From an optimization exercise on the open Yosys and OpenROAD flow, aimed at a short achievable clock period and few clock cycles; shortcuts taken in it are not production practice.
Where RTL was checked, it was by simulation tests only, not by an equivalence proof against the original.
Some runs may be left out. An edit can pass the tests and still lose a function that they never use.
The RTL of run 4 was laid out without a check of its function.

==> config.mk <==
export PLATFORM = sky130hd
export DESIGN_NAME = e203_muldiv_top
export DESIGN_NICKNAME = e203_muldiv_top
export VERILOG_FILES = /design/flow/design.v
export SDC_FILE = /design/flow/constraint.sdc
export NUM_CORES = 4
export LEC_CHECK = 0
export CAP_MARGIN = 20
export CORE_MARGIN = 2
export CORE_UTILIZATION = 40
export PLACE_DENSITY = 0.6
export SETUP_SLACK_MARGIN = 3
export SLEW_MARGIN = 20
export SYNTH_HIERARCHICAL = 1
export SYNTH_MINIMUM_KEEP_SIZE = 0
==> constraint.sdc <==
create_clock -name core_clock -period 12.0 [get_ports {clk}]
set_input_delay 2.4000 -clock core_clock [delete_from_list [all_inputs] [get_ports {clk}]]
set_output_delay 2.4000 -clock core_clock [all_outputs]
set_load 0.01 [all_outputs]
==> design.v <==
module sirv_gnrl_dfflr_init # (
  parameter DW = 32,
  parameter rst_value = 0
) (
  input               lden, 
  input      [DW-1:0] dnxt,
  output     [DW-1:0] qout,
  input               clk,
  input               rst_n
);
reg [DW-1:0] qout_r;
always @(posedge clk or negedge rst_n)
begin : DFFLRS_PROC
  if (rst_n == 1'b0)
    qout_r <= rst_value;
  else if (lden == 1'b1)
    qout_r <=   dnxt;
end
assign qout = qout_r;
endmodule
module sirv_gnrl_dfflrs # (
  parameter DW = 32
) (
  input               lden, 
  input      [DW-1:0] dnxt,
  output     [DW-1:0] qout,
  input               clk,
  input               rst_n
);
reg [DW-1:0] qout_r;
always @(posedge clk or negedge rst_n)
begin : DFFLRS_PROC
  if (rst_n == 1'b0)
    qout_r <= {DW{1'b1}};
  else if (lden == 1'b1)
    qout_r <=   dnxt;
end
assign qout = qout_r;
endmodule
module sirv_gnrl_dfflr # (
  parameter DW = 32
) (
  input               lden, 
  input      [DW-1:0] dnxt,
  output     [DW-1:0] qout,
  input               clk,
  input               rst_n
);
reg [DW-1:0] qout_r;
always @(posedge clk or negedge rst_n)
begin : DFFLR_PROC
  if (rst_n == 1'b0)
    qout_r <= {DW{1'b0}};
  else if (lden == 1'b1)
    qout_r <=   dnxt;
end
assign qout = qout_r;
endmodule
module sirv_gnrl_dffl # (
  parameter DW = 32
) (
  input               lden, 
  input      [DW-1:0] dnxt,
  output     [DW-1:0] qout,
  input               clk 
);
reg [DW-1:0] qout_r;
always @(posedge clk)
begin : DFFL_PROC
  if (lden == 1'b1)
    qout_r <=   dnxt;
end
assign qout = qout_r;
endmodule
module sirv_gnrl_dffrs # (
  parameter DW = 32
) (
  input      [DW-1:0] dnxt,
  output     [DW-1:0] qout,
  input               clk,
  input               rst_n
);
reg [DW-1:0] qout_r;
always @(posedge clk or negedge rst_n)
begin : DFFRS_PROC
  if (rst_n == 1'b0)
    qout_r <= {DW{1'b1}};
  else                  
    qout_r <=   dnxt;
end
assign qout = qout_r;
endmodule
module sirv_gnrl_dffr # (
  parameter DW = 32
) (
  input      [DW-1:0] dnxt,
  output     [DW-1:0] qout,
  input               clk,
  input               rst_n
);
reg [DW-1:0] qout_r;
always @(posedge clk or negedge rst_n)
begin : DFFR_PROC
  if (rst_n == 1'b0)
    qout_r <= {DW{1'b0}};
  else                  
    qout_r <=   dnxt;
end
assign qout = qout_r;
endmodule
module sirv_gnrl_ltch # (
  parameter DW = 32
) (
  input               lden, 
  input      [DW-1:0] dnxt,
  output     [DW-1:0] qout
);
reg [DW-1:0] qout_r;
always @ * 
begin : LTCH_PROC
  if (lden == 1'b1)
    qout_r <= dnxt;
end
assign qout = qout_r;
endmodule
module booth_mul33 (
  input  [32:0] x,
  input  [32:0] y,
  output [65:0] p
);
  wire [34:0] ye = {y[32], y, 1'b0};
  wire b0_2 = ye[2], b0_1 = ye[1], b0_0 = ye[0];
  wire one0 = b0_1 ^ b0_0;
  wire two0 = (b0_2 & ~b0_1 & ~b0_0) | (~b0_2 & b0_1 & b0_0);
  wire neg0 = b0_2 & ~(b0_1 & b0_0);
  wire [33:0] sel0 = ({34{one0}} & {x[32], x}) | ({34{two0}} & {x, 1'b0});
  wire [33:0] sx0 = sel0 ^ {34{neg0}};
  wire b1_2 = ye[4], b1_1 = ye[3], b1_0 = ye[2];
  wire one1 = b1_1 ^ b1_0;
  wire two1 = (b1_2 & ~b1_1 & ~b1_0) | (~b1_2 & b1_1 & b1_0);
  wire neg1 = b1_2 & ~(b1_1 & b1_0);
  wire [33:0] sel1 = ({34{one1}} & {x[32], x}) | ({34{two1}} & {x, 1'b0});
  wire [33:0] sx1 = sel1 ^ {34{neg1}};
  wire b2_2 = ye[6], b2_1 = ye[5], b2_0 = ye[4];
  wire one2 = b2_1 ^ b2_0;
  wire two2 = (b2_2 & ~b2_1 & ~b2_0) | (~b2_2 & b2_1 & b2_0);
  wire neg2 = b2_2 & ~(b2_1 & b2_0);
  wire [33:0] sel2 = ({34{one2}} & {x[32], x}) | ({34{two2}} & {x, 1'b0});
  wire [33:0] sx2 = sel2 ^ {34{neg2}};
  wire b3_2 = ye[8], b3_1 = ye[7], b3_0 = ye[6];
  wire one3 = b3_1 ^ b3_0;
  wire two3 = (b3_2 & ~b3_1 & ~b3_0) | (~b3_2 & b3_1 & b3_0);
  wire neg3 = b3_2 & ~(b3_1 & b3_0);
  wire [33:0] sel3 = ({34{one3}} & {x[32], x}) | ({34{two3}} & {x, 1'b0});
  wire [33:0] sx3 = sel3 ^ {34{neg3}};
  wire b4_2 = ye[10], b4_1 = ye[9], b4_0 = ye[8];
  wire one4 = b4_1 ^ b4_0;
  wire two4 = (b4_2 & ~b4_1 & ~b4_0) | (~b4_2 & b4_1 & b4_0);
  wire neg4 = b4_2 & ~(b4_1 & b4_0);
  wire [33:0] sel4 = ({34{one4}} & {x[32], x}) | ({34{two4}} & {x, 1'b0});
  wire [33:0] sx4 = sel4 ^ {34{neg4}};
  wire b5_2 = ye[12], b5_1 = ye[11], b5_0 = ye[10];
  wire one5 = b5_1 ^ b5_0;
  wire two5 = (b5_2 & ~b5_1 & ~b5_0) | (~b5_2 & b5_1 & b5_0);
  wire neg5 = b5_2 & ~(b5_1 & b5_0);
  wire [33:0] sel5 = ({34{one5}} & {x[32], x}) | ({34{two5}} & {x, 1'b0});
  wire [33:0] sx5 = sel5 ^ {34{neg5}};
  wire b6_2 = ye[14], b6_1 = ye[13], b6_0 = ye[12];
  wire one6 = b6_1 ^ b6_0;
  wire two6 = (b6_2 & ~b6_1 & ~b6_0) | (~b6_2 & b6_1 & b6_0);
  wire neg6 = b6_2 & ~(b6_1 & b6_0);
  wire [33:0] sel6 = ({34{one6}} & {x[32], x}) | ({34{two6}} & {x, 1'b0});
  wire [33:0] sx6 = sel6 ^ {34{neg6}};
  wire b7_2 = ye[16], b7_1 = ye[15], b7_0 = ye[14];
  wire one7 = b7_1 ^ b7_0;
  wire two7 = (b7_2 & ~b7_1 & ~b7_0) | (~b7_2 & b7_1 & b7_0);
  wire neg7 = b7_2 & ~(b7_1 & b7_0);
  wire [33:0] sel7 = ({34{one7}} & {x[32], x}) | ({34{two7}} & {x, 1'b0});
  wire [33:0] sx7 = sel7 ^ {34{neg7}};
  wire b8_2 = ye[18], b8_1 = ye[17], b8_0 = ye[16];
  wire one8 = b8_1 ^ b8_0;
  wire two8 = (b8_2 & ~b8_1 & ~b8_0) | (~b8_2 & b8_1 & b8_0);
  wire neg8 = b8_2 & ~(b8_1 & b8_0);
  wire [33:0] sel8 = ({34{one8}} & {x[32], x}) | ({34{two8}} & {x, 1'b0});
  wire [33:0] sx8 = sel8 ^ {34{neg8}};
  wire b9_2 = ye[20], b9_1 = ye[19], b9_0 = ye[18];
  wire one9 = b9_1 ^ b9_0;
  wire two9 = (b9_2 & ~b9_1 & ~b9_0) | (~b9_2 & b9_1 & b9_0);
  wire neg9 = b9_2 & ~(b9_1 & b9_0);
  wire [33:0] sel9 = ({34{one9}} & {x[32], x}) | ({34{two9}} & {x, 1'b0});
  wire [33:0] sx9 = sel9 ^ {34{neg9}};
  wire b10_2 = ye[22], b10_1 = ye[21], b10_0 = ye[20];
  wire one10 = b10_1 ^ b10_0;
  wire two10 = (b10_2 & ~b10_1 & ~b10_0) | (~b10_2 & b10_1 & b10_0);
  wire neg10 = b10_2 & ~(b10_1 & b10_0);
  wire [33:0] sel10 = ({34{one10}} & {x[32], x}) | ({34{two10}} & {x, 1'b0});
  wire [33:0] sx10 = sel10 ^ {34{neg10}};
  wire b11_2 = ye[24], b11_1 = ye[23], b11_0 = ye[22];
  wire one11 = b11_1 ^ b11_0;
  wire two11 = (b11_2 & ~b11_1 & ~b11_0) | (~b11_2 & b11_1 & b11_0);
  wire neg11 = b11_2 & ~(b11_1 & b11_0);
  wire [33:0] sel11 = ({34{one11}} & {x[32], x}) | ({34{two11}} & {x, 1'b0});
  wire [33:0] sx11 = sel11 ^ {34{neg11}};
  wire b12_2 = ye[26], b12_1 = ye[25], b12_0 = ye[24];
  wire one12 = b12_1 ^ b12_0;
  wire two12 = (b12_2 & ~b12_1 & ~b12_0) | (~b12_2 & b12_1 & b12_0);
  wire neg12 = b12_2 & ~(b12_1 & b12_0);
  wire [33:0] sel12 = ({34{one12}} & {x[32], x}) | ({34{two12}} & {x, 1'b0});
  wire [33:0] sx12 = sel12 ^ {34{neg12}};
  wire b13_2 = ye[28], b13_1 = ye[27], b13_0 = ye[26];
  wire one13 = b13_1 ^ b13_0;
  wire two13 = (b13_2 & ~b13_1 & ~b13_0) | (~b13_2 & b13_1 & b13_0);
  wire neg13 = b13_2 & ~(b13_1 & b13_0);
  wire [33:0] sel13 = ({34{one13}} & {x[32], x}) | ({34{two13}} & {x, 1'b0});
  wire [33:0] sx13 = sel13 ^ {34{neg13}};
  wire b14_2 = ye[30], b14_1 = ye[29], b14_0 = ye[28];
  wire one14 = b14_1 ^ b14_0;
  wire two14 = (b14_2 & ~b14_1 & ~b14_0) | (~b14_2 & b14_1 & b14_0);
  wire neg14 = b14_2 & ~(b14_1 & b14_0);
  wire [33:0] sel14 = ({34{one14}} & {x[32], x}) | ({34{two14}} & {x, 1'b0});
  wire [33:0] sx14 = sel14 ^ {34{neg14}};
  wire b15_2 = ye[32], b15_1 = ye[31], b15_0 = ye[30];
  wire one15 = b15_1 ^ b15_0;
  wire two15 = (b15_2 & ~b15_1 & ~b15_0) | (~b15_2 & b15_1 & b15_0);
  wire neg15 = b15_2 & ~(b15_1 & b15_0);
  wire [33:0] sel15 = ({34{one15}} & {x[32], x}) | ({34{two15}} & {x, 1'b0});
  wire [33:0] sx15 = sel15 ^ {34{neg15}};
  wire b16_2 = ye[34], b16_1 = ye[33], b16_0 = ye[32];
  wire one16 = b16_1 ^ b16_0;
  wire two16 = (b16_2 & ~b16_1 & ~b16_0) | (~b16_2 & b16_1 & b16_0);
  wire neg16 = b16_2 & ~(b16_1 & b16_0);
  wire [33:0] sel16 = ({34{one16}} & {x[32], x}) | ({34{two16}} & {x, 1'b0});
  wire [33:0] sx16 = sel16 ^ {34{neg16}};
  wire mt1 = sx0[24] ^ sx1[22];
  wire mt2 = sx0[24] & sx1[22];
  wire mt3 = sx0[25] ^ sx1[23];
  wire mt4 = sx0[25] & sx1[23];
  wire mt5 = sx0[26] ^ sx1[24] ^ sx2[22];
  wire mt6 = (sx0[26] & sx1[24]) | (sx0[26] & sx2[22]) | (sx1[24] & sx2[22]);
  wire mt7 = sx3[20] ^ sx4[18];
  wire mt8 = sx3[20] & sx4[18];
  wire mt9 = sx0[27] ^ sx1[25] ^ sx2[23];
  wire mt10 = (sx0[27] & sx1[25]) | (sx0[27] & sx2[23]) | (sx1[25] & sx2[23]);
  wire mt11 = sx3[21] ^ sx4[19];
  wire mt12 = sx3[21] & sx4[19];
  wire mt13 = sx0[28] ^ sx1[26] ^ sx2[24];
  wire mt14 = (sx0[28] & sx1[26]) | (sx0[28] & sx2[24]) | (sx1[26] & sx2[24]);
  wire mt15 = sx3[22] ^ sx4[20] ^ sx5[18];
  wire mt16 = (sx3[22] & sx4[20]) | (sx3[22] & sx5[18]) | (sx4[20] & sx5[18]);
  wire mt17 = sx6[16] ^ sx7[14];
  wire mt18 = sx6[16] & sx7[14];
  wire mt19 = sx0[29] ^ sx1[27] ^ sx2[25];
  wire mt20 = (sx0[29] & sx1[27]) | (sx0[29] & sx2[25]) | (sx1[27] & sx2[25]);
  wire mt21 = sx3[23] ^ sx4[21] ^ sx5[19];
  wire mt22 = (sx3[23] & sx4[21]) | (sx3[23] & sx5[19]) | (sx4[21] & sx5[19]);
  wire mt23 = sx6[17] ^ sx7[15];
  wire mt24 = sx6[17] & sx7[15];
  wire mt25 = sx0[30] ^ sx1[28] ^ sx2[26];
  wire mt26 = (sx0[30] & sx1[28]) | (sx0[30] & sx2[26]) | (sx1[28] & sx2[26]);
  wire mt27 = sx3[24] ^ sx4[22] ^ sx5[20];
  wire mt28 = (sx3[24] & sx4[22]) | (sx3[24] & sx5[20]) | (sx4[22] & sx5[20]);
  wire mt29 = sx6[18] ^ sx7[16] ^ sx8[14];
  wire mt30 = (sx6[18] & sx7[16]) | (sx6[18] & sx8[14]) | (sx7[16] & sx8[14]);
  wire mt31 = sx9[12] ^ sx10[10];
  wire mt32 = sx9[12] & sx10[10];
  wire mt33 = sx0[31] ^ sx1[29] ^ sx2[27];
  wire mt34 = (sx0[31] & sx1[29]) | (sx0[31] & sx2[27]) | (sx1[29] & sx2[27]);
  wire mt35 = sx3[25] ^ sx4[23] ^ sx5[21];
  wire mt36 = (sx3[25] & sx4[23]) | (sx3[25] & sx5[21]) | (sx4[23] & sx5[21]);
  wire mt37 = sx6[19] ^ sx7[17] ^ sx8[15];
  wire mt38 = (sx6[19] & sx7[17]) | (sx6[19] & sx8[15]) | (sx7[17] & sx8[15]);
  wire mt39 = sx9[13] ^ sx10[11];
  wire mt40 = sx9[13] & sx10[11];
  wire mt41 = sx0[32] ^ sx1[30] ^ sx2[28];
  wire mt42 = (sx0[32] & sx1[30]) | (sx0[32] & sx2[28]) | (sx1[30] & sx2[28]);
  wire mt43 = sx3[26] ^ sx4[24] ^ sx5[22];
  wire mt44 = (sx3[26] & sx4[24]) | (sx3[26] & sx5[22]) | (sx4[24] & sx5[22]);
  wire mt45 = sx6[20] ^ sx7[18] ^ sx8[16];
  wire mt46 = (sx6[20] & sx7[18]) | (sx6[20] & sx8[16]) | (sx7[18] & sx8[16]);
  wire mt47 = sx9[14] ^ sx10[12] ^ sx11[10];
  wire mt48 = (sx9[14] & sx10[12]) | (sx9[14] & sx11[10]) | (sx10[12] & sx11[10]);
  wire mt49 = sx12[8] ^ sx13[6];
  wire mt50 = sx12[8] & sx13[6];
  wire mt51 = ~sx0[33] ^ sx1[31] ^ sx2[29];
  wire mt52 = (~sx0[33] & sx1[31]) | (~sx0[33] & sx2[29]) | (sx1[31] & sx2[29]);
  wire mt53 = sx3[27] ^ sx4[25] ^ sx5[23];
  wire mt54 = (sx3[27] & sx4[25]) | (sx3[27] & sx5[23]) | (sx4[25] & sx5[23]);
  wire mt55 = sx6[21] ^ sx7[19] ^ sx8[17];
  wire mt56 = (sx6[21] & sx7[19]) | (sx6[21] & sx8[17]) | (sx7[19] & sx8[17]);
  wire mt57 = sx9[15] ^ sx10[13] ^ sx11[11];
  wire mt58 = (sx9[15] & sx10[13]) | (sx9[15] & sx11[11]) | (sx10[13] & sx11[11]);
  wire mt59 = sx12[9] ^ sx13[7] ^ sx14[5];
  wire mt60 = (sx12[9] & sx13[7]) | (sx12[9] & sx14[5]) | (sx13[7] & sx14[5]);
  wire mt61 = sx1[32] ^ sx2[30] ^ sx3[28];
  wire mt62 = (sx1[32] & sx2[30]) | (sx1[32] & sx3[28]) | (sx2[30] & sx3[28]);
  wire mt63 = sx4[26] ^ sx5[24] ^ sx6[22];
  wire mt64 = (sx4[26] & sx5[24]) | (sx4[26] & sx6[22]) | (sx5[24] & sx6[22]);
  wire mt65 = sx7[20] ^ sx8[18] ^ sx9[16];
  wire mt66 = (sx7[20] & sx8[18]) | (sx7[20] & sx9[16]) | (sx8[18] & sx9[16]);
  wire mt67 = sx10[14] ^ sx11[12] ^ sx12[10];
  wire mt68 = (sx10[14] & sx11[12]) | (sx10[14] & sx12[10]) | (sx11[12] & sx12[10]);
  wire mt69 = sx13[8] ^ sx14[6];
  wire mt70 = sx13[8] & sx14[6];
  wire mt71 = ~sx1[33] ^ sx2[31] ^ sx3[29];
  wire mt72 = (~sx1[33] & sx2[31]) | (~sx1[33] & sx3[29]) | (sx2[31] & sx3[29]);
  wire mt73 = sx4[27] ^ sx5[25] ^ sx6[23];
  wire mt74 = (sx4[27] & sx5[25]) | (sx4[27] & sx6[23]) | (sx5[25] & sx6[23]);
  wire mt75 = sx7[21] ^ sx8[19] ^ sx9[17];
  wire mt76 = (sx7[21] & sx8[19]) | (sx7[21] & sx9[17]) | (sx8[19] & sx9[17]);
  wire mt77 = sx10[15] ^ sx11[13] ^ sx12[11];
  wire mt78 = (sx10[15] & sx11[13]) | (sx10[15] & sx12[11]) | (sx11[13] & sx12[11]);
  wire mt79 = sx2[32] ^ sx3[30] ^ sx4[28];
  wire mt80 = (sx2[32] & sx3[30]) | (sx2[32] & sx4[28]) | (sx3[30] & sx4[28]);
  wire mt81 = sx5[26] ^ sx6[24] ^ sx7[22];
  wire mt82 = (sx5[26] & sx6[24]) | (sx5[26] & sx7[22]) | (sx6[24] & sx7[22]);
  wire mt83 = sx8[20] ^ sx9[18] ^ sx10[16];
  wire mt84 = (sx8[20] & sx9[18]) | (sx8[20] & sx10[16]) | (sx9[18] & sx10[16]);
  wire mt85 = sx11[14] ^ sx12[12];
  wire mt86 = sx11[14] & sx12[12];
  wire mt87 = ~sx2[33] ^ sx3[31] ^ sx4[29];
  wire mt88 = (~sx2[33] & sx3[31]) | (~sx2[33] & sx4[29]) | (sx3[31] & sx4[29]);
  wire mt89 = sx5[27] ^ sx6[25] ^ sx7[23];
  wire mt90 = (sx5[27] & sx6[25]) | (sx5[27] & sx7[23]) | (sx6[25] & sx7[23]);
  wire mt91 = sx8[21] ^ sx9[19] ^ sx10[17];
  wire mt92 = (sx8[21] & sx9[19]) | (sx8[21] & sx10[17]) | (sx9[19] & sx10[17]);
  wire mt93 = sx3[32] ^ sx4[30] ^ sx5[28];
  wire mt94 = (sx3[32] & sx4[30]) | (sx3[32] & sx5[28]) | (sx4[30] & sx5[28]);
  wire mt95 = sx6[26] ^ sx7[24] ^ sx8[22];
  wire mt96 = (sx6[26] & sx7[24]) | (sx6[26] & sx8[22]) | (sx7[24] & sx8[22]);
  wire mt97 = sx9[20] ^ sx10[18];
  wire mt98 = sx9[20] & sx10[18];
  wire mt99 = ~sx3[33] ^ sx4[31] ^ sx5[29];
  wire mt100 = (~sx3[33] & sx4[31]) | (~sx3[33] & sx5[29]) | (sx4[31] & sx5[29]);
  wire mt101 = sx6[27] ^ sx7[25] ^ sx8[23];
  wire mt102 = (sx6[27] & sx7[25]) | (sx6[27] & sx8[23]) | (sx7[25] & sx8[23]);
  wire mt103 = sx4[32] ^ sx5[30] ^ sx6[28];
  wire mt104 = (sx4[32] & sx5[30]) | (sx4[32] & sx6[28]) | (sx5[30] & sx6[28]);
  wire mt105 = sx7[26] ^ sx8[24];
  wire mt106 = sx7[26] & sx8[24];
  wire mt107 = ~sx4[33] ^ sx5[31] ^ sx6[29];
  wire mt108 = (~sx4[33] & sx5[31]) | (~sx4[33] & sx6[29]) | (sx5[31] & sx6[29]);
  wire mt109 = sx5[32] ^ sx6[30];
  wire mt110 = sx5[32] & sx6[30];
  wire mt111 = sx0[16] ^ sx1[14];
  wire mt112 = sx0[16] & sx1[14];
  wire mt113 = sx0[17] ^ sx1[15];
  wire mt114 = sx0[17] & sx1[15];
  wire mt115 = sx0[18] ^ sx1[16] ^ sx2[14];
  wire mt116 = (sx0[18] & sx1[16]) | (sx0[18] & sx2[14]) | (sx1[16] & sx2[14]);
  wire mt117 = sx3[12] ^ sx4[10];
  wire mt118 = sx3[12] & sx4[10];
  wire mt119 = sx0[19] ^ sx1[17] ^ sx2[15];
  wire mt120 = (sx0[19] & sx1[17]) | (sx0[19] & sx2[15]) | (sx1[17] & sx2[15]);
  wire mt121 = sx3[13] ^ sx4[11];
  wire mt122 = sx3[13] & sx4[11];
  wire mt123 = sx0[20] ^ sx1[18] ^ sx2[16];
  wire mt124 = (sx0[20] & sx1[18]) | (sx0[20] & sx2[16]) | (sx1[18] & sx2[16]);
  wire mt125 = sx3[14] ^ sx4[12] ^ sx5[10];
  wire mt126 = (sx3[14] & sx4[12]) | (sx3[14] & sx5[10]) | (sx4[12] & sx5[10]);
  wire mt127 = sx6[8] ^ sx7[6];
  wire mt128 = sx6[8] & sx7[6];
  wire mt129 = sx0[21] ^ sx1[19] ^ sx2[17];
  wire mt130 = (sx0[21] & sx1[19]) | (sx0[21] & sx2[17]) | (sx1[19] & sx2[17]);
  wire mt131 = sx3[15] ^ sx4[13] ^ sx5[11];
  wire mt132 = (sx3[15] & sx4[13]) | (sx3[15] & sx5[11]) | (sx4[13] & sx5[11]);
  wire mt133 = sx6[9] ^ sx7[7];
  wire mt134 = sx6[9] & sx7[7];
  wire mt135 = sx0[22] ^ sx1[20] ^ sx2[18];
  wire mt136 = (sx0[22] & sx1[20]) | (sx0[22] & sx2[18]) | (sx1[20] & sx2[18]);
  wire mt137 = sx3[16] ^ sx4[14] ^ sx5[12];
  wire mt138 = (sx3[16] & sx4[14]) | (sx3[16] & sx5[12]) | (sx4[14] & sx5[12]);
  wire mt139 = sx6[10] ^ sx7[8] ^ sx8[6];
  wire mt140 = (sx6[10] & sx7[8]) | (sx6[10] & sx8[6]) | (sx7[8] & sx8[6]);
  wire mt141 = sx9[4] ^ sx10[2];
  wire mt142 = sx9[4] & sx10[2];
  wire mt143 = sx0[23] ^ sx1[21] ^ sx2[19];
  wire mt144 = (sx0[23] & sx1[21]) | (sx0[23] & sx2[19]) | (sx1[21] & sx2[19]);
  wire mt145 = sx3[17] ^ sx4[15] ^ sx5[13];
  wire mt146 = (sx3[17] & sx4[15]) | (sx3[17] & sx5[13]) | (sx4[15] & sx5[13]);
  wire mt147 = sx6[11] ^ sx7[9] ^ sx8[7];
  wire mt148 = (sx6[11] & sx7[9]) | (sx6[11] & sx8[7]) | (sx7[9] & sx8[7]);
  wire mt149 = sx9[5] ^ sx10[3];
  wire mt150 = sx9[5] & sx10[3];
  wire mt151 = mt1 ^ sx2[20] ^ sx3[18];
  wire mt152 = (mt1 & sx2[20]) | (mt1 & sx3[18]) | (sx2[20] & sx3[18]);
  wire mt153 = sx4[16] ^ sx5[14] ^ sx6[12];
  wire mt154 = (sx4[16] & sx5[14]) | (sx4[16] & sx6[12]) | (sx5[14] & sx6[12]);
  wire mt155 = sx7[10] ^ sx8[8] ^ sx9[6];
  wire mt156 = (sx7[10] & sx8[8]) | (sx7[10] & sx9[6]) | (sx8[8] & sx9[6]);
  wire mt157 = sx10[4] ^ sx11[2] ^ sx12[0];
  wire mt158 = (sx10[4] & sx11[2]) | (sx10[4] & sx12[0]) | (sx11[2] & sx12[0]);
  wire mt159 = mt2 ^ mt3 ^ sx2[21];
  wire mt160 = (mt2 & mt3) | (mt2 & sx2[21]) | (mt3 & sx2[21]);
  wire mt161 = sx3[19] ^ sx4[17] ^ sx5[15];
  wire mt162 = (sx3[19] & sx4[17]) | (sx3[19] & sx5[15]) | (sx4[17] & sx5[15]);
  wire mt163 = sx6[13] ^ sx7[11] ^ sx8[9];
  wire mt164 = (sx6[13] & sx7[11]) | (sx6[13] & sx8[9]) | (sx7[11] & sx8[9]);
  wire mt165 = sx9[7] ^ sx10[5] ^ sx11[3];
  wire mt166 = (sx9[7] & sx10[5]) | (sx9[7] & sx11[3]) | (sx10[5] & sx11[3]);
  wire mt167 = mt4 ^ mt5 ^ mt7;
  wire mt168 = (mt4 & mt5) | (mt4 & mt7) | (mt5 & mt7);
  wire mt169 = sx5[16] ^ sx6[14] ^ sx7[12];
  wire mt170 = (sx5[16] & sx6[14]) | (sx5[16] & sx7[12]) | (sx6[14] & sx7[12]);
  wire mt171 = sx8[10] ^ sx9[8] ^ sx10[6];
  wire mt172 = (sx8[10] & sx9[8]) | (sx8[10] & sx10[6]) | (sx9[8] & sx10[6]);
  wire mt173 = sx11[4] ^ sx12[2] ^ sx13[0];
  wire mt174 = (sx11[4] & sx12[2]) | (sx11[4] & sx13[0]) | (sx12[2] & sx13[0]);
  wire mt175 = mt6 ^ mt8 ^ mt9;
  wire mt176 = (mt6 & mt8) | (mt6 & mt9) | (mt8 & mt9);
  wire mt177 = mt11 ^ sx5[17] ^ sx6[15];
  wire mt178 = (mt11 & sx5[17]) | (mt11 & sx6[15]) | (sx5[17] & sx6[15]);
  wire mt179 = sx7[13] ^ sx8[11] ^ sx9[9];
  wire mt180 = (sx7[13] & sx8[11]) | (sx7[13] & sx9[9]) | (sx8[11] & sx9[9]);
  wire mt181 = sx10[7] ^ sx11[5] ^ sx12[3];
  wire mt182 = (sx10[7] & sx11[5]) | (sx10[7] & sx12[3]) | (sx11[5] & sx12[3]);
  wire mt183 = mt10 ^ mt12 ^ mt13;
  wire mt184 = (mt10 & mt12) | (mt10 & mt13) | (mt12 & mt13);
  wire mt185 = mt15 ^ mt17 ^ sx8[12];
  wire mt186 = (mt15 & mt17) | (mt15 & sx8[12]) | (mt17 & sx8[12]);
  wire mt187 = sx9[10] ^ sx10[8] ^ sx11[6];
  wire mt188 = (sx9[10] & sx10[8]) | (sx9[10] & sx11[6]) | (sx10[8] & sx11[6]);
  wire mt189 = sx12[4] ^ sx13[2] ^ sx14[0];
  wire mt190 = (sx12[4] & sx13[2]) | (sx12[4] & sx14[0]) | (sx13[2] & sx14[0]);
  wire mt191 = mt14 ^ mt16 ^ mt18;
  wire mt192 = (mt14 & mt16) | (mt14 & mt18) | (mt16 & mt18);
  wire mt193 = mt19 ^ mt21 ^ mt23;
  wire mt194 = (mt19 & mt21) | (mt19 & mt23) | (mt21 & mt23);
  wire mt195 = sx8[13] ^ sx9[11] ^ sx10[9];
  wire mt196 = (sx8[13] & sx9[11]) | (sx8[13] & sx10[9]) | (sx9[11] & sx10[9]);
  wire mt197 = sx11[7] ^ sx12[5] ^ sx13[3];
  wire mt198 = (sx11[7] & sx12[5]) | (sx11[7] & sx13[3]) | (sx12[5] & sx13[3]);
  wire mt199 = mt20 ^ mt22 ^ mt24;
  wire mt200 = (mt20 & mt22) | (mt20 & mt24) | (mt22 & mt24);
  wire mt201 = mt25 ^ mt27 ^ mt29;
  wire mt202 = (mt25 & mt27) | (mt25 & mt29) | (mt27 & mt29);
  wire mt203 = mt31 ^ sx11[8] ^ sx12[6];
  wire mt204 = (mt31 & sx11[8]) | (mt31 & sx12[6]) | (sx11[8] & sx12[6]);
  wire mt205 = sx13[4] ^ sx14[2] ^ sx15[0];
  wire mt206 = (sx13[4] & sx14[2]) | (sx13[4] & sx15[0]) | (sx14[2] & sx15[0]);
  wire mt207 = mt26 ^ mt28 ^ mt30;
  wire mt208 = (mt26 & mt28) | (mt26 & mt30) | (mt28 & mt30);
  wire mt209 = mt32 ^ mt33 ^ mt35;
  wire mt210 = (mt32 & mt33) | (mt32 & mt35) | (mt33 & mt35);
  wire mt211 = mt37 ^ mt39 ^ sx11[9];
  wire mt212 = (mt37 & mt39) | (mt37 & sx11[9]) | (mt39 & sx11[9]);
  wire mt213 = sx12[7] ^ sx13[5] ^ sx14[3];
  wire mt214 = (sx12[7] & sx13[5]) | (sx12[7] & sx14[3]) | (sx13[5] & sx14[3]);
  wire mt215 = mt34 ^ mt36 ^ mt38;
  wire mt216 = (mt34 & mt36) | (mt34 & mt38) | (mt36 & mt38);
  wire mt217 = mt40 ^ mt41 ^ mt43;
  wire mt218 = (mt40 & mt41) | (mt40 & mt43) | (mt41 & mt43);
  wire mt219 = mt45 ^ mt47 ^ mt49;
  wire mt220 = (mt45 & mt47) | (mt45 & mt49) | (mt47 & mt49);
  wire mt221 = sx14[4] ^ sx15[2] ^ sx16[0];
  wire mt222 = (sx14[4] & sx15[2]) | (sx14[4] & sx16[0]) | (sx15[2] & sx16[0]);
  wire mt223 = mt42 ^ mt44 ^ mt46;
  wire mt224 = (mt42 & mt44) | (mt42 & mt46) | (mt44 & mt46);
  wire mt225 = mt48 ^ mt50 ^ mt51;
  wire mt226 = (mt48 & mt50) | (mt48 & mt51) | (mt50 & mt51);
  wire mt227 = mt53 ^ mt55 ^ mt57;
  wire mt228 = (mt53 & mt55) | (mt53 & mt57) | (mt55 & mt57);
  wire mt229 = mt59 ^ sx15[3] ^ sx16[1];
  wire mt230 = (mt59 & sx15[3]) | (mt59 & sx16[1]) | (sx15[3] & sx16[1]);
  wire mt231 = mt52 ^ mt54 ^ mt56;
  wire mt232 = (mt52 & mt54) | (mt52 & mt56) | (mt54 & mt56);
  wire mt233 = mt58 ^ mt60 ^ mt61;
  wire mt234 = (mt58 & mt60) | (mt58 & mt61) | (mt60 & mt61);
  wire mt235 = mt63 ^ mt65 ^ mt67;
  wire mt236 = (mt63 & mt65) | (mt63 & mt67) | (mt65 & mt67);
  wire mt237 = mt69 ^ sx15[4] ^ sx16[2];
  wire mt238 = (mt69 & sx15[4]) | (mt69 & sx16[2]) | (sx15[4] & sx16[2]);
  wire mt239 = mt62 ^ mt64 ^ mt66;
  wire mt240 = (mt62 & mt64) | (mt62 & mt66) | (mt64 & mt66);
  wire mt241 = mt68 ^ mt70 ^ mt71;
  wire mt242 = (mt68 & mt70) | (mt68 & mt71) | (mt70 & mt71);
  wire mt243 = mt73 ^ mt75 ^ mt77;
  wire mt244 = (mt73 & mt75) | (mt73 & mt77) | (mt75 & mt77);
  wire mt245 = sx13[9] ^ sx14[7] ^ sx15[5];
  wire mt246 = (sx13[9] & sx14[7]) | (sx13[9] & sx15[5]) | (sx14[7] & sx15[5]);
  wire mt247 = mt72 ^ mt74 ^ mt76;
  wire mt248 = (mt72 & mt74) | (mt72 & mt76) | (mt74 & mt76);
  wire mt249 = mt78 ^ mt79 ^ mt81;
  wire mt250 = (mt78 & mt79) | (mt78 & mt81) | (mt79 & mt81);
  wire mt251 = mt83 ^ mt85 ^ sx13[10];
  wire mt252 = (mt83 & mt85) | (mt83 & sx13[10]) | (mt85 & sx13[10]);
  wire mt253 = sx14[8] ^ sx15[6] ^ sx16[4];
  wire mt254 = (sx14[8] & sx15[6]) | (sx14[8] & sx16[4]) | (sx15[6] & sx16[4]);
  wire mt255 = mt80 ^ mt82 ^ mt84;
  wire mt256 = (mt80 & mt82) | (mt80 & mt84) | (mt82 & mt84);
  wire mt257 = mt86 ^ mt87 ^ mt89;
  wire mt258 = (mt86 & mt87) | (mt86 & mt89) | (mt87 & mt89);
  wire mt259 = mt91 ^ sx11[15] ^ sx12[13];
  wire mt260 = (mt91 & sx11[15]) | (mt91 & sx12[13]) | (sx11[15] & sx12[13]);
  wire mt261 = sx13[11] ^ sx14[9] ^ sx15[7];
  wire mt262 = (sx13[11] & sx14[9]) | (sx13[11] & sx15[7]) | (sx14[9] & sx15[7]);
  wire mt263 = mt88 ^ mt90 ^ mt92;
  wire mt264 = (mt88 & mt90) | (mt88 & mt92) | (mt90 & mt92);
  wire mt265 = mt93 ^ mt95 ^ mt97;
  wire mt266 = (mt93 & mt95) | (mt93 & mt97) | (mt95 & mt97);
  wire mt267 = sx11[16] ^ sx12[14] ^ sx13[12];
  wire mt268 = (sx11[16] & sx12[14]) | (sx11[16] & sx13[12]) | (sx12[14] & sx13[12]);
  wire mt269 = sx14[10] ^ sx15[8] ^ sx16[6];
  wire mt270 = (sx14[10] & sx15[8]) | (sx14[10] & sx16[6]) | (sx15[8] & sx16[6]);
  wire mt271 = mt94 ^ mt96 ^ mt98;
  wire mt272 = (mt94 & mt96) | (mt94 & mt98) | (mt96 & mt98);
  wire mt273 = mt99 ^ mt101 ^ sx9[21];
  wire mt274 = (mt99 & mt101) | (mt99 & sx9[21]) | (mt101 & sx9[21]);
  wire mt275 = sx10[19] ^ sx11[17] ^ sx12[15];
  wire mt276 = (sx10[19] & sx11[17]) | (sx10[19] & sx12[15]) | (sx11[17] & sx12[15]);
  wire mt277 = sx13[13] ^ sx14[11] ^ sx15[9];
  wire mt278 = (sx13[13] & sx14[11]) | (sx13[13] & sx15[9]) | (sx14[11] & sx15[9]);
  wire mt279 = mt100 ^ mt102 ^ mt103;
  wire mt280 = (mt100 & mt102) | (mt100 & mt103) | (mt102 & mt103);
  wire mt281 = mt105 ^ sx9[22] ^ sx10[20];
  wire mt282 = (mt105 & sx9[22]) | (mt105 & sx10[20]) | (sx9[22] & sx10[20]);
  wire mt283 = sx11[18] ^ sx12[16] ^ sx13[14];
  wire mt284 = (sx11[18] & sx12[16]) | (sx11[18] & sx13[14]) | (sx12[16] & sx13[14]);
  wire mt285 = sx14[12] ^ sx15[10] ^ sx16[8];
  wire mt286 = (sx14[12] & sx15[10]) | (sx14[12] & sx16[8]) | (sx15[10] & sx16[8]);
  wire mt287 = mt104 ^ mt106 ^ mt107;
  wire mt288 = (mt104 & mt106) | (mt104 & mt107) | (mt106 & mt107);
  wire mt289 = sx7[27] ^ sx8[25] ^ sx9[23];
  wire mt290 = (sx7[27] & sx8[25]) | (sx7[27] & sx9[23]) | (sx8[25] & sx9[23]);
  wire mt291 = sx10[21] ^ sx11[19] ^ sx12[17];
  wire mt292 = (sx10[21] & sx11[19]) | (sx10[21] & sx12[17]) | (sx11[19] & sx12[17]);
  wire mt293 = sx13[15] ^ sx14[13] ^ sx15[11];
  wire mt294 = (sx13[15] & sx14[13]) | (sx13[15] & sx15[11]) | (sx14[13] & sx15[11]);
  wire mt295 = mt108 ^ mt109 ^ sx7[28];
  wire mt296 = (mt108 & mt109) | (mt108 & sx7[28]) | (mt109 & sx7[28]);
  wire mt297 = sx8[26] ^ sx9[24] ^ sx10[22];
  wire mt298 = (sx8[26] & sx9[24]) | (sx8[26] & sx10[22]) | (sx9[24] & sx10[22]);
  wire mt299 = sx11[20] ^ sx12[18] ^ sx13[16];
  wire mt300 = (sx11[20] & sx12[18]) | (sx11[20] & sx13[16]) | (sx12[18] & sx13[16]);
  wire mt301 = sx14[14] ^ sx15[12] ^ sx16[10];
  wire mt302 = (sx14[14] & sx15[12]) | (sx14[14] & sx16[10]) | (sx15[12] & sx16[10]);
  wire mt303 = mt110 ^ ~sx5[33] ^ sx6[31];
  wire mt304 = (mt110 & ~sx5[33]) | (mt110 & sx6[31]) | (~sx5[33] & sx6[31]);
  wire mt305 = sx7[29] ^ sx8[27] ^ sx9[25];
  wire mt306 = (sx7[29] & sx8[27]) | (sx7[29] & sx9[25]) | (sx8[27] & sx9[25]);
  wire mt307 = sx10[23] ^ sx11[21] ^ sx12[19];
  wire mt308 = (sx10[23] & sx11[21]) | (sx10[23] & sx12[19]) | (sx11[21] & sx12[19]);
  wire mt309 = sx13[17] ^ sx14[15] ^ sx15[13];
  wire mt310 = (sx13[17] & sx14[15]) | (sx13[17] & sx15[13]) | (sx14[15] & sx15[13]);
  wire mt311 = sx6[32] ^ sx7[30] ^ sx8[28];
  wire mt312 = (sx6[32] & sx7[30]) | (sx6[32] & sx8[28]) | (sx7[30] & sx8[28]);
  wire mt313 = sx9[26] ^ sx10[24] ^ sx11[22];
  wire mt314 = (sx9[26] & sx10[24]) | (sx9[26] & sx11[22]) | (sx10[24] & sx11[22]);
  wire mt315 = sx12[20] ^ sx13[18] ^ sx14[16];
  wire mt316 = (sx12[20] & sx13[18]) | (sx12[20] & sx14[16]) | (sx13[18] & sx14[16]);
  wire mt317 = sx15[14] ^ sx16[12];
  wire mt318 = sx15[14] & sx16[12];
  wire mt319 = ~sx6[33] ^ sx7[31] ^ sx8[29];
  wire mt320 = (~sx6[33] & sx7[31]) | (~sx6[33] & sx8[29]) | (sx7[31] & sx8[29]);
  wire mt321 = sx9[27] ^ sx10[25] ^ sx11[23];
  wire mt322 = (sx9[27] & sx10[25]) | (sx9[27] & sx11[23]) | (sx10[25] & sx11[23]);
  wire mt323 = sx12[21] ^ sx13[19] ^ sx14[17];
  wire mt324 = (sx12[21] & sx13[19]) | (sx12[21] & sx14[17]) | (sx13[19] & sx14[17]);
  wire mt325 = sx7[32] ^ sx8[30] ^ sx9[28];
  wire mt326 = (sx7[32] & sx8[30]) | (sx7[32] & sx9[28]) | (sx8[30] & sx9[28]);
  wire mt327 = sx10[26] ^ sx11[24] ^ sx12[22];
  wire mt328 = (sx10[26] & sx11[24]) | (sx10[26] & sx12[22]) | (sx11[24] & sx12[22]);
  wire mt329 = sx13[20] ^ sx14[18];
  wire mt330 = sx13[20] & sx14[18];
  wire mt331 = ~sx7[33] ^ sx8[31] ^ sx9[29];
  wire mt332 = (~sx7[33] & sx8[31]) | (~sx7[33] & sx9[29]) | (sx8[31] & sx9[29]);
  wire mt333 = sx10[27] ^ sx11[25] ^ sx12[23];
  wire mt334 = (sx10[27] & sx11[25]) | (sx10[27] & sx12[23]) | (sx11[25] & sx12[23]);
  wire mt335 = sx8[32] ^ sx9[30] ^ sx10[28];
  wire mt336 = (sx8[32] & sx9[30]) | (sx8[32] & sx10[28]) | (sx9[30] & sx10[28]);
  wire mt337 = sx11[26] ^ sx12[24];
  wire mt338 = sx11[26] & sx12[24];
  wire mt339 = ~sx8[33] ^ sx9[31] ^ sx10[29];
  wire mt340 = (~sx8[33] & sx9[31]) | (~sx8[33] & sx10[29]) | (sx9[31] & sx10[29]);
  wire mt341 = sx9[32] ^ sx10[30];
  wire mt342 = sx9[32] & sx10[30];
  wire mt343 = sx0[10] ^ sx1[8];
  wire mt344 = sx0[10] & sx1[8];
  wire mt345 = sx0[11] ^ sx1[9];
  wire mt346 = sx0[11] & sx1[9];
  wire mt347 = sx0[12] ^ sx1[10] ^ sx2[8];
  wire mt348 = (sx0[12] & sx1[10]) | (sx0[12] & sx2[8]) | (sx1[10] & sx2[8]);
  wire mt349 = sx3[6] ^ sx4[4];
  wire mt350 = sx3[6] & sx4[4];
  wire mt351 = sx0[13] ^ sx1[11] ^ sx2[9];
  wire mt352 = (sx0[13] & sx1[11]) | (sx0[13] & sx2[9]) | (sx1[11] & sx2[9]);
  wire mt353 = sx3[7] ^ sx4[5];
  wire mt354 = sx3[7] & sx4[5];
  wire mt355 = sx0[14] ^ sx1[12] ^ sx2[10];
  wire mt356 = (sx0[14] & sx1[12]) | (sx0[14] & sx2[10]) | (sx1[12] & sx2[10]);
  wire mt357 = sx3[8] ^ sx4[6] ^ sx5[4];
  wire mt358 = (sx3[8] & sx4[6]) | (sx3[8] & sx5[4]) | (sx4[6] & sx5[4]);
  wire mt359 = sx6[2] ^ sx7[0];
  wire mt360 = sx6[2] & sx7[0];
  wire mt361 = sx0[15] ^ sx1[13] ^ sx2[11];
  wire mt362 = (sx0[15] & sx1[13]) | (sx0[15] & sx2[11]) | (sx1[13] & sx2[11]);
  wire mt363 = sx3[9] ^ sx4[7] ^ sx5[5];
  wire mt364 = (sx3[9] & sx4[7]) | (sx3[9] & sx5[5]) | (sx4[7] & sx5[5]);
  wire mt365 = sx6[3] ^ sx7[1];
  wire mt366 = sx6[3] & sx7[1];
  wire mt367 = mt111 ^ sx2[12] ^ sx3[10];
  wire mt368 = (mt111 & sx2[12]) | (mt111 & sx3[10]) | (sx2[12] & sx3[10]);
  wire mt369 = sx4[8] ^ sx5[6] ^ sx6[4];
  wire mt370 = (sx4[8] & sx5[6]) | (sx4[8] & sx6[4]) | (sx5[6] & sx6[4]);
  wire mt371 = sx7[2] ^ sx8[0] ^ neg8;
  wire mt372 = (sx7[2] & sx8[0]) | (sx7[2] & neg8) | (sx8[0] & neg8);
  wire mt373 = mt112 ^ mt113 ^ sx2[13];
  wire mt374 = (mt112 & mt113) | (mt112 & sx2[13]) | (mt113 & sx2[13]);
  wire mt375 = sx3[11] ^ sx4[9] ^ sx5[7];
  wire mt376 = (sx3[11] & sx4[9]) | (sx3[11] & sx5[7]) | (sx4[9] & sx5[7]);
  wire mt377 = sx6[5] ^ sx7[3] ^ sx8[1];
  wire mt378 = (sx6[5] & sx7[3]) | (sx6[5] & sx8[1]) | (sx7[3] & sx8[1]);
  wire mt379 = mt114 ^ mt115 ^ mt117;
  wire mt380 = (mt114 & mt115) | (mt114 & mt117) | (mt115 & mt117);
  wire mt381 = sx5[8] ^ sx6[6] ^ sx7[4];
  wire mt382 = (sx5[8] & sx6[6]) | (sx5[8] & sx7[4]) | (sx6[6] & sx7[4]);
  wire mt383 = sx8[2] ^ sx9[0] ^ neg9;
  wire mt384 = (sx8[2] & sx9[0]) | (sx8[2] & neg9) | (sx9[0] & neg9);
  wire mt385 = mt116 ^ mt118 ^ mt119;
  wire mt386 = (mt116 & mt118) | (mt116 & mt119) | (mt118 & mt119);
  wire mt387 = mt121 ^ sx5[9] ^ sx6[7];
  wire mt388 = (mt121 & sx5[9]) | (mt121 & sx6[7]) | (sx5[9] & sx6[7]);
  wire mt389 = sx7[5] ^ sx8[3] ^ sx9[1];
  wire mt390 = (sx7[5] & sx8[3]) | (sx7[5] & sx9[1]) | (sx8[3] & sx9[1]);
  wire mt391 = mt120 ^ mt122 ^ mt123;
  wire mt392 = (mt120 & mt122) | (mt120 & mt123) | (mt122 & mt123);
  wire mt393 = mt125 ^ mt127 ^ sx8[4];
  wire mt394 = (mt125 & mt127) | (mt125 & sx8[4]) | (mt127 & sx8[4]);
  wire mt395 = sx9[2] ^ sx10[0] ^ neg10;
  wire mt396 = (sx9[2] & sx10[0]) | (sx9[2] & neg10) | (sx10[0] & neg10);
  wire mt397 = mt124 ^ mt126 ^ mt128;
  wire mt398 = (mt124 & mt126) | (mt124 & mt128) | (mt126 & mt128);
  wire mt399 = mt129 ^ mt131 ^ mt133;
  wire mt400 = (mt129 & mt131) | (mt129 & mt133) | (mt131 & mt133);
  wire mt401 = sx8[5] ^ sx9[3] ^ sx10[1];
  wire mt402 = (sx8[5] & sx9[3]) | (sx8[5] & sx10[1]) | (sx9[3] & sx10[1]);
  wire mt403 = mt130 ^ mt132 ^ mt134;
  wire mt404 = (mt130 & mt132) | (mt130 & mt134) | (mt132 & mt134);
  wire mt405 = mt135 ^ mt137 ^ mt139;
  wire mt406 = (mt135 & mt137) | (mt135 & mt139) | (mt137 & mt139);
  wire mt407 = mt141 ^ sx11[0] ^ neg11;
  wire mt408 = (mt141 & sx11[0]) | (mt141 & neg11) | (sx11[0] & neg11);
  wire mt409 = mt136 ^ mt138 ^ mt140;
  wire mt410 = (mt136 & mt138) | (mt136 & mt140) | (mt138 & mt140);
  wire mt411 = mt142 ^ mt143 ^ mt145;
  wire mt412 = (mt142 & mt143) | (mt142 & mt145) | (mt143 & mt145);
  wire mt413 = mt147 ^ mt149 ^ sx11[1];
  wire mt414 = (mt147 & mt149) | (mt147 & sx11[1]) | (mt149 & sx11[1]);
  wire mt415 = mt144 ^ mt146 ^ mt148;
  wire mt416 = (mt144 & mt146) | (mt144 & mt148) | (mt146 & mt148);
  wire mt417 = mt150 ^ mt151 ^ mt153;
  wire mt418 = (mt150 & mt151) | (mt150 & mt153) | (mt151 & mt153);
  wire mt419 = mt155 ^ mt157 ^ neg12;
  wire mt420 = (mt155 & mt157) | (mt155 & neg12) | (mt157 & neg12);
  wire mt421 = mt152 ^ mt154 ^ mt156;
  wire mt422 = (mt152 & mt154) | (mt152 & mt156) | (mt154 & mt156);
  wire mt423 = mt158 ^ mt159 ^ mt161;
  wire mt424 = (mt158 & mt159) | (mt158 & mt161) | (mt159 & mt161);
  wire mt425 = mt163 ^ mt165 ^ sx12[1];
  wire mt426 = (mt163 & mt165) | (mt163 & sx12[1]) | (mt165 & sx12[1]);
  wire mt427 = mt160 ^ mt162 ^ mt164;
  wire mt428 = (mt160 & mt162) | (mt160 & mt164) | (mt162 & mt164);
  wire mt429 = mt166 ^ mt167 ^ mt169;
  wire mt430 = (mt166 & mt167) | (mt166 & mt169) | (mt167 & mt169);
  wire mt431 = mt171 ^ mt173 ^ neg13;
  wire mt432 = (mt171 & mt173) | (mt171 & neg13) | (mt173 & neg13);
  wire mt433 = mt168 ^ mt170 ^ mt172;
  wire mt434 = (mt168 & mt170) | (mt168 & mt172) | (mt170 & mt172);
  wire mt435 = mt174 ^ mt175 ^ mt177;
  wire mt436 = (mt174 & mt175) | (mt174 & mt177) | (mt175 & mt177);
  wire mt437 = mt179 ^ mt181 ^ sx13[1];
  wire mt438 = (mt179 & mt181) | (mt179 & sx13[1]) | (mt181 & sx13[1]);
  wire mt439 = mt176 ^ mt178 ^ mt180;
  wire mt440 = (mt176 & mt178) | (mt176 & mt180) | (mt178 & mt180);
  wire mt441 = mt182 ^ mt183 ^ mt185;
  wire mt442 = (mt182 & mt183) | (mt182 & mt185) | (mt183 & mt185);
  wire mt443 = mt187 ^ mt189 ^ neg14;
  wire mt444 = (mt187 & mt189) | (mt187 & neg14) | (mt189 & neg14);
  wire mt445 = mt184 ^ mt186 ^ mt188;
  wire mt446 = (mt184 & mt186) | (mt184 & mt188) | (mt186 & mt188);
  wire mt447 = mt190 ^ mt191 ^ mt193;
  wire mt448 = (mt190 & mt191) | (mt190 & mt193) | (mt191 & mt193);
  wire mt449 = mt195 ^ mt197 ^ sx14[1];
  wire mt450 = (mt195 & mt197) | (mt195 & sx14[1]) | (mt197 & sx14[1]);
  wire mt451 = mt192 ^ mt194 ^ mt196;
  wire mt452 = (mt192 & mt194) | (mt192 & mt196) | (mt194 & mt196);
  wire mt453 = mt198 ^ mt199 ^ mt201;
  wire mt454 = (mt198 & mt199) | (mt198 & mt201) | (mt199 & mt201);
  wire mt455 = mt203 ^ mt205 ^ neg15;
  wire mt456 = (mt203 & mt205) | (mt203 & neg15) | (mt205 & neg15);
  wire mt457 = mt200 ^ mt202 ^ mt204;
  wire mt458 = (mt200 & mt202) | (mt200 & mt204) | (mt202 & mt204);
  wire mt459 = mt206 ^ mt207 ^ mt209;
  wire mt460 = (mt206 & mt207) | (mt206 & mt209) | (mt207 & mt209);
  wire mt461 = mt211 ^ mt213 ^ sx15[1];
  wire mt462 = (mt211 & mt213) | (mt211 & sx15[1]) | (mt213 & sx15[1]);
  wire mt463 = mt208 ^ mt210 ^ mt212;
  wire mt464 = (mt208 & mt210) | (mt208 & mt212) | (mt210 & mt212);
  wire mt465 = mt214 ^ mt215 ^ mt217;
  wire mt466 = (mt214 & mt215) | (mt214 & mt217) | (mt215 & mt217);
  wire mt467 = mt219 ^ mt221 ^ neg16;
  wire mt468 = (mt219 & mt221) | (mt219 & neg16) | (mt221 & neg16);
  wire mt469 = mt216 ^ mt218 ^ mt220;
  wire mt470 = (mt216 & mt218) | (mt216 & mt220) | (mt218 & mt220);
  wire mt471 = mt222 ^ mt223 ^ mt225;
  wire mt472 = (mt222 & mt223) | (mt222 & mt225) | (mt223 & mt225);
  wire mt473 = mt227 ^ mt229 ^ 1'b1;
  wire mt474 = (mt227 & mt229) | (mt227 & 1'b1) | (mt229 & 1'b1);
  wire mt475 = mt224 ^ mt226 ^ mt228;
  wire mt476 = (mt224 & mt226) | (mt224 & mt228) | (mt226 & mt228);
  wire mt477 = mt230 ^ mt231 ^ mt233;
  wire mt478 = (mt230 & mt231) | (mt230 & mt233) | (mt231 & mt233);
  wire mt479 = mt235 ^ mt237 ^ 1'b1;
  wire mt480 = (mt235 & mt237) | (mt235 & 1'b1) | (mt237 & 1'b1);
  wire mt481 = mt232 ^ mt234 ^ mt236;
  wire mt482 = (mt232 & mt234) | (mt232 & mt236) | (mt234 & mt236);
  wire mt483 = mt238 ^ mt239 ^ mt241;
  wire mt484 = (mt238 & mt239) | (mt238 & mt241) | (mt239 & mt241);
  wire mt485 = mt243 ^ mt245 ^ sx16[3];
  wire mt486 = (mt243 & mt245) | (mt243 & sx16[3]) | (mt245 & sx16[3]);
  wire mt487 = mt240 ^ mt242 ^ mt244;
  wire mt488 = (mt240 & mt242) | (mt240 & mt244) | (mt242 & mt244);
  wire mt489 = mt246 ^ mt247 ^ mt249;
  wire mt490 = (mt246 & mt247) | (mt246 & mt249) | (mt247 & mt249);
  wire mt491 = mt251 ^ mt253 ^ 1'b1;
  wire mt492 = (mt251 & mt253) | (mt251 & 1'b1) | (mt253 & 1'b1);
  wire mt493 = mt248 ^ mt250 ^ mt252;
  wire mt494 = (mt248 & mt250) | (mt248 & mt252) | (mt250 & mt252);
  wire mt495 = mt254 ^ mt255 ^ mt257;
  wire mt496 = (mt254 & mt255) | (mt254 & mt257) | (mt255 & mt257);
  wire mt497 = mt259 ^ mt261 ^ sx16[5];
  wire mt498 = (mt259 & mt261) | (mt259 & sx16[5]) | (mt261 & sx16[5]);
  wire mt499 = mt256 ^ mt258 ^ mt260;
  wire mt500 = (mt256 & mt258) | (mt256 & mt260) | (mt258 & mt260);
  wire mt501 = mt262 ^ mt263 ^ mt265;
  wire mt502 = (mt262 & mt263) | (mt262 & mt265) | (mt263 & mt265);
  wire mt503 = mt267 ^ mt269 ^ 1'b1;
  wire mt504 = (mt267 & mt269) | (mt267 & 1'b1) | (mt269 & 1'b1);
  wire mt505 = mt264 ^ mt266 ^ mt268;
  wire mt506 = (mt264 & mt266) | (mt264 & mt268) | (mt266 & mt268);
  wire mt507 = mt270 ^ mt271 ^ mt273;
  wire mt508 = (mt270 & mt271) | (mt270 & mt273) | (mt271 & mt273);
  wire mt509 = mt275 ^ mt277 ^ sx16[7];
  wire mt510 = (mt275 & mt277) | (mt275 & sx16[7]) | (mt277 & sx16[7]);
  wire mt511 = mt272 ^ mt274 ^ mt276;
  wire mt512 = (mt272 & mt274) | (mt272 & mt276) | (mt274 & mt276);
  wire mt513 = mt278 ^ mt279 ^ mt281;
  wire mt514 = (mt278 & mt279) | (mt278 & mt281) | (mt279 & mt281);
  wire mt515 = mt283 ^ mt285 ^ 1'b1;
  wire mt516 = (mt283 & mt285) | (mt283 & 1'b1) | (mt285 & 1'b1);
  wire mt517 = mt280 ^ mt282 ^ mt284;
  wire mt518 = (mt280 & mt282) | (mt280 & mt284) | (mt282 & mt284);
  wire mt519 = mt286 ^ mt287 ^ mt289;
  wire mt520 = (mt286 & mt287) | (mt286 & mt289) | (mt287 & mt289);
  wire mt521 = mt291 ^ mt293 ^ sx16[9];
  wire mt522 = (mt291 & mt293) | (mt291 & sx16[9]) | (mt293 & sx16[9]);
  wire mt523 = mt288 ^ mt290 ^ mt292;
  wire mt524 = (mt288 & mt290) | (mt288 & mt292) | (mt290 & mt292);
  wire mt525 = mt294 ^ mt295 ^ mt297;
  wire mt526 = (mt294 & mt295) | (mt294 & mt297) | (mt295 & mt297);
  wire mt527 = mt299 ^ mt301 ^ 1'b1;
  wire mt528 = (mt299 & mt301) | (mt299 & 1'b1) | (mt301 & 1'b1);
  wire mt529 = mt296 ^ mt298 ^ mt300;
  wire mt530 = (mt296 & mt298) | (mt296 & mt300) | (mt298 & mt300);
  wire mt531 = mt302 ^ mt303 ^ mt305;
  wire mt532 = (mt302 & mt303) | (mt302 & mt305) | (mt303 & mt305);
  wire mt533 = mt307 ^ mt309 ^ sx16[11];
  wire mt534 = (mt307 & mt309) | (mt307 & sx16[11]) | (mt309 & sx16[11]);
  wire mt535 = mt304 ^ mt306 ^ mt308;
  wire mt536 = (mt304 & mt306) | (mt304 & mt308) | (mt306 & mt308);
  wire mt537 = mt310 ^ mt311 ^ mt313;
  wire mt538 = (mt310 & mt311) | (mt310 & mt313) | (mt311 & mt313);
  wire mt539 = mt315 ^ mt317 ^ 1'b1;
  wire mt540 = (mt315 & mt317) | (mt315 & 1'b1) | (mt317 & 1'b1);
  wire mt541 = mt312 ^ mt314 ^ mt316;
  wire mt542 = (mt312 & mt314) | (mt312 & mt316) | (mt314 & mt316);
  wire mt543 = mt318 ^ mt319 ^ mt321;
  wire mt544 = (mt318 & mt319) | (mt318 & mt321) | (mt319 & mt321);
  wire mt545 = mt323 ^ sx15[15] ^ sx16[13];
  wire mt546 = (mt323 & sx15[15]) | (mt323 & sx16[13]) | (sx15[15] & sx16[13]);
  wire mt547 = mt320 ^ mt322 ^ mt324;
  wire mt548 = (mt320 & mt322) | (mt320 & mt324) | (mt322 & mt324);
  wire mt549 = mt325 ^ mt327 ^ mt329;
  wire mt550 = (mt325 & mt327) | (mt325 & mt329) | (mt327 & mt329);
  wire mt551 = sx15[16] ^ sx16[14] ^ 1'b1;
  wire mt552 = (sx15[16] & sx16[14]) | (sx15[16] & 1'b1) | (sx16[14] & 1'b1);
  wire mt553 = mt326 ^ mt328 ^ mt330;
  wire mt554 = (mt326 & mt328) | (mt326 & mt330) | (mt328 & mt330);
  wire mt555 = mt331 ^ mt333 ^ sx13[21];
  wire mt556 = (mt331 & mt333) | (mt331 & sx13[21]) | (mt333 & sx13[21]);
  wire mt557 = sx14[19] ^ sx15[17] ^ sx16[15];
  wire mt558 = (sx14[19] & sx15[17]) | (sx14[19] & sx16[15]) | (sx15[17] & sx16[15]);
  wire mt559 = mt332 ^ mt334 ^ mt335;
  wire mt560 = (mt332 & mt334) | (mt332 & mt335) | (mt334 & mt335);
  wire mt561 = mt337 ^ sx13[22] ^ sx14[20];
  wire mt562 = (mt337 & sx13[22]) | (mt337 & sx14[20]) | (sx13[22] & sx14[20]);
  wire mt563 = sx15[18] ^ sx16[16] ^ 1'b1;
  wire mt564 = (sx15[18] & sx16[16]) | (sx15[18] & 1'b1) | (sx16[16] & 1'b1);
  wire mt565 = mt336 ^ mt338 ^ mt339;
  wire mt566 = (mt336 & mt338) | (mt336 & mt339) | (mt338 & mt339);
  wire mt567 = sx11[27] ^ sx12[25] ^ sx13[23];
  wire mt568 = (sx11[27] & sx12[25]) | (sx11[27] & sx13[23]) | (sx12[25] & sx13[23]);
  wire mt569 = sx14[21] ^ sx15[19] ^ sx16[17];
  wire mt570 = (sx14[21] & sx15[19]) | (sx14[21] & sx16[17]) | (sx15[19] & sx16[17]);
  wire mt571 = mt340 ^ mt341 ^ sx11[28];
  wire mt572 = (mt340 & mt341) | (mt340 & sx11[28]) | (mt341 & sx11[28]);
  wire mt573 = sx12[26] ^ sx13[24] ^ sx14[22];
  wire mt574 = (sx12[26] & sx13[24]) | (sx12[26] & sx14[22]) | (sx13[24] & sx14[22]);
  wire mt575 = sx15[20] ^ sx16[18] ^ 1'b1;
  wire mt576 = (sx15[20] & sx16[18]) | (sx15[20] & 1'b1) | (sx16[18] & 1'b1);
  wire mt577 = mt342 ^ ~sx9[33] ^ sx10[31];
  wire mt578 = (mt342 & ~sx9[33]) | (mt342 & sx10[31]) | (~sx9[33] & sx10[31]);
  wire mt579 = sx11[29] ^ sx12[27] ^ sx13[25];
  wire mt580 = (sx11[29] & sx12[27]) | (sx11[29] & sx13[25]) | (sx12[27] & sx13[25]);
  wire mt581 = sx14[23] ^ sx15[21] ^ sx16[19];
  wire mt582 = (sx14[23] & sx15[21]) | (sx14[23] & sx16[19]) | (sx15[21] & sx16[19]);
  wire mt583 = sx10[32] ^ sx11[30] ^ sx12[28];
  wire mt584 = (sx10[32] & sx11[30]) | (sx10[32] & sx12[28]) | (sx11[30] & sx12[28]);
  wire mt585 = sx13[26] ^ sx14[24] ^ sx15[22];
  wire mt586 = (sx13[26] & sx14[24]) | (sx13[26] & sx15[22]) | (sx14[24] & sx15[22]);
  wire mt587 = sx16[20] ^ 1'b1;
  wire mt588 = sx16[20] & 1'b1;
  wire mt589 = ~sx10[33] ^ sx11[31] ^ sx12[29];
  wire mt590 = (~sx10[33] & sx11[31]) | (~sx10[33] & sx12[29]) | (sx11[31] & sx12[29]);
  wire mt591 = sx13[27] ^ sx14[25] ^ sx15[23];
  wire mt592 = (sx13[27] & sx14[25]) | (sx13[27] & sx15[23]) | (sx14[25] & sx15[23]);
  wire mt593 = sx11[32] ^ sx12[30] ^ sx13[28];
  wire mt594 = (sx11[32] & sx12[30]) | (sx11[32] & sx13[28]) | (sx12[30] & sx13[28]);
  wire mt595 = sx14[26] ^ sx15[24];
  wire mt596 = sx14[26] & sx15[24];
  wire mt597 = ~sx11[33] ^ sx12[31] ^ sx13[29];
  wire mt598 = (~sx11[33] & sx12[31]) | (~sx11[33] & sx13[29]) | (sx12[31] & sx13[29]);
  wire mt599 = sx12[32] ^ sx13[30];
  wire mt600 = sx12[32] & sx13[30];
  wire mt601 = sx0[6] ^ sx1[4];
  wire mt602 = sx0[6] & sx1[4];
  wire mt603 = sx0[7] ^ sx1[5];
  wire mt604 = sx0[7] & sx1[5];
  wire mt605 = sx0[8] ^ sx1[6] ^ sx2[4];
  wire mt606 = (sx0[8] & sx1[6]) | (sx0[8] & sx2[4]) | (sx1[6] & sx2[4]);
  wire mt607 = sx3[2] ^ sx4[0];
  wire mt608 = sx3[2] & sx4[0];
  wire mt609 = sx0[9] ^ sx1[7] ^ sx2[5];
  wire mt610 = (sx0[9] & sx1[7]) | (sx0[9] & sx2[5]) | (sx1[7] & sx2[5]);
  wire mt611 = sx3[3] ^ sx4[1];
  wire mt612 = sx3[3] & sx4[1];
  wire mt613 = mt343 ^ sx2[6] ^ sx3[4];
  wire mt614 = (mt343 & sx2[6]) | (mt343 & sx3[4]) | (sx2[6] & sx3[4]);
  wire mt615 = sx4[2] ^ sx5[0] ^ neg5;
  wire mt616 = (sx4[2] & sx5[0]) | (sx4[2] & neg5) | (sx5[0] & neg5);
  wire mt617 = mt344 ^ mt345 ^ sx2[7];
  wire mt618 = (mt344 & mt345) | (mt344 & sx2[7]) | (mt345 & sx2[7]);
  wire mt619 = sx3[5] ^ sx4[3] ^ sx5[1];
  wire mt620 = (sx3[5] & sx4[3]) | (sx3[5] & sx5[1]) | (sx4[3] & sx5[1]);
  wire mt621 = mt346 ^ mt347 ^ mt349;
  wire mt622 = (mt346 & mt347) | (mt346 & mt349) | (mt347 & mt349);
  wire mt623 = sx5[2] ^ sx6[0] ^ neg6;
  wire mt624 = (sx5[2] & sx6[0]) | (sx5[2] & neg6) | (sx6[0] & neg6);
  wire mt625 = mt348 ^ mt350 ^ mt351;
  wire mt626 = (mt348 & mt350) | (mt348 & mt351) | (mt350 & mt351);
  wire mt627 = mt353 ^ sx5[3] ^ sx6[1];
  wire mt628 = (mt353 & sx5[3]) | (mt353 & sx6[1]) | (sx5[3] & sx6[1]);
  wire mt629 = mt352 ^ mt354 ^ mt355;
  wire mt630 = (mt352 & mt354) | (mt352 & mt355) | (mt354 & mt355);
  wire mt631 = mt357 ^ mt359 ^ neg7;
  wire mt632 = (mt357 & mt359) | (mt357 & neg7) | (mt359 & neg7);
  wire mt633 = mt356 ^ mt358 ^ mt360;
  wire mt634 = (mt356 & mt358) | (mt356 & mt360) | (mt358 & mt360);
  wire mt635 = mt361 ^ mt363 ^ mt365;
  wire mt636 = (mt361 & mt363) | (mt361 & mt365) | (mt363 & mt365);
  wire mt637 = mt362 ^ mt364 ^ mt366;
  wire mt638 = (mt362 & mt364) | (mt362 & mt366) | (mt364 & mt366);
  wire mt639 = mt367 ^ mt369 ^ mt371;
  wire mt640 = (mt367 & mt369) | (mt367 & mt371) | (mt369 & mt371);
  wire mt641 = mt368 ^ mt370 ^ mt372;
  wire mt642 = (mt368 & mt370) | (mt368 & mt372) | (mt370 & mt372);
  wire mt643 = mt373 ^ mt375 ^ mt377;
  wire mt644 = (mt373 & mt375) | (mt373 & mt377) | (mt375 & mt377);
  wire mt645 = mt374 ^ mt376 ^ mt378;
  wire mt646 = (mt374 & mt376) | (mt374 & mt378) | (mt376 & mt378);
  wire mt647 = mt379 ^ mt381 ^ mt383;
  wire mt648 = (mt379 & mt381) | (mt379 & mt383) | (mt381 & mt383);
  wire mt649 = mt380 ^ mt382 ^ mt384;
  wire mt650 = (mt380 & mt382) | (mt380 & mt384) | (mt382 & mt384);
  wire mt651 = mt385 ^ mt387 ^ mt389;
  wire mt652 = (mt385 & mt387) | (mt385 & mt389) | (mt387 & mt389);
  wire mt653 = mt386 ^ mt388 ^ mt390;
  wire mt654 = (mt386 & mt388) | (mt386 & mt390) | (mt388 & mt390);
  wire mt655 = mt391 ^ mt393 ^ mt395;
  wire mt656 = (mt391 & mt393) | (mt391 & mt395) | (mt393 & mt395);
  wire mt657 = mt392 ^ mt394 ^ mt396;
  wire mt658 = (mt392 & mt394) | (mt392 & mt396) | (mt394 & mt396);
  wire mt659 = mt397 ^ mt399 ^ mt401;
  wire mt660 = (mt397 & mt399) | (mt397 & mt401) | (mt399 & mt401);
  wire mt661 = mt398 ^ mt400 ^ mt402;
  wire mt662 = (mt398 & mt400) | (mt398 & mt402) | (mt400 & mt402);
  wire mt663 = mt403 ^ mt405 ^ mt407;
  wire mt664 = (mt403 & mt405) | (mt403 & mt407) | (mt405 & mt407);
  wire mt665 = mt404 ^ mt406 ^ mt408;
  wire mt666 = (mt404 & mt406) | (mt404 & mt408) | (mt406 & mt408);
  wire mt667 = mt409 ^ mt411 ^ mt413;
  wire mt668 = (mt409 & mt411) | (mt409 & mt413) | (mt411 & mt413);
  wire mt669 = mt410 ^ mt412 ^ mt414;
  wire mt670 = (mt410 & mt412) | (mt410 & mt414) | (mt412 & mt414);
  wire mt671 = mt415 ^ mt417 ^ mt419;
  wire mt672 = (mt415 & mt417) | (mt415 & mt419) | (mt417 & mt419);
  wire mt673 = mt416 ^ mt418 ^ mt420;
  wire mt674 = (mt416 & mt418) | (mt416 & mt420) | (mt418 & mt420);
  wire mt675 = mt421 ^ mt423 ^ mt425;
  wire mt676 = (mt421 & mt423) | (mt421 & mt425) | (mt423 & mt425);
  wire mt677 = mt422 ^ mt424 ^ mt426;
  wire mt678 = (mt422 & mt424) | (mt422 & mt426) | (mt424 & mt426);
  wire mt679 = mt427 ^ mt429 ^ mt431;
  wire mt680 = (mt427 & mt429) | (mt427 & mt431) | (mt429 & mt431);
  wire mt681 = mt428 ^ mt430 ^ mt432;
  wire mt682 = (mt428 & mt430) | (mt428 & mt432) | (mt430 & mt432);
  wire mt683 = mt433 ^ mt435 ^ mt437;
  wire mt684 = (mt433 & mt435) | (mt433 & mt437) | (mt435 & mt437);
  wire mt685 = mt434 ^ mt436 ^ mt438;
  wire mt686 = (mt434 & mt436) | (mt434 & mt438) | (mt436 & mt438);
  wire mt687 = mt439 ^ mt441 ^ mt443;
  wire mt688 = (mt439 & mt441) | (mt439 & mt443) | (mt441 & mt443);
  wire mt689 = mt440 ^ mt442 ^ mt444;
  wire mt690 = (mt440 & mt442) | (mt440 & mt444) | (mt442 & mt444);
  wire mt691 = mt445 ^ mt447 ^ mt449;
  wire mt692 = (mt445 & mt447) | (mt445 & mt449) | (mt447 & mt449);
  wire mt693 = mt446 ^ mt448 ^ mt450;
  wire mt694 = (mt446 & mt448) | (mt446 & mt450) | (mt448 & mt450);
  wire mt695 = mt451 ^ mt453 ^ mt455;
  wire mt696 = (mt451 & mt453) | (mt451 & mt455) | (mt453 & mt455);
  wire mt697 = mt452 ^ mt454 ^ mt456;
  wire mt698 = (mt452 & mt454) | (mt452 & mt456) | (mt454 & mt456);
  wire mt699 = mt457 ^ mt459 ^ mt461;
  wire mt700 = (mt457 & mt459) | (mt457 & mt461) | (mt459 & mt461);
  wire mt701 = mt458 ^ mt460 ^ mt462;
  wire mt702 = (mt458 & mt460) | (mt458 & mt462) | (mt460 & mt462);
  wire mt703 = mt463 ^ mt465 ^ mt467;
  wire mt704 = (mt463 & mt465) | (mt463 & mt467) | (mt465 & mt467);
  wire mt705 = mt464 ^ mt466 ^ mt468;
  wire mt706 = (mt464 & mt466) | (mt464 & mt468) | (mt466 & mt468);
  wire mt707 = mt469 ^ mt471 ^ mt473;
  wire mt708 = (mt469 & mt471) | (mt469 & mt473) | (mt471 & mt473);
  wire mt709 = mt470 ^ mt472 ^ mt474;
  wire mt710 = (mt470 & mt472) | (mt470 & mt474) | (mt472 & mt474);
  wire mt711 = mt475 ^ mt477 ^ mt479;
  wire mt712 = (mt475 & mt477) | (mt475 & mt479) | (mt477 & mt479);
  wire mt713 = mt476 ^ mt478 ^ mt480;
  wire mt714 = (mt476 & mt478) | (mt476 & mt480) | (mt478 & mt480);
  wire mt715 = mt481 ^ mt483 ^ mt485;
  wire mt716 = (mt481 & mt483) | (mt481 & mt485) | (mt483 & mt485);
  wire mt717 = mt482 ^ mt484 ^ mt486;
  wire mt718 = (mt482 & mt484) | (mt482 & mt486) | (mt484 & mt486);
  wire mt719 = mt487 ^ mt489 ^ mt491;
  wire mt720 = (mt487 & mt489) | (mt487 & mt491) | (mt489 & mt491);
  wire mt721 = mt488 ^ mt490 ^ mt492;
  wire mt722 = (mt488 & mt490) | (mt488 & mt492) | (mt490 & mt492);
  wire mt723 = mt493 ^ mt495 ^ mt497;
  wire mt724 = (mt493 & mt495) | (mt493 & mt497) | (mt495 & mt497);
  wire mt725 = mt494 ^ mt496 ^ mt498;
  wire mt726 = (mt494 & mt496) | (mt494 & mt498) | (mt496 & mt498);
  wire mt727 = mt499 ^ mt501 ^ mt503;
  wire mt728 = (mt499 & mt501) | (mt499 & mt503) | (mt501 & mt503);
  wire mt729 = mt500 ^ mt502 ^ mt504;
  wire mt730 = (mt500 & mt502) | (mt500 & mt504) | (mt502 & mt504);
  wire mt731 = mt505 ^ mt507 ^ mt509;
  wire mt732 = (mt505 & mt507) | (mt505 & mt509) | (mt507 & mt509);
  wire mt733 = mt506 ^ mt508 ^ mt510;
  wire mt734 = (mt506 & mt508) | (mt506 & mt510) | (mt508 & mt510);
  wire mt735 = mt511 ^ mt513 ^ mt515;
  wire mt736 = (mt511 & mt513) | (mt511 & mt515) | (mt513 & mt515);
  wire mt737 = mt512 ^ mt514 ^ mt516;
  wire mt738 = (mt512 & mt514) | (mt512 & mt516) | (mt514 & mt516);
  wire mt739 = mt517 ^ mt519 ^ mt521;
  wire mt740 = (mt517 & mt519) | (mt517 & mt521) | (mt519 & mt521);
  wire mt741 = mt518 ^ mt520 ^ mt522;
  wire mt742 = (mt518 & mt520) | (mt518 & mt522) | (mt520 & mt522);
  wire mt743 = mt523 ^ mt525 ^ mt527;
  wire mt744 = (mt523 & mt525) | (mt523 & mt527) | (mt525 & mt527);
  wire mt745 = mt524 ^ mt526 ^ mt528;
  wire mt746 = (mt524 & mt526) | (mt524 & mt528) | (mt526 & mt528);
  wire mt747 = mt529 ^ mt531 ^ mt533;
  wire mt748 = (mt529 & mt531) | (mt529 & mt533) | (mt531 & mt533);
  wire mt749 = mt530 ^ mt532 ^ mt534;
  wire mt750 = (mt530 & mt532) | (mt530 & mt534) | (mt532 & mt534);
  wire mt751 = mt535 ^ mt537 ^ mt539;
  wire mt752 = (mt535 & mt537) | (mt535 & mt539) | (mt537 & mt539);
  wire mt753 = mt536 ^ mt538 ^ mt540;
  wire mt754 = (mt536 & mt538) | (mt536 & mt540) | (mt538 & mt540);
  wire mt755 = mt541 ^ mt543 ^ mt545;
  wire mt756 = (mt541 & mt543) | (mt541 & mt545) | (mt543 & mt545);
  wire mt757 = mt542 ^ mt544 ^ mt546;
  wire mt758 = (mt542 & mt544) | (mt542 & mt546) | (mt544 & mt546);
  wire mt759 = mt547 ^ mt549 ^ mt551;
  wire mt760 = (mt547 & mt549) | (mt547 & mt551) | (mt549 & mt551);
  wire mt761 = mt548 ^ mt550 ^ mt552;
  wire mt762 = (mt548 & mt550) | (mt548 & mt552) | (mt550 & mt552);
  wire mt763 = mt553 ^ mt555 ^ mt557;
  wire mt764 = (mt553 & mt555) | (mt553 & mt557) | (mt555 & mt557);
  wire mt765 = mt554 ^ mt556 ^ mt558;
  wire mt766 = (mt554 & mt556) | (mt554 & mt558) | (mt556 & mt558);
  wire mt767 = mt559 ^ mt561 ^ mt563;
  wire mt768 = (mt559 & mt561) | (mt559 & mt563) | (mt561 & mt563);
  wire mt769 = mt560 ^ mt562 ^ mt564;
  wire mt770 = (mt560 & mt562) | (mt560 & mt564) | (mt562 & mt564);
  wire mt771 = mt565 ^ mt567 ^ mt569;
  wire mt772 = (mt565 & mt567) | (mt565 & mt569) | (mt567 & mt569);
  wire mt773 = mt566 ^ mt568 ^ mt570;
  wire mt774 = (mt566 & mt568) | (mt566 & mt570) | (mt568 & mt570);
  wire mt775 = mt571 ^ mt573 ^ mt575;
  wire mt776 = (mt571 & mt573) | (mt571 & mt575) | (mt573 & mt575);
  wire mt777 = mt572 ^ mt574 ^ mt576;
  wire mt778 = (mt572 & mt574) | (mt572 & mt576) | (mt574 & mt576);
  wire mt779 = mt577 ^ mt579 ^ mt581;
  wire mt780 = (mt577 & mt579) | (mt577 & mt581) | (mt579 & mt581);
  wire mt781 = mt578 ^ mt580 ^ mt582;
  wire mt782 = (mt578 & mt580) | (mt578 & mt582) | (mt580 & mt582);
  wire mt783 = mt583 ^ mt585 ^ mt587;
  wire mt784 = (mt583 & mt585) | (mt583 & mt587) | (mt585 & mt587);
  wire mt785 = mt584 ^ mt586 ^ mt588;
  wire mt786 = (mt584 & mt586) | (mt584 & mt588) | (mt586 & mt588);
  wire mt787 = mt589 ^ mt591 ^ sx16[21];
  wire mt788 = (mt589 & mt591) | (mt589 & sx16[21]) | (mt591 & sx16[21]);
  wire mt789 = mt590 ^ mt592 ^ mt593;
  wire mt790 = (mt590 & mt592) | (mt590 & mt593) | (mt592 & mt593);
  wire mt791 = mt595 ^ sx16[22] ^ 1'b1;
  wire mt792 = (mt595 & sx16[22]) | (mt595 & 1'b1) | (sx16[22] & 1'b1);
  wire mt793 = mt594 ^ mt596 ^ mt597;
  wire mt794 = (mt594 & mt596) | (mt594 & mt597) | (mt596 & mt597);
  wire mt795 = sx14[27] ^ sx15[25] ^ sx16[23];
  wire mt796 = (sx14[27] & sx15[25]) | (sx14[27] & sx16[23]) | (sx15[25] & sx16[23]);
  wire mt797 = mt598 ^ mt599 ^ sx14[28];
  wire mt798 = (mt598 & mt599) | (mt598 & sx14[28]) | (mt599 & sx14[28]);
  wire mt799 = sx15[26] ^ sx16[24] ^ 1'b1;
  wire mt800 = (sx15[26] & sx16[24]) | (sx15[26] & 1'b1) | (sx16[24] & 1'b1);
  wire mt801 = mt600 ^ ~sx12[33] ^ sx13[31];
  wire mt802 = (mt600 & ~sx12[33]) | (mt600 & sx13[31]) | (~sx12[33] & sx13[31]);
  wire mt803 = sx14[29] ^ sx15[27] ^ sx16[25];
  wire mt804 = (sx14[29] & sx15[27]) | (sx14[29] & sx16[25]) | (sx15[27] & sx16[25]);
  wire mt805 = sx13[32] ^ sx14[30] ^ sx15[28];
  wire mt806 = (sx13[32] & sx14[30]) | (sx13[32] & sx15[28]) | (sx14[30] & sx15[28]);
  wire mt807 = sx16[26] ^ 1'b1;
  wire mt808 = sx16[26] & 1'b1;
  wire mt809 = ~sx13[33] ^ sx14[31] ^ sx15[29];
  wire mt810 = (~sx13[33] & sx14[31]) | (~sx13[33] & sx15[29]) | (sx14[31] & sx15[29]);
  wire mt811 = sx14[32] ^ sx15[30];
  wire mt812 = sx14[32] & sx15[30];
  wire mt813 = sx0[4] ^ sx1[2];
  wire mt814 = sx0[4] & sx1[2];
  wire mt815 = sx0[5] ^ sx1[3];
  wire mt816 = sx0[5] & sx1[3];
  wire mt817 = mt601 ^ sx2[2] ^ sx3[0];
  wire mt818 = (mt601 & sx2[2]) | (mt601 & sx3[0]) | (sx2[2] & sx3[0]);
  wire mt819 = mt602 ^ mt603 ^ sx2[3];
  wire mt820 = (mt602 & mt603) | (mt602 & sx2[3]) | (mt603 & sx2[3]);
  wire mt821 = mt604 ^ mt605 ^ mt607;
  wire mt822 = (mt604 & mt605) | (mt604 & mt607) | (mt605 & mt607);
  wire mt823 = mt606 ^ mt608 ^ mt609;
  wire mt824 = (mt606 & mt608) | (mt606 & mt609) | (mt608 & mt609);
  wire mt825 = mt610 ^ mt612 ^ mt613;
  wire mt826 = (mt610 & mt612) | (mt610 & mt613) | (mt612 & mt613);
  wire mt827 = mt614 ^ mt616 ^ mt617;
  wire mt828 = (mt614 & mt616) | (mt614 & mt617) | (mt616 & mt617);
  wire mt829 = mt618 ^ mt620 ^ mt621;
  wire mt830 = (mt618 & mt620) | (mt618 & mt621) | (mt620 & mt621);
  wire mt831 = mt622 ^ mt624 ^ mt625;
  wire mt832 = (mt622 & mt624) | (mt622 & mt625) | (mt624 & mt625);
  wire mt833 = mt626 ^ mt628 ^ mt629;
  wire mt834 = (mt626 & mt628) | (mt626 & mt629) | (mt628 & mt629);
  wire mt835 = mt630 ^ mt632 ^ mt633;
  wire mt836 = (mt630 & mt632) | (mt630 & mt633) | (mt632 & mt633);
  wire mt837 = mt634 ^ mt636 ^ mt637;
  wire mt838 = (mt634 & mt636) | (mt634 & mt637) | (mt636 & mt637);
  wire mt839 = mt638 ^ mt640 ^ mt641;
  wire mt840 = (mt638 & mt640) | (mt638 & mt641) | (mt640 & mt641);
  wire mt841 = mt642 ^ mt644 ^ mt645;
  wire mt842 = (mt642 & mt644) | (mt642 & mt645) | (mt644 & mt645);
  wire mt843 = mt646 ^ mt648 ^ mt649;
  wire mt844 = (mt646 & mt648) | (mt646 & mt649) | (mt648 & mt649);
  wire mt845 = mt650 ^ mt652 ^ mt653;
  wire mt846 = (mt650 & mt652) | (mt650 & mt653) | (mt652 & mt653);
  wire mt847 = mt654 ^ mt656 ^ mt657;
  wire mt848 = (mt654 & mt656) | (mt654 & mt657) | (mt656 & mt657);
  wire mt849 = mt658 ^ mt660 ^ mt661;
  wire mt850 = (mt658 & mt660) | (mt658 & mt661) | (mt660 & mt661);
  wire mt851 = mt662 ^ mt664 ^ mt665;
  wire mt852 = (mt662 & mt664) | (mt662 & mt665) | (mt664 & mt665);
  wire mt853 = mt666 ^ mt668 ^ mt669;
  wire mt854 = (mt666 & mt668) | (mt666 & mt669) | (mt668 & mt669);
  wire mt855 = mt670 ^ mt672 ^ mt673;
  wire mt856 = (mt670 & mt672) | (mt670 & mt673) | (mt672 & mt673);
  wire mt857 = mt674 ^ mt676 ^ mt677;
  wire mt858 = (mt674 & mt676) | (mt674 & mt677) | (mt676 & mt677);
  wire mt859 = mt678 ^ mt680 ^ mt681;
  wire mt860 = (mt678 & mt680) | (mt678 & mt681) | (mt680 & mt681);
  wire mt861 = mt682 ^ mt684 ^ mt685;
  wire mt862 = (mt682 & mt684) | (mt682 & mt685) | (mt684 & mt685);
  wire mt863 = mt686 ^ mt688 ^ mt689;
  wire mt864 = (mt686 & mt688) | (mt686 & mt689) | (mt688 & mt689);
  wire mt865 = mt690 ^ mt692 ^ mt693;
  wire mt866 = (mt690 & mt692) | (mt690 & mt693) | (mt692 & mt693);
  wire mt867 = mt694 ^ mt696 ^ mt697;
  wire mt868 = (mt694 & mt696) | (mt694 & mt697) | (mt696 & mt697);
  wire mt869 = mt698 ^ mt700 ^ mt701;
  wire mt870 = (mt698 & mt700) | (mt698 & mt701) | (mt700 & mt701);
  wire mt871 = mt702 ^ mt704 ^ mt705;
  wire mt872 = (mt702 & mt704) | (mt702 & mt705) | (mt704 & mt705);
  wire mt873 = mt706 ^ mt708 ^ mt709;
  wire mt874 = (mt706 & mt708) | (mt706 & mt709) | (mt708 & mt709);
  wire mt875 = mt710 ^ mt712 ^ mt713;
  wire mt876 = (mt710 & mt712) | (mt710 & mt713) | (mt712 & mt713);
  wire mt877 = mt714 ^ mt716 ^ mt717;
  wire mt878 = (mt714 & mt716) | (mt714 & mt717) | (mt716 & mt717);
  wire mt879 = mt718 ^ mt720 ^ mt721;
  wire mt880 = (mt718 & mt720) | (mt718 & mt721) | (mt720 & mt721);
  wire mt881 = mt722 ^ mt724 ^ mt725;
  wire mt882 = (mt722 & mt724) | (mt722 & mt725) | (mt724 & mt725);
  wire mt883 = mt726 ^ mt728 ^ mt729;
  wire mt884 = (mt726 & mt728) | (mt726 & mt729) | (mt728 & mt729);
  wire mt885 = mt730 ^ mt732 ^ mt733;
  wire mt886 = (mt730 & mt732) | (mt730 & mt733) | (mt732 & mt733);
  wire mt887 = mt734 ^ mt736 ^ mt737;
  wire mt888 = (mt734 & mt736) | (mt734 & mt737) | (mt736 & mt737);
  wire mt889 = mt738 ^ mt740 ^ mt741;
  wire mt890 = (mt738 & mt740) | (mt738 & mt741) | (mt740 & mt741);
  wire mt891 = mt742 ^ mt744 ^ mt745;
  wire mt892 = (mt742 & mt744) | (mt742 & mt745) | (mt744 & mt745);
  wire mt893 = mt746 ^ mt748 ^ mt749;
  wire mt894 = (mt746 & mt748) | (mt746 & mt749) | (mt748 & mt749);
  wire mt895 = mt750 ^ mt752 ^ mt753;
  wire mt896 = (mt750 & mt752) | (mt750 & mt753) | (mt752 & mt753);
  wire mt897 = mt754 ^ mt756 ^ mt757;
  wire mt898 = (mt754 & mt756) | (mt754 & mt757) | (mt756 & mt757);
  wire mt899 = mt758 ^ mt760 ^ mt761;
  wire mt900 = (mt758 & mt760) | (mt758 & mt761) | (mt760 & mt761);
  wire mt901 = mt762 ^ mt764 ^ mt765;
  wire mt902 = (mt762 & mt764) | (mt762 & mt765) | (mt764 & mt765);
  wire mt903 = mt766 ^ mt768 ^ mt769;
  wire mt904 = (mt766 & mt768) | (mt766 & mt769) | (mt768 & mt769);
  wire mt905 = mt770 ^ mt772 ^ mt773;
  wire mt906 = (mt770 & mt772) | (mt770 & mt773) | (mt772 & mt773);
  wire mt907 = mt774 ^ mt776 ^ mt777;
  wire mt908 = (mt774 & mt776) | (mt774 & mt777) | (mt776 & mt777);
  wire mt909 = mt778 ^ mt780 ^ mt781;
  wire mt910 = (mt778 & mt780) | (mt778 & mt781) | (mt780 & mt781);
  wire mt911 = mt782 ^ mt784 ^ mt785;
  wire mt912 = (mt782 & mt784) | (mt782 & mt785) | (mt784 & mt785);
  wire mt913 = mt786 ^ mt788 ^ mt789;
  wire mt914 = (mt786 & mt788) | (mt786 & mt789) | (mt788 & mt789);
  wire mt915 = mt790 ^ mt792 ^ mt793;
  wire mt916 = (mt790 & mt792) | (mt790 & mt793) | (mt792 & mt793);
  wire mt917 = mt794 ^ mt796 ^ mt797;
  wire mt918 = (mt794 & mt796) | (mt794 & mt797) | (mt796 & mt797);
  wire mt919 = mt798 ^ mt800 ^ mt801;
  wire mt920 = (mt798 & mt800) | (mt798 & mt801) | (mt800 & mt801);
  wire mt921 = mt802 ^ mt804 ^ mt805;
  wire mt922 = (mt802 & mt804) | (mt802 & mt805) | (mt804 & mt805);
  wire mt923 = mt806 ^ mt808 ^ mt809;
  wire mt924 = (mt806 & mt808) | (mt806 & mt809) | (mt808 & mt809);
  wire mt925 = mt810 ^ mt811 ^ sx16[28];
  wire mt926 = (mt810 & mt811) | (mt810 & sx16[28]) | (mt811 & sx16[28]);
  wire mt927 = mt812 ^ ~sx14[33] ^ sx15[31];
  wire mt928 = (mt812 & ~sx14[33]) | (mt812 & sx15[31]) | (~sx14[33] & sx15[31]);
  wire mt929 = sx15[32] ^ sx16[30];
  wire mt930 = sx15[32] & sx16[30];
  wire mt931 = sx0[2] ^ sx1[0];
  wire mt932 = sx0[2] & sx1[0];
  wire mt933 = sx0[3] ^ sx1[1];
  wire mt934 = sx0[3] & sx1[1];
  wire mt935 = mt813 ^ sx2[0] ^ neg2;
  wire mt936 = (mt813 & sx2[0]) | (mt813 & neg2) | (sx2[0] & neg2);
  wire mt937 = mt814 ^ mt815 ^ sx2[1];
  wire mt938 = (mt814 & mt815) | (mt814 & sx2[1]) | (mt815 & sx2[1]);
  wire mt939 = mt816 ^ mt817 ^ neg3;
  wire mt940 = (mt816 & mt817) | (mt816 & neg3) | (mt817 & neg3);
  wire mt941 = mt818 ^ mt819 ^ sx3[1];
  wire mt942 = (mt818 & mt819) | (mt818 & sx3[1]) | (mt819 & sx3[1]);
  wire mt943 = mt820 ^ mt821 ^ neg4;
  wire mt944 = (mt820 & mt821) | (mt820 & neg4) | (mt821 & neg4);
  wire mt945 = mt822 ^ mt823 ^ mt611;
  wire mt946 = (mt822 & mt823) | (mt822 & mt611) | (mt823 & mt611);
  wire mt947 = mt824 ^ mt825 ^ mt615;
  wire mt948 = (mt824 & mt825) | (mt824 & mt615) | (mt825 & mt615);
  wire mt949 = mt826 ^ mt827 ^ mt619;
  wire mt950 = (mt826 & mt827) | (mt826 & mt619) | (mt827 & mt619);
  wire mt951 = mt828 ^ mt829 ^ mt623;
  wire mt952 = (mt828 & mt829) | (mt828 & mt623) | (mt829 & mt623);
  wire mt953 = mt830 ^ mt831 ^ mt627;
  wire mt954 = (mt830 & mt831) | (mt830 & mt627) | (mt831 & mt627);
  wire mt955 = mt832 ^ mt833 ^ mt631;
  wire mt956 = (mt832 & mt833) | (mt832 & mt631) | (mt833 & mt631);
  wire mt957 = mt834 ^ mt835 ^ mt635;
  wire mt958 = (mt834 & mt835) | (mt834 & mt635) | (mt835 & mt635);
  wire mt959 = mt836 ^ mt837 ^ mt639;
  wire mt960 = (mt836 & mt837) | (mt836 & mt639) | (mt837 & mt639);
  wire mt961 = mt838 ^ mt839 ^ mt643;
  wire mt962 = (mt838 & mt839) | (mt838 & mt643) | (mt839 & mt643);
  wire mt963 = mt840 ^ mt841 ^ mt647;
  wire mt964 = (mt840 & mt841) | (mt840 & mt647) | (mt841 & mt647);
  wire mt965 = mt842 ^ mt843 ^ mt651;
  wire mt966 = (mt842 & mt843) | (mt842 & mt651) | (mt843 & mt651);
  wire mt967 = mt844 ^ mt845 ^ mt655;
  wire mt968 = (mt844 & mt845) | (mt844 & mt655) | (mt845 & mt655);
  wire mt969 = mt846 ^ mt847 ^ mt659;
  wire mt970 = (mt846 & mt847) | (mt846 & mt659) | (mt847 & mt659);
  wire mt971 = mt848 ^ mt849 ^ mt663;
  wire mt972 = (mt848 & mt849) | (mt848 & mt663) | (mt849 & mt663);
  wire mt973 = mt850 ^ mt851 ^ mt667;
  wire mt974 = (mt850 & mt851) | (mt850 & mt667) | (mt851 & mt667);
  wire mt975 = mt852 ^ mt853 ^ mt671;
  wire mt976 = (mt852 & mt853) | (mt852 & mt671) | (mt853 & mt671);
  wire mt977 = mt854 ^ mt855 ^ mt675;
  wire mt978 = (mt854 & mt855) | (mt854 & mt675) | (mt855 & mt675);
  wire mt979 = mt856 ^ mt857 ^ mt679;
  wire mt980 = (mt856 & mt857) | (mt856 & mt679) | (mt857 & mt679);
  wire mt981 = mt858 ^ mt859 ^ mt683;
  wire mt982 = (mt858 & mt859) | (mt858 & mt683) | (mt859 & mt683);
  wire mt983 = mt860 ^ mt861 ^ mt687;
  wire mt984 = (mt860 & mt861) | (mt860 & mt687) | (mt861 & mt687);
  wire mt985 = mt862 ^ mt863 ^ mt691;
  wire mt986 = (mt862 & mt863) | (mt862 & mt691) | (mt863 & mt691);
  wire mt987 = mt864 ^ mt865 ^ mt695;
  wire mt988 = (mt864 & mt865) | (mt864 & mt695) | (mt865 & mt695);
  wire mt989 = mt866 ^ mt867 ^ mt699;
  wire mt990 = (mt866 & mt867) | (mt866 & mt699) | (mt867 & mt699);
  wire mt991 = mt868 ^ mt869 ^ mt703;
  wire mt992 = (mt868 & mt869) | (mt868 & mt703) | (mt869 & mt703);
  wire mt993 = mt870 ^ mt871 ^ mt707;
  wire mt994 = (mt870 & mt871) | (mt870 & mt707) | (mt871 & mt707);
  wire mt995 = mt872 ^ mt873 ^ mt711;
  wire mt996 = (mt872 & mt873) | (mt872 & mt711) | (mt873 & mt711);
  wire mt997 = mt874 ^ mt875 ^ mt715;
  wire mt998 = (mt874 & mt875) | (mt874 & mt715) | (mt875 & mt715);
  wire mt999 = mt876 ^ mt877 ^ mt719;
  wire mt1000 = (mt876 & mt877) | (mt876 & mt719) | (mt877 & mt719);
  wire mt1001 = mt878 ^ mt879 ^ mt723;
  wire mt1002 = (mt878 & mt879) | (mt878 & mt723) | (mt879 & mt723);
  wire mt1003 = mt880 ^ mt881 ^ mt727;
  wire mt1004 = (mt880 & mt881) | (mt880 & mt727) | (mt881 & mt727);
  wire mt1005 = mt882 ^ mt883 ^ mt731;
  wire mt1006 = (mt882 & mt883) | (mt882 & mt731) | (mt883 & mt731);
  wire mt1007 = mt884 ^ mt885 ^ mt735;
  wire mt1008 = (mt884 & mt885) | (mt884 & mt735) | (mt885 & mt735);
  wire mt1009 = mt886 ^ mt887 ^ mt739;
  wire mt1010 = (mt886 & mt887) | (mt886 & mt739) | (mt887 & mt739);
  wire mt1011 = mt888 ^ mt889 ^ mt743;
  wire mt1012 = (mt888 & mt889) | (mt888 & mt743) | (mt889 & mt743);
  wire mt1013 = mt890 ^ mt891 ^ mt747;
  wire mt1014 = (mt890 & mt891) | (mt890 & mt747) | (mt891 & mt747);
  wire mt1015 = mt892 ^ mt893 ^ mt751;
  wire mt1016 = (mt892 & mt893) | (mt892 & mt751) | (mt893 & mt751);
  wire mt1017 = mt894 ^ mt895 ^ mt755;
  wire mt1018 = (mt894 & mt895) | (mt894 & mt755) | (mt895 & mt755);
  wire mt1019 = mt896 ^ mt897 ^ mt759;
  wire mt1020 = (mt896 & mt897) | (mt896 & mt759) | (mt897 & mt759);
  wire mt1021 = mt898 ^ mt899 ^ mt763;
  wire mt1022 = (mt898 & mt899) | (mt898 & mt763) | (mt899 & mt763);
  wire mt1023 = mt900 ^ mt901 ^ mt767;
  wire mt1024 = (mt900 & mt901) | (mt900 & mt767) | (mt901 & mt767);
  wire mt1025 = mt902 ^ mt903 ^ mt771;
  wire mt1026 = (mt902 & mt903) | (mt902 & mt771) | (mt903 & mt771);
  wire mt1027 = mt904 ^ mt905 ^ mt775;
  wire mt1028 = (mt904 & mt905) | (mt904 & mt775) | (mt905 & mt775);
  wire mt1029 = mt906 ^ mt907 ^ mt779;
  wire mt1030 = (mt906 & mt907) | (mt906 & mt779) | (mt907 & mt779);
  wire mt1031 = mt908 ^ mt909 ^ mt783;
  wire mt1032 = (mt908 & mt909) | (mt908 & mt783) | (mt909 & mt783);
  wire mt1033 = mt910 ^ mt911 ^ mt787;
  wire mt1034 = (mt910 & mt911) | (mt910 & mt787) | (mt911 & mt787);
  wire mt1035 = mt912 ^ mt913 ^ mt791;
  wire mt1036 = (mt912 & mt913) | (mt912 & mt791) | (mt913 & mt791);
  wire mt1037 = mt914 ^ mt915 ^ mt795;
  wire mt1038 = (mt914 & mt915) | (mt914 & mt795) | (mt915 & mt795);
  wire mt1039 = mt916 ^ mt917 ^ mt799;
  wire mt1040 = (mt916 & mt917) | (mt916 & mt799) | (mt917 & mt799);
  wire mt1041 = mt918 ^ mt919 ^ mt803;
  wire mt1042 = (mt918 & mt919) | (mt918 & mt803) | (mt919 & mt803);
  wire mt1043 = mt920 ^ mt921 ^ mt807;
  wire mt1044 = (mt920 & mt921) | (mt920 & mt807) | (mt921 & mt807);
  wire mt1045 = mt922 ^ mt923 ^ sx16[27];
  wire mt1046 = (mt922 & mt923) | (mt922 & sx16[27]) | (mt923 & sx16[27]);
  wire mt1047 = mt924 ^ mt925 ^ 1'b1;
  wire mt1048 = (mt924 & mt925) | (mt924 & 1'b1) | (mt925 & 1'b1);
  wire mt1049 = mt926 ^ mt927 ^ sx16[29];
  wire mt1050 = (mt926 & mt927) | (mt926 & sx16[29]) | (mt927 & sx16[29]);
  wire mt1051 = mt928 ^ mt929 ^ 1'b1;
  wire mt1052 = (mt928 & mt929) | (mt928 & 1'b1) | (mt929 & 1'b1);
  wire mt1053 = mt930 ^ ~sx15[33] ^ sx16[31];
  wire mt1054 = (mt930 & ~sx15[33]) | (mt930 & sx16[31]) | (~sx15[33] & sx16[31]);
  wire mt1055 = sx16[32] ^ 1'b1;
  wire mt1056 = sx16[32] & 1'b1;
  wire [65:0] r0 = {mt1056, mt1054, mt1052, mt1050, mt1048, mt1046, mt1044, mt1042, mt1040, mt1038, mt1036, mt1034, mt1032, mt1030, mt1028, mt1026, mt1024, mt1022, mt1020, mt1018, mt1016, mt1014, mt1012, mt1010, mt1008, mt1006, mt1004, mt1002, mt1000, mt998, mt996, mt994, mt992, mt990, mt988, mt986, mt984, mt982, mt980, mt978, mt976, mt974, mt972, mt970, mt968, mt966, mt964, mt962, mt960, mt958, mt956, mt954, mt952, mt950, mt948, mt946, mt944, mt942, mt940, mt938, mt936, mt934, mt932, mt931, sx0[1], sx0[0]};
  wire [65:0] r1 = {~sx16[33], mt1055, mt1053, mt1051, mt1049, mt1047, mt1045, mt1043, mt1041, mt1039, mt1037, mt1035, mt1033, mt1031, mt1029, mt1027, mt1025, mt1023, mt1021, mt1019, mt1017, mt1015, mt1013, mt1011, mt1009, mt1007, mt1005, mt1003, mt1001, mt999, mt997, mt995, mt993, mt991, mt989, mt987, mt985, mt983, mt981, mt979, mt977, mt975, mt973, mt971, mt969, mt967, mt965, mt963, mt961, mt959, mt957, mt955, mt953, mt951, mt949, mt947, mt945, mt943, mt941, mt939, mt937, mt935, mt933, neg1, 1'b0, neg0};
  assign p = r0 + r1;
endmodule
module div_fast (
  input  [31:0] a,
  input  [31:0] b,
  input         sgn,
  output        big,
  output [31:0] q,
  output [31:0] r
);
  wire sa = sgn & a[31];
  wire sb = sgn & b[31];
  wire sq = sa ^ sb;
  wire [32:0] bx = {sb, b};
  wire p1_1 = a[0] ^ ~bx[0];
  wire p1_2 = a[0] & ~bx[0];
  wire p1_3 = a[1] ^ ~bx[1];
  wire p1_4 = a[1] & ~bx[1];
  wire p1_5 = a[2] ^ ~bx[2];
  wire p1_6 = a[2] & ~bx[2];
  wire p1_7 = a[3] ^ ~bx[3];
  wire p1_8 = a[3] & ~bx[3];
  wire p1_9 = a[4] ^ ~bx[4];
  wire p1_10 = a[4] & ~bx[4];
  wire p1_11 = a[5] ^ ~bx[5];
  wire p1_12 = a[5] & ~bx[5];
  wire p1_13 = a[6] ^ ~bx[6];
  wire p1_14 = a[6] & ~bx[6];
  wire p1_15 = a[7] ^ ~bx[7];
  wire p1_16 = a[7] & ~bx[7];
  wire p1_17 = a[8] ^ ~bx[8];
  wire p1_18 = a[8] & ~bx[8];
  wire p1_19 = a[9] ^ ~bx[9];
  wire p1_20 = a[9] & ~bx[9];
  wire p1_21 = a[10] ^ ~bx[10];
  wire p1_22 = a[10] & ~bx[10];
  wire p1_23 = a[11] ^ ~bx[11];
  wire p1_24 = a[11] & ~bx[11];
  wire p1_25 = a[12] ^ ~bx[12];
  wire p1_26 = a[12] & ~bx[12];
  wire p1_27 = a[13] ^ ~bx[13];
  wire p1_28 = a[13] & ~bx[13];
  wire p1_29 = a[14] ^ ~bx[14];
  wire p1_30 = a[14] & ~bx[14];
  wire p1_31 = a[15] ^ ~bx[15];
  wire p1_32 = a[15] & ~bx[15];
  wire p1_33 = a[16] ^ ~bx[16];
  wire p1_34 = a[16] & ~bx[16];
  wire p1_35 = a[17] ^ ~bx[17];
  wire p1_36 = a[17] & ~bx[17];
  wire p1_37 = a[18] ^ ~bx[18];
  wire p1_38 = a[18] & ~bx[18];
  wire p1_39 = a[19] ^ ~bx[19];
  wire p1_40 = a[19] & ~bx[19];
  wire p1_41 = a[20] ^ ~bx[20];
  wire p1_42 = a[20] & ~bx[20];
  wire p1_43 = a[21] ^ ~bx[21];
  wire p1_44 = a[21] & ~bx[21];
  wire p1_45 = a[22] ^ ~bx[22];
  wire p1_46 = a[22] & ~bx[22];
  wire p1_47 = a[23] ^ ~bx[23];
  wire p1_48 = a[23] & ~bx[23];
  wire p1_49 = a[24] ^ ~bx[24];
  wire p1_50 = a[24] & ~bx[24];
  wire p1_51 = a[25] ^ ~bx[25];
  wire p1_52 = a[25] & ~bx[25];
  wire p1_53 = a[26] ^ ~bx[26];
  wire p1_54 = a[26] & ~bx[26];
  wire p1_55 = a[27] ^ ~bx[27];
  wire p1_56 = a[27] & ~bx[27];
  wire p1_57 = a[28] ^ ~bx[28];
  wire p1_58 = a[28] & ~bx[28];
  wire p1_59 = a[29] ^ ~bx[29];
  wire p1_60 = a[29] & ~bx[29];
  wire p1_61 = a[30] ^ ~bx[30];
  wire p1_62 = a[30] & ~bx[30];
  wire p1_63 = a[31] ^ ~bx[31];
  wire p1_64 = a[31] & ~bx[31];
  wire p1_65 = sa ^ ~bx[32];
  wire p1_66 = sa & ~bx[32];
  wire p1_67 = sa ^ ~bx[32];
  wire p1_68 = sa & ~bx[32];
  wire p1_69 = sa ^ ~bx[32];
  wire p1_70 = sa & ~bx[32];
  wire p1_71 = sa ^ ~bx[32];
  wire p1_72 = sa & ~bx[32];
  wire p1_73 = sa ^ ~bx[32];
  wire p1_74 = sa & ~bx[32];
  wire [36:0] p1_r0 = {p1_72, p1_70, p1_68, p1_66, p1_64, p1_62, p1_60, p1_58, p1_56, p1_54, p1_52, p1_50, p1_48, p1_46, p1_44, p1_42, p1_40, p1_38, p1_36, p1_34, p1_32, p1_30, p1_28, p1_26, p1_24, p1_22, p1_20, p1_18, p1_16, p1_14, p1_12, p1_10, p1_8, p1_6, p1_4, p1_2, p1_1};
  wire [36:0] p1_r1 = {p1_73, p1_71, p1_69, p1_67, p1_65, p1_63, p1_61, p1_59, p1_57, p1_55, p1_53, p1_51, p1_49, p1_47, p1_45, p1_43, p1_41, p1_39, p1_37, p1_35, p1_33, p1_31, p1_29, p1_27, p1_25, p1_23, p1_21, p1_19, p1_17, p1_15, p1_13, p1_11, p1_9, p1_7, p1_5, p1_3, 1'b1};
  wire [36:0] pv1 = p1_r0 + p1_r1;
  wire pz1 = ((p1_r0 ^ p1_r1) == {p1_r0[35:0] | p1_r1[35:0], 1'b0});
  wire pok1 = sa ? (pv1[36] | pz1) : ~pv1[36];
  wire p2_1 = a[1] ^ ~bx[0];
  wire p2_2 = a[1] & ~bx[0];
  wire p2_3 = a[2] ^ ~bx[1];
  wire p2_4 = a[2] & ~bx[1];
  wire p2_5 = a[3] ^ ~bx[2];
  wire p2_6 = a[3] & ~bx[2];
  wire p2_7 = a[4] ^ ~bx[3];
  wire p2_8 = a[4] & ~bx[3];
  wire p2_9 = a[5] ^ ~bx[4];
  wire p2_10 = a[5] & ~bx[4];
  wire p2_11 = a[6] ^ ~bx[5];
  wire p2_12 = a[6] & ~bx[5];
  wire p2_13 = a[7] ^ ~bx[6];
  wire p2_14 = a[7] & ~bx[6];
  wire p2_15 = a[8] ^ ~bx[7];
  wire p2_16 = a[8] & ~bx[7];
  wire p2_17 = a[9] ^ ~bx[8];
  wire p2_18 = a[9] & ~bx[8];
  wire p2_19 = a[10] ^ ~bx[9];
  wire p2_20 = a[10] & ~bx[9];
  wire p2_21 = a[11] ^ ~bx[10];
  wire p2_22 = a[11] & ~bx[10];
  wire p2_23 = a[12] ^ ~bx[11];
  wire p2_24 = a[12] & ~bx[11];
  wire p2_25 = a[13] ^ ~bx[12];
  wire p2_26 = a[13] & ~bx[12];
  wire p2_27 = a[14] ^ ~bx[13];
  wire p2_28 = a[14] & ~bx[13];
  wire p2_29 = a[15] ^ ~bx[14];
  wire p2_30 = a[15] & ~bx[14];
  wire p2_31 = a[16] ^ ~bx[15];
  wire p2_32 = a[16] & ~bx[15];
  wire p2_33 = a[17] ^ ~bx[16];
  wire p2_34 = a[17] & ~bx[16];
  wire p2_35 = a[18] ^ ~bx[17];
  wire p2_36 = a[18] & ~bx[17];
  wire p2_37 = a[19] ^ ~bx[18];
  wire p2_38 = a[19] & ~bx[18];
  wire p2_39 = a[20] ^ ~bx[19];
  wire p2_40 = a[20] & ~bx[19];
  wire p2_41 = a[21] ^ ~bx[20];
  wire p2_42 = a[21] & ~bx[20];
  wire p2_43 = a[22] ^ ~bx[21];
  wire p2_44 = a[22] & ~bx[21];
  wire p2_45 = a[23] ^ ~bx[22];
  wire p2_46 = a[23] & ~bx[22];
  wire p2_47 = a[24] ^ ~bx[23];
  wire p2_48 = a[24] & ~bx[23];
  wire p2_49 = a[25] ^ ~bx[24];
  wire p2_50 = a[25] & ~bx[24];
  wire p2_51 = a[26] ^ ~bx[25];
  wire p2_52 = a[26] & ~bx[25];
  wire p2_53 = a[27] ^ ~bx[26];
  wire p2_54 = a[27] & ~bx[26];
  wire p2_55 = a[28] ^ ~bx[27];
  wire p2_56 = a[28] & ~bx[27];
  wire p2_57 = a[29] ^ ~bx[28];
  wire p2_58 = a[29] & ~bx[28];
  wire p2_59 = a[30] ^ ~bx[29];
  wire p2_60 = a[30] & ~bx[29];
  wire p2_61 = a[31] ^ ~bx[30];
  wire p2_62 = a[31] & ~bx[30];
  wire p2_63 = sa ^ ~bx[31];
  wire p2_64 = sa & ~bx[31];
  wire p2_65 = sa ^ ~bx[32];
  wire p2_66 = sa & ~bx[32];
  wire p2_67 = sa ^ ~bx[32];
  wire p2_68 = sa & ~bx[32];
  wire p2_69 = sa ^ ~bx[32];
  wire p2_70 = sa & ~bx[32];
  wire p2_71 = sa ^ ~bx[32];
  wire p2_72 = sa & ~bx[32];
  wire [36:0] p2_r0 = {p2_70, p2_68, p2_66, p2_64, p2_62, p2_60, p2_58, p2_56, p2_54, p2_52, p2_50, p2_48, p2_46, p2_44, p2_42, p2_40, p2_38, p2_36, p2_34, p2_32, p2_30, p2_28, p2_26, p2_24, p2_22, p2_20, p2_18, p2_16, p2_14, p2_12, p2_10, p2_8, p2_6, p2_4, p2_2, p2_1, a[0]};
  wire [36:0] p2_r1 = {p2_71, p2_69, p2_67, p2_65, p2_63, p2_61, p2_59, p2_57, p2_55, p2_53, p2_51, p2_49, p2_47, p2_45, p2_43, p2_41, p2_39, p2_37, p2_35, p2_33, p2_31, p2_29, p2_27, p2_25, p2_23, p2_21, p2_19, p2_17, p2_15, p2_13, p2_11, p2_9, p2_7, p2_5, p2_3, 1'b1, 1'b0};
  wire [36:0] pv2 = p2_r0 + p2_r1;
  wire pz2 = ((p2_r0 ^ p2_r1) == {p2_r0[35:0] | p2_r1[35:0], 1'b0});
  wire pok2 = sa ? (pv2[36] | pz2) : ~pv2[36];
  wire p3_1 = a[2] ^ bx[2];
  wire p3_2 = a[2] & bx[2];
  wire p3_3 = a[3] ^ bx[3];
  wire p3_4 = a[3] & bx[3];
  wire p3_5 = a[4] ^ bx[4];
  wire p3_6 = a[4] & bx[4];
  wire p3_7 = a[5] ^ bx[5];
  wire p3_8 = a[5] & bx[5];
  wire p3_9 = a[6] ^ bx[6];
  wire p3_10 = a[6] & bx[6];
  wire p3_11 = a[7] ^ bx[7];
  wire p3_12 = a[7] & bx[7];
  wire p3_13 = a[8] ^ bx[8];
  wire p3_14 = a[8] & bx[8];
  wire p3_15 = a[9] ^ bx[9];
  wire p3_16 = a[9] & bx[9];
  wire p3_17 = a[10] ^ bx[10];
  wire p3_18 = a[10] & bx[10];
  wire p3_19 = a[11] ^ bx[11];
  wire p3_20 = a[11] & bx[11];
  wire p3_21 = a[12] ^ bx[12];
  wire p3_22 = a[12] & bx[12];
  wire p3_23 = a[13] ^ bx[13];
  wire p3_24 = a[13] & bx[13];
  wire p3_25 = a[14] ^ bx[14];
  wire p3_26 = a[14] & bx[14];
  wire p3_27 = a[15] ^ bx[15];
  wire p3_28 = a[15] & bx[15];
  wire p3_29 = a[16] ^ bx[16];
  wire p3_30 = a[16] & bx[16];
  wire p3_31 = a[17] ^ bx[17];
  wire p3_32 = a[17] & bx[17];
  wire p3_33 = a[18] ^ bx[18];
  wire p3_34 = a[18] & bx[18];
  wire p3_35 = a[19] ^ bx[19];
  wire p3_36 = a[19] & bx[19];
  wire p3_37 = a[20] ^ bx[20];
  wire p3_38 = a[20] & bx[20];
  wire p3_39 = a[21] ^ bx[21];
  wire p3_40 = a[21] & bx[21];
  wire p3_41 = a[22] ^ bx[22];
  wire p3_42 = a[22] & bx[22];
  wire p3_43 = a[23] ^ bx[23];
  wire p3_44 = a[23] & bx[23];
  wire p3_45 = a[24] ^ bx[24];
  wire p3_46 = a[24] & bx[24];
  wire p3_47 = a[25] ^ bx[25];
  wire p3_48 = a[25] & bx[25];
  wire p3_49 = a[26] ^ bx[26];
  wire p3_50 = a[26] & bx[26];
  wire p3_51 = a[27] ^ bx[27];
  wire p3_52 = a[27] & bx[27];
  wire p3_53 = a[28] ^ bx[28];
  wire p3_54 = a[28] & bx[28];
  wire p3_55 = a[29] ^ bx[29];
  wire p3_56 = a[29] & bx[29];
  wire p3_57 = a[30] ^ bx[30];
  wire p3_58 = a[30] & bx[30];
  wire p3_59 = a[31] ^ bx[31];
  wire p3_60 = a[31] & bx[31];
  wire p3_61 = sa ^ bx[32];
  wire p3_62 = sa & bx[32];
  wire p3_63 = sa ^ bx[32];
  wire p3_64 = sa & bx[32];
  wire p3_65 = sa ^ bx[32];
  wire p3_66 = sa & bx[32];
  wire p3_67 = sa ^ bx[32];
  wire p3_68 = sa & bx[32];
  wire p3_69 = sa ^ bx[32];
  wire p3_70 = sa & bx[32];
  wire p3_71 = p3_1 ^ ~bx[0];
  wire p3_72 = p3_1 & ~bx[0];
  wire p3_73 = p3_2 ^ p3_3 ^ ~bx[1];
  wire p3_74 = (p3_2 & p3_3) | (p3_2 & ~bx[1]) | (p3_3 & ~bx[1]);
  wire p3_75 = p3_4 ^ p3_5 ^ ~bx[2];
  wire p3_76 = (p3_4 & p3_5) | (p3_4 & ~bx[2]) | (p3_5 & ~bx[2]);
  wire p3_77 = p3_6 ^ p3_7 ^ ~bx[3];
  wire p3_78 = (p3_6 & p3_7) | (p3_6 & ~bx[3]) | (p3_7 & ~bx[3]);
  wire p3_79 = p3_8 ^ p3_9 ^ ~bx[4];
  wire p3_80 = (p3_8 & p3_9) | (p3_8 & ~bx[4]) | (p3_9 & ~bx[4]);
  wire p3_81 = p3_10 ^ p3_11 ^ ~bx[5];
  wire p3_82 = (p3_10 & p3_11) | (p3_10 & ~bx[5]) | (p3_11 & ~bx[5]);
  wire p3_83 = p3_12 ^ p3_13 ^ ~bx[6];
  wire p3_84 = (p3_12 & p3_13) | (p3_12 & ~bx[6]) | (p3_13 & ~bx[6]);
  wire p3_85 = p3_14 ^ p3_15 ^ ~bx[7];
  wire p3_86 = (p3_14 & p3_15) | (p3_14 & ~bx[7]) | (p3_15 & ~bx[7]);
  wire p3_87 = p3_16 ^ p3_17 ^ ~bx[8];
  wire p3_88 = (p3_16 & p3_17) | (p3_16 & ~bx[8]) | (p3_17 & ~bx[8]);
  wire p3_89 = p3_18 ^ p3_19 ^ ~bx[9];
  wire p3_90 = (p3_18 & p3_19) | (p3_18 & ~bx[9]) | (p3_19 & ~bx[9]);
  wire p3_91 = p3_20 ^ p3_21 ^ ~bx[10];
  wire p3_92 = (p3_20 & p3_21) | (p3_20 & ~bx[10]) | (p3_21 & ~bx[10]);
  wire p3_93 = p3_22 ^ p3_23 ^ ~bx[11];
  wire p3_94 = (p3_22 & p3_23) | (p3_22 & ~bx[11]) | (p3_23 & ~bx[11]);
  wire p3_95 = p3_24 ^ p3_25 ^ ~bx[12];
  wire p3_96 = (p3_24 & p3_25) | (p3_24 & ~bx[12]) | (p3_25 & ~bx[12]);
  wire p3_97 = p3_26 ^ p3_27 ^ ~bx[13];
  wire p3_98 = (p3_26 & p3_27) | (p3_26 & ~bx[13]) | (p3_27 & ~bx[13]);
  wire p3_99 = p3_28 ^ p3_29 ^ ~bx[14];
  wire p3_100 = (p3_28 & p3_29) | (p3_28 & ~bx[14]) | (p3_29 & ~bx[14]);
  wire p3_101 = p3_30 ^ p3_31 ^ ~bx[15];
  wire p3_102 = (p3_30 & p3_31) | (p3_30 & ~bx[15]) | (p3_31 & ~bx[15]);
  wire p3_103 = p3_32 ^ p3_33 ^ ~bx[16];
  wire p3_104 = (p3_32 & p3_33) | (p3_32 & ~bx[16]) | (p3_33 & ~bx[16]);
  wire p3_105 = p3_34 ^ p3_35 ^ ~bx[17];
  wire p3_106 = (p3_34 & p3_35) | (p3_34 & ~bx[17]) | (p3_35 & ~bx[17]);
  wire p3_107 = p3_36 ^ p3_37 ^ ~bx[18];
  wire p3_108 = (p3_36 & p3_37) | (p3_36 & ~bx[18]) | (p3_37 & ~bx[18]);
  wire p3_109 = p3_38 ^ p3_39 ^ ~bx[19];
  wire p3_110 = (p3_38 & p3_39) | (p3_38 & ~bx[19]) | (p3_39 & ~bx[19]);
  wire p3_111 = p3_40 ^ p3_41 ^ ~bx[20];
  wire p3_112 = (p3_40 & p3_41) | (p3_40 & ~bx[20]) | (p3_41 & ~bx[20]);
  wire p3_113 = p3_42 ^ p3_43 ^ ~bx[21];
  wire p3_114 = (p3_42 & p3_43) | (p3_42 & ~bx[21]) | (p3_43 & ~bx[21]);
  wire p3_115 = p3_44 ^ p3_45 ^ ~bx[22];
  wire p3_116 = (p3_44 & p3_45) | (p3_44 & ~bx[22]) | (p3_45 & ~bx[22]);
  wire p3_117 = p3_46 ^ p3_47 ^ ~bx[23];
  wire p3_118 = (p3_46 & p3_47) | (p3_46 & ~bx[23]) | (p3_47 & ~bx[23]);
  wire p3_119 = p3_48 ^ p3_49 ^ ~bx[24];
  wire p3_120 = (p3_48 & p3_49) | (p3_48 & ~bx[24]) | (p3_49 & ~bx[24]);
  wire p3_121 = p3_50 ^ p3_51 ^ ~bx[25];
  wire p3_122 = (p3_50 & p3_51) | (p3_50 & ~bx[25]) | (p3_51 & ~bx[25]);
  wire p3_123 = p3_52 ^ p3_53 ^ ~bx[26];
  wire p3_124 = (p3_52 & p3_53) | (p3_52 & ~bx[26]) | (p3_53 & ~bx[26]);
  wire p3_125 = p3_54 ^ p3_55 ^ ~bx[27];
  wire p3_126 = (p3_54 & p3_55) | (p3_54 & ~bx[27]) | (p3_55 & ~bx[27]);
  wire p3_127 = p3_56 ^ p3_57 ^ ~bx[28];
  wire p3_128 = (p3_56 & p3_57) | (p3_56 & ~bx[28]) | (p3_57 & ~bx[28]);
  wire p3_129 = p3_58 ^ p3_59 ^ ~bx[29];
  wire p3_130 = (p3_58 & p3_59) | (p3_58 & ~bx[29]) | (p3_59 & ~bx[29]);
  wire p3_131 = p3_60 ^ p3_61 ^ ~bx[30];
  wire p3_132 = (p3_60 & p3_61) | (p3_60 & ~bx[30]) | (p3_61 & ~bx[30]);
  wire p3_133 = p3_62 ^ p3_63 ^ ~bx[31];
  wire p3_134 = (p3_62 & p3_63) | (p3_62 & ~bx[31]) | (p3_63 & ~bx[31]);
  wire p3_135 = p3_64 ^ p3_65 ^ ~bx[32];
  wire p3_136 = (p3_64 & p3_65) | (p3_64 & ~bx[32]) | (p3_65 & ~bx[32]);
  wire p3_137 = p3_66 ^ p3_67 ^ ~bx[32];
  wire p3_138 = (p3_66 & p3_67) | (p3_66 & ~bx[32]) | (p3_67 & ~bx[32]);
  wire p3_139 = p3_68 ^ p3_69 ^ ~bx[32];
  wire p3_140 = (p3_68 & p3_69) | (p3_68 & ~bx[32]) | (p3_69 & ~bx[32]);
  wire [36:0] p3_r0 = {p3_138, p3_136, p3_134, p3_132, p3_130, p3_128, p3_126, p3_124, p3_122, p3_120, p3_118, p3_116, p3_114, p3_112, p3_110, p3_108, p3_106, p3_104, p3_102, p3_100, p3_98, p3_96, p3_94, p3_92, p3_90, p3_88, p3_86, p3_84, p3_82, p3_80, p3_78, p3_76, p3_74, p3_72, p3_71, a[1], a[0]};
  wire [36:0] p3_r1 = {p3_139, p3_137, p3_135, p3_133, p3_131, p3_129, p3_127, p3_125, p3_123, p3_121, p3_119, p3_117, p3_115, p3_113, p3_111, p3_109, p3_107, p3_105, p3_103, p3_101, p3_99, p3_97, p3_95, p3_93, p3_91, p3_89, p3_87, p3_85, p3_83, p3_81, p3_79, p3_77, p3_75, p3_73, 1'b1, bx[1], bx[0]};
  wire [36:0] pv3 = p3_r0 + p3_r1;
  wire pz3 = ((p3_r0 ^ p3_r1) == {p3_r0[35:0] | p3_r1[35:0], 1'b0});
  wire pok3 = sa ? (pv3[36] | pz3) : ~pv3[36];
  wire p4_1 = a[2] ^ ~bx[0];
  wire p4_2 = a[2] & ~bx[0];
  wire p4_3 = a[3] ^ ~bx[1];
  wire p4_4 = a[3] & ~bx[1];
  wire p4_5 = a[4] ^ ~bx[2];
  wire p4_6 = a[4] & ~bx[2];
  wire p4_7 = a[5] ^ ~bx[3];
  wire p4_8 = a[5] & ~bx[3];
  wire p4_9 = a[6] ^ ~bx[4];
  wire p4_10 = a[6] & ~bx[4];
  wire p4_11 = a[7] ^ ~bx[5];
  wire p4_12 = a[7] & ~bx[5];
  wire p4_13 = a[8] ^ ~bx[6];
  wire p4_14 = a[8] & ~bx[6];
  wire p4_15 = a[9] ^ ~bx[7];
  wire p4_16 = a[9] & ~bx[7];
  wire p4_17 = a[10] ^ ~bx[8];
  wire p4_18 = a[10] & ~bx[8];
  wire p4_19 = a[11] ^ ~bx[9];
  wire p4_20 = a[11] & ~bx[9];
  wire p4_21 = a[12] ^ ~bx[10];
  wire p4_22 = a[12] & ~bx[10];
  wire p4_23 = a[13] ^ ~bx[11];
  wire p4_24 = a[13] & ~bx[11];
  wire p4_25 = a[14] ^ ~bx[12];
  wire p4_26 = a[14] & ~bx[12];
  wire p4_27 = a[15] ^ ~bx[13];
  wire p4_28 = a[15] & ~bx[13];
  wire p4_29 = a[16] ^ ~bx[14];
  wire p4_30 = a[16] & ~bx[14];
  wire p4_31 = a[17] ^ ~bx[15];
  wire p4_32 = a[17] & ~bx[15];
  wire p4_33 = a[18] ^ ~bx[16];
  wire p4_34 = a[18] & ~bx[16];
  wire p4_35 = a[19] ^ ~bx[17];
  wire p4_36 = a[19] & ~bx[17];
  wire p4_37 = a[20] ^ ~bx[18];
  wire p4_38 = a[20] & ~bx[18];
  wire p4_39 = a[21] ^ ~bx[19];
  wire p4_40 = a[21] & ~bx[19];
  wire p4_41 = a[22] ^ ~bx[20];
  wire p4_42 = a[22] & ~bx[20];
  wire p4_43 = a[23] ^ ~bx[21];
  wire p4_44 = a[23] & ~bx[21];
  wire p4_45 = a[24] ^ ~bx[22];
  wire p4_46 = a[24] & ~bx[22];
  wire p4_47 = a[25] ^ ~bx[23];
  wire p4_48 = a[25] & ~bx[23];
  wire p4_49 = a[26] ^ ~bx[24];
  wire p4_50 = a[26] & ~bx[24];
  wire p4_51 = a[27] ^ ~bx[25];
  wire p4_52 = a[27] & ~bx[25];
  wire p4_53 = a[28] ^ ~bx[26];
  wire p4_54 = a[28] & ~bx[26];
  wire p4_55 = a[29] ^ ~bx[27];
  wire p4_56 = a[29] & ~bx[27];
  wire p4_57 = a[30] ^ ~bx[28];
  wire p4_58 = a[30] & ~bx[28];
  wire p4_59 = a[31] ^ ~bx[29];
  wire p4_60 = a[31] & ~bx[29];
  wire p4_61 = sa ^ ~bx[30];
  wire p4_62 = sa & ~bx[30];
  wire p4_63 = sa ^ ~bx[31];
  wire p4_64 = sa & ~bx[31];
  wire p4_65 = sa ^ ~bx[32];
  wire p4_66 = sa & ~bx[32];
  wire p4_67 = sa ^ ~bx[32];
  wire p4_68 = sa & ~bx[32];
  wire p4_69 = sa ^ ~bx[32];
  wire p4_70 = sa & ~bx[32];
  wire [36:0] p4_r0 = {p4_68, p4_66, p4_64, p4_62, p4_60, p4_58, p4_56, p4_54, p4_52, p4_50, p4_48, p4_46, p4_44, p4_42, p4_40, p4_38, p4_36, p4_34, p4_32, p4_30, p4_28, p4_26, p4_24, p4_22, p4_20, p4_18, p4_16, p4_14, p4_12, p4_10, p4_8, p4_6, p4_4, p4_2, p4_1, a[1], a[0]};
  wire [36:0] p4_r1 = {p4_69, p4_67, p4_65, p4_63, p4_61, p4_59, p4_57, p4_55, p4_53, p4_51, p4_49, p4_47, p4_45, p4_43, p4_41, p4_39, p4_37, p4_35, p4_33, p4_31, p4_29, p4_27, p4_25, p4_23, p4_21, p4_19, p4_17, p4_15, p4_13, p4_11, p4_9, p4_7, p4_5, p4_3, 1'b1, 1'b0, 1'b0};
  wire [36:0] pv4 = p4_r0 + p4_r1;
  wire pz4 = ((p4_r0 ^ p4_r1) == {p4_r0[35:0] | p4_r1[35:0], 1'b0});
  wire pok4 = sa ? (pv4[36] | pz4) : ~pv4[36];
  wire p5_1 = a[2] ^ ~bx[2];
  wire p5_2 = a[2] & ~bx[2];
  wire p5_3 = a[3] ^ ~bx[3];
  wire p5_4 = a[3] & ~bx[3];
  wire p5_5 = a[4] ^ ~bx[4];
  wire p5_6 = a[4] & ~bx[4];
  wire p5_7 = a[5] ^ ~bx[5];
  wire p5_8 = a[5] & ~bx[5];
  wire p5_9 = a[6] ^ ~bx[6];
  wire p5_10 = a[6] & ~bx[6];
  wire p5_11 = a[7] ^ ~bx[7];
  wire p5_12 = a[7] & ~bx[7];
  wire p5_13 = a[8] ^ ~bx[8];
  wire p5_14 = a[8] & ~bx[8];
  wire p5_15 = a[9] ^ ~bx[9];
  wire p5_16 = a[9] & ~bx[9];
  wire p5_17 = a[10] ^ ~bx[10];
  wire p5_18 = a[10] & ~bx[10];
  wire p5_19 = a[11] ^ ~bx[11];
  wire p5_20 = a[11] & ~bx[11];
  wire p5_21 = a[12] ^ ~bx[12];
  wire p5_22 = a[12] & ~bx[12];
  wire p5_23 = a[13] ^ ~bx[13];
  wire p5_24 = a[13] & ~bx[13];
  wire p5_25 = a[14] ^ ~bx[14];
  wire p5_26 = a[14] & ~bx[14];
  wire p5_27 = a[15] ^ ~bx[15];
  wire p5_28 = a[15] & ~bx[15];
  wire p5_29 = a[16] ^ ~bx[16];
  wire p5_30 = a[16] & ~bx[16];
  wire p5_31 = a[17] ^ ~bx[17];
  wire p5_32 = a[17] & ~bx[17];
  wire p5_33 = a[18] ^ ~bx[18];
  wire p5_34 = a[18] & ~bx[18];
  wire p5_35 = a[19] ^ ~bx[19];
  wire p5_36 = a[19] & ~bx[19];
  wire p5_37 = a[20] ^ ~bx[20];
  wire p5_38 = a[20] & ~bx[20];
  wire p5_39 = a[21] ^ ~bx[21];
  wire p5_40 = a[21] & ~bx[21];
  wire p5_41 = a[22] ^ ~bx[22];
  wire p5_42 = a[22] & ~bx[22];
  wire p5_43 = a[23] ^ ~bx[23];
  wire p5_44 = a[23] & ~bx[23];
  wire p5_45 = a[24] ^ ~bx[24];
  wire p5_46 = a[24] & ~bx[24];
  wire p5_47 = a[25] ^ ~bx[25];
  wire p5_48 = a[25] & ~bx[25];
  wire p5_49 = a[26] ^ ~bx[26];
  wire p5_50 = a[26] & ~bx[26];
  wire p5_51 = a[27] ^ ~bx[27];
  wire p5_52 = a[27] & ~bx[27];
  wire p5_53 = a[28] ^ ~bx[28];
  wire p5_54 = a[28] & ~bx[28];
  wire p5_55 = a[29] ^ ~bx[29];
  wire p5_56 = a[29] & ~bx[29];
  wire p5_57 = a[30] ^ ~bx[30];
  wire p5_58 = a[30] & ~bx[30];
  wire p5_59 = a[31] ^ ~bx[31];
  wire p5_60 = a[31] & ~bx[31];
  wire p5_61 = sa ^ ~bx[32];
  wire p5_62 = sa & ~bx[32];
  wire p5_63 = sa ^ ~bx[32];
  wire p5_64 = sa & ~bx[32];
  wire p5_65 = sa ^ ~bx[32];
  wire p5_66 = sa & ~bx[32];
  wire p5_67 = sa ^ ~bx[32];
  wire p5_68 = sa & ~bx[32];
  wire p5_69 = sa ^ ~bx[32];
  wire p5_70 = sa & ~bx[32];
  wire p5_71 = a[0] ^ ~bx[0];
  wire p5_72 = a[0] & ~bx[0];
  wire p5_73 = a[1] ^ ~bx[1];
  wire p5_74 = a[1] & ~bx[1];
  wire p5_75 = p5_1 ^ ~bx[0] ^ 1'b1;
  wire p5_76 = (p5_1 & ~bx[0]) | (p5_1 & 1'b1) | (~bx[0] & 1'b1);
  wire p5_77 = p5_2 ^ p5_3 ^ ~bx[1];
  wire p5_78 = (p5_2 & p5_3) | (p5_2 & ~bx[1]) | (p5_3 & ~bx[1]);
  wire p5_79 = p5_4 ^ p5_5 ^ ~bx[2];
  wire p5_80 = (p5_4 & p5_5) | (p5_4 & ~bx[2]) | (p5_5 & ~bx[2]);
  wire p5_81 = p5_6 ^ p5_7 ^ ~bx[3];
  wire p5_82 = (p5_6 & p5_7) | (p5_6 & ~bx[3]) | (p5_7 & ~bx[3]);
  wire p5_83 = p5_8 ^ p5_9 ^ ~bx[4];
  wire p5_84 = (p5_8 & p5_9) | (p5_8 & ~bx[4]) | (p5_9 & ~bx[4]);
  wire p5_85 = p5_10 ^ p5_11 ^ ~bx[5];
  wire p5_86 = (p5_10 & p5_11) | (p5_10 & ~bx[5]) | (p5_11 & ~bx[5]);
  wire p5_87 = p5_12 ^ p5_13 ^ ~bx[6];
  wire p5_88 = (p5_12 & p5_13) | (p5_12 & ~bx[6]) | (p5_13 & ~bx[6]);
  wire p5_89 = p5_14 ^ p5_15 ^ ~bx[7];
  wire p5_90 = (p5_14 & p5_15) | (p5_14 & ~bx[7]) | (p5_15 & ~bx[7]);
  wire p5_91 = p5_16 ^ p5_17 ^ ~bx[8];
  wire p5_92 = (p5_16 & p5_17) | (p5_16 & ~bx[8]) | (p5_17 & ~bx[8]);
  wire p5_93 = p5_18 ^ p5_19 ^ ~bx[9];
  wire p5_94 = (p5_18 & p5_19) | (p5_18 & ~bx[9]) | (p5_19 & ~bx[9]);
  wire p5_95 = p5_20 ^ p5_21 ^ ~bx[10];
  wire p5_96 = (p5_20 & p5_21) | (p5_20 & ~bx[10]) | (p5_21 & ~bx[10]);
  wire p5_97 = p5_22 ^ p5_23 ^ ~bx[11];
  wire p5_98 = (p5_22 & p5_23) | (p5_22 & ~bx[11]) | (p5_23 & ~bx[11]);
  wire p5_99 = p5_24 ^ p5_25 ^ ~bx[12];
  wire p5_100 = (p5_24 & p5_25) | (p5_24 & ~bx[12]) | (p5_25 & ~bx[12]);
  wire p5_101 = p5_26 ^ p5_27 ^ ~bx[13];
  wire p5_102 = (p5_26 & p5_27) | (p5_26 & ~bx[13]) | (p5_27 & ~bx[13]);
  wire p5_103 = p5_28 ^ p5_29 ^ ~bx[14];
  wire p5_104 = (p5_28 & p5_29) | (p5_28 & ~bx[14]) | (p5_29 & ~bx[14]);
  wire p5_105 = p5_30 ^ p5_31 ^ ~bx[15];
  wire p5_106 = (p5_30 & p5_31) | (p5_30 & ~bx[15]) | (p5_31 & ~bx[15]);
  wire p5_107 = p5_32 ^ p5_33 ^ ~bx[16];
  wire p5_108 = (p5_32 & p5_33) | (p5_32 & ~bx[16]) | (p5_33 & ~bx[16]);
  wire p5_109 = p5_34 ^ p5_35 ^ ~bx[17];
  wire p5_110 = (p5_34 & p5_35) | (p5_34 & ~bx[17]) | (p5_35 & ~bx[17]);
  wire p5_111 = p5_36 ^ p5_37 ^ ~bx[18];
  wire p5_112 = (p5_36 & p5_37) | (p5_36 & ~bx[18]) | (p5_37 & ~bx[18]);
  wire p5_113 = p5_38 ^ p5_39 ^ ~bx[19];
  wire p5_114 = (p5_38 & p5_39) | (p5_38 & ~bx[19]) | (p5_39 & ~bx[19]);
  wire p5_115 = p5_40 ^ p5_41 ^ ~bx[20];
  wire p5_116 = (p5_40 & p5_41) | (p5_40 & ~bx[20]) | (p5_41 & ~bx[20]);
  wire p5_117 = p5_42 ^ p5_43 ^ ~bx[21];
  wire p5_118 = (p5_42 & p5_43) | (p5_42 & ~bx[21]) | (p5_43 & ~bx[21]);
  wire p5_119 = p5_44 ^ p5_45 ^ ~bx[22];
  wire p5_120 = (p5_44 & p5_45) | (p5_44 & ~bx[22]) | (p5_45 & ~bx[22]);
  wire p5_121 = p5_46 ^ p5_47 ^ ~bx[23];
  wire p5_122 = (p5_46 & p5_47) | (p5_46 & ~bx[23]) | (p5_47 & ~bx[23]);
  wire p5_123 = p5_48 ^ p5_49 ^ ~bx[24];
  wire p5_124 = (p5_48 & p5_49) | (p5_48 & ~bx[24]) | (p5_49 & ~bx[24]);
  wire p5_125 = p5_50 ^ p5_51 ^ ~bx[25];
  wire p5_126 = (p5_50 & p5_51) | (p5_50 & ~bx[25]) | (p5_51 & ~bx[25]);
  wire p5_127 = p5_52 ^ p5_53 ^ ~bx[26];
  wire p5_128 = (p5_52 & p5_53) | (p5_52 & ~bx[26]) | (p5_53 & ~bx[26]);
  wire p5_129 = p5_54 ^ p5_55 ^ ~bx[27];
  wire p5_130 = (p5_54 & p5_55) | (p5_54 & ~bx[27]) | (p5_55 & ~bx[27]);
  wire p5_131 = p5_56 ^ p5_57 ^ ~bx[28];
  wire p5_132 = (p5_56 & p5_57) | (p5_56 & ~bx[28]) | (p5_57 & ~bx[28]);
  wire p5_133 = p5_58 ^ p5_59 ^ ~bx[29];
  wire p5_134 = (p5_58 & p5_59) | (p5_58 & ~bx[29]) | (p5_59 & ~bx[29]);
  wire p5_135 = p5_60 ^ p5_61 ^ ~bx[30];
  wire p5_136 = (p5_60 & p5_61) | (p5_60 & ~bx[30]) | (p5_61 & ~bx[30]);
  wire p5_137 = p5_62 ^ p5_63 ^ ~bx[31];
  wire p5_138 = (p5_62 & p5_63) | (p5_62 & ~bx[31]) | (p5_63 & ~bx[31]);
  wire p5_139 = p5_64 ^ p5_65 ^ ~bx[32];
  wire p5_140 = (p5_64 & p5_65) | (p5_64 & ~bx[32]) | (p5_65 & ~bx[32]);
  wire p5_141 = p5_66 ^ p5_67 ^ ~bx[32];
  wire p5_142 = (p5_66 & p5_67) | (p5_66 & ~bx[32]) | (p5_67 & ~bx[32]);
  wire p5_143 = p5_68 ^ p5_69 ^ ~bx[32];
  wire p5_144 = (p5_68 & p5_69) | (p5_68 & ~bx[32]) | (p5_69 & ~bx[32]);
  wire [36:0] p5_r0 = {p5_142, p5_140, p5_138, p5_136, p5_134, p5_132, p5_130, p5_128, p5_126, p5_124, p5_122, p5_120, p5_118, p5_116, p5_114, p5_112, p5_110, p5_108, p5_106, p5_104, p5_102, p5_100, p5_98, p5_96, p5_94, p5_92, p5_90, p5_88, p5_86, p5_84, p5_82, p5_80, p5_78, p5_76, p5_74, p5_72, p5_71};
  wire [36:0] p5_r1 = {p5_143, p5_141, p5_139, p5_137, p5_135, p5_133, p5_131, p5_129, p5_127, p5_125, p5_123, p5_121, p5_119, p5_117, p5_115, p5_113, p5_111, p5_109, p5_107, p5_105, p5_103, p5_101, p5_99, p5_97, p5_95, p5_93, p5_91, p5_89, p5_87, p5_85, p5_83, p5_81, p5_79, p5_77, p5_75, p5_73, 1'b1};
  wire [36:0] pv5 = p5_r0 + p5_r1;
  wire pz5 = ((p5_r0 ^ p5_r1) == {p5_r0[35:0] | p5_r1[35:0], 1'b0});
  wire pok5 = sa ? (pv5[36] | pz5) : ~pv5[36];
  wire p6_1 = a[3] ^ bx[2];
  wire p6_2 = a[3] & bx[2];
  wire p6_3 = a[4] ^ bx[3];
  wire p6_4 = a[4] & bx[3];
  wire p6_5 = a[5] ^ bx[4];
  wire p6_6 = a[5] & bx[4];
  wire p6_7 = a[6] ^ bx[5];
  wire p6_8 = a[6] & bx[5];
  wire p6_9 = a[7] ^ bx[6];
  wire p6_10 = a[7] & bx[6];
  wire p6_11 = a[8] ^ bx[7];
  wire p6_12 = a[8] & bx[7];
  wire p6_13 = a[9] ^ bx[8];
  wire p6_14 = a[9] & bx[8];
  wire p6_15 = a[10] ^ bx[9];
  wire p6_16 = a[10] & bx[9];
  wire p6_17 = a[11] ^ bx[10];
  wire p6_18 = a[11] & bx[10];
  wire p6_19 = a[12] ^ bx[11];
  wire p6_20 = a[12] & bx[11];
  wire p6_21 = a[13] ^ bx[12];
  wire p6_22 = a[13] & bx[12];
  wire p6_23 = a[14] ^ bx[13];
  wire p6_24 = a[14] & bx[13];
  wire p6_25 = a[15] ^ bx[14];
  wire p6_26 = a[15] & bx[14];
  wire p6_27 = a[16] ^ bx[15];
  wire p6_28 = a[16] & bx[15];
  wire p6_29 = a[17] ^ bx[16];
  wire p6_30 = a[17] & bx[16];
  wire p6_31 = a[18] ^ bx[17];
  wire p6_32 = a[18] & bx[17];
  wire p6_33 = a[19] ^ bx[18];
  wire p6_34 = a[19] & bx[18];
  wire p6_35 = a[20] ^ bx[19];
  wire p6_36 = a[20] & bx[19];
  wire p6_37 = a[21] ^ bx[20];
  wire p6_38 = a[21] & bx[20];
  wire p6_39 = a[22] ^ bx[21];
  wire p6_40 = a[22] & bx[21];
  wire p6_41 = a[23] ^ bx[22];
  wire p6_42 = a[23] & bx[22];
  wire p6_43 = a[24] ^ bx[23];
  wire p6_44 = a[24] & bx[23];
  wire p6_45 = a[25] ^ bx[24];
  wire p6_46 = a[25] & bx[24];
  wire p6_47 = a[26] ^ bx[25];
  wire p6_48 = a[26] & bx[25];
  wire p6_49 = a[27] ^ bx[26];
  wire p6_50 = a[27] & bx[26];
  wire p6_51 = a[28] ^ bx[27];
  wire p6_52 = a[28] & bx[27];
  wire p6_53 = a[29] ^ bx[28];
  wire p6_54 = a[29] & bx[28];
  wire p6_55 = a[30] ^ bx[29];
  wire p6_56 = a[30] & bx[29];
  wire p6_57 = a[31] ^ bx[30];
  wire p6_58 = a[31] & bx[30];
  wire p6_59 = sa ^ bx[31];
  wire p6_60 = sa & bx[31];
  wire p6_61 = sa ^ bx[32];
  wire p6_62 = sa & bx[32];
  wire p6_63 = sa ^ bx[32];
  wire p6_64 = sa & bx[32];
  wire p6_65 = sa ^ bx[32];
  wire p6_66 = sa & bx[32];
  wire p6_67 = sa ^ bx[32];
  wire p6_68 = sa & bx[32];
  wire p6_69 = p6_1 ^ ~bx[0];
  wire p6_70 = p6_1 & ~bx[0];
  wire p6_71 = p6_2 ^ p6_3 ^ ~bx[1];
  wire p6_72 = (p6_2 & p6_3) | (p6_2 & ~bx[1]) | (p6_3 & ~bx[1]);
  wire p6_73 = p6_4 ^ p6_5 ^ ~bx[2];
  wire p6_74 = (p6_4 & p6_5) | (p6_4 & ~bx[2]) | (p6_5 & ~bx[2]);
  wire p6_75 = p6_6 ^ p6_7 ^ ~bx[3];
  wire p6_76 = (p6_6 & p6_7) | (p6_6 & ~bx[3]) | (p6_7 & ~bx[3]);
  wire p6_77 = p6_8 ^ p6_9 ^ ~bx[4];
  wire p6_78 = (p6_8 & p6_9) | (p6_8 & ~bx[4]) | (p6_9 & ~bx[4]);
  wire p6_79 = p6_10 ^ p6_11 ^ ~bx[5];
  wire p6_80 = (p6_10 & p6_11) | (p6_10 & ~bx[5]) | (p6_11 & ~bx[5]);
  wire p6_81 = p6_12 ^ p6_13 ^ ~bx[6];
  wire p6_82 = (p6_12 & p6_13) | (p6_12 & ~bx[6]) | (p6_13 & ~bx[6]);
  wire p6_83 = p6_14 ^ p6_15 ^ ~bx[7];
  wire p6_84 = (p6_14 & p6_15) | (p6_14 & ~bx[7]) | (p6_15 & ~bx[7]);
  wire p6_85 = p6_16 ^ p6_17 ^ ~bx[8];
  wire p6_86 = (p6_16 & p6_17) | (p6_16 & ~bx[8]) | (p6_17 & ~bx[8]);
  wire p6_87 = p6_18 ^ p6_19 ^ ~bx[9];
  wire p6_88 = (p6_18 & p6_19) | (p6_18 & ~bx[9]) | (p6_19 & ~bx[9]);
  wire p6_89 = p6_20 ^ p6_21 ^ ~bx[10];
  wire p6_90 = (p6_20 & p6_21) | (p6_20 & ~bx[10]) | (p6_21 & ~bx[10]);
  wire p6_91 = p6_22 ^ p6_23 ^ ~bx[11];
  wire p6_92 = (p6_22 & p6_23) | (p6_22 & ~bx[11]) | (p6_23 & ~bx[11]);
  wire p6_93 = p6_24 ^ p6_25 ^ ~bx[12];
  wire p6_94 = (p6_24 & p6_25) | (p6_24 & ~bx[12]) | (p6_25 & ~bx[12]);
  wire p6_95 = p6_26 ^ p6_27 ^ ~bx[13];
  wire p6_96 = (p6_26 & p6_27) | (p6_26 & ~bx[13]) | (p6_27 & ~bx[13]);
  wire p6_97 = p6_28 ^ p6_29 ^ ~bx[14];
  wire p6_98 = (p6_28 & p6_29) | (p6_28 & ~bx[14]) | (p6_29 & ~bx[14]);
  wire p6_99 = p6_30 ^ p6_31 ^ ~bx[15];
  wire p6_100 = (p6_30 & p6_31) | (p6_30 & ~bx[15]) | (p6_31 & ~bx[15]);
  wire p6_101 = p6_32 ^ p6_33 ^ ~bx[16];
  wire p6_102 = (p6_32 & p6_33) | (p6_32 & ~bx[16]) | (p6_33 & ~bx[16]);
  wire p6_103 = p6_34 ^ p6_35 ^ ~bx[17];
  wire p6_104 = (p6_34 & p6_35) | (p6_34 & ~bx[17]) | (p6_35 & ~bx[17]);
  wire p6_105 = p6_36 ^ p6_37 ^ ~bx[18];
  wire p6_106 = (p6_36 & p6_37) | (p6_36 & ~bx[18]) | (p6_37 & ~bx[18]);
  wire p6_107 = p6_38 ^ p6_39 ^ ~bx[19];
  wire p6_108 = (p6_38 & p6_39) | (p6_38 & ~bx[19]) | (p6_39 & ~bx[19]);
  wire p6_109 = p6_40 ^ p6_41 ^ ~bx[20];
  wire p6_110 = (p6_40 & p6_41) | (p6_40 & ~bx[20]) | (p6_41 & ~bx[20]);
  wire p6_111 = p6_42 ^ p6_43 ^ ~bx[21];
  wire p6_112 = (p6_42 & p6_43) | (p6_42 & ~bx[21]) | (p6_43 & ~bx[21]);
  wire p6_113 = p6_44 ^ p6_45 ^ ~bx[22];
  wire p6_114 = (p6_44 & p6_45) | (p6_44 & ~bx[22]) | (p6_45 & ~bx[22]);
  wire p6_115 = p6_46 ^ p6_47 ^ ~bx[23];
  wire p6_116 = (p6_46 & p6_47) | (p6_46 & ~bx[23]) | (p6_47 & ~bx[23]);
  wire p6_117 = p6_48 ^ p6_49 ^ ~bx[24];
  wire p6_118 = (p6_48 & p6_49) | (p6_48 & ~bx[24]) | (p6_49 & ~bx[24]);
  wire p6_119 = p6_50 ^ p6_51 ^ ~bx[25];
  wire p6_120 = (p6_50 & p6_51) | (p6_50 & ~bx[25]) | (p6_51 & ~bx[25]);
  wire p6_121 = p6_52 ^ p6_53 ^ ~bx[26];
  wire p6_122 = (p6_52 & p6_53) | (p6_52 & ~bx[26]) | (p6_53 & ~bx[26]);
  wire p6_123 = p6_54 ^ p6_55 ^ ~bx[27];
  wire p6_124 = (p6_54 & p6_55) | (p6_54 & ~bx[27]) | (p6_55 & ~bx[27]);
  wire p6_125 = p6_56 ^ p6_57 ^ ~bx[28];
  wire p6_126 = (p6_56 & p6_57) | (p6_56 & ~bx[28]) | (p6_57 & ~bx[28]);
  wire p6_127 = p6_58 ^ p6_59 ^ ~bx[29];
  wire p6_128 = (p6_58 & p6_59) | (p6_58 & ~bx[29]) | (p6_59 & ~bx[29]);
  wire p6_129 = p6_60 ^ p6_61 ^ ~bx[30];
  wire p6_130 = (p6_60 & p6_61) | (p6_60 & ~bx[30]) | (p6_61 & ~bx[30]);
  wire p6_131 = p6_62 ^ p6_63 ^ ~bx[31];
  wire p6_132 = (p6_62 & p6_63) | (p6_62 & ~bx[31]) | (p6_63 & ~bx[31]);
  wire p6_133 = p6_64 ^ p6_65 ^ ~bx[32];
  wire p6_134 = (p6_64 & p6_65) | (p6_64 & ~bx[32]) | (p6_65 & ~bx[32]);
  wire p6_135 = p6_66 ^ p6_67 ^ ~bx[32];
  wire p6_136 = (p6_66 & p6_67) | (p6_66 & ~bx[32]) | (p6_67 & ~bx[32]);
  wire [36:0] p6_r0 = {p6_134, p6_132, p6_130, p6_128, p6_126, p6_124, p6_122, p6_120, p6_118, p6_116, p6_114, p6_112, p6_110, p6_108, p6_106, p6_104, p6_102, p6_100, p6_98, p6_96, p6_94, p6_92, p6_90, p6_88, p6_86, p6_84, p6_82, p6_80, p6_78, p6_76, p6_74, p6_72, p6_70, p6_69, a[2], a[1], a[0]};
  wire [36:0] p6_r1 = {p6_135, p6_133, p6_131, p6_129, p6_127, p6_125, p6_123, p6_121, p6_119, p6_117, p6_115, p6_113, p6_111, p6_109, p6_107, p6_105, p6_103, p6_101, p6_99, p6_97, p6_95, p6_93, p6_91, p6_89, p6_87, p6_85, p6_83, p6_81, p6_79, p6_77, p6_75, p6_73, p6_71, 1'b1, bx[1], bx[0], 1'b0};
  wire [36:0] pv6 = p6_r0 + p6_r1;
  wire pz6 = ((p6_r0 ^ p6_r1) == {p6_r0[35:0] | p6_r1[35:0], 1'b0});
  wire pok6 = sa ? (pv6[36] | pz6) : ~pv6[36];
  wire p7_1 = a[3] ^ bx[3];
  wire p7_2 = a[3] & bx[3];
  wire p7_3 = a[4] ^ bx[4];
  wire p7_4 = a[4] & bx[4];
  wire p7_5 = a[5] ^ bx[5];
  wire p7_6 = a[5] & bx[5];
  wire p7_7 = a[6] ^ bx[6];
  wire p7_8 = a[6] & bx[6];
  wire p7_9 = a[7] ^ bx[7];
  wire p7_10 = a[7] & bx[7];
  wire p7_11 = a[8] ^ bx[8];
  wire p7_12 = a[8] & bx[8];
  wire p7_13 = a[9] ^ bx[9];
  wire p7_14 = a[9] & bx[9];
  wire p7_15 = a[10] ^ bx[10];
  wire p7_16 = a[10] & bx[10];
  wire p7_17 = a[11] ^ bx[11];
  wire p7_18 = a[11] & bx[11];
  wire p7_19 = a[12] ^ bx[12];
  wire p7_20 = a[12] & bx[12];
  wire p7_21 = a[13] ^ bx[13];
  wire p7_22 = a[13] & bx[13];
  wire p7_23 = a[14] ^ bx[14];
  wire p7_24 = a[14] & bx[14];
  wire p7_25 = a[15] ^ bx[15];
  wire p7_26 = a[15] & bx[15];
  wire p7_27 = a[16] ^ bx[16];
  wire p7_28 = a[16] & bx[16];
  wire p7_29 = a[17] ^ bx[17];
  wire p7_30 = a[17] & bx[17];
  wire p7_31 = a[18] ^ bx[18];
  wire p7_32 = a[18] & bx[18];
  wire p7_33 = a[19] ^ bx[19];
  wire p7_34 = a[19] & bx[19];
  wire p7_35 = a[20] ^ bx[20];
  wire p7_36 = a[20] & bx[20];
  wire p7_37 = a[21] ^ bx[21];
  wire p7_38 = a[21] & bx[21];
  wire p7_39 = a[22] ^ bx[22];
  wire p7_40 = a[22] & bx[22];
  wire p7_41 = a[23] ^ bx[23];
  wire p7_42 = a[23] & bx[23];
  wire p7_43 = a[24] ^ bx[24];
  wire p7_44 = a[24] & bx[24];
  wire p7_45 = a[25] ^ bx[25];
  wire p7_46 = a[25] & bx[25];
  wire p7_47 = a[26] ^ bx[26];
  wire p7_48 = a[26] & bx[26];
  wire p7_49 = a[27] ^ bx[27];
  wire p7_50 = a[27] & bx[27];
  wire p7_51 = a[28] ^ bx[28];
  wire p7_52 = a[28] & bx[28];
  wire p7_53 = a[29] ^ bx[29];
  wire p7_54 = a[29] & bx[29];
  wire p7_55 = a[30] ^ bx[30];
  wire p7_56 = a[30] & bx[30];
  wire p7_57 = a[31] ^ bx[31];
  wire p7_58 = a[31] & bx[31];
  wire p7_59 = sa ^ bx[32];
  wire p7_60 = sa & bx[32];
  wire p7_61 = sa ^ bx[32];
  wire p7_62 = sa & bx[32];
  wire p7_63 = sa ^ bx[32];
  wire p7_64 = sa & bx[32];
  wire p7_65 = sa ^ bx[32];
  wire p7_66 = sa & bx[32];
  wire p7_67 = sa ^ bx[32];
  wire p7_68 = sa & bx[32];
  wire p7_69 = p7_1 ^ ~bx[0];
  wire p7_70 = p7_1 & ~bx[0];
  wire p7_71 = p7_2 ^ p7_3 ^ ~bx[1];
  wire p7_72 = (p7_2 & p7_3) | (p7_2 & ~bx[1]) | (p7_3 & ~bx[1]);
  wire p7_73 = p7_4 ^ p7_5 ^ ~bx[2];
  wire p7_74 = (p7_4 & p7_5) | (p7_4 & ~bx[2]) | (p7_5 & ~bx[2]);
  wire p7_75 = p7_6 ^ p7_7 ^ ~bx[3];
  wire p7_76 = (p7_6 & p7_7) | (p7_6 & ~bx[3]) | (p7_7 & ~bx[3]);
  wire p7_77 = p7_8 ^ p7_9 ^ ~bx[4];
  wire p7_78 = (p7_8 & p7_9) | (p7_8 & ~bx[4]) | (p7_9 & ~bx[4]);
  wire p7_79 = p7_10 ^ p7_11 ^ ~bx[5];
  wire p7_80 = (p7_10 & p7_11) | (p7_10 & ~bx[5]) | (p7_11 & ~bx[5]);
  wire p7_81 = p7_12 ^ p7_13 ^ ~bx[6];
  wire p7_82 = (p7_12 & p7_13) | (p7_12 & ~bx[6]) | (p7_13 & ~bx[6]);
  wire p7_83 = p7_14 ^ p7_15 ^ ~bx[7];
  wire p7_84 = (p7_14 & p7_15) | (p7_14 & ~bx[7]) | (p7_15 & ~bx[7]);
  wire p7_85 = p7_16 ^ p7_17 ^ ~bx[8];
  wire p7_86 = (p7_16 & p7_17) | (p7_16 & ~bx[8]) | (p7_17 & ~bx[8]);
  wire p7_87 = p7_18 ^ p7_19 ^ ~bx[9];
  wire p7_88 = (p7_18 & p7_19) | (p7_18 & ~bx[9]) | (p7_19 & ~bx[9]);
  wire p7_89 = p7_20 ^ p7_21 ^ ~bx[10];
  wire p7_90 = (p7_20 & p7_21) | (p7_20 & ~bx[10]) | (p7_21 & ~bx[10]);
  wire p7_91 = p7_22 ^ p7_23 ^ ~bx[11];
  wire p7_92 = (p7_22 & p7_23) | (p7_22 & ~bx[11]) | (p7_23 & ~bx[11]);
  wire p7_93 = p7_24 ^ p7_25 ^ ~bx[12];
  wire p7_94 = (p7_24 & p7_25) | (p7_24 & ~bx[12]) | (p7_25 & ~bx[12]);
  wire p7_95 = p7_26 ^ p7_27 ^ ~bx[13];
  wire p7_96 = (p7_26 & p7_27) | (p7_26 & ~bx[13]) | (p7_27 & ~bx[13]);
  wire p7_97 = p7_28 ^ p7_29 ^ ~bx[14];
  wire p7_98 = (p7_28 & p7_29) | (p7_28 & ~bx[14]) | (p7_29 & ~bx[14]);
  wire p7_99 = p7_30 ^ p7_31 ^ ~bx[15];
  wire p7_100 = (p7_30 & p7_31) | (p7_30 & ~bx[15]) | (p7_31 & ~bx[15]);
  wire p7_101 = p7_32 ^ p7_33 ^ ~bx[16];
  wire p7_102 = (p7_32 & p7_33) | (p7_32 & ~bx[16]) | (p7_33 & ~bx[16]);
  wire p7_103 = p7_34 ^ p7_35 ^ ~bx[17];
  wire p7_104 = (p7_34 & p7_35) | (p7_34 & ~bx[17]) | (p7_35 & ~bx[17]);
  wire p7_105 = p7_36 ^ p7_37 ^ ~bx[18];
  wire p7_106 = (p7_36 & p7_37) | (p7_36 & ~bx[18]) | (p7_37 & ~bx[18]);
  wire p7_107 = p7_38 ^ p7_39 ^ ~bx[19];
  wire p7_108 = (p7_38 & p7_39) | (p7_38 & ~bx[19]) | (p7_39 & ~bx[19]);
  wire p7_109 = p7_40 ^ p7_41 ^ ~bx[20];
  wire p7_110 = (p7_40 & p7_41) | (p7_40 & ~bx[20]) | (p7_41 & ~bx[20]);
  wire p7_111 = p7_42 ^ p7_43 ^ ~bx[21];
  wire p7_112 = (p7_42 & p7_43) | (p7_42 & ~bx[21]) | (p7_43 & ~bx[21]);
  wire p7_113 = p7_44 ^ p7_45 ^ ~bx[22];
  wire p7_114 = (p7_44 & p7_45) | (p7_44 & ~bx[22]) | (p7_45 & ~bx[22]);
  wire p7_115 = p7_46 ^ p7_47 ^ ~bx[23];
  wire p7_116 = (p7_46 & p7_47) | (p7_46 & ~bx[23]) | (p7_47 & ~bx[23]);
  wire p7_117 = p7_48 ^ p7_49 ^ ~bx[24];
  wire p7_118 = (p7_48 & p7_49) | (p7_48 & ~bx[24]) | (p7_49 & ~bx[24]);
  wire p7_119 = p7_50 ^ p7_51 ^ ~bx[25];
  wire p7_120 = (p7_50 & p7_51) | (p7_50 & ~bx[25]) | (p7_51 & ~bx[25]);
  wire p7_121 = p7_52 ^ p7_53 ^ ~bx[26];
  wire p7_122 = (p7_52 & p7_53) | (p7_52 & ~bx[26]) | (p7_53 & ~bx[26]);
  wire p7_123 = p7_54 ^ p7_55 ^ ~bx[27];
  wire p7_124 = (p7_54 & p7_55) | (p7_54 & ~bx[27]) | (p7_55 & ~bx[27]);
  wire p7_125 = p7_56 ^ p7_57 ^ ~bx[28];
  wire p7_126 = (p7_56 & p7_57) | (p7_56 & ~bx[28]) | (p7_57 & ~bx[28]);
  wire p7_127 = p7_58 ^ p7_59 ^ ~bx[29];
  wire p7_128 = (p7_58 & p7_59) | (p7_58 & ~bx[29]) | (p7_59 & ~bx[29]);
  wire p7_129 = p7_60 ^ p7_61 ^ ~bx[30];
  wire p7_130 = (p7_60 & p7_61) | (p7_60 & ~bx[30]) | (p7_61 & ~bx[30]);
  wire p7_131 = p7_62 ^ p7_63 ^ ~bx[31];
  wire p7_132 = (p7_62 & p7_63) | (p7_62 & ~bx[31]) | (p7_63 & ~bx[31]);
  wire p7_133 = p7_64 ^ p7_65 ^ ~bx[32];
  wire p7_134 = (p7_64 & p7_65) | (p7_64 & ~bx[32]) | (p7_65 & ~bx[32]);
  wire p7_135 = p7_66 ^ p7_67 ^ ~bx[32];
  wire p7_136 = (p7_66 & p7_67) | (p7_66 & ~bx[32]) | (p7_67 & ~bx[32]);
  wire [36:0] p7_r0 = {p7_134, p7_132, p7_130, p7_128, p7_126, p7_124, p7_122, p7_120, p7_118, p7_116, p7_114, p7_112, p7_110, p7_108, p7_106, p7_104, p7_102, p7_100, p7_98, p7_96, p7_94, p7_92, p7_90, p7_88, p7_86, p7_84, p7_82, p7_80, p7_78, p7_76, p7_74, p7_72, p7_70, p7_69, a[2], a[1], a[0]};
  wire [36:0] p7_r1 = {p7_135, p7_133, p7_131, p7_129, p7_127, p7_125, p7_123, p7_121, p7_119, p7_117, p7_115, p7_113, p7_111, p7_109, p7_107, p7_105, p7_103, p7_101, p7_99, p7_97, p7_95, p7_93, p7_91, p7_89, p7_87, p7_85, p7_83, p7_81, p7_79, p7_77, p7_75, p7_73, p7_71, 1'b1, bx[2], bx[1], bx[0]};
  wire [36:0] pv7 = p7_r0 + p7_r1;
  wire pz7 = ((p7_r0 ^ p7_r1) == {p7_r0[35:0] | p7_r1[35:0], 1'b0});
  wire pok7 = sa ? (pv7[36] | pz7) : ~pv7[36];
  wire p8_1 = a[3] ^ ~bx[0];
  wire p8_2 = a[3] & ~bx[0];
  wire p8_3 = a[4] ^ ~bx[1];
  wire p8_4 = a[4] & ~bx[1];
  wire p8_5 = a[5] ^ ~bx[2];
  wire p8_6 = a[5] & ~bx[2];
  wire p8_7 = a[6] ^ ~bx[3];
  wire p8_8 = a[6] & ~bx[3];
  wire p8_9 = a[7] ^ ~bx[4];
  wire p8_10 = a[7] & ~bx[4];
  wire p8_11 = a[8] ^ ~bx[5];
  wire p8_12 = a[8] & ~bx[5];
  wire p8_13 = a[9] ^ ~bx[6];
  wire p8_14 = a[9] & ~bx[6];
  wire p8_15 = a[10] ^ ~bx[7];
  wire p8_16 = a[10] & ~bx[7];
  wire p8_17 = a[11] ^ ~bx[8];
  wire p8_18 = a[11] & ~bx[8];
  wire p8_19 = a[12] ^ ~bx[9];
  wire p8_20 = a[12] & ~bx[9];
  wire p8_21 = a[13] ^ ~bx[10];
  wire p8_22 = a[13] & ~bx[10];
  wire p8_23 = a[14] ^ ~bx[11];
  wire p8_24 = a[14] & ~bx[11];
  wire p8_25 = a[15] ^ ~bx[12];
  wire p8_26 = a[15] & ~bx[12];
  wire p8_27 = a[16] ^ ~bx[13];
  wire p8_28 = a[16] & ~bx[13];
  wire p8_29 = a[17] ^ ~bx[14];
  wire p8_30 = a[17] & ~bx[14];
  wire p8_31 = a[18] ^ ~bx[15];
  wire p8_32 = a[18] & ~bx[15];
  wire p8_33 = a[19] ^ ~bx[16];
  wire p8_34 = a[19] & ~bx[16];
  wire p8_35 = a[20] ^ ~bx[17];
  wire p8_36 = a[20] & ~bx[17];
  wire p8_37 = a[21] ^ ~bx[18];
  wire p8_38 = a[21] & ~bx[18];
  wire p8_39 = a[22] ^ ~bx[19];
  wire p8_40 = a[22] & ~bx[19];
  wire p8_41 = a[23] ^ ~bx[20];
  wire p8_42 = a[23] & ~bx[20];
  wire p8_43 = a[24] ^ ~bx[21];
  wire p8_44 = a[24] & ~bx[21];
  wire p8_45 = a[25] ^ ~bx[22];
  wire p8_46 = a[25] & ~bx[22];
  wire p8_47 = a[26] ^ ~bx[23];
  wire p8_48 = a[26] & ~bx[23];
  wire p8_49 = a[27] ^ ~bx[24];
  wire p8_50 = a[27] & ~bx[24];
  wire p8_51 = a[28] ^ ~bx[25];
  wire p8_52 = a[28] & ~bx[25];
  wire p8_53 = a[29] ^ ~bx[26];
  wire p8_54 = a[29] & ~bx[26];
  wire p8_55 = a[30] ^ ~bx[27];
  wire p8_56 = a[30] & ~bx[27];
  wire p8_57 = a[31] ^ ~bx[28];
  wire p8_58 = a[31] & ~bx[28];
  wire p8_59 = sa ^ ~bx[29];
  wire p8_60 = sa & ~bx[29];
  wire p8_61 = sa ^ ~bx[30];
  wire p8_62 = sa & ~bx[30];
  wire p8_63 = sa ^ ~bx[31];
  wire p8_64 = sa & ~bx[31];
  wire p8_65 = sa ^ ~bx[32];
  wire p8_66 = sa & ~bx[32];
  wire p8_67 = sa ^ ~bx[32];
  wire p8_68 = sa & ~bx[32];
  wire [36:0] p8_r0 = {p8_66, p8_64, p8_62, p8_60, p8_58, p8_56, p8_54, p8_52, p8_50, p8_48, p8_46, p8_44, p8_42, p8_40, p8_38, p8_36, p8_34, p8_32, p8_30, p8_28, p8_26, p8_24, p8_22, p8_20, p8_18, p8_16, p8_14, p8_12, p8_10, p8_8, p8_6, p8_4, p8_2, p8_1, a[2], a[1], a[0]};
  wire [36:0] p8_r1 = {p8_67, p8_65, p8_63, p8_61, p8_59, p8_57, p8_55, p8_53, p8_51, p8_49, p8_47, p8_45, p8_43, p8_41, p8_39, p8_37, p8_35, p8_33, p8_31, p8_29, p8_27, p8_25, p8_23, p8_21, p8_19, p8_17, p8_15, p8_13, p8_11, p8_9, p8_7, p8_5, p8_3, 1'b1, 1'b0, 1'b0, 1'b0};
  wire [36:0] pv8 = p8_r0 + p8_r1;
  wire pz8 = ((p8_r0 ^ p8_r1) == {p8_r0[35:0] | p8_r1[35:0], 1'b0});
  wire pok8 = sa ? (pv8[36] | pz8) : ~pv8[36];
  wire [36:0] n1_r0 = {sa, sa, sa, sa, sa, a[31], a[30], a[29], a[28], a[27], a[26], a[25], a[24], a[23], a[22], a[21], a[20], a[19], a[18], a[17], a[16], a[15], a[14], a[13], a[12], a[11], a[10], a[9], a[8], a[7], a[6], a[5], a[4], a[3], a[2], a[1], a[0]};
  wire [36:0] n1_r1 = {bx[32], bx[32], bx[32], bx[32], bx[32], bx[31], bx[30], bx[29], bx[28], bx[27], bx[26], bx[25], bx[24], bx[23], bx[22], bx[21], bx[20], bx[19], bx[18], bx[17], bx[16], bx[15], bx[14], bx[13], bx[12], bx[11], bx[10], bx[9], bx[8], bx[7], bx[6], bx[5], bx[4], bx[3], bx[2], bx[1], bx[0]};
  wire [36:0] nv1 = n1_r0 + n1_r1;
  wire nz1 = ((n1_r0 ^ n1_r1) == {n1_r0[35:0] | n1_r1[35:0], 1'b0});
  wire nok1 = sa ? (nv1[36] | nz1) : ~nv1[36];
  wire [36:0] n2_r0 = {sa, sa, sa, sa, sa, a[31], a[30], a[29], a[28], a[27], a[26], a[25], a[24], a[23], a[22], a[21], a[20], a[19], a[18], a[17], a[16], a[15], a[14], a[13], a[12], a[11], a[10], a[9], a[8], a[7], a[6], a[5], a[4], a[3], a[2], a[1], a[0]};
  wire [36:0] n2_r1 = {bx[32], bx[32], bx[32], bx[32], bx[31], bx[30], bx[29], bx[28], bx[27], bx[26], bx[25], bx[24], bx[23], bx[22], bx[21], bx[20], bx[19], bx[18], bx[17], bx[16], bx[15], bx[14], bx[13], bx[12], bx[11], bx[10], bx[9], bx[8], bx[7], bx[6], bx[5], bx[4], bx[3], bx[2], bx[1], bx[0], 1'b0};
  wire [36:0] nv2 = n2_r0 + n2_r1;
  wire nz2 = ((n2_r0 ^ n2_r1) == {n2_r0[35:0] | n2_r1[35:0], 1'b0});
  wire nok2 = sa ? (nv2[36] | nz2) : ~nv2[36];
  wire n3_1 = a[0] ^ ~bx[0];
  wire n3_2 = a[0] & ~bx[0];
  wire n3_3 = a[1] ^ ~bx[1];
  wire n3_4 = a[1] & ~bx[1];
  wire n3_5 = a[2] ^ ~bx[2] ^ bx[0];
  wire n3_6 = (a[2] & ~bx[2]) | (a[2] & bx[0]) | (~bx[2] & bx[0]);
  wire n3_7 = a[3] ^ ~bx[3] ^ bx[1];
  wire n3_8 = (a[3] & ~bx[3]) | (a[3] & bx[1]) | (~bx[3] & bx[1]);
  wire n3_9 = a[4] ^ ~bx[4] ^ bx[2];
  wire n3_10 = (a[4] & ~bx[4]) | (a[4] & bx[2]) | (~bx[4] & bx[2]);
  wire n3_11 = a[5] ^ ~bx[5] ^ bx[3];
  wire n3_12 = (a[5] & ~bx[5]) | (a[5] & bx[3]) | (~bx[5] & bx[3]);
  wire n3_13 = a[6] ^ ~bx[6] ^ bx[4];
  wire n3_14 = (a[6] & ~bx[6]) | (a[6] & bx[4]) | (~bx[6] & bx[4]);
  wire n3_15 = a[7] ^ ~bx[7] ^ bx[5];
  wire n3_16 = (a[7] & ~bx[7]) | (a[7] & bx[5]) | (~bx[7] & bx[5]);
  wire n3_17 = a[8] ^ ~bx[8] ^ bx[6];
  wire n3_18 = (a[8] & ~bx[8]) | (a[8] & bx[6]) | (~bx[8] & bx[6]);
  wire n3_19 = a[9] ^ ~bx[9] ^ bx[7];
  wire n3_20 = (a[9] & ~bx[9]) | (a[9] & bx[7]) | (~bx[9] & bx[7]);
  wire n3_21 = a[10] ^ ~bx[10] ^ bx[8];
  wire n3_22 = (a[10] & ~bx[10]) | (a[10] & bx[8]) | (~bx[10] & bx[8]);
  wire n3_23 = a[11] ^ ~bx[11] ^ bx[9];
  wire n3_24 = (a[11] & ~bx[11]) | (a[11] & bx[9]) | (~bx[11] & bx[9]);
  wire n3_25 = a[12] ^ ~bx[12] ^ bx[10];
  wire n3_26 = (a[12] & ~bx[12]) | (a[12] & bx[10]) | (~bx[12] & bx[10]);
  wire n3_27 = a[13] ^ ~bx[13] ^ bx[11];
  wire n3_28 = (a[13] & ~bx[13]) | (a[13] & bx[11]) | (~bx[13] & bx[11]);
  wire n3_29 = a[14] ^ ~bx[14] ^ bx[12];
  wire n3_30 = (a[14] & ~bx[14]) | (a[14] & bx[12]) | (~bx[14] & bx[12]);
  wire n3_31 = a[15] ^ ~bx[15] ^ bx[13];
  wire n3_32 = (a[15] & ~bx[15]) | (a[15] & bx[13]) | (~bx[15] & bx[13]);
  wire n3_33 = a[16] ^ ~bx[16] ^ bx[14];
  wire n3_34 = (a[16] & ~bx[16]) | (a[16] & bx[14]) | (~bx[16] & bx[14]);
  wire n3_35 = a[17] ^ ~bx[17] ^ bx[15];
  wire n3_36 = (a[17] & ~bx[17]) | (a[17] & bx[15]) | (~bx[17] & bx[15]);
  wire n3_37 = a[18] ^ ~bx[18] ^ bx[16];
  wire n3_38 = (a[18] & ~bx[18]) | (a[18] & bx[16]) | (~bx[18] & bx[16]);
  wire n3_39 = a[19] ^ ~bx[19] ^ bx[17];
  wire n3_40 = (a[19] & ~bx[19]) | (a[19] & bx[17]) | (~bx[19] & bx[17]);
  wire n3_41 = a[20] ^ ~bx[20] ^ bx[18];
  wire n3_42 = (a[20] & ~bx[20]) | (a[20] & bx[18]) | (~bx[20] & bx[18]);
  wire n3_43 = a[21] ^ ~bx[21] ^ bx[19];
  wire n3_44 = (a[21] & ~bx[21]) | (a[21] & bx[19]) | (~bx[21] & bx[19]);
  wire n3_45 = a[22] ^ ~bx[22] ^ bx[20];
  wire n3_46 = (a[22] & ~bx[22]) | (a[22] & bx[20]) | (~bx[22] & bx[20]);
  wire n3_47 = a[23] ^ ~bx[23] ^ bx[21];
  wire n3_48 = (a[23] & ~bx[23]) | (a[23] & bx[21]) | (~bx[23] & bx[21]);
  wire n3_49 = a[24] ^ ~bx[24] ^ bx[22];
  wire n3_50 = (a[24] & ~bx[24]) | (a[24] & bx[22]) | (~bx[24] & bx[22]);
  wire n3_51 = a[25] ^ ~bx[25] ^ bx[23];
  wire n3_52 = (a[25] & ~bx[25]) | (a[25] & bx[23]) | (~bx[25] & bx[23]);
  wire n3_53 = a[26] ^ ~bx[26] ^ bx[24];
  wire n3_54 = (a[26] & ~bx[26]) | (a[26] & bx[24]) | (~bx[26] & bx[24]);
  wire n3_55 = a[27] ^ ~bx[27] ^ bx[25];
  wire n3_56 = (a[27] & ~bx[27]) | (a[27] & bx[25]) | (~bx[27] & bx[25]);
  wire n3_57 = a[28] ^ ~bx[28] ^ bx[26];
  wire n3_58 = (a[28] & ~bx[28]) | (a[28] & bx[26]) | (~bx[28] & bx[26]);
  wire n3_59 = a[29] ^ ~bx[29] ^ bx[27];
  wire n3_60 = (a[29] & ~bx[29]) | (a[29] & bx[27]) | (~bx[29] & bx[27]);
  wire n3_61 = a[30] ^ ~bx[30] ^ bx[28];
  wire n3_62 = (a[30] & ~bx[30]) | (a[30] & bx[28]) | (~bx[30] & bx[28]);
  wire n3_63 = a[31] ^ ~bx[31] ^ bx[29];
  wire n3_64 = (a[31] & ~bx[31]) | (a[31] & bx[29]) | (~bx[31] & bx[29]);
  wire n3_65 = sa ^ ~bx[32] ^ bx[30];
  wire n3_66 = (sa & ~bx[32]) | (sa & bx[30]) | (~bx[32] & bx[30]);
  wire n3_67 = sa ^ ~bx[32] ^ bx[31];
  wire n3_68 = (sa & ~bx[32]) | (sa & bx[31]) | (~bx[32] & bx[31]);
  wire n3_69 = sa ^ ~bx[32] ^ bx[32];
  wire n3_70 = (sa & ~bx[32]) | (sa & bx[32]) | (~bx[32] & bx[32]);
  wire n3_71 = sa ^ ~bx[32] ^ bx[32];
  wire n3_72 = (sa & ~bx[32]) | (sa & bx[32]) | (~bx[32] & bx[32]);
  wire n3_73 = sa ^ ~bx[32] ^ bx[32];
  wire n3_74 = (sa & ~bx[32]) | (sa & bx[32]) | (~bx[32] & bx[32]);
  wire [36:0] n3_r0 = {n3_72, n3_70, n3_68, n3_66, n3_64, n3_62, n3_60, n3_58, n3_56, n3_54, n3_52, n3_50, n3_48, n3_46, n3_44, n3_42, n3_40, n3_38, n3_36, n3_34, n3_32, n3_30, n3_28, n3_26, n3_24, n3_22, n3_20, n3_18, n3_16, n3_14, n3_12, n3_10, n3_8, n3_6, n3_4, n3_2, n3_1};
  wire [36:0] n3_r1 = {n3_73, n3_71, n3_69, n3_67, n3_65, n3_63, n3_61, n3_59, n3_57, n3_55, n3_53, n3_51, n3_49, n3_47, n3_45, n3_43, n3_41, n3_39, n3_37, n3_35, n3_33, n3_31, n3_29, n3_27, n3_25, n3_23, n3_21, n3_19, n3_17, n3_15, n3_13, n3_11, n3_9, n3_7, n3_5, n3_3, 1'b1};
  wire [36:0] nv3 = n3_r0 + n3_r1;
  wire nz3 = ((n3_r0 ^ n3_r1) == {n3_r0[35:0] | n3_r1[35:0], 1'b0});
  wire nok3 = sa ? (nv3[36] | nz3) : ~nv3[36];
  wire [36:0] n4_r0 = {sa, sa, sa, sa, sa, a[31], a[30], a[29], a[28], a[27], a[26], a[25], a[24], a[23], a[22], a[21], a[20], a[19], a[18], a[17], a[16], a[15], a[14], a[13], a[12], a[11], a[10], a[9], a[8], a[7], a[6], a[5], a[4], a[3], a[2], a[1], a[0]};
  wire [36:0] n4_r1 = {bx[32], bx[32], bx[32], bx[31], bx[30], bx[29], bx[28], bx[27], bx[26], bx[25], bx[24], bx[23], bx[22], bx[21], bx[20], bx[19], bx[18], bx[17], bx[16], bx[15], bx[14], bx[13], bx[12], bx[11], bx[10], bx[9], bx[8], bx[7], bx[6], bx[5], bx[4], bx[3], bx[2], bx[1], bx[0], 1'b0, 1'b0};
  wire [36:0] nv4 = n4_r0 + n4_r1;
  wire nz4 = ((n4_r0 ^ n4_r1) == {n4_r0[35:0] | n4_r1[35:0], 1'b0});
  wire nok4 = sa ? (nv4[36] | nz4) : ~nv4[36];
  wire n5_1 = a[2] ^ bx[2];
  wire n5_2 = a[2] & bx[2];
  wire n5_3 = a[3] ^ bx[3] ^ bx[1];
  wire n5_4 = (a[3] & bx[3]) | (a[3] & bx[1]) | (bx[3] & bx[1]);
  wire n5_5 = a[4] ^ bx[4] ^ bx[2];
  wire n5_6 = (a[4] & bx[4]) | (a[4] & bx[2]) | (bx[4] & bx[2]);
  wire n5_7 = a[5] ^ bx[5] ^ bx[3];
  wire n5_8 = (a[5] & bx[5]) | (a[5] & bx[3]) | (bx[5] & bx[3]);
  wire n5_9 = a[6] ^ bx[6] ^ bx[4];
  wire n5_10 = (a[6] & bx[6]) | (a[6] & bx[4]) | (bx[6] & bx[4]);
  wire n5_11 = a[7] ^ bx[7] ^ bx[5];
  wire n5_12 = (a[7] & bx[7]) | (a[7] & bx[5]) | (bx[7] & bx[5]);
  wire n5_13 = a[8] ^ bx[8] ^ bx[6];
  wire n5_14 = (a[8] & bx[8]) | (a[8] & bx[6]) | (bx[8] & bx[6]);
  wire n5_15 = a[9] ^ bx[9] ^ bx[7];
  wire n5_16 = (a[9] & bx[9]) | (a[9] & bx[7]) | (bx[9] & bx[7]);
  wire n5_17 = a[10] ^ bx[10] ^ bx[8];
  wire n5_18 = (a[10] & bx[10]) | (a[10] & bx[8]) | (bx[10] & bx[8]);
  wire n5_19 = a[11] ^ bx[11] ^ bx[9];
  wire n5_20 = (a[11] & bx[11]) | (a[11] & bx[9]) | (bx[11] & bx[9]);
  wire n5_21 = a[12] ^ bx[12] ^ bx[10];
  wire n5_22 = (a[12] & bx[12]) | (a[12] & bx[10]) | (bx[12] & bx[10]);
  wire n5_23 = a[13] ^ bx[13] ^ bx[11];
  wire n5_24 = (a[13] & bx[13]) | (a[13] & bx[11]) | (bx[13] & bx[11]);
  wire n5_25 = a[14] ^ bx[14] ^ bx[12];
  wire n5_26 = (a[14] & bx[14]) | (a[14] & bx[12]) | (bx[14] & bx[12]);
  wire n5_27 = a[15] ^ bx[15] ^ bx[13];
  wire n5_28 = (a[15] & bx[15]) | (a[15] & bx[13]) | (bx[15] & bx[13]);
  wire n5_29 = a[16] ^ bx[16] ^ bx[14];
  wire n5_30 = (a[16] & bx[16]) | (a[16] & bx[14]) | (bx[16] & bx[14]);
  wire n5_31 = a[17] ^ bx[17] ^ bx[15];
  wire n5_32 = (a[17] & bx[17]) | (a[17] & bx[15]) | (bx[17] & bx[15]);
  wire n5_33 = a[18] ^ bx[18] ^ bx[16];
  wire n5_34 = (a[18] & bx[18]) | (a[18] & bx[16]) | (bx[18] & bx[16]);
  wire n5_35 = a[19] ^ bx[19] ^ bx[17];
  wire n5_36 = (a[19] & bx[19]) | (a[19] & bx[17]) | (bx[19] & bx[17]);
  wire n5_37 = a[20] ^ bx[20] ^ bx[18];
  wire n5_38 = (a[20] & bx[20]) | (a[20] & bx[18]) | (bx[20] & bx[18]);
  wire n5_39 = a[21] ^ bx[21] ^ bx[19];
  wire n5_40 = (a[21] & bx[21]) | (a[21] & bx[19]) | (bx[21] & bx[19]);
  wire n5_41 = a[22] ^ bx[22] ^ bx[20];
  wire n5_42 = (a[22] & bx[22]) | (a[22] & bx[20]) | (bx[22] & bx[20]);
  wire n5_43 = a[23] ^ bx[23] ^ bx[21];
  wire n5_44 = (a[23] & bx[23]) | (a[23] & bx[21]) | (bx[23] & bx[21]);
  wire n5_45 = a[24] ^ bx[24] ^ bx[22];
  wire n5_46 = (a[24] & bx[24]) | (a[24] & bx[22]) | (bx[24] & bx[22]);
  wire n5_47 = a[25] ^ bx[25] ^ bx[23];
  wire n5_48 = (a[25] & bx[25]) | (a[25] & bx[23]) | (bx[25] & bx[23]);
  wire n5_49 = a[26] ^ bx[26] ^ bx[24];
  wire n5_50 = (a[26] & bx[26]) | (a[26] & bx[24]) | (bx[26] & bx[24]);
  wire n5_51 = a[27] ^ bx[27] ^ bx[25];
  wire n5_52 = (a[27] & bx[27]) | (a[27] & bx[25]) | (bx[27] & bx[25]);
  wire n5_53 = a[28] ^ bx[28] ^ bx[26];
  wire n5_54 = (a[28] & bx[28]) | (a[28] & bx[26]) | (bx[28] & bx[26]);
  wire n5_55 = a[29] ^ bx[29] ^ bx[27];
  wire n5_56 = (a[29] & bx[29]) | (a[29] & bx[27]) | (bx[29] & bx[27]);
  wire n5_57 = a[30] ^ bx[30] ^ bx[28];
  wire n5_58 = (a[30] & bx[30]) | (a[30] & bx[28]) | (bx[30] & bx[28]);
  wire n5_59 = a[31] ^ bx[31] ^ bx[29];
  wire n5_60 = (a[31] & bx[31]) | (a[31] & bx[29]) | (bx[31] & bx[29]);
  wire n5_61 = sa ^ bx[32] ^ bx[30];
  wire n5_62 = (sa & bx[32]) | (sa & bx[30]) | (bx[32] & bx[30]);
  wire n5_63 = sa ^ bx[32] ^ bx[31];
  wire n5_64 = (sa & bx[32]) | (sa & bx[31]) | (bx[32] & bx[31]);
  wire n5_65 = sa ^ bx[32] ^ bx[32];
  wire n5_66 = (sa & bx[32]) | (sa & bx[32]) | (bx[32] & bx[32]);
  wire n5_67 = sa ^ bx[32] ^ bx[32];
  wire n5_68 = (sa & bx[32]) | (sa & bx[32]) | (bx[32] & bx[32]);
  wire n5_69 = sa ^ bx[32] ^ bx[32];
  wire n5_70 = (sa & bx[32]) | (sa & bx[32]) | (bx[32] & bx[32]);
  wire [36:0] n5_r0 = {n5_68, n5_66, n5_64, n5_62, n5_60, n5_58, n5_56, n5_54, n5_52, n5_50, n5_48, n5_46, n5_44, n5_42, n5_40, n5_38, n5_36, n5_34, n5_32, n5_30, n5_28, n5_26, n5_24, n5_22, n5_20, n5_18, n5_16, n5_14, n5_12, n5_10, n5_8, n5_6, n5_4, n5_2, n5_1, a[1], a[0]};
  wire [36:0] n5_r1 = {n5_69, n5_67, n5_65, n5_63, n5_61, n5_59, n5_57, n5_55, n5_53, n5_51, n5_49, n5_47, n5_45, n5_43, n5_41, n5_39, n5_37, n5_35, n5_33, n5_31, n5_29, n5_27, n5_25, n5_23, n5_21, n5_19, n5_17, n5_15, n5_13, n5_11, n5_9, n5_7, n5_5, n5_3, bx[0], bx[1], bx[0]};
  wire [36:0] nv5 = n5_r0 + n5_r1;
  wire nz5 = ((n5_r0 ^ n5_r1) == {n5_r0[35:0] | n5_r1[35:0], 1'b0});
  wire nok5 = sa ? (nv5[36] | nz5) : ~nv5[36];
  wire n6_1 = a[1] ^ ~bx[0];
  wire n6_2 = a[1] & ~bx[0];
  wire n6_3 = a[2] ^ ~bx[1];
  wire n6_4 = a[2] & ~bx[1];
  wire n6_5 = a[3] ^ ~bx[2] ^ bx[0];
  wire n6_6 = (a[3] & ~bx[2]) | (a[3] & bx[0]) | (~bx[2] & bx[0]);
  wire n6_7 = a[4] ^ ~bx[3] ^ bx[1];
  wire n6_8 = (a[4] & ~bx[3]) | (a[4] & bx[1]) | (~bx[3] & bx[1]);
  wire n6_9 = a[5] ^ ~bx[4] ^ bx[2];
  wire n6_10 = (a[5] & ~bx[4]) | (a[5] & bx[2]) | (~bx[4] & bx[2]);
  wire n6_11 = a[6] ^ ~bx[5] ^ bx[3];
  wire n6_12 = (a[6] & ~bx[5]) | (a[6] & bx[3]) | (~bx[5] & bx[3]);
  wire n6_13 = a[7] ^ ~bx[6] ^ bx[4];
  wire n6_14 = (a[7] & ~bx[6]) | (a[7] & bx[4]) | (~bx[6] & bx[4]);
  wire n6_15 = a[8] ^ ~bx[7] ^ bx[5];
  wire n6_16 = (a[8] & ~bx[7]) | (a[8] & bx[5]) | (~bx[7] & bx[5]);
  wire n6_17 = a[9] ^ ~bx[8] ^ bx[6];
  wire n6_18 = (a[9] & ~bx[8]) | (a[9] & bx[6]) | (~bx[8] & bx[6]);
  wire n6_19 = a[10] ^ ~bx[9] ^ bx[7];
  wire n6_20 = (a[10] & ~bx[9]) | (a[10] & bx[7]) | (~bx[9] & bx[7]);
  wire n6_21 = a[11] ^ ~bx[10] ^ bx[8];
  wire n6_22 = (a[11] & ~bx[10]) | (a[11] & bx[8]) | (~bx[10] & bx[8]);
  wire n6_23 = a[12] ^ ~bx[11] ^ bx[9];
  wire n6_24 = (a[12] & ~bx[11]) | (a[12] & bx[9]) | (~bx[11] & bx[9]);
  wire n6_25 = a[13] ^ ~bx[12] ^ bx[10];
  wire n6_26 = (a[13] & ~bx[12]) | (a[13] & bx[10]) | (~bx[12] & bx[10]);
  wire n6_27 = a[14] ^ ~bx[13] ^ bx[11];
  wire n6_28 = (a[14] & ~bx[13]) | (a[14] & bx[11]) | (~bx[13] & bx[11]);
  wire n6_29 = a[15] ^ ~bx[14] ^ bx[12];
  wire n6_30 = (a[15] & ~bx[14]) | (a[15] & bx[12]) | (~bx[14] & bx[12]);
  wire n6_31 = a[16] ^ ~bx[15] ^ bx[13];
  wire n6_32 = (a[16] & ~bx[15]) | (a[16] & bx[13]) | (~bx[15] & bx[13]);
  wire n6_33 = a[17] ^ ~bx[16] ^ bx[14];
  wire n6_34 = (a[17] & ~bx[16]) | (a[17] & bx[14]) | (~bx[16] & bx[14]);
  wire n6_35 = a[18] ^ ~bx[17] ^ bx[15];
  wire n6_36 = (a[18] & ~bx[17]) | (a[18] & bx[15]) | (~bx[17] & bx[15]);
  wire n6_37 = a[19] ^ ~bx[18] ^ bx[16];
  wire n6_38 = (a[19] & ~bx[18]) | (a[19] & bx[16]) | (~bx[18] & bx[16]);
  wire n6_39 = a[20] ^ ~bx[19] ^ bx[17];
  wire n6_40 = (a[20] & ~bx[19]) | (a[20] & bx[17]) | (~bx[19] & bx[17]);
  wire n6_41 = a[21] ^ ~bx[20] ^ bx[18];
  wire n6_42 = (a[21] & ~bx[20]) | (a[21] & bx[18]) | (~bx[20] & bx[18]);
  wire n6_43 = a[22] ^ ~bx[21] ^ bx[19];
  wire n6_44 = (a[22] & ~bx[21]) | (a[22] & bx[19]) | (~bx[21] & bx[19]);
  wire n6_45 = a[23] ^ ~bx[22] ^ bx[20];
  wire n6_46 = (a[23] & ~bx[22]) | (a[23] & bx[20]) | (~bx[22] & bx[20]);
  wire n6_47 = a[24] ^ ~bx[23] ^ bx[21];
  wire n6_48 = (a[24] & ~bx[23]) | (a[24] & bx[21]) | (~bx[23] & bx[21]);
  wire n6_49 = a[25] ^ ~bx[24] ^ bx[22];
  wire n6_50 = (a[25] & ~bx[24]) | (a[25] & bx[22]) | (~bx[24] & bx[22]);
  wire n6_51 = a[26] ^ ~bx[25] ^ bx[23];
  wire n6_52 = (a[26] & ~bx[25]) | (a[26] & bx[23]) | (~bx[25] & bx[23]);
  wire n6_53 = a[27] ^ ~bx[26] ^ bx[24];
  wire n6_54 = (a[27] & ~bx[26]) | (a[27] & bx[24]) | (~bx[26] & bx[24]);
  wire n6_55 = a[28] ^ ~bx[27] ^ bx[25];
  wire n6_56 = (a[28] & ~bx[27]) | (a[28] & bx[25]) | (~bx[27] & bx[25]);
  wire n6_57 = a[29] ^ ~bx[28] ^ bx[26];
  wire n6_58 = (a[29] & ~bx[28]) | (a[29] & bx[26]) | (~bx[28] & bx[26]);
  wire n6_59 = a[30] ^ ~bx[29] ^ bx[27];
  wire n6_60 = (a[30] & ~bx[29]) | (a[30] & bx[27]) | (~bx[29] & bx[27]);
  wire n6_61 = a[31] ^ ~bx[30] ^ bx[28];
  wire n6_62 = (a[31] & ~bx[30]) | (a[31] & bx[28]) | (~bx[30] & bx[28]);
  wire n6_63 = sa ^ ~bx[31] ^ bx[29];
  wire n6_64 = (sa & ~bx[31]) | (sa & bx[29]) | (~bx[31] & bx[29]);
  wire n6_65 = sa ^ ~bx[32] ^ bx[30];
  wire n6_66 = (sa & ~bx[32]) | (sa & bx[30]) | (~bx[32] & bx[30]);
  wire n6_67 = sa ^ ~bx[32] ^ bx[31];
  wire n6_68 = (sa & ~bx[32]) | (sa & bx[31]) | (~bx[32] & bx[31]);
  wire n6_69 = sa ^ ~bx[32] ^ bx[32];
  wire n6_70 = (sa & ~bx[32]) | (sa & bx[32]) | (~bx[32] & bx[32]);
  wire n6_71 = sa ^ ~bx[32] ^ bx[32];
  wire n6_72 = (sa & ~bx[32]) | (sa & bx[32]) | (~bx[32] & bx[32]);
  wire [36:0] n6_r0 = {n6_70, n6_68, n6_66, n6_64, n6_62, n6_60, n6_58, n6_56, n6_54, n6_52, n6_50, n6_48, n6_46, n6_44, n6_42, n6_40, n6_38, n6_36, n6_34, n6_32, n6_30, n6_28, n6_26, n6_24, n6_22, n6_20, n6_18, n6_16, n6_14, n6_12, n6_10, n6_8, n6_6, n6_4, n6_2, n6_1, a[0]};
  wire [36:0] n6_r1 = {n6_71, n6_69, n6_67, n6_65, n6_63, n6_61, n6_59, n6_57, n6_55, n6_53, n6_51, n6_49, n6_47, n6_45, n6_43, n6_41, n6_39, n6_37, n6_35, n6_33, n6_31, n6_29, n6_27, n6_25, n6_23, n6_21, n6_19, n6_17, n6_15, n6_13, n6_11, n6_9, n6_7, n6_5, n6_3, 1'b1, 1'b0};
  wire [36:0] nv6 = n6_r0 + n6_r1;
  wire nz6 = ((n6_r0 ^ n6_r1) == {n6_r0[35:0] | n6_r1[35:0], 1'b0});
  wire nok6 = sa ? (nv6[36] | nz6) : ~nv6[36];
  wire n7_1 = a[0] ^ ~bx[0];
  wire n7_2 = a[0] & ~bx[0];
  wire n7_3 = a[1] ^ ~bx[1];
  wire n7_4 = a[1] & ~bx[1];
  wire n7_5 = a[2] ^ ~bx[2];
  wire n7_6 = a[2] & ~bx[2];
  wire n7_7 = a[3] ^ ~bx[3] ^ bx[0];
  wire n7_8 = (a[3] & ~bx[3]) | (a[3] & bx[0]) | (~bx[3] & bx[0]);
  wire n7_9 = a[4] ^ ~bx[4] ^ bx[1];
  wire n7_10 = (a[4] & ~bx[4]) | (a[4] & bx[1]) | (~bx[4] & bx[1]);
  wire n7_11 = a[5] ^ ~bx[5] ^ bx[2];
  wire n7_12 = (a[5] & ~bx[5]) | (a[5] & bx[2]) | (~bx[5] & bx[2]);
  wire n7_13 = a[6] ^ ~bx[6] ^ bx[3];
  wire n7_14 = (a[6] & ~bx[6]) | (a[6] & bx[3]) | (~bx[6] & bx[3]);
  wire n7_15 = a[7] ^ ~bx[7] ^ bx[4];
  wire n7_16 = (a[7] & ~bx[7]) | (a[7] & bx[4]) | (~bx[7] & bx[4]);
  wire n7_17 = a[8] ^ ~bx[8] ^ bx[5];
  wire n7_18 = (a[8] & ~bx[8]) | (a[8] & bx[5]) | (~bx[8] & bx[5]);
  wire n7_19 = a[9] ^ ~bx[9] ^ bx[6];
  wire n7_20 = (a[9] & ~bx[9]) | (a[9] & bx[6]) | (~bx[9] & bx[6]);
  wire n7_21 = a[10] ^ ~bx[10] ^ bx[7];
  wire n7_22 = (a[10] & ~bx[10]) | (a[10] & bx[7]) | (~bx[10] & bx[7]);
  wire n7_23 = a[11] ^ ~bx[11] ^ bx[8];
  wire n7_24 = (a[11] & ~bx[11]) | (a[11] & bx[8]) | (~bx[11] & bx[8]);
  wire n7_25 = a[12] ^ ~bx[12] ^ bx[9];
  wire n7_26 = (a[12] & ~bx[12]) | (a[12] & bx[9]) | (~bx[12] & bx[9]);
  wire n7_27 = a[13] ^ ~bx[13] ^ bx[10];
  wire n7_28 = (a[13] & ~bx[13]) | (a[13] & bx[10]) | (~bx[13] & bx[10]);
  wire n7_29 = a[14] ^ ~bx[14] ^ bx[11];
  wire n7_30 = (a[14] & ~bx[14]) | (a[14] & bx[11]) | (~bx[14] & bx[11]);
  wire n7_31 = a[15] ^ ~bx[15] ^ bx[12];
  wire n7_32 = (a[15] & ~bx[15]) | (a[15] & bx[12]) | (~bx[15] & bx[12]);
  wire n7_33 = a[16] ^ ~bx[16] ^ bx[13];
  wire n7_34 = (a[16] & ~bx[16]) | (a[16] & bx[13]) | (~bx[16] & bx[13]);
  wire n7_35 = a[17] ^ ~bx[17] ^ bx[14];
  wire n7_36 = (a[17] & ~bx[17]) | (a[17] & bx[14]) | (~bx[17] & bx[14]);
  wire n7_37 = a[18] ^ ~bx[18] ^ bx[15];
  wire n7_38 = (a[18] & ~bx[18]) | (a[18] & bx[15]) | (~bx[18] & bx[15]);
  wire n7_39 = a[19] ^ ~bx[19] ^ bx[16];
  wire n7_40 = (a[19] & ~bx[19]) | (a[19] & bx[16]) | (~bx[19] & bx[16]);
  wire n7_41 = a[20] ^ ~bx[20] ^ bx[17];
  wire n7_42 = (a[20] & ~bx[20]) | (a[20] & bx[17]) | (~bx[20] & bx[17]);
  wire n7_43 = a[21] ^ ~bx[21] ^ bx[18];
  wire n7_44 = (a[21] & ~bx[21]) | (a[21] & bx[18]) | (~bx[21] & bx[18]);
  wire n7_45 = a[22] ^ ~bx[22] ^ bx[19];
  wire n7_46 = (a[22] & ~bx[22]) | (a[22] & bx[19]) | (~bx[22] & bx[19]);
  wire n7_47 = a[23] ^ ~bx[23] ^ bx[20];
  wire n7_48 = (a[23] & ~bx[23]) | (a[23] & bx[20]) | (~bx[23] & bx[20]);
  wire n7_49 = a[24] ^ ~bx[24] ^ bx[21];
  wire n7_50 = (a[24] & ~bx[24]) | (a[24] & bx[21]) | (~bx[24] & bx[21]);
  wire n7_51 = a[25] ^ ~bx[25] ^ bx[22];
  wire n7_52 = (a[25] & ~bx[25]) | (a[25] & bx[22]) | (~bx[25] & bx[22]);
  wire n7_53 = a[26] ^ ~bx[26] ^ bx[23];
  wire n7_54 = (a[26] & ~bx[26]) | (a[26] & bx[23]) | (~bx[26] & bx[23]);
  wire n7_55 = a[27] ^ ~bx[27] ^ bx[24];
  wire n7_56 = (a[27] & ~bx[27]) | (a[27] & bx[24]) | (~bx[27] & bx[24]);
  wire n7_57 = a[28] ^ ~bx[28] ^ bx[25];
  wire n7_58 = (a[28] & ~bx[28]) | (a[28] & bx[25]) | (~bx[28] & bx[25]);
  wire n7_59 = a[29] ^ ~bx[29] ^ bx[26];
  wire n7_60 = (a[29] & ~bx[29]) | (a[29] & bx[26]) | (~bx[29] & bx[26]);
  wire n7_61 = a[30] ^ ~bx[30] ^ bx[27];
  wire n7_62 = (a[30] & ~bx[30]) | (a[30] & bx[27]) | (~bx[30] & bx[27]);
  wire n7_63 = a[31] ^ ~bx[31] ^ bx[28];
  wire n7_64 = (a[31] & ~bx[31]) | (a[31] & bx[28]) | (~bx[31] & bx[28]);
  wire n7_65 = sa ^ ~bx[32] ^ bx[29];
  wire n7_66 = (sa & ~bx[32]) | (sa & bx[29]) | (~bx[32] & bx[29]);
  wire n7_67 = sa ^ ~bx[32] ^ bx[30];
  wire n7_68 = (sa & ~bx[32]) | (sa & bx[30]) | (~bx[32] & bx[30]);
  wire n7_69 = sa ^ ~bx[32] ^ bx[31];
  wire n7_70 = (sa & ~bx[32]) | (sa & bx[31]) | (~bx[32] & bx[31]);
  wire n7_71 = sa ^ ~bx[32] ^ bx[32];
  wire n7_72 = (sa & ~bx[32]) | (sa & bx[32]) | (~bx[32] & bx[32]);
  wire n7_73 = sa ^ ~bx[32] ^ bx[32];
  wire n7_74 = (sa & ~bx[32]) | (sa & bx[32]) | (~bx[32] & bx[32]);
  wire [36:0] n7_r0 = {n7_72, n7_70, n7_68, n7_66, n7_64, n7_62, n7_60, n7_58, n7_56, n7_54, n7_52, n7_50, n7_48, n7_46, n7_44, n7_42, n7_40, n7_38, n7_36, n7_34, n7_32, n7_30, n7_28, n7_26, n7_24, n7_22, n7_20, n7_18, n7_16, n7_14, n7_12, n7_10, n7_8, n7_6, n7_4, n7_2, n7_1};
  wire [36:0] n7_r1 = {n7_73, n7_71, n7_69, n7_67, n7_65, n7_63, n7_61, n7_59, n7_57, n7_55, n7_53, n7_51, n7_49, n7_47, n7_45, n7_43, n7_41, n7_39, n7_37, n7_35, n7_33, n7_31, n7_29, n7_27, n7_25, n7_23, n7_21, n7_19, n7_17, n7_15, n7_13, n7_11, n7_9, n7_7, n7_5, n7_3, 1'b1};
  wire [36:0] nv7 = n7_r0 + n7_r1;
  wire nz7 = ((n7_r0 ^ n7_r1) == {n7_r0[35:0] | n7_r1[35:0], 1'b0});
  wire nok7 = sa ? (nv7[36] | nz7) : ~nv7[36];
  wire [36:0] n8_r0 = {sa, sa, sa, sa, sa, a[31], a[30], a[29], a[28], a[27], a[26], a[25], a[24], a[23], a[22], a[21], a[20], a[19], a[18], a[17], a[16], a[15], a[14], a[13], a[12], a[11], a[10], a[9], a[8], a[7], a[6], a[5], a[4], a[3], a[2], a[1], a[0]};
  wire [36:0] n8_r1 = {bx[32], bx[32], bx[31], bx[30], bx[29], bx[28], bx[27], bx[26], bx[25], bx[24], bx[23], bx[22], bx[21], bx[20], bx[19], bx[18], bx[17], bx[16], bx[15], bx[14], bx[13], bx[12], bx[11], bx[10], bx[9], bx[8], bx[7], bx[6], bx[5], bx[4], bx[3], bx[2], bx[1], bx[0], 1'b0, 1'b0, 1'b0};
  wire [36:0] nv8 = n8_r0 + n8_r1;
  wire nz8 = ((n8_r0 ^ n8_r1) == {n8_r0[35:0] | n8_r1[35:0], 1'b0});
  wire nok8 = sa ? (nv8[36] | nz8) : ~nv8[36];
  wire [7:0] psel;
  assign psel[0] = ~pok1;
  assign psel[1] = pok1 & ~pok2;
  assign psel[2] = pok2 & ~pok3;
  assign psel[3] = pok3 & ~pok4;
  assign psel[4] = pok4 & ~pok5;
  assign psel[5] = pok5 & ~pok6;
  assign psel[6] = pok6 & ~pok7;
  assign psel[7] = pok7 & ~pok8;
  wire [31:0] pr = ({32{psel[0]}} & a)
            | ({32{psel[1]}} & pv1[31:0])
            | ({32{psel[2]}} & pv2[31:0])
            | ({32{psel[3]}} & pv3[31:0])
            | ({32{psel[4]}} & pv4[31:0])
            | ({32{psel[5]}} & pv5[31:0])
            | ({32{psel[6]}} & pv6[31:0])
            | ({32{psel[7]}} & pv7[31:0]);
  wire [7:0] nsel;
  assign nsel[0] = ~nok1;
  assign nsel[1] = nok1 & ~nok2;
  assign nsel[2] = nok2 & ~nok3;
  assign nsel[3] = nok3 & ~nok4;
  assign nsel[4] = nok4 & ~nok5;
  assign nsel[5] = nok5 & ~nok6;
  assign nsel[6] = nok6 & ~nok7;
  assign nsel[7] = nok7 & ~nok8;
  wire [31:0] nr = ({32{nsel[0]}} & a)
            | ({32{nsel[1]}} & nv1[31:0])
            | ({32{nsel[2]}} & nv2[31:0])
            | ({32{nsel[3]}} & nv3[31:0])
            | ({32{nsel[4]}} & nv4[31:0])
            | ({32{nsel[5]}} & nv5[31:0])
            | ({32{nsel[6]}} & nv6[31:0])
            | ({32{nsel[7]}} & nv7[31:0]);
  assign big = sq ? nok8 : pok8;
  assign r = sq ? nr : pr;
  wire [31:0] qp = ({32{psel[1]}} & 32'd1)
            | ({32{psel[2]}} & 32'd2)
            | ({32{psel[3]}} & 32'd3)
            | ({32{psel[4]}} & 32'd4)
            | ({32{psel[5]}} & 32'd5)
            | ({32{psel[6]}} & 32'd6)
            | ({32{psel[7]}} & 32'd7);
  wire [31:0] qn = ({32{nsel[1]}} & 32'hffffffff)
            | ({32{nsel[2]}} & 32'hfffffffe)
            | ({32{nsel[3]}} & 32'hfffffffd)
            | ({32{nsel[4]}} & 32'hfffffffc)
            | ({32{nsel[5]}} & 32'hfffffffb)
            | ({32{nsel[6]}} & 32'hfffffffa)
            | ({32{nsel[7]}} & 32'hfffffff9);
  assign q = sq ? qn : qp;
endmodule
module e203_muldiv_top (
  input         clk,
  input         rst_n,
  input         i_valid,
  output        i_ready,
  input  [2:0]  i_op,      
  input  [31:0] i_rs1,
  input  [31:0] i_rs2,
  output        o_valid,
  input         o_ready,
  output [31:0] o_wdat
);
  localparam DG   = 3;                     
  localparam WB   = 2 * DG;                
  localparam NWIN = (32 + WB - 1) / WB;    
  localparam DW   = NWIN * WB;             
  wire is_div = i_op[2];
  wire is_rem = i_op[1];
  wire mul_sa = (i_op[1:0] != 2'b11);
  wire mul_sb = ~i_op[1];
  wire [65:0] prod;
  booth_mul33 u_mul (
    .x ({mul_sa & i_rs1[31], i_rs1}),
    .y ({mul_sb & i_rs2[31], i_rs2}),
    .p (prod)
  );
  wire div_s  = ~i_op[0];
  wire sa     = div_s & i_rs1[31];
  wire sb     = div_s & i_rs2[31];
  wire sq     = sa ^ sb;
  wire b_zero = (i_rs2 == 32'd0);
  wire        f_big;
  wire [31:0] f_q;
  wire [31:0] f_r;
  div_fast u_fast (
    .a   (i_rs1),
    .b   (i_rs2),
    .sgn (div_s),
    .big (f_big),
    .q   (f_q),
    .r   (f_r)
  );
  wire fast_ok = b_zero | ~f_big;
  wire [31:0] am = sa ? (32'd0 - i_rs1) : i_rs1;
  wire [31:0] bm = sb ? (32'd0 - i_rs2) : i_rs2;
  reg  [NWIN-1:0] win_need;
  reg  [2:0]      start_w;
  reg  [31:0]     start_p;
  reg  [DW-1:0]   start_d;
  integer w;
  always @* begin
    win_need = {NWIN{1'b0}};
    for (w = 1; w < NWIN; w = w + 1)
      win_need[w] = ((am >> (WB * w)) >= bm);
    start_w = 3'd0;
    for (w = 1; w < NWIN; w = w + 1)
      if (win_need[w]) start_w = w;
    start_p = 32'd0;
    start_d = {DW{1'b0}};
    for (w = 0; w < NWIN; w = w + 1)
      if (start_w == w) begin
        start_p = ({{DW{1'b0}}, am} >> (WB * (w + 1)));
        start_d = ({{DW{1'b0}}, am} << (DW - WB * (w + 1)));
      end
  end
  reg           busy;
  reg [2:0]     s_w;
  reg [31:0]    s_p;     
  reg [DW-1:0]  s_d;     
  reg [31:0]    s_q;     
  reg [31:0]    s_b1;    
  reg [33:0]    s_b3;    
  wire [31:0]   n_p;
  wire [DW-1:0] n_d;
  wire [31:0]   n_q;
  div_slow_step #(.DG(DG), .DW(DW)) u_step (
    .p   (s_p),
    .d   (s_d),
    .q   (s_q),
    .b1  (s_b1),
    .b3  (s_b3),
    .n_p (n_p),
    .n_d (n_d),
    .n_q (n_q)
  );
  reg  done;
  wire last = (s_w == 3'd0);
  wire [31:0] sres = is_rem ? (sa ? (32'd0 - s_p) : s_p)
                            : (sq ? (32'd0 - s_q) : s_q);
  always @(posedge clk or negedge rst_n) begin
    if (!rst_n) begin
      busy <= 1'b0;
      done <= 1'b0;
    end else if (~i_valid) begin
      busy <= 1'b0;
      done <= 1'b0;
    end else if (~busy) begin
      busy <= is_div & ~fast_ok;
      done <= 1'b0;
    end else if (~done) begin
      done <= last;
    end else if (o_ready) begin
      busy <= 1'b0;
      done <= 1'b0;
    end
  end
  always @(posedge clk) begin
    if (~busy) begin
      s_w  <= start_w;
      s_p  <= start_p;
      s_d  <= start_d;
      s_q  <= 32'd0;
      s_b1 <= bm;
      s_b3 <= {2'b00, bm} + {1'b0, bm, 1'b0};
    end else if (~done) begin
      s_w  <= s_w - 3'd1;
      s_p  <= n_p;
      s_d  <= n_d;
      s_q  <= n_q;
    end
  end
  out_sel u_out (
    .busy    (busy),
    .done    (done),
    .i_valid (i_valid),
    .o_ready (o_ready),
    .i_op    (i_op),
    .b_zero  (b_zero),
    .f_big   (f_big),
    .sres    (sres),
    .prod    (prod[63:0]),
    .f_q     (f_q),
    .f_r     (f_r),
    .a       (i_rs1),
    .o_valid (o_valid),
    .i_ready (i_ready),
    .o_wdat  (o_wdat)
  );
endmodule
module div_slow_step #(
  parameter DG = 3,
  parameter DW = 36
) (
  input      [31:0]   p,
  input      [DW-1:0] d,
  input      [31:0]   q,
  input      [31:0]   b1,
  input      [33:0]   b3,
  output reg [31:0]   n_p,
  output reg [DW-1:0] n_d,
  output reg [31:0]   n_q
);
  wire [33:0] m1 = {2'b00, b1};
  wire [33:0] m2 = {1'b0, b1, 1'b0};
  reg  [33:0] pp;
  reg  [34:0] d1, d2, d3;
  integer c;
  always @* begin
    n_p = p;
    n_d = d;
    n_q = q;
    for (c = 0; c < DG; c = c + 1) begin
      pp  = {n_p, n_d[DW-1 -: 2]};
      n_d = n_d << 2;
      d1 = {1'b0, pp} - {1'b0, m1};
      d2 = {1'b0, pp} - {1'b0, m2};
      d3 = {1'b0, pp} - {1'b0, b3};
      if (!d3[34]) begin
        n_p = d3[31:0]; n_q = {n_q[29:0], 2'd3};
      end else if (!d2[34]) begin
        n_p = d2[31:0]; n_q = {n_q[29:0], 2'd2};
      end else if (!d1[34]) begin
        n_p = d1[31:0]; n_q = {n_q[29:0], 2'd1};
      end else begin
        n_p = pp[31:0]; n_q = {n_q[29:0], 2'd0};
      end
    end
  end
endmodule
module out_sel (
  input         busy,
  input         done,
  input         i_valid,
  input         o_ready,
  input  [2:0]  i_op,
  input         b_zero,
  input         f_big,
  input  [31:0] sres,
  input  [63:0] prod,
  input  [31:0] f_q,
  input  [31:0] f_r,
  input  [31:0] a,
  output        o_valid,
  output        i_ready,
  output [31:0] o_wdat
);
  wire is_div = i_op[2];
  wire is_rem = i_op[1];
  assign o_valid = i_valid & (busy ? done : (~is_div | b_zero | ~f_big));
  assign i_ready = o_valid & o_ready;
  wire en_slow = busy;
  wire en_lo   = ~busy & ~is_div & (i_op[1:0] == 2'b00);
  wire en_hi   = ~busy & ~is_div & (i_op[1:0] != 2'b00);
  wire en_r    = ~busy & is_div & ~b_zero & is_rem;
  wire en_q    = ~busy & is_div & ~b_zero & ~is_rem;
  wire en_z    = ~busy & is_div & b_zero;
  assign o_wdat = ({32{en_slow}} & sres)
                | ({32{en_lo}}   & prod[31:0])
                | ({32{en_hi}}   & prod[63:32])
                | ({32{en_r}}    & f_r)
                | ({32{en_q}}    & f_q)
                | ({32{en_z}}    & (is_rem ? a : 32'hffffffff));
endmodule
==> run.sh <==
#!/bin/bash
# synth_recipe.tcl (not shown) runs the flow's synth.tcl, then flattens the netlist and writes it again
# the make line also repeats each setting of config.mk as NAME=value (left out here)
make -C /OpenROAD-flow-scripts/flow DESIGN_CONFIG=/design/flow/config.mk WORK_HOME=/design/flow/orfs CLKGATE_MAP_FILE= SYNTH_SCRIPT=/design/flow/synth_recipe.tcl finish
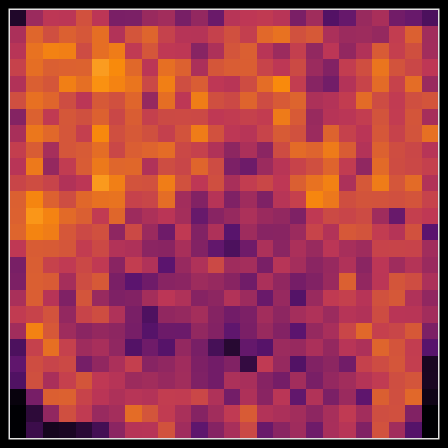
Figure 1: run 1, cell area per tile.
The die is cut into 26 by 26 equal tiles; black is low, pale yellow is high, 0 to 100% covered.
- nearly empty tiles: 0.60%
- tiles over 75% full: 0.60%
- fullest tile: 79%
- mean over tiles: 48%
Initial Utilization: 40.2%
core area: 271000 um^2
fin util: 50.9%

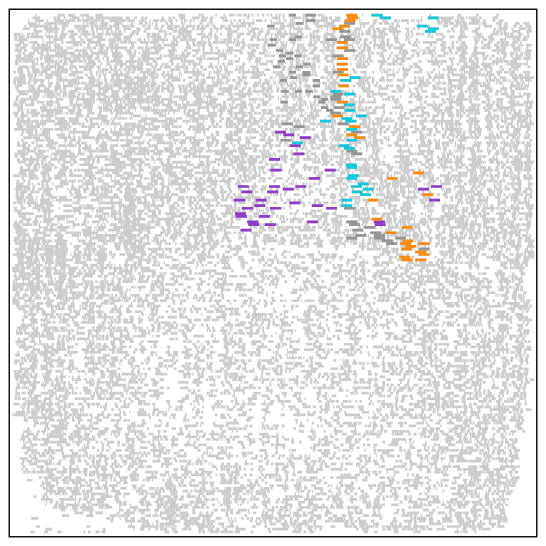
Figure 2: run 1, sequential cells grouped by signal name.
(1 px per um)
- orange: `s_b3` (sequential cells 34)
- cyan: `s_p` (sequential cells 32)
- purple: `s_d` (sequential cells 36)
fraction of area in registers: 3.47%
storage element area: 4780 um^2

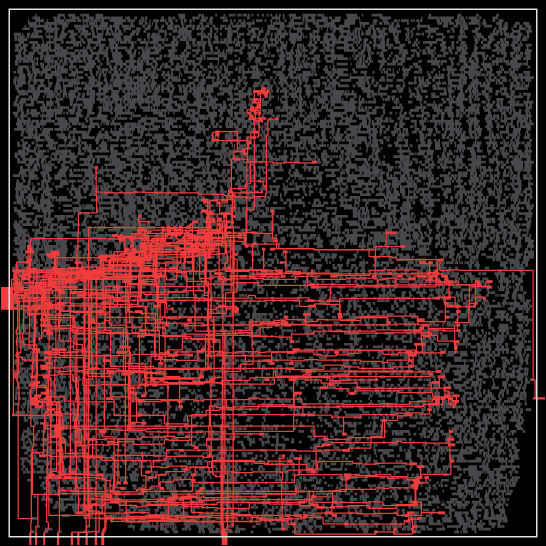
Figure 3: run 1, I/O nets highlighted.
(1 px per um)
- red: `i_rs2` (direction input; edge 16 left, 15 bottom, 1 right; end cells 623; buffers 152; wire 35.9 mm)
I/O pin count: 105
I/O Buffers: 104

==> run 1: what timing repair did <==
item / CTS / global route
endpoints found under the setup margin: 78 / 86
resized for setup: 520 / 723
cloned: 5 / 8
pin swaps: 261 / 309
buffers inserted: 116 / 143
hold buffers: 0 / 0
==> run 1: per-layer routing <==
metal	vias up	global-route usage, %	wire, um
li1	51200	-	-
met1	57400	59.6	265000
met2	6408	60.6	246000
met3	1213	10.2	68000
met4	20	20.3	36500
met5	-	0	128
==> run 1: worst max-delay path: cells and delay by family <==
| family | cells | cell delay (ns) |
|---|---|---|
| buffers and inverters | 8 | 0.97 |
| xor gates and xnor gates | 2 | 0.24 |
| adders and majority gates | 7 | 3.27 |
| and+or+nand+nor | 3 | 0.55 |
| AOI/OAI and AO/OA | 9 | 1.68 |
==> run 1: registers in the layout, summed over array words and instances, names as in the netlist <==
name	flops
s_p	32
s_b1	31
s_d	36
s_w	3
done	1
s_q	32
busy	1
s_b3	34
==> results_dict.tcl, run 1 <==
set metrics [dict create \
    cp.arrival_ns 9.18 \
    cts.path.max_buffers 2 \
    die_area_um2 277000 \
    worstPathMaxFanout 6 \
    cap_violations 0 \
    setup_viol 0 \
    fmax_ghz 0.0863 \
    finalCritPeriodShare_pct 96.5 \
    outcome "finished clean" \
    critPathLaunch "i_rs2[1]" \
    clk_share_pct 0.411 \
    fill_cells 26700 \
    fin_ws_ns 0.419 \
    drtIter0Drc 14300 \
    cts_num_sinks 170 \
    endpoint "o_wdat[24]" \
    slew_headroom_pct 14.0 \
    design_area_um2 138000 \
    wl_per_cell_um 32.4 \
    n_antenna_cell 21 \
    nWellTaps 3570 \
    htreeDepth 4 \
    clock_buffer_count 18 \
    worstHoldStart "s_d[10]" \
    n_all_inverters 1591 \
    grt_pass1_wl_um 844000 \
    area_growth_pct 26.5 \
    grt_pass1_vias 111000 \
    gp_congestion 1.11 \
    routed_wl_um 615000 \
    syn-instance-count 13700 \
    critical_path.most_common_cell "fa_2" \
    crit_path_max_incr_delay_ns 0.57 \
    ys_warn_count 8 \
    die_h_um 526 \
    worst-slew-pin-transition_ns 1.28 \
    timing.rr.start "s_b3[0]" \
    final_cell_mix "buf_4 (2093), ha_1 (1604), inv_1 (1501)" \
    layout_commonest_cell "buf_4" \
    root_buffer "clkbuf_16" \
    dp_hpwl_um 519000 \
    dr.pass1.iters 9 \
    dpl_worst_slack_ns -0.463 \
    buf_share_pct 16.1 \
    die_w_um 526 \
    seq_cells 170 \
    skew_ns 0.0150 \
    setup.worst_path.end_class "primary output" \
    drive_above_1_share_pct 23.1 \
    fin_crit_ns 11.58 \
    nNonClkBuffers 2506 \
    final_cells 19000 \
    clk-insertion-delay-late_ns 0.49 \
    crit_path_start_kind "input port" \
    drv_slew 0 \
    clkTransAtPathRegs_ns 0.08 \
    hold_end "s_d[16]" \
    syn_area_per_cell_um2 7.97 \
    multi_input_area_um2 99800 \
    grt_max_degree 95 \
    crit_required_ns 9.60 \
    rows 191 \
    rsz0062_at_grt "true" \
    hold_slack_ns 0.533 \
    worstReg2RegEnd "s_p[6]" \
    nets 18000 \
    rr_worst_depth 51 \
    numCtsBuffers 17 \
    dpl.cell_count 18700 \
    r2r_slack_ns 1.21 \
    min_path_type "register to register" \
    cts_tree "done" \
    placed_area_um2 130000 \
    grt_overflow 0 \
    synth_area_um2 109000 \
    hold_viol_final 0 \
    vias 116000 \
    postRouteAntennaNets 0 \
    totalNegativeSetupSlack_ns 0 \
    path_class "input port to primary output" \
    min_path_cells 2 \
    num-multi-input-gates 11100 \
    multi_input_area_share_pct 72.4 \
    area_dominant_class "multi-input gates" \
    gr-usage-all-layers_pct 42.6 \
    critPathSlowestCell "fa_1" \
    antenna_found_initial 45 \
    route.detailed.drc 0 \
    via_per_inst 6.12 \
]
Testbench counts for the RTL of run 1, summed over its fixed seeds: cycles 3,691.
==> run 2: changes to the inputs <==
--- a/design.v
+++ b/design.v
@@ -2581,4 +2581,5 @@
   localparam WB   = 2 * DG;                
-  localparam NWIN = (32 + WB - 1) / WB;    
-  localparam DW   = NWIN * WB;             
+  localparam LB   = 2;                     
+  localparam NWIN = (32 - LB + WB - 1) / WB;   
+  localparam DW   = LB + NWIN * WB;        
   wire is_div = i_op[2];
@@ -2620,3 +2621,3 @@
     for (w = 1; w < NWIN; w = w + 1)
-      win_need[w] = ((am >> (WB * w)) >= bm);
+      win_need[w] = ((am >> (LB + WB * w)) >= bm);
     start_w = 3'd0;
@@ -2628,4 +2629,4 @@
       if (start_w == w) begin
-        start_p = ({{DW{1'b0}}, am} >> (WB * (w + 1)));
-        start_d = ({{DW{1'b0}}, am} << (DW - WB * (w + 1)));
+        start_p = ({{DW{1'b0}}, am} >> (LB + WB * (w + 1)));
+        start_d = ({{DW{1'b0}}, am} << (DW - LB - WB * (w + 1)));
       end
@@ -2654,4 +2655,17 @@
   wire last = (s_w == 3'd0);
-  wire [31:0] sres = is_rem ? (sa ? (32'd0 - s_p) : s_p)
-                            : (sq ? (32'd0 - s_q) : s_q);
+  wire [31:0]   l_p;
+  wire [DW-1:0] l_d;
+  wire [31:0]   l_q;
+  div_slow_step #(.DG(LB / 2), .DW(DW)) u_last (
+    .p   (s_p),
+    .d   (s_d),
+    .q   (s_q),
+    .b1  (s_b1),
+    .b3  (s_b3),
+    .n_p (l_p),
+    .n_d (l_d),
+    .n_q (l_q)
+  );
+  wire [31:0] sres = is_rem ? (sa ? (32'd0 - l_p) : l_p)
+                            : (sq ? (32'd0 - l_q) : l_q);
   always @(posedge clk or negedge rst_n) begin
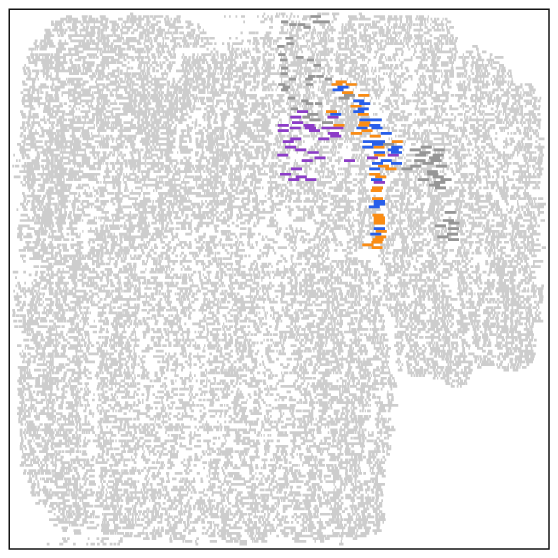
Figure 4: run 2, sequential cells grouped by signal name.
(1 px per um)
- blue: `s_b1` (sequential cells 31)
- orange: `s_b3` (sequential cells 34)
- purple: `s_d` (sequential cells 32; where top centre)
fraction of area in registers: 3.38%
storage element area: 4620 um^2
fin util: 48.1%

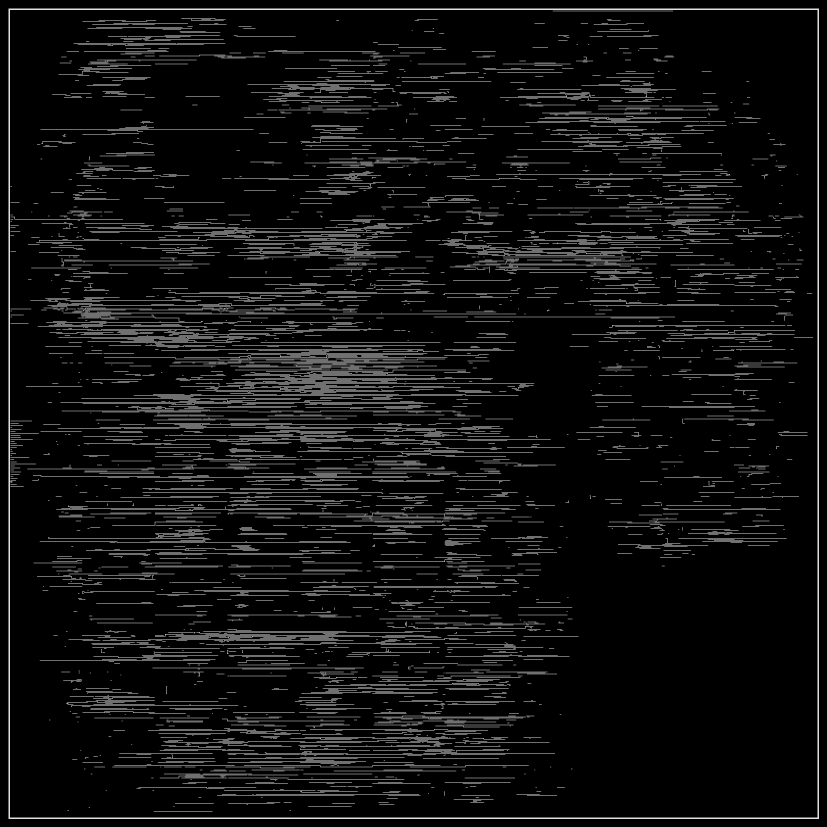
Figure 5: run 2, metal 3.
(1.5 px per um)
- main direction: horizontal
- share of all routed wire: 10%
detailed-route via count: 118000
grt met3 use: 7.25%
Post-Route WL: 574000 um

==> results_dict.tcl, run 2 <==
set metrics [dict create \
    outcome "finished clean" \
    route.detailed.drc 0 \
    worstPathMaxFanout 8 \
    rr_worst_depth 44 \
    portBuffers 104 \
    syn-instance-count 14500 \
    numCtsBuffers 17 \
    totalNegativeSetupSlack_ns 0 \
    start_util_pct 40.1 \
    largest_register_ffs 34 \
    gr-usage-all-layers_pct 37.8 \
    clkTransAtPathRegs_ns 0.08 \
    critPathSlowestCell "ha_2" \
    cts_setup_buffers 83 \
    hold_viol_final 0 \
    timing.rr.start "s_p[14]" \
    dr.pass1.iters 9 \
    grt_max_degree 109 \
    setup_viol 0 \
    die_area_um2 290000 \
    cp.arrival_ns 9.30 \
    min_path_type "register to register" \
    hold_slack_ns 0.529 \
    drtIter0Drc 14800 \
    ys_warn_count 9 \
    crit_path_start_kind "input port" \
    hold_buffers 0 \
    endpoint "o_wdat[25]" \
    regMostFlops "s_b3" \
    slew_headroom_pct 21.5 \
    synth_area_um2 114000 \
    antenna_found_initial 23 \
    critical_path.most_common_cell "buf_4" \
    rows 196 \
    gp_congestion 1.09 \
    cap_violations 0 \
    crit_path_max_incr_delay_ns 0.49 \
    htreeDepth 4 \
    min_path_cells 2 \
    design_area_um2 137000 \
    clk-insertion-delay-late_ns 0.45 \
    layout_commonest_cell "ha_1" \
    worst-slew-pin-transition_ns 1.17 \
    placed_area_um2 131000 \
    skew_ns 0.0135 \
    cts-resized-gates 473 \
    fmax_ghz 0.0855 \
    nets 18300 \
    via_per_inst 6.10 \
    finalCritPeriodShare_pct 97.5 \
    r2r_slack_ns 1.26 \
    path_delay_family "compound AO/OA/AOI/OAI gates" \
    syn_area_per_cell_um2 7.88 \
    critPathLaunch "i_rs2[2]" \
    reg.largest.list "s_b3 (34), s_d (32), s_p (32)" \
    dpl_worst_slack_ns -0.605 \
    coreArea_um2 284000 \
    final_cells 19400 \
    rsz0062_at_grt "true" \
    fin_ws_ns 0.297 \
    cts.path.max_buffers 2 \
    drive_above_1_share_pct 17.9 \
    hold_end "s_d[11]" \
    dpl.cell_count 19200 \
    final_cell_mix "ha_1 (1743), buf_4 (1640), inv_1 (1605)" \
    dp_hpwl_um 483000 \
    path_class "input port to primary output" \
    die_w_um 538 \
    path_depth 29 \
    fill_cells 28300 \
    setup.worst_path.end_class "primary output" \
    die_h_um 538 \
    io_pins 105 \
    cts_num_sinks 164 \
    root_buffer "clkbuf_16" \
    area_growth_pct 19.8 \
    path_buf_inv 13 \
    grt_overflow 0 \
    grt_pass1_wl_um 802000 \
    grt_pass1_vias 112000 \
    worstReg2RegEnd "s_p[27]" \
    wl_per_cell_um 29.6 \
    drv_slew 0 \
    worstHoldStart "s_d[5]" \
    postRouteAntennaNets 0 \
    cts_tree "done" \
    crit_required_ns 9.60 \
    fin_crit_ns 11.70 \
]
Testbench counts for the RTL of run 2, summed over its fixed seeds: cycles 3,663.
[run 2: cell types whose count changed in the layout (fill, tap and decap cells not counted), sizes merged, moves of 59 or more]
| cell | change |
|---|---|
| a21oi | +100 |
| nor2 | +62 |
| ha | +91 |
| o21ai | +59 |
| inv | +86 |
| buf | -549 |
[run 2: per-layer routing]
metal  wire length [um]  track usage, %  vias up  share of wire, %
met1             232000            50.2    57600                41
li1                   -               -    52800                 -
met3              58900            7.25     1255                10
met2             235000            55.2     6710                41
met4              47200            25.5       12               8.2
met5                101               0        -             0.018
[run 2: layout make-up]
class	count	area, um^2	area share (%)
Antenna cell	12	30.0	0.0220
Clock buffer	19	433	0.317
Clock inverter	13	173	0.126
Inverter	1666	6310	4.61
Multi-Input combinational cell	11800	104000	75.7
Sequential cell	164	4620	3.38
Tap cell	3762	4710	3.44
Timing Repair Buffer	1959	16900	12.4
==> run 3: too many edits to list; what changed since run 2 <==
design.v: 2794 -> 4780 lines; modules unchanged: 10
  div_fast: edited, 1274 -> 3274 lines
  e203_muldiv_top: edited, 153 -> 139 lines
==> module e203_muldiv_top as of run 3 <==
module e203_muldiv_top (
  input         clk,
  input         rst_n,
  input         i_valid,
  output        i_ready,
  input  [2:0]  i_op,      
  input  [31:0] i_rs1,
  input  [31:0] i_rs2,
  output        o_valid,
  input         o_ready,
  output [31:0] o_wdat
);
  localparam DG   = 3;                     
  localparam WB   = 2 * DG;                
  localparam NWIN = (32 + WB - 1) / WB;    
  localparam DW   = NWIN * WB;             
  wire is_div = i_op[2];
  wire is_rem = i_op[1];
  wire mul_sa = (i_op[1:0] != 2'b11);
  wire mul_sb = ~i_op[1];
  wire [65:0] prod;
  booth_mul33 u_mul (
    .x ({mul_sa & i_rs1[31], i_rs1}),
    .y ({mul_sb & i_rs2[31], i_rs2}),
    .p (prod)
  );
  wire div_s  = ~i_op[0];
  wire sa     = div_s & i_rs1[31];
  wire sb     = div_s & i_rs2[31];
  wire sq     = sa ^ sb;
  wire b_zero = (i_rs2 == 32'd0);
  wire        f_big;
  wire [31:0] f_q;
  wire [31:0] f_r;
  div_fast u_fast (
    .a   (i_rs1),
    .b   (i_rs2),
    .sgn (div_s),
    .big (f_big),
    .q   (f_q),
    .r   (f_r)
  );
  wire fast_ok = b_zero | ~f_big;
  wire [31:0] am = sa ? (32'd0 - i_rs1) : i_rs1;
  wire [31:0] bm = sb ? (32'd0 - i_rs2) : i_rs2;
  reg  [NWIN-1:0] win_need;
  reg  [2:0]      start_w;
  reg  [31:0]     start_p;
  reg  [DW-1:0]   start_d;
  integer w;
  always @* begin
    win_need = {NWIN{1'b0}};
    for (w = 1; w < NWIN; w = w + 1)
      win_need[w] = ((am >> (WB * w)) >= bm);
    start_w = 3'd0;
    for (w = 1; w < NWIN; w = w + 1)
      if (win_need[w]) start_w = w;
    start_p = 32'd0;
    start_d = {DW{1'b0}};
    for (w = 0; w < NWIN; w = w + 1)
      if (start_w == w) begin
        start_p = ({{DW{1'b0}}, am} >> (WB * (w + 1)));
        start_d = ({{DW{1'b0}}, am} << (DW - WB * (w + 1)));
      end
  end
  reg           busy;
  reg [2:0]     s_w;
  reg [31:0]    s_p;     
  reg [DW-1:0]  s_d;     
  reg [31:0]    s_q;     
  reg [31:0]    s_b1;    
  reg [33:0]    s_b3;    
  wire [31:0]   n_p;
  wire [DW-1:0] n_d;
  wire [31:0]   n_q;
  div_slow_step #(.DG(DG), .DW(DW)) u_step (
    .p   (s_p),
    .d   (s_d),
    .q   (s_q),
    .b1  (s_b1),
    .b3  (s_b3),
    .n_p (n_p),
    .n_d (n_d),
    .n_q (n_q)
  );
  reg  done;
  wire last = (s_w == 3'd0);
  wire [31:0] sres = is_rem ? (sa ? (32'd0 - s_p) : s_p)
                            : (sq ? (32'd0 - s_q) : s_q);
  always @(posedge clk or negedge rst_n) begin
    if (!rst_n) begin
      busy <= 1'b0;
      done <= 1'b0;
    end else if (~i_valid) begin
      busy <= 1'b0;
      done <= 1'b0;
    end else if (~busy) begin
      busy <= is_div & ~fast_ok;
      done <= 1'b0;
    end else if (~done) begin
      done <= last;
    end else if (o_ready) begin
      busy <= 1'b0;
      done <= 1'b0;
    end
  end
  always @(posedge clk) begin
    if (~busy) begin
      s_w  <= start_w;
      s_p  <= start_p;
      s_d  <= start_d;
      s_q  <= 32'd0;
      s_b1 <= bm;
      s_b3 <= {2'b00, bm} + {1'b0, bm, 1'b0};
    end else if (~done) begin
      s_w  <= s_w - 3'd1;
      s_p  <= n_p;
      s_d  <= n_d;
      s_q  <= n_q;
    end
  end
  out_sel u_out (
    .busy    (busy),
    .done    (done),
    .i_valid (i_valid),
    .o_ready (o_ready),
    .i_op    (i_op),
    .b_zero  (b_zero),
    .f_big   (f_big),
    .sres    (sres),
    .prod    (prod[63:0]),
    .f_q     (f_q),
    .f_r     (f_r),
    .a       (i_rs1),
    .o_valid (o_valid),
    .i_ready (i_ready),
    .o_wdat  (o_wdat)
  );
endmodule
--- a/config.mk
+++ b/config.mk
@@ -8,5 +8,5 @@
 export CAP_MARGIN = 20
 export CORE_MARGIN = 2
-export CORE_UTILIZATION = 40
+export CORE_UTILIZATION = 35
 export PLACE_DENSITY = 0.6
 export SETUP_SLACK_MARGIN = 3
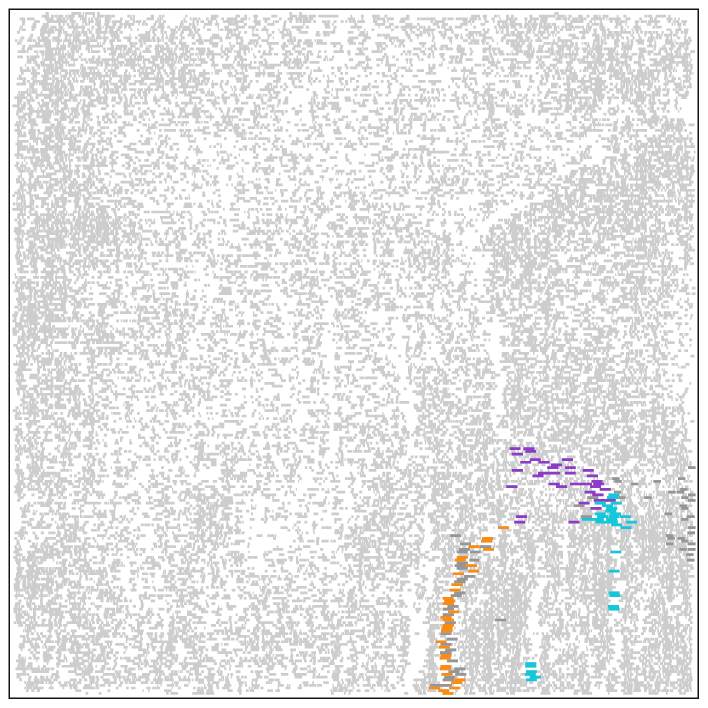
Figure 6: run 3, sequential cells grouped by signal name.
(1 px per um)
fraction of area in registers: 2.15%
fin util: 47.7%
storage element area: 4780 um^2

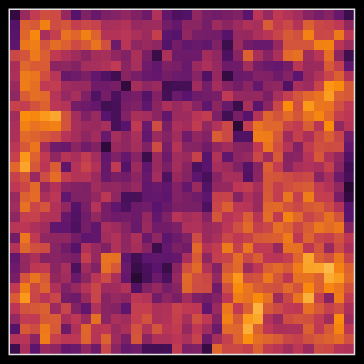
Figure 7: run 3, cell area per tile.
(0.5 px per um) The die is cut into 34 by 34 equal tiles; black is low, pale yellow is high, 0 to 100% covered.
- tiles over 75% full: 2.0%
- fullest tile: 85%
- mean over tiles: 45%
core area: 466000 um^2
Initial Utilization: 35.1%

==> results_dict.tcl, run 3 <==
set metrics [dict create \
    outcome "complete, but fails checks" \
    check.faults "setup timing" \
    rsz0062_at_grt "true" \
    fin_crit_ns 12.08 \
    crit_path_start_kind "input port" \
    dp_hpwl_um 1040000 \
    rr_worst_depth 43 \
    syn-instance-count 20400 \
    crit_path_max_incr_delay_ns 0.63 \
    grt_pass1_vias 177000 \
    io_pins 105 \
    grt_pass1_wl_um 1560000 \
    slew_headroom_pct 8.65 \
    setup.worst_path.end_class "primary output" \
    met2_usage_pct 69.1 \
    cts.path.max_buffers 2 \
    fill_cells 46300 \
    timing.rr.start "s_b3[0]" \
    syn_area_per_cell_um2 8.01 \
    layout_commonest_cell "buf_4" \
    grt_overflow 0 \
    grt_use_met1_pct 60.8 \
    dr.pass1.iters 8 \
    nets 29000 \
    root_buffer "clkbuf_16" \
    final_cell_mix "buf_4 (4947), ha_1 (2609), inv_1 (2468)" \
    cts-resized-gates 718 \
    drtIter0Drc 24600 \
    vias 188000 \
    cts_setup_buffers 102 \
    via_per_inst 6.02 \
    critPathLaunch "i_rs2[26]" \
    ys_warn_count 8 \
    wl_per_cell_um 38.4 \
    totalNegativeSetupSlack_ns -0.271 \
    cts_num_sinks 170 \
    area_growth_pct 36.2 \
    clkTransAtPathRegs_ns 0.08 \
    path_class "input port to primary output" \
    route.met3.wl_um 130000 \
    hold_buffers 0 \
    grtUsageMet3_pct 13.2 \
    grt_max_degree 90 \
    reg.largest.list "s_d (36), s_b3 (34)" \
    hold_viol_final 0 \
    cp.arrival_ns 9.68 \
    die_h_um 688 \
    critPathSlowestCell "fa_2" \
    routed_wl_um 1200000 \
    setup_viol 6 \
    fin_ws_ns -0.0841 \
    worstHoldStart "s_d[0]" \
    portBuffers 104 \
    drive_above_1_share_pct 28.1 \
    gr-max-usage-layer "met2" \
    regMostFlops "s_d" \
    antenna_found_initial 150 \
    endpoint "o_wdat[31]" \
    wirelength_met1_um 464000 \
    min_path_type "register to register" \
    rows 251 \
    htreeDepth 4 \
    skew_ns 0.0200 \
    postRouteAntennaNets 0 \
    wl_met2_um 478000 \
    die_w_um 688 \
    drv_slew 0 \
    r2r_slack_ns 2.15 \
    fmax_ghz 0.0828 \
    crit_required_ns 9.60 \
    worstReg2RegEnd "s_p[1]" \
    worstPathMaxFanout 4 \
    design_area_um2 223000 \
    clk-insertion-delay-late_ns 0.51 \
    route.detailed.drc 0 \
    dr.max_layer_used "met5" \
    worst-slew-pin-transition_ns 1.36 \
    finalCritPeriodShare_pct 101 \
    cts_tree "done" \
    placed_area_um2 212000 \
    cap_violations 0 \
    die_area_um2 473000 \
    numCtsBuffers 17 \
    largest_register_ffs 36 \
    gp_congestion 1.17 \
    gr-usage-all-layers_pct 48.5 \
    synth_area_um2 164000 \
    hold_end "s_d[6]" \
    min_path_cells 2 \
]
Testbench counts for the RTL of run 3, summed over its fixed seeds: cycles 3,607.
-- run 3: critical path: cells and delay by family --
family / cells / cell delay (ns)
and+or+nand+nor: 6 / 1.86
AOI/OAI and AO/OA: 6 / 1.79
buffers and inverters: 11 / 1.74
adders and majority gates: 4 / 1.48
xor gates and xnor gates: 1 / 0.19
muxes: 1 / 0.19
-- run 3: through the flow --
stage	setup WS (ns)	instances	hold WS (ns)	util (%)
global placement	-2.05	30700	0.512	45.5
floorplan	1.15	20400	0.484	-
global route	-0.0365	31100	0.553	47.7
detailed placement	-1.86	30700	0.522	45.5
finish	-0.0841	31200	0.535	47.7
CTS	0.209	30900	0.540	46.5
-- run 3: layout make-up --
| cell class | count | area, um^2 | share of cell area (%) |
|---|---|---|---|
| Clock inverter | 15 | 151 | 0.0680 |
| Multi-Input combinational cell | 16600 | 151000 | 68.0 |
| Clock buffer | 17 | 425 | 0.191 |
| Sequential cell | 170 | 4780 | 2.15 |
| Antenna cell | 74 | 185 | 0.0832 |
| Inverter | 2593 | 9950 | 4.47 |
| Timing Repair Buffer | 5568 | 47900 | 21.5 |
| Tap cell | 6198 | 7750 | 3.48 |
==> run 4: changes to the inputs <==
--- a/design.v
+++ b/design.v
@@ -4467,100 +4467,84 @@
   wire nok16 = sa ? (nv16[37] | nz16) : ~nv16[37];
-  wire [15:0] psel;
-  assign psel[0] = ~pok1;
-  assign psel[1] = pok1 & ~pok2;
-  assign psel[2] = pok2 & ~pok3;
-  assign psel[3] = pok3 & ~pok4;
-  assign psel[4] = pok4 & ~pok5;
-  assign psel[5] = pok5 & ~pok6;
-  assign psel[6] = pok6 & ~pok7;
-  assign psel[7] = pok7 & ~pok8;
-  assign psel[8] = pok8 & ~pok9;
-  assign psel[9] = pok9 & ~pok10;
-  assign psel[10] = pok10 & ~pok11;
-  assign psel[11] = pok11 & ~pok12;
-  assign psel[12] = pok12 & ~pok13;
-  assign psel[13] = pok13 & ~pok14;
-  assign psel[14] = pok14 & ~pok15;
-  assign psel[15] = pok15 & ~pok16;
-  wire [31:0] pr = ({32{psel[0]}} & a)
-            | ({32{psel[1]}} & pv1[31:0])
-            | ({32{psel[2]}} & pv2[31:0])
-            | ({32{psel[3]}} & pv3[31:0])
-            | ({32{psel[4]}} & pv4[31:0])
-            | ({32{psel[5]}} & pv5[31:0])
-            | ({32{psel[6]}} & pv6[31:0])
-            | ({32{psel[7]}} & pv7[31:0])
-            | ({32{psel[8]}} & pv8[31:0])
-            | ({32{psel[9]}} & pv9[31:0])
-            | ({32{psel[10]}} & pv10[31:0])
-            | ({32{psel[11]}} & pv11[31:0])
-            | ({32{psel[12]}} & pv12[31:0])
-            | ({32{psel[13]}} & pv13[31:0])
-            | ({32{psel[14]}} & pv14[31:0])
-            | ({32{psel[15]}} & pv15[31:0]);
-  wire [15:0] nsel;
-  assign nsel[0] = ~nok1;
-  assign nsel[1] = nok1 & ~nok2;
-  assign nsel[2] = nok2 & ~nok3;
-  assign nsel[3] = nok3 & ~nok4;
-  assign nsel[4] = nok4 & ~nok5;
-  assign nsel[5] = nok5 & ~nok6;
-  assign nsel[6] = nok6 & ~nok7;
-  assign nsel[7] = nok7 & ~nok8;
-  assign nsel[8] = nok8 & ~nok9;
-  assign nsel[9] = nok9 & ~nok10;
-  assign nsel[10] = nok10 & ~nok11;
-  assign nsel[11] = nok11 & ~nok12;
-  assign nsel[12] = nok12 & ~nok13;
-  assign nsel[13] = nok13 & ~nok14;
-  assign nsel[14] = nok14 & ~nok15;
-  assign nsel[15] = nok15 & ~nok16;
-  wire [31:0] nr = ({32{nsel[0]}} & a)
-            | ({32{nsel[1]}} & nv1[31:0])
-            | ({32{nsel[2]}} & nv2[31:0])
-            | ({32{nsel[3]}} & nv3[31:0])
-            | ({32{nsel[4]}} & nv4[31:0])
-            | ({32{nsel[5]}} & nv5[31:0])
-            | ({32{nsel[6]}} & nv6[31:0])
-            | ({32{nsel[7]}} & nv7[31:0])
-            | ({32{nsel[8]}} & nv8[31:0])
-            | ({32{nsel[9]}} & nv9[31:0])
-            | ({32{nsel[10]}} & nv10[31:0])
-            | ({32{nsel[11]}} & nv11[31:0])
-            | ({32{nsel[12]}} & nv12[31:0])
-            | ({32{nsel[13]}} & nv13[31:0])
-            | ({32{nsel[14]}} & nv14[31:0])
-            | ({32{nsel[15]}} & nv15[31:0]);
-  assign big = sq ? nok16 : pok16;
-  assign r = sq ? nr : pr;
-  wire [31:0] qp = ({32{psel[1]}} & 32'd1)
-            | ({32{psel[2]}} & 32'd2)
-            | ({32{psel[3]}} & 32'd3)
-            | ({32{psel[4]}} & 32'd4)
-            | ({32{psel[5]}} & 32'd5)
-            | ({32{psel[6]}} & 32'd6)
-            | ({32{psel[7]}} & 32'd7)
-            | ({32{psel[8]}} & 32'd8)
-            | ({32{psel[9]}} & 32'd9)
-            | ({32{psel[10]}} & 32'd10)
-            | ({32{psel[11]}} & 32'd11)
-            | ({32{psel[12]}} & 32'd12)
-            | ({32{psel[13]}} & 32'd13)
-            | ({32{psel[14]}} & 32'd14)
-            | ({32{psel[15]}} & 32'd15);
-  wire [31:0] qn = ({32{nsel[1]}} & 32'hffffffff)
-            | ({32{nsel[2]}} & 32'hfffffffe)
-            | ({32{nsel[3]}} & 32'hfffffffd)
-            | ({32{nsel[4]}} & 32'hfffffffc)
-            | ({32{nsel[5]}} & 32'hfffffffb)
-            | ({32{nsel[6]}} & 32'hfffffffa)
-            | ({32{nsel[7]}} & 32'hfffffff9)
-            | ({32{nsel[8]}} & 32'hfffffff8)
-            | ({32{nsel[9]}} & 32'hfffffff7)
-            | ({32{nsel[10]}} & 32'hfffffff6)
-            | ({32{nsel[11]}} & 32'hfffffff5)
-            | ({32{nsel[12]}} & 32'hfffffff4)
-            | ({32{nsel[13]}} & 32'hfffffff3)
-            | ({32{nsel[14]}} & 32'hfffffff2)
-            | ({32{nsel[15]}} & 32'hfffffff1);
+  wire [16:0] ok;
+  assign ok[0] = 1'b1;
+  assign ok[1] = sq ? nok1 : pok1;
+  assign ok[2] = sq ? nok2 : pok2;
+  assign ok[3] = sq ? nok3 : pok3;
+  assign ok[4] = sq ? nok4 : pok4;
+  assign ok[5] = sq ? nok5 : pok5;
+  assign ok[6] = sq ? nok6 : pok6;
+  assign ok[7] = sq ? nok7 : pok7;
+  assign ok[8] = sq ? nok8 : pok8;
+  assign ok[9] = sq ? nok9 : pok9;
+  assign ok[10] = sq ? nok10 : pok10;
+  assign ok[11] = sq ? nok11 : pok11;
+  assign ok[12] = sq ? nok12 : pok12;
+  assign ok[13] = sq ? nok13 : pok13;
+  assign ok[14] = sq ? nok14 : pok14;
+  assign ok[15] = sq ? nok15 : pok15;
+  assign ok[16] = sq ? nok16 : pok16;
+  assign big = ok[16];
+  wire [15:0] sel;
+  assign sel[0] = ~ok[1];
+  assign sel[1] = ok[1] & ~ok[2];
+  assign sel[2] = ok[2] & ~ok[3];
+  assign sel[3] = ok[3] & ~ok[4];
+  assign sel[4] = ok[4] & ~ok[5];
+  assign sel[5] = ok[5] & ~ok[6];
+  assign sel[6] = ok[6] & ~ok[7];
+  assign sel[7] = ok[7] & ~ok[8];
+  assign sel[8] = ok[8] & ~ok[9];
+  assign sel[9] = ok[9] & ~ok[10];
+  assign sel[10] = ok[10] & ~ok[11];
+  assign sel[11] = ok[11] & ~ok[12];
+  assign sel[12] = ok[12] & ~ok[13];
+  assign sel[13] = ok[13] & ~ok[14];
+  assign sel[14] = ok[14] & ~ok[15];
+  assign sel[15] = ok[15] & ~ok[16];
+  assign r = ({32{sel[0]}} & a)
+           | ({32{sel[1]}} & (sq ? nv1[31:0] : pv1[31:0]))
+           | ({32{sel[2]}} & (sq ? nv2[31:0] : pv2[31:0]))
+           | ({32{sel[3]}} & (sq ? nv3[31:0] : pv3[31:0]))
+           | ({32{sel[4]}} & (sq ? nv4[31:0] : pv4[31:0]))
+           | ({32{sel[5]}} & (sq ? nv5[31:0] : pv5[31:0]))
+           | ({32{sel[6]}} & (sq ? nv6[31:0] : pv6[31:0]))
+           | ({32{sel[7]}} & (sq ? nv7[31:0] : pv7[31:0]))
+           | ({32{sel[8]}} & (sq ? nv8[31:0] : pv8[31:0]))
+           | ({32{sel[9]}} & (sq ? nv9[31:0] : pv9[31:0]))
+           | ({32{sel[10]}} & (sq ? nv10[31:0] : pv10[31:0]))
+           | ({32{sel[11]}} & (sq ? nv11[31:0] : pv11[31:0]))
+           | ({32{sel[12]}} & (sq ? nv12[31:0] : pv12[31:0]))
+           | ({32{sel[13]}} & (sq ? nv13[31:0] : pv13[31:0]))
+           | ({32{sel[14]}} & (sq ? nv14[31:0] : pv14[31:0]))
+           | ({32{sel[15]}} & (sq ? nv15[31:0] : pv15[31:0]));
+  wire [31:0] qp = ({32{sel[1]}} & 32'd1)
+            | ({32{sel[2]}} & 32'd2)
+            | ({32{sel[3]}} & 32'd3)
+            | ({32{sel[4]}} & 32'd4)
+            | ({32{sel[5]}} & 32'd5)
+            | ({32{sel[6]}} & 32'd6)
+            | ({32{sel[7]}} & 32'd7)
+            | ({32{sel[8]}} & 32'd8)
+            | ({32{sel[9]}} & 32'd9)
+            | ({32{sel[10]}} & 32'd10)
+            | ({32{sel[11]}} & 32'd11)
+            | ({32{sel[12]}} & 32'd12)
+            | ({32{sel[13]}} & 32'd13)
+            | ({32{sel[14]}} & 32'd14)
+            | ({32{sel[15]}} & 32'd15);
+  wire [31:0] qn = ({32{sel[1]}} & 32'hffffffff)
+            | ({32{sel[2]}} & 32'hfffffffe)
+            | ({32{sel[3]}} & 32'hfffffffd)
+            | ({32{sel[4]}} & 32'hfffffffc)
+            | ({32{sel[5]}} & 32'hfffffffb)
+            | ({32{sel[6]}} & 32'hfffffffa)
+            | ({32{sel[7]}} & 32'hfffffff9)
+            | ({32{sel[8]}} & 32'hfffffff8)
+            | ({32{sel[9]}} & 32'hfffffff7)
+            | ({32{sel[10]}} & 32'hfffffff6)
+            | ({32{sel[11]}} & 32'hfffffff5)
+            | ({32{sel[12]}} & 32'hfffffff4)
+            | ({32{sel[13]}} & 32'hfffffff3)
+            | ({32{sel[14]}} & 32'hfffffff2)
+            | ({32{sel[15]}} & 32'hfffffff1);
   assign q = sq ? qn : qp;
@@ -4579,6 +4563,8 @@
 );
-  localparam DG   = 3;                     
-  localparam WB   = 2 * DG;                
-  localparam NWIN = (32 + WB - 1) / WB;    
-  localparam DW   = NWIN * WB;             
+  localparam SK   = 4;                     
+  localparam SC   = 2;                     
+  localparam SW   = SK * SC;               
+  localparam NWIN = (32 + SW - 1) / SW;    
+  localparam DW   = NWIN * SW;             
+  localparam NM   = (1 << SK) - 1;         
   wire is_div = i_op[2];
@@ -4613,5 +4599,5 @@
   reg  [NWIN-1:0] win_need;
-  reg  [2:0]      start_w;
-  reg  [31:0]     start_p;
-  reg  [DW-1:0]   start_d;
+  reg  [3:0]      start_w;
+  reg  [31:0]     start_p;    
+  reg  [DW-1:0]   start_d;    
   integer w;
@@ -4620,4 +4606,4 @@
     for (w = 1; w < NWIN; w = w + 1)
-      win_need[w] = ((am >> (WB * w)) >= bm);
-    start_w = 3'd0;
+      win_need[w] = ((am >> (SW * w)) >= bm);
+    start_w = 4'd0;
     for (w = 1; w < NWIN; w = w + 1)
@@ -4628,140 +4614,70 @@
       if (start_w == w) begin
-        start_p = ({{DW{1'b0}}, am} >> (WB * (w + 1)));
-        start_d = ({{DW{1'b0}}, am} << (DW - WB * (w + 1)));
+        start_p = ({{DW{1'b0}}, am} >> (SW * (w + 1)));
+        start_d = ({{DW{1'b0}}, am} << (DW - SW * (w + 1)));
       end
   end
-  reg           busy;
-  reg [2:0]     s_w;
-  reg [31:0]    s_p;     
-  reg [DW-1:0]  s_d;     
-  reg [31:0]    s_q;     
-  reg [31:0]    s_b1;    
-  reg [33:0]    s_b3;    
-  wire [31:0]   n_p;
-  wire [DW-1:0] n_d;
-  wire [31:0]   n_q;
-  div_slow_step #(.DG(DG), .DW(DW)) u_step (
-    .p   (s_p),
-    .d   (s_d),
-    .q   (s_q),
-    .b1  (s_b1),
-    .b3  (s_b3),
-    .n_p (n_p),
-    .n_d (n_d),
-    .n_q (n_q)
-  );
-  reg  done;
-  wire last = (s_w == 3'd0);
-  wire [31:0] sres = is_rem ? (sa ? (32'd0 - s_p) : s_p)
-                            : (sq ? (32'd0 - s_q) : s_q);
-  always @(posedge clk or negedge rst_n) begin
-    if (!rst_n) begin
-      busy <= 1'b0;
-      done <= 1'b0;
-    end else if (~i_valid) begin
-      busy <= 1'b0;
-      done <= 1'b0;
-    end else if (~busy) begin
-      busy <= is_div & ~fast_ok;
-      done <= 1'b0;
-    end else if (~done) begin
-      done <= last;
-    end else if (o_ready) begin
-      busy <= 1'b0;
-      done <= 1'b0;
+  reg            busy;
+  reg [3:0]      s_w;
+  reg [31:0]     s_p;
+  reg [DW-1:0]   s_d;
+  reg [31:0]     s_q;
+  reg [(32+SK)*NM-1:0] s_mul;    
+  reg [(32+SK)*NM-1:0] mul_nxt;
+  integer jm;
+  always @* begin
+    for (jm = 1; jm <= NM; jm = jm + 1)
+      mul_nxt[(32+SK)*(jm-1) +: (32+SK)] = jm * {{SK{1'b0}}, bm};
+  end
+  reg [31:0]   n_p;
+  reg [DW-1:0] n_d;
+  reg [31:0]   n_q;
+  reg [31+SK:0] pp;
+  reg [32+SK:0] df;
+  reg [SK-1:0]  dig;
+  reg [31:0]    rem;
+  integer c, j;
+  always @* begin
+    n_p = s_p;
+    n_d = s_d;
+    n_q = s_q;
+    for (c = 0; c < SC; c = c + 1) begin
+      pp  = {n_p, n_d[DW-1 -: SK]};
+      n_d = n_d << SK;
+      dig = {SK{1'b0}};
+      rem = pp[31:0];
+      for (j = 1; j <= NM; j = j + 1) begin
+        df = {1'b0, pp} - {1'b0, s_mul[(32+SK)*(j-1) +: (32+SK)]};
+        if (!df[32+SK]) begin
+          dig = j;
+          rem = df[31:0];
+        end
+      end
+      n_p = rem;
+      n_q = {n_q[31-SK:0], dig};
     end
   end
+  wire last = (s_w == 4'd0);
+  wire [31:0] sres = is_rem ? (sa ? (32'd0 - n_p) : n_p)
+                            : (sq ? (32'd0 - n_q) : n_q);
+  always @(posedge clk or negedge rst_n) begin
+    if (!rst_n) busy <= 1'b0;
+    else if (~i_valid) busy <= 1'b0;
+    else if (~busy) busy <= is_div & ~fast_ok;
+    else if (last & o_ready) busy <= 1'b0;
+  end
   always @(posedge clk) begin
     if (~busy) begin
-      s_w  <= start_w;
-      s_p  <= start_p;
-      s_d  <= start_d;
-      s_q  <= 32'd0;
-      s_b1 <= bm;
-      s_b3 <= {2'b00, bm} + {1'b0, bm, 1'b0};
-    end else if (~done) begin
-      s_w  <= s_w - 3'd1;
-      s_p  <= n_p;
-      s_d  <= n_d;
-      s_q  <= n_q;
-    end
-  end
-  out_sel u_out (
-    .busy    (busy),
-    .done    (done),
-    .i_valid (i_valid),
-    .o_ready (o_ready),
-    .i_op    (i_op),
-    .b_zero  (b_zero),
-    .f_big   (f_big),
-    .sres    (sres),
-    .prod    (prod[63:0]),
-    .f_q     (f_q),
-    .f_r     (f_r),
-    .a       (i_rs1),
-    .o_valid (o_valid),
-    .i_ready (i_ready),
-    .o_wdat  (o_wdat)
-  );
-endmodule
-module div_slow_step #(
-  parameter DG = 3,
-  parameter DW = 36
-) (
-  input      [31:0]   p,
-  input      [DW-1:0] d,
-  input      [31:0]   q,
-  input      [31:0]   b1,
-  input      [33:0]   b3,
-  output reg [31:0]   n_p,
-  output reg [DW-1:0] n_d,
-  output reg [31:0]   n_q
-);
-  wire [33:0] m1 = {2'b00, b1};
-  wire [33:0] m2 = {1'b0, b1, 1'b0};
-  reg  [33:0] pp;
-  reg  [34:0] d1, d2, d3;
-  integer c;
-  always @* begin
-    n_p = p;
-    n_d = d;
-    n_q = q;
-    for (c = 0; c < DG; c = c + 1) begin
-      pp  = {n_p, n_d[DW-1 -: 2]};
-      n_d = n_d << 2;
-      d1 = {1'b0, pp} - {1'b0, m1};
-      d2 = {1'b0, pp} - {1'b0, m2};
-      d3 = {1'b0, pp} - {1'b0, b3};
-      if (!d3[34]) begin
-        n_p = d3[31:0]; n_q = {n_q[29:0], 2'd3};
-      end else if (!d2[34]) begin
-        n_p = d2[31:0]; n_q = {n_q[29:0], 2'd2};
-      end else if (!d1[34]) begin
-        n_p = d1[31:0]; n_q = {n_q[29:0], 2'd1};
-      end else begin
-        n_p = pp[31:0]; n_q = {n_q[29:0], 2'd0};
-      end
+      s_w   <= start_w;
+      s_p   <= start_p;
+      s_d   <= start_d;
+      s_q   <= 32'd0;
+      s_mul <= mul_nxt;
+    end else if (~last) begin
+      s_w   <= s_w - 4'd1;
+      s_p   <= n_p;
+      s_d   <= n_d;
+      s_q   <= n_q;
     end
   end
-endmodule
-module out_sel (
-  input         busy,
-  input         done,
-  input         i_valid,
-  input         o_ready,
-  input  [2:0]  i_op,
-  input         b_zero,
-  input         f_big,
-  input  [31:0] sres,
-  input  [63:0] prod,
-  input  [31:0] f_q,
-  input  [31:0] f_r,
-  input  [31:0] a,
-  output        o_valid,
-  output        i_ready,
-  output [31:0] o_wdat
-);
-  wire is_div = i_op[2];
-  wire is_rem = i_op[1];
-  assign o_valid = i_valid & (busy ? done : (~is_div | b_zero | ~f_big));
+  assign o_valid = i_valid & (busy ? last : (~is_div | fast_ok));
   assign i_ready = o_valid & o_ready;
@@ -4778,3 +4694,3 @@
                 | ({32{en_q}}    & f_q)
-                | ({32{en_z}}    & (is_rem ? a : 32'hffffffff));
+                | ({32{en_z}}    & (is_rem ? i_rs1 : 32'hffffffff));
 endmodule
--- a/config.mk
+++ b/config.mk
@@ -9,3 +9,3 @@
 export CORE_MARGIN = 2
-export CORE_UTILIZATION = 35
+export CORE_UTILIZATION = 40
 export PLACE_DENSITY = 0.6
@@ -13,3 +13 @@
 export SLEW_MARGIN = 20
-export SYNTH_HIERARCHICAL = 1
-export SYNTH_MINIMUM_KEEP_SIZE = 0
==> results_dict.tcl, run 4 <==
set metrics [dict create \
    firstError "[ERROR GRT-0116] Global routing finished with congestion. Check the congestion regions in the DRC Viewer." \
    numCtsBuffers 45 \
    syn-instance-count 26200 \
    syn_area_per_cell_um2 7.96 \
    synth_area_leaders "ha_1 (22%), fa_1 (14%), xnor2_1 (7.8%), xor2_1 (6.3%), inv_1 (5.5%)" \
    cts_num_sinks 356 \
    hold_buffers 0 \
    placed_area_um2 298000 \
    synth_common_cells "ha_1 (3660), inv_1 (3066), a21oi_1 (1930), xnor2_1 (1858), nor2_1 (1569)" \
    lastStage "5_1_grt" \
    ys_seq_area_share_pct 5.01 \
    async_reset_ff_share_pct 0.281 \
    grt_max_degree 131 \
    dp_hpwl_um 1410000 \
    rows 265 \
    ys.flop_type "edfxtp_1" \
    synth_edf_count 331 \
    die_h_um 726 \
    gp_congestion 1.29 \
    outcome "stopped before the end" \
    cts-resized-gates 955 \
    cts.path.max_buffers 3 \
    synth.distinct_cells 121 \
    synth_area_um2 209000 \
    htreeDepth 2 \
    cts_setup_buffers 185 \
    portBuffers 104 \
    ys_ff_latch 356 \
    io_pins 105 \
    root_buffer "clkbuf_16" \
    start_util_pct 40.1 \
    synth_area_leader_cell "ha_1" \
    ys_warn_count 1 \
    synth_most_common_cell "ha_1" \
    die_w_um 726 \
    dpl_worst_slack_ns -3.80 \
    synth_top_area_share_pct 21.9 \
]
[run 4: worst max-delay path by stage]
stage	start	to	slack, ns	depth (start not counted)
after global placement	s_d[28]	o_wdat[31]	-3.99	49
after CTS	s_d[28]	o_wdat[31]	-2.32	50
after floorplan	i_rs2[5]	o_wdat[28]	-0.60	34
after detailed placement	s_d[28]	o_wdat[31]	-3.80	48
[run 4: per-stage QoR]
step	std cells	utilization [%]
after detailed placement	42500	57.3
after global placement	42500	57.3
after floorplan	26200	-
after CTS	42800	58.7
[run 4: logic make-up after synthesis]
group,after synthesis,share of synthesized area [%]
AND/OR/NAND/NOR,5868,13.7
multiplexers,121,0.602
adder cells (fa/ha/maj),5139,36.1
flip-flops,356,5.01
buffers and inverters,3949,7.12
other,1,0.00180
XOR/XNOR,3358,14.1
AO/OA/AOI/OAI,7433,23.3

-- re-timing with driven ports --
Ports are ideal in the flow. The routed layouts listed here were re-timed in OpenROAD. Step 1: set_driving_cell puts a clkbuf_16 on clk and a buf_2 on each other input, an assumption about the parent block. Step 2 times the ports against the registers' clock, not the clock port: input delays grow and output delays shrink by t, the midpoint of the rising clock arrivals with the driver on. Slacks: ideal / step 1 / step 2; pairs: ideal / step 1.
run	shift t [ns]	setup slack, ns	worst setup path at the end	worst data-port slew with drivers (ns)
run 1	0.561	0.419 / 0.336 / 0.336	input to output	0.22
run 2	0.501	0.297 / 0.254 / 0.254	input to output	0.26
run 3	0.555	-0.084 / -0.215 / -0.215	input to output	0.24
For run 3, which loses most, drivers alone change the setup slack by -0.131 ns; drivers and shift together by -0.131 ns.
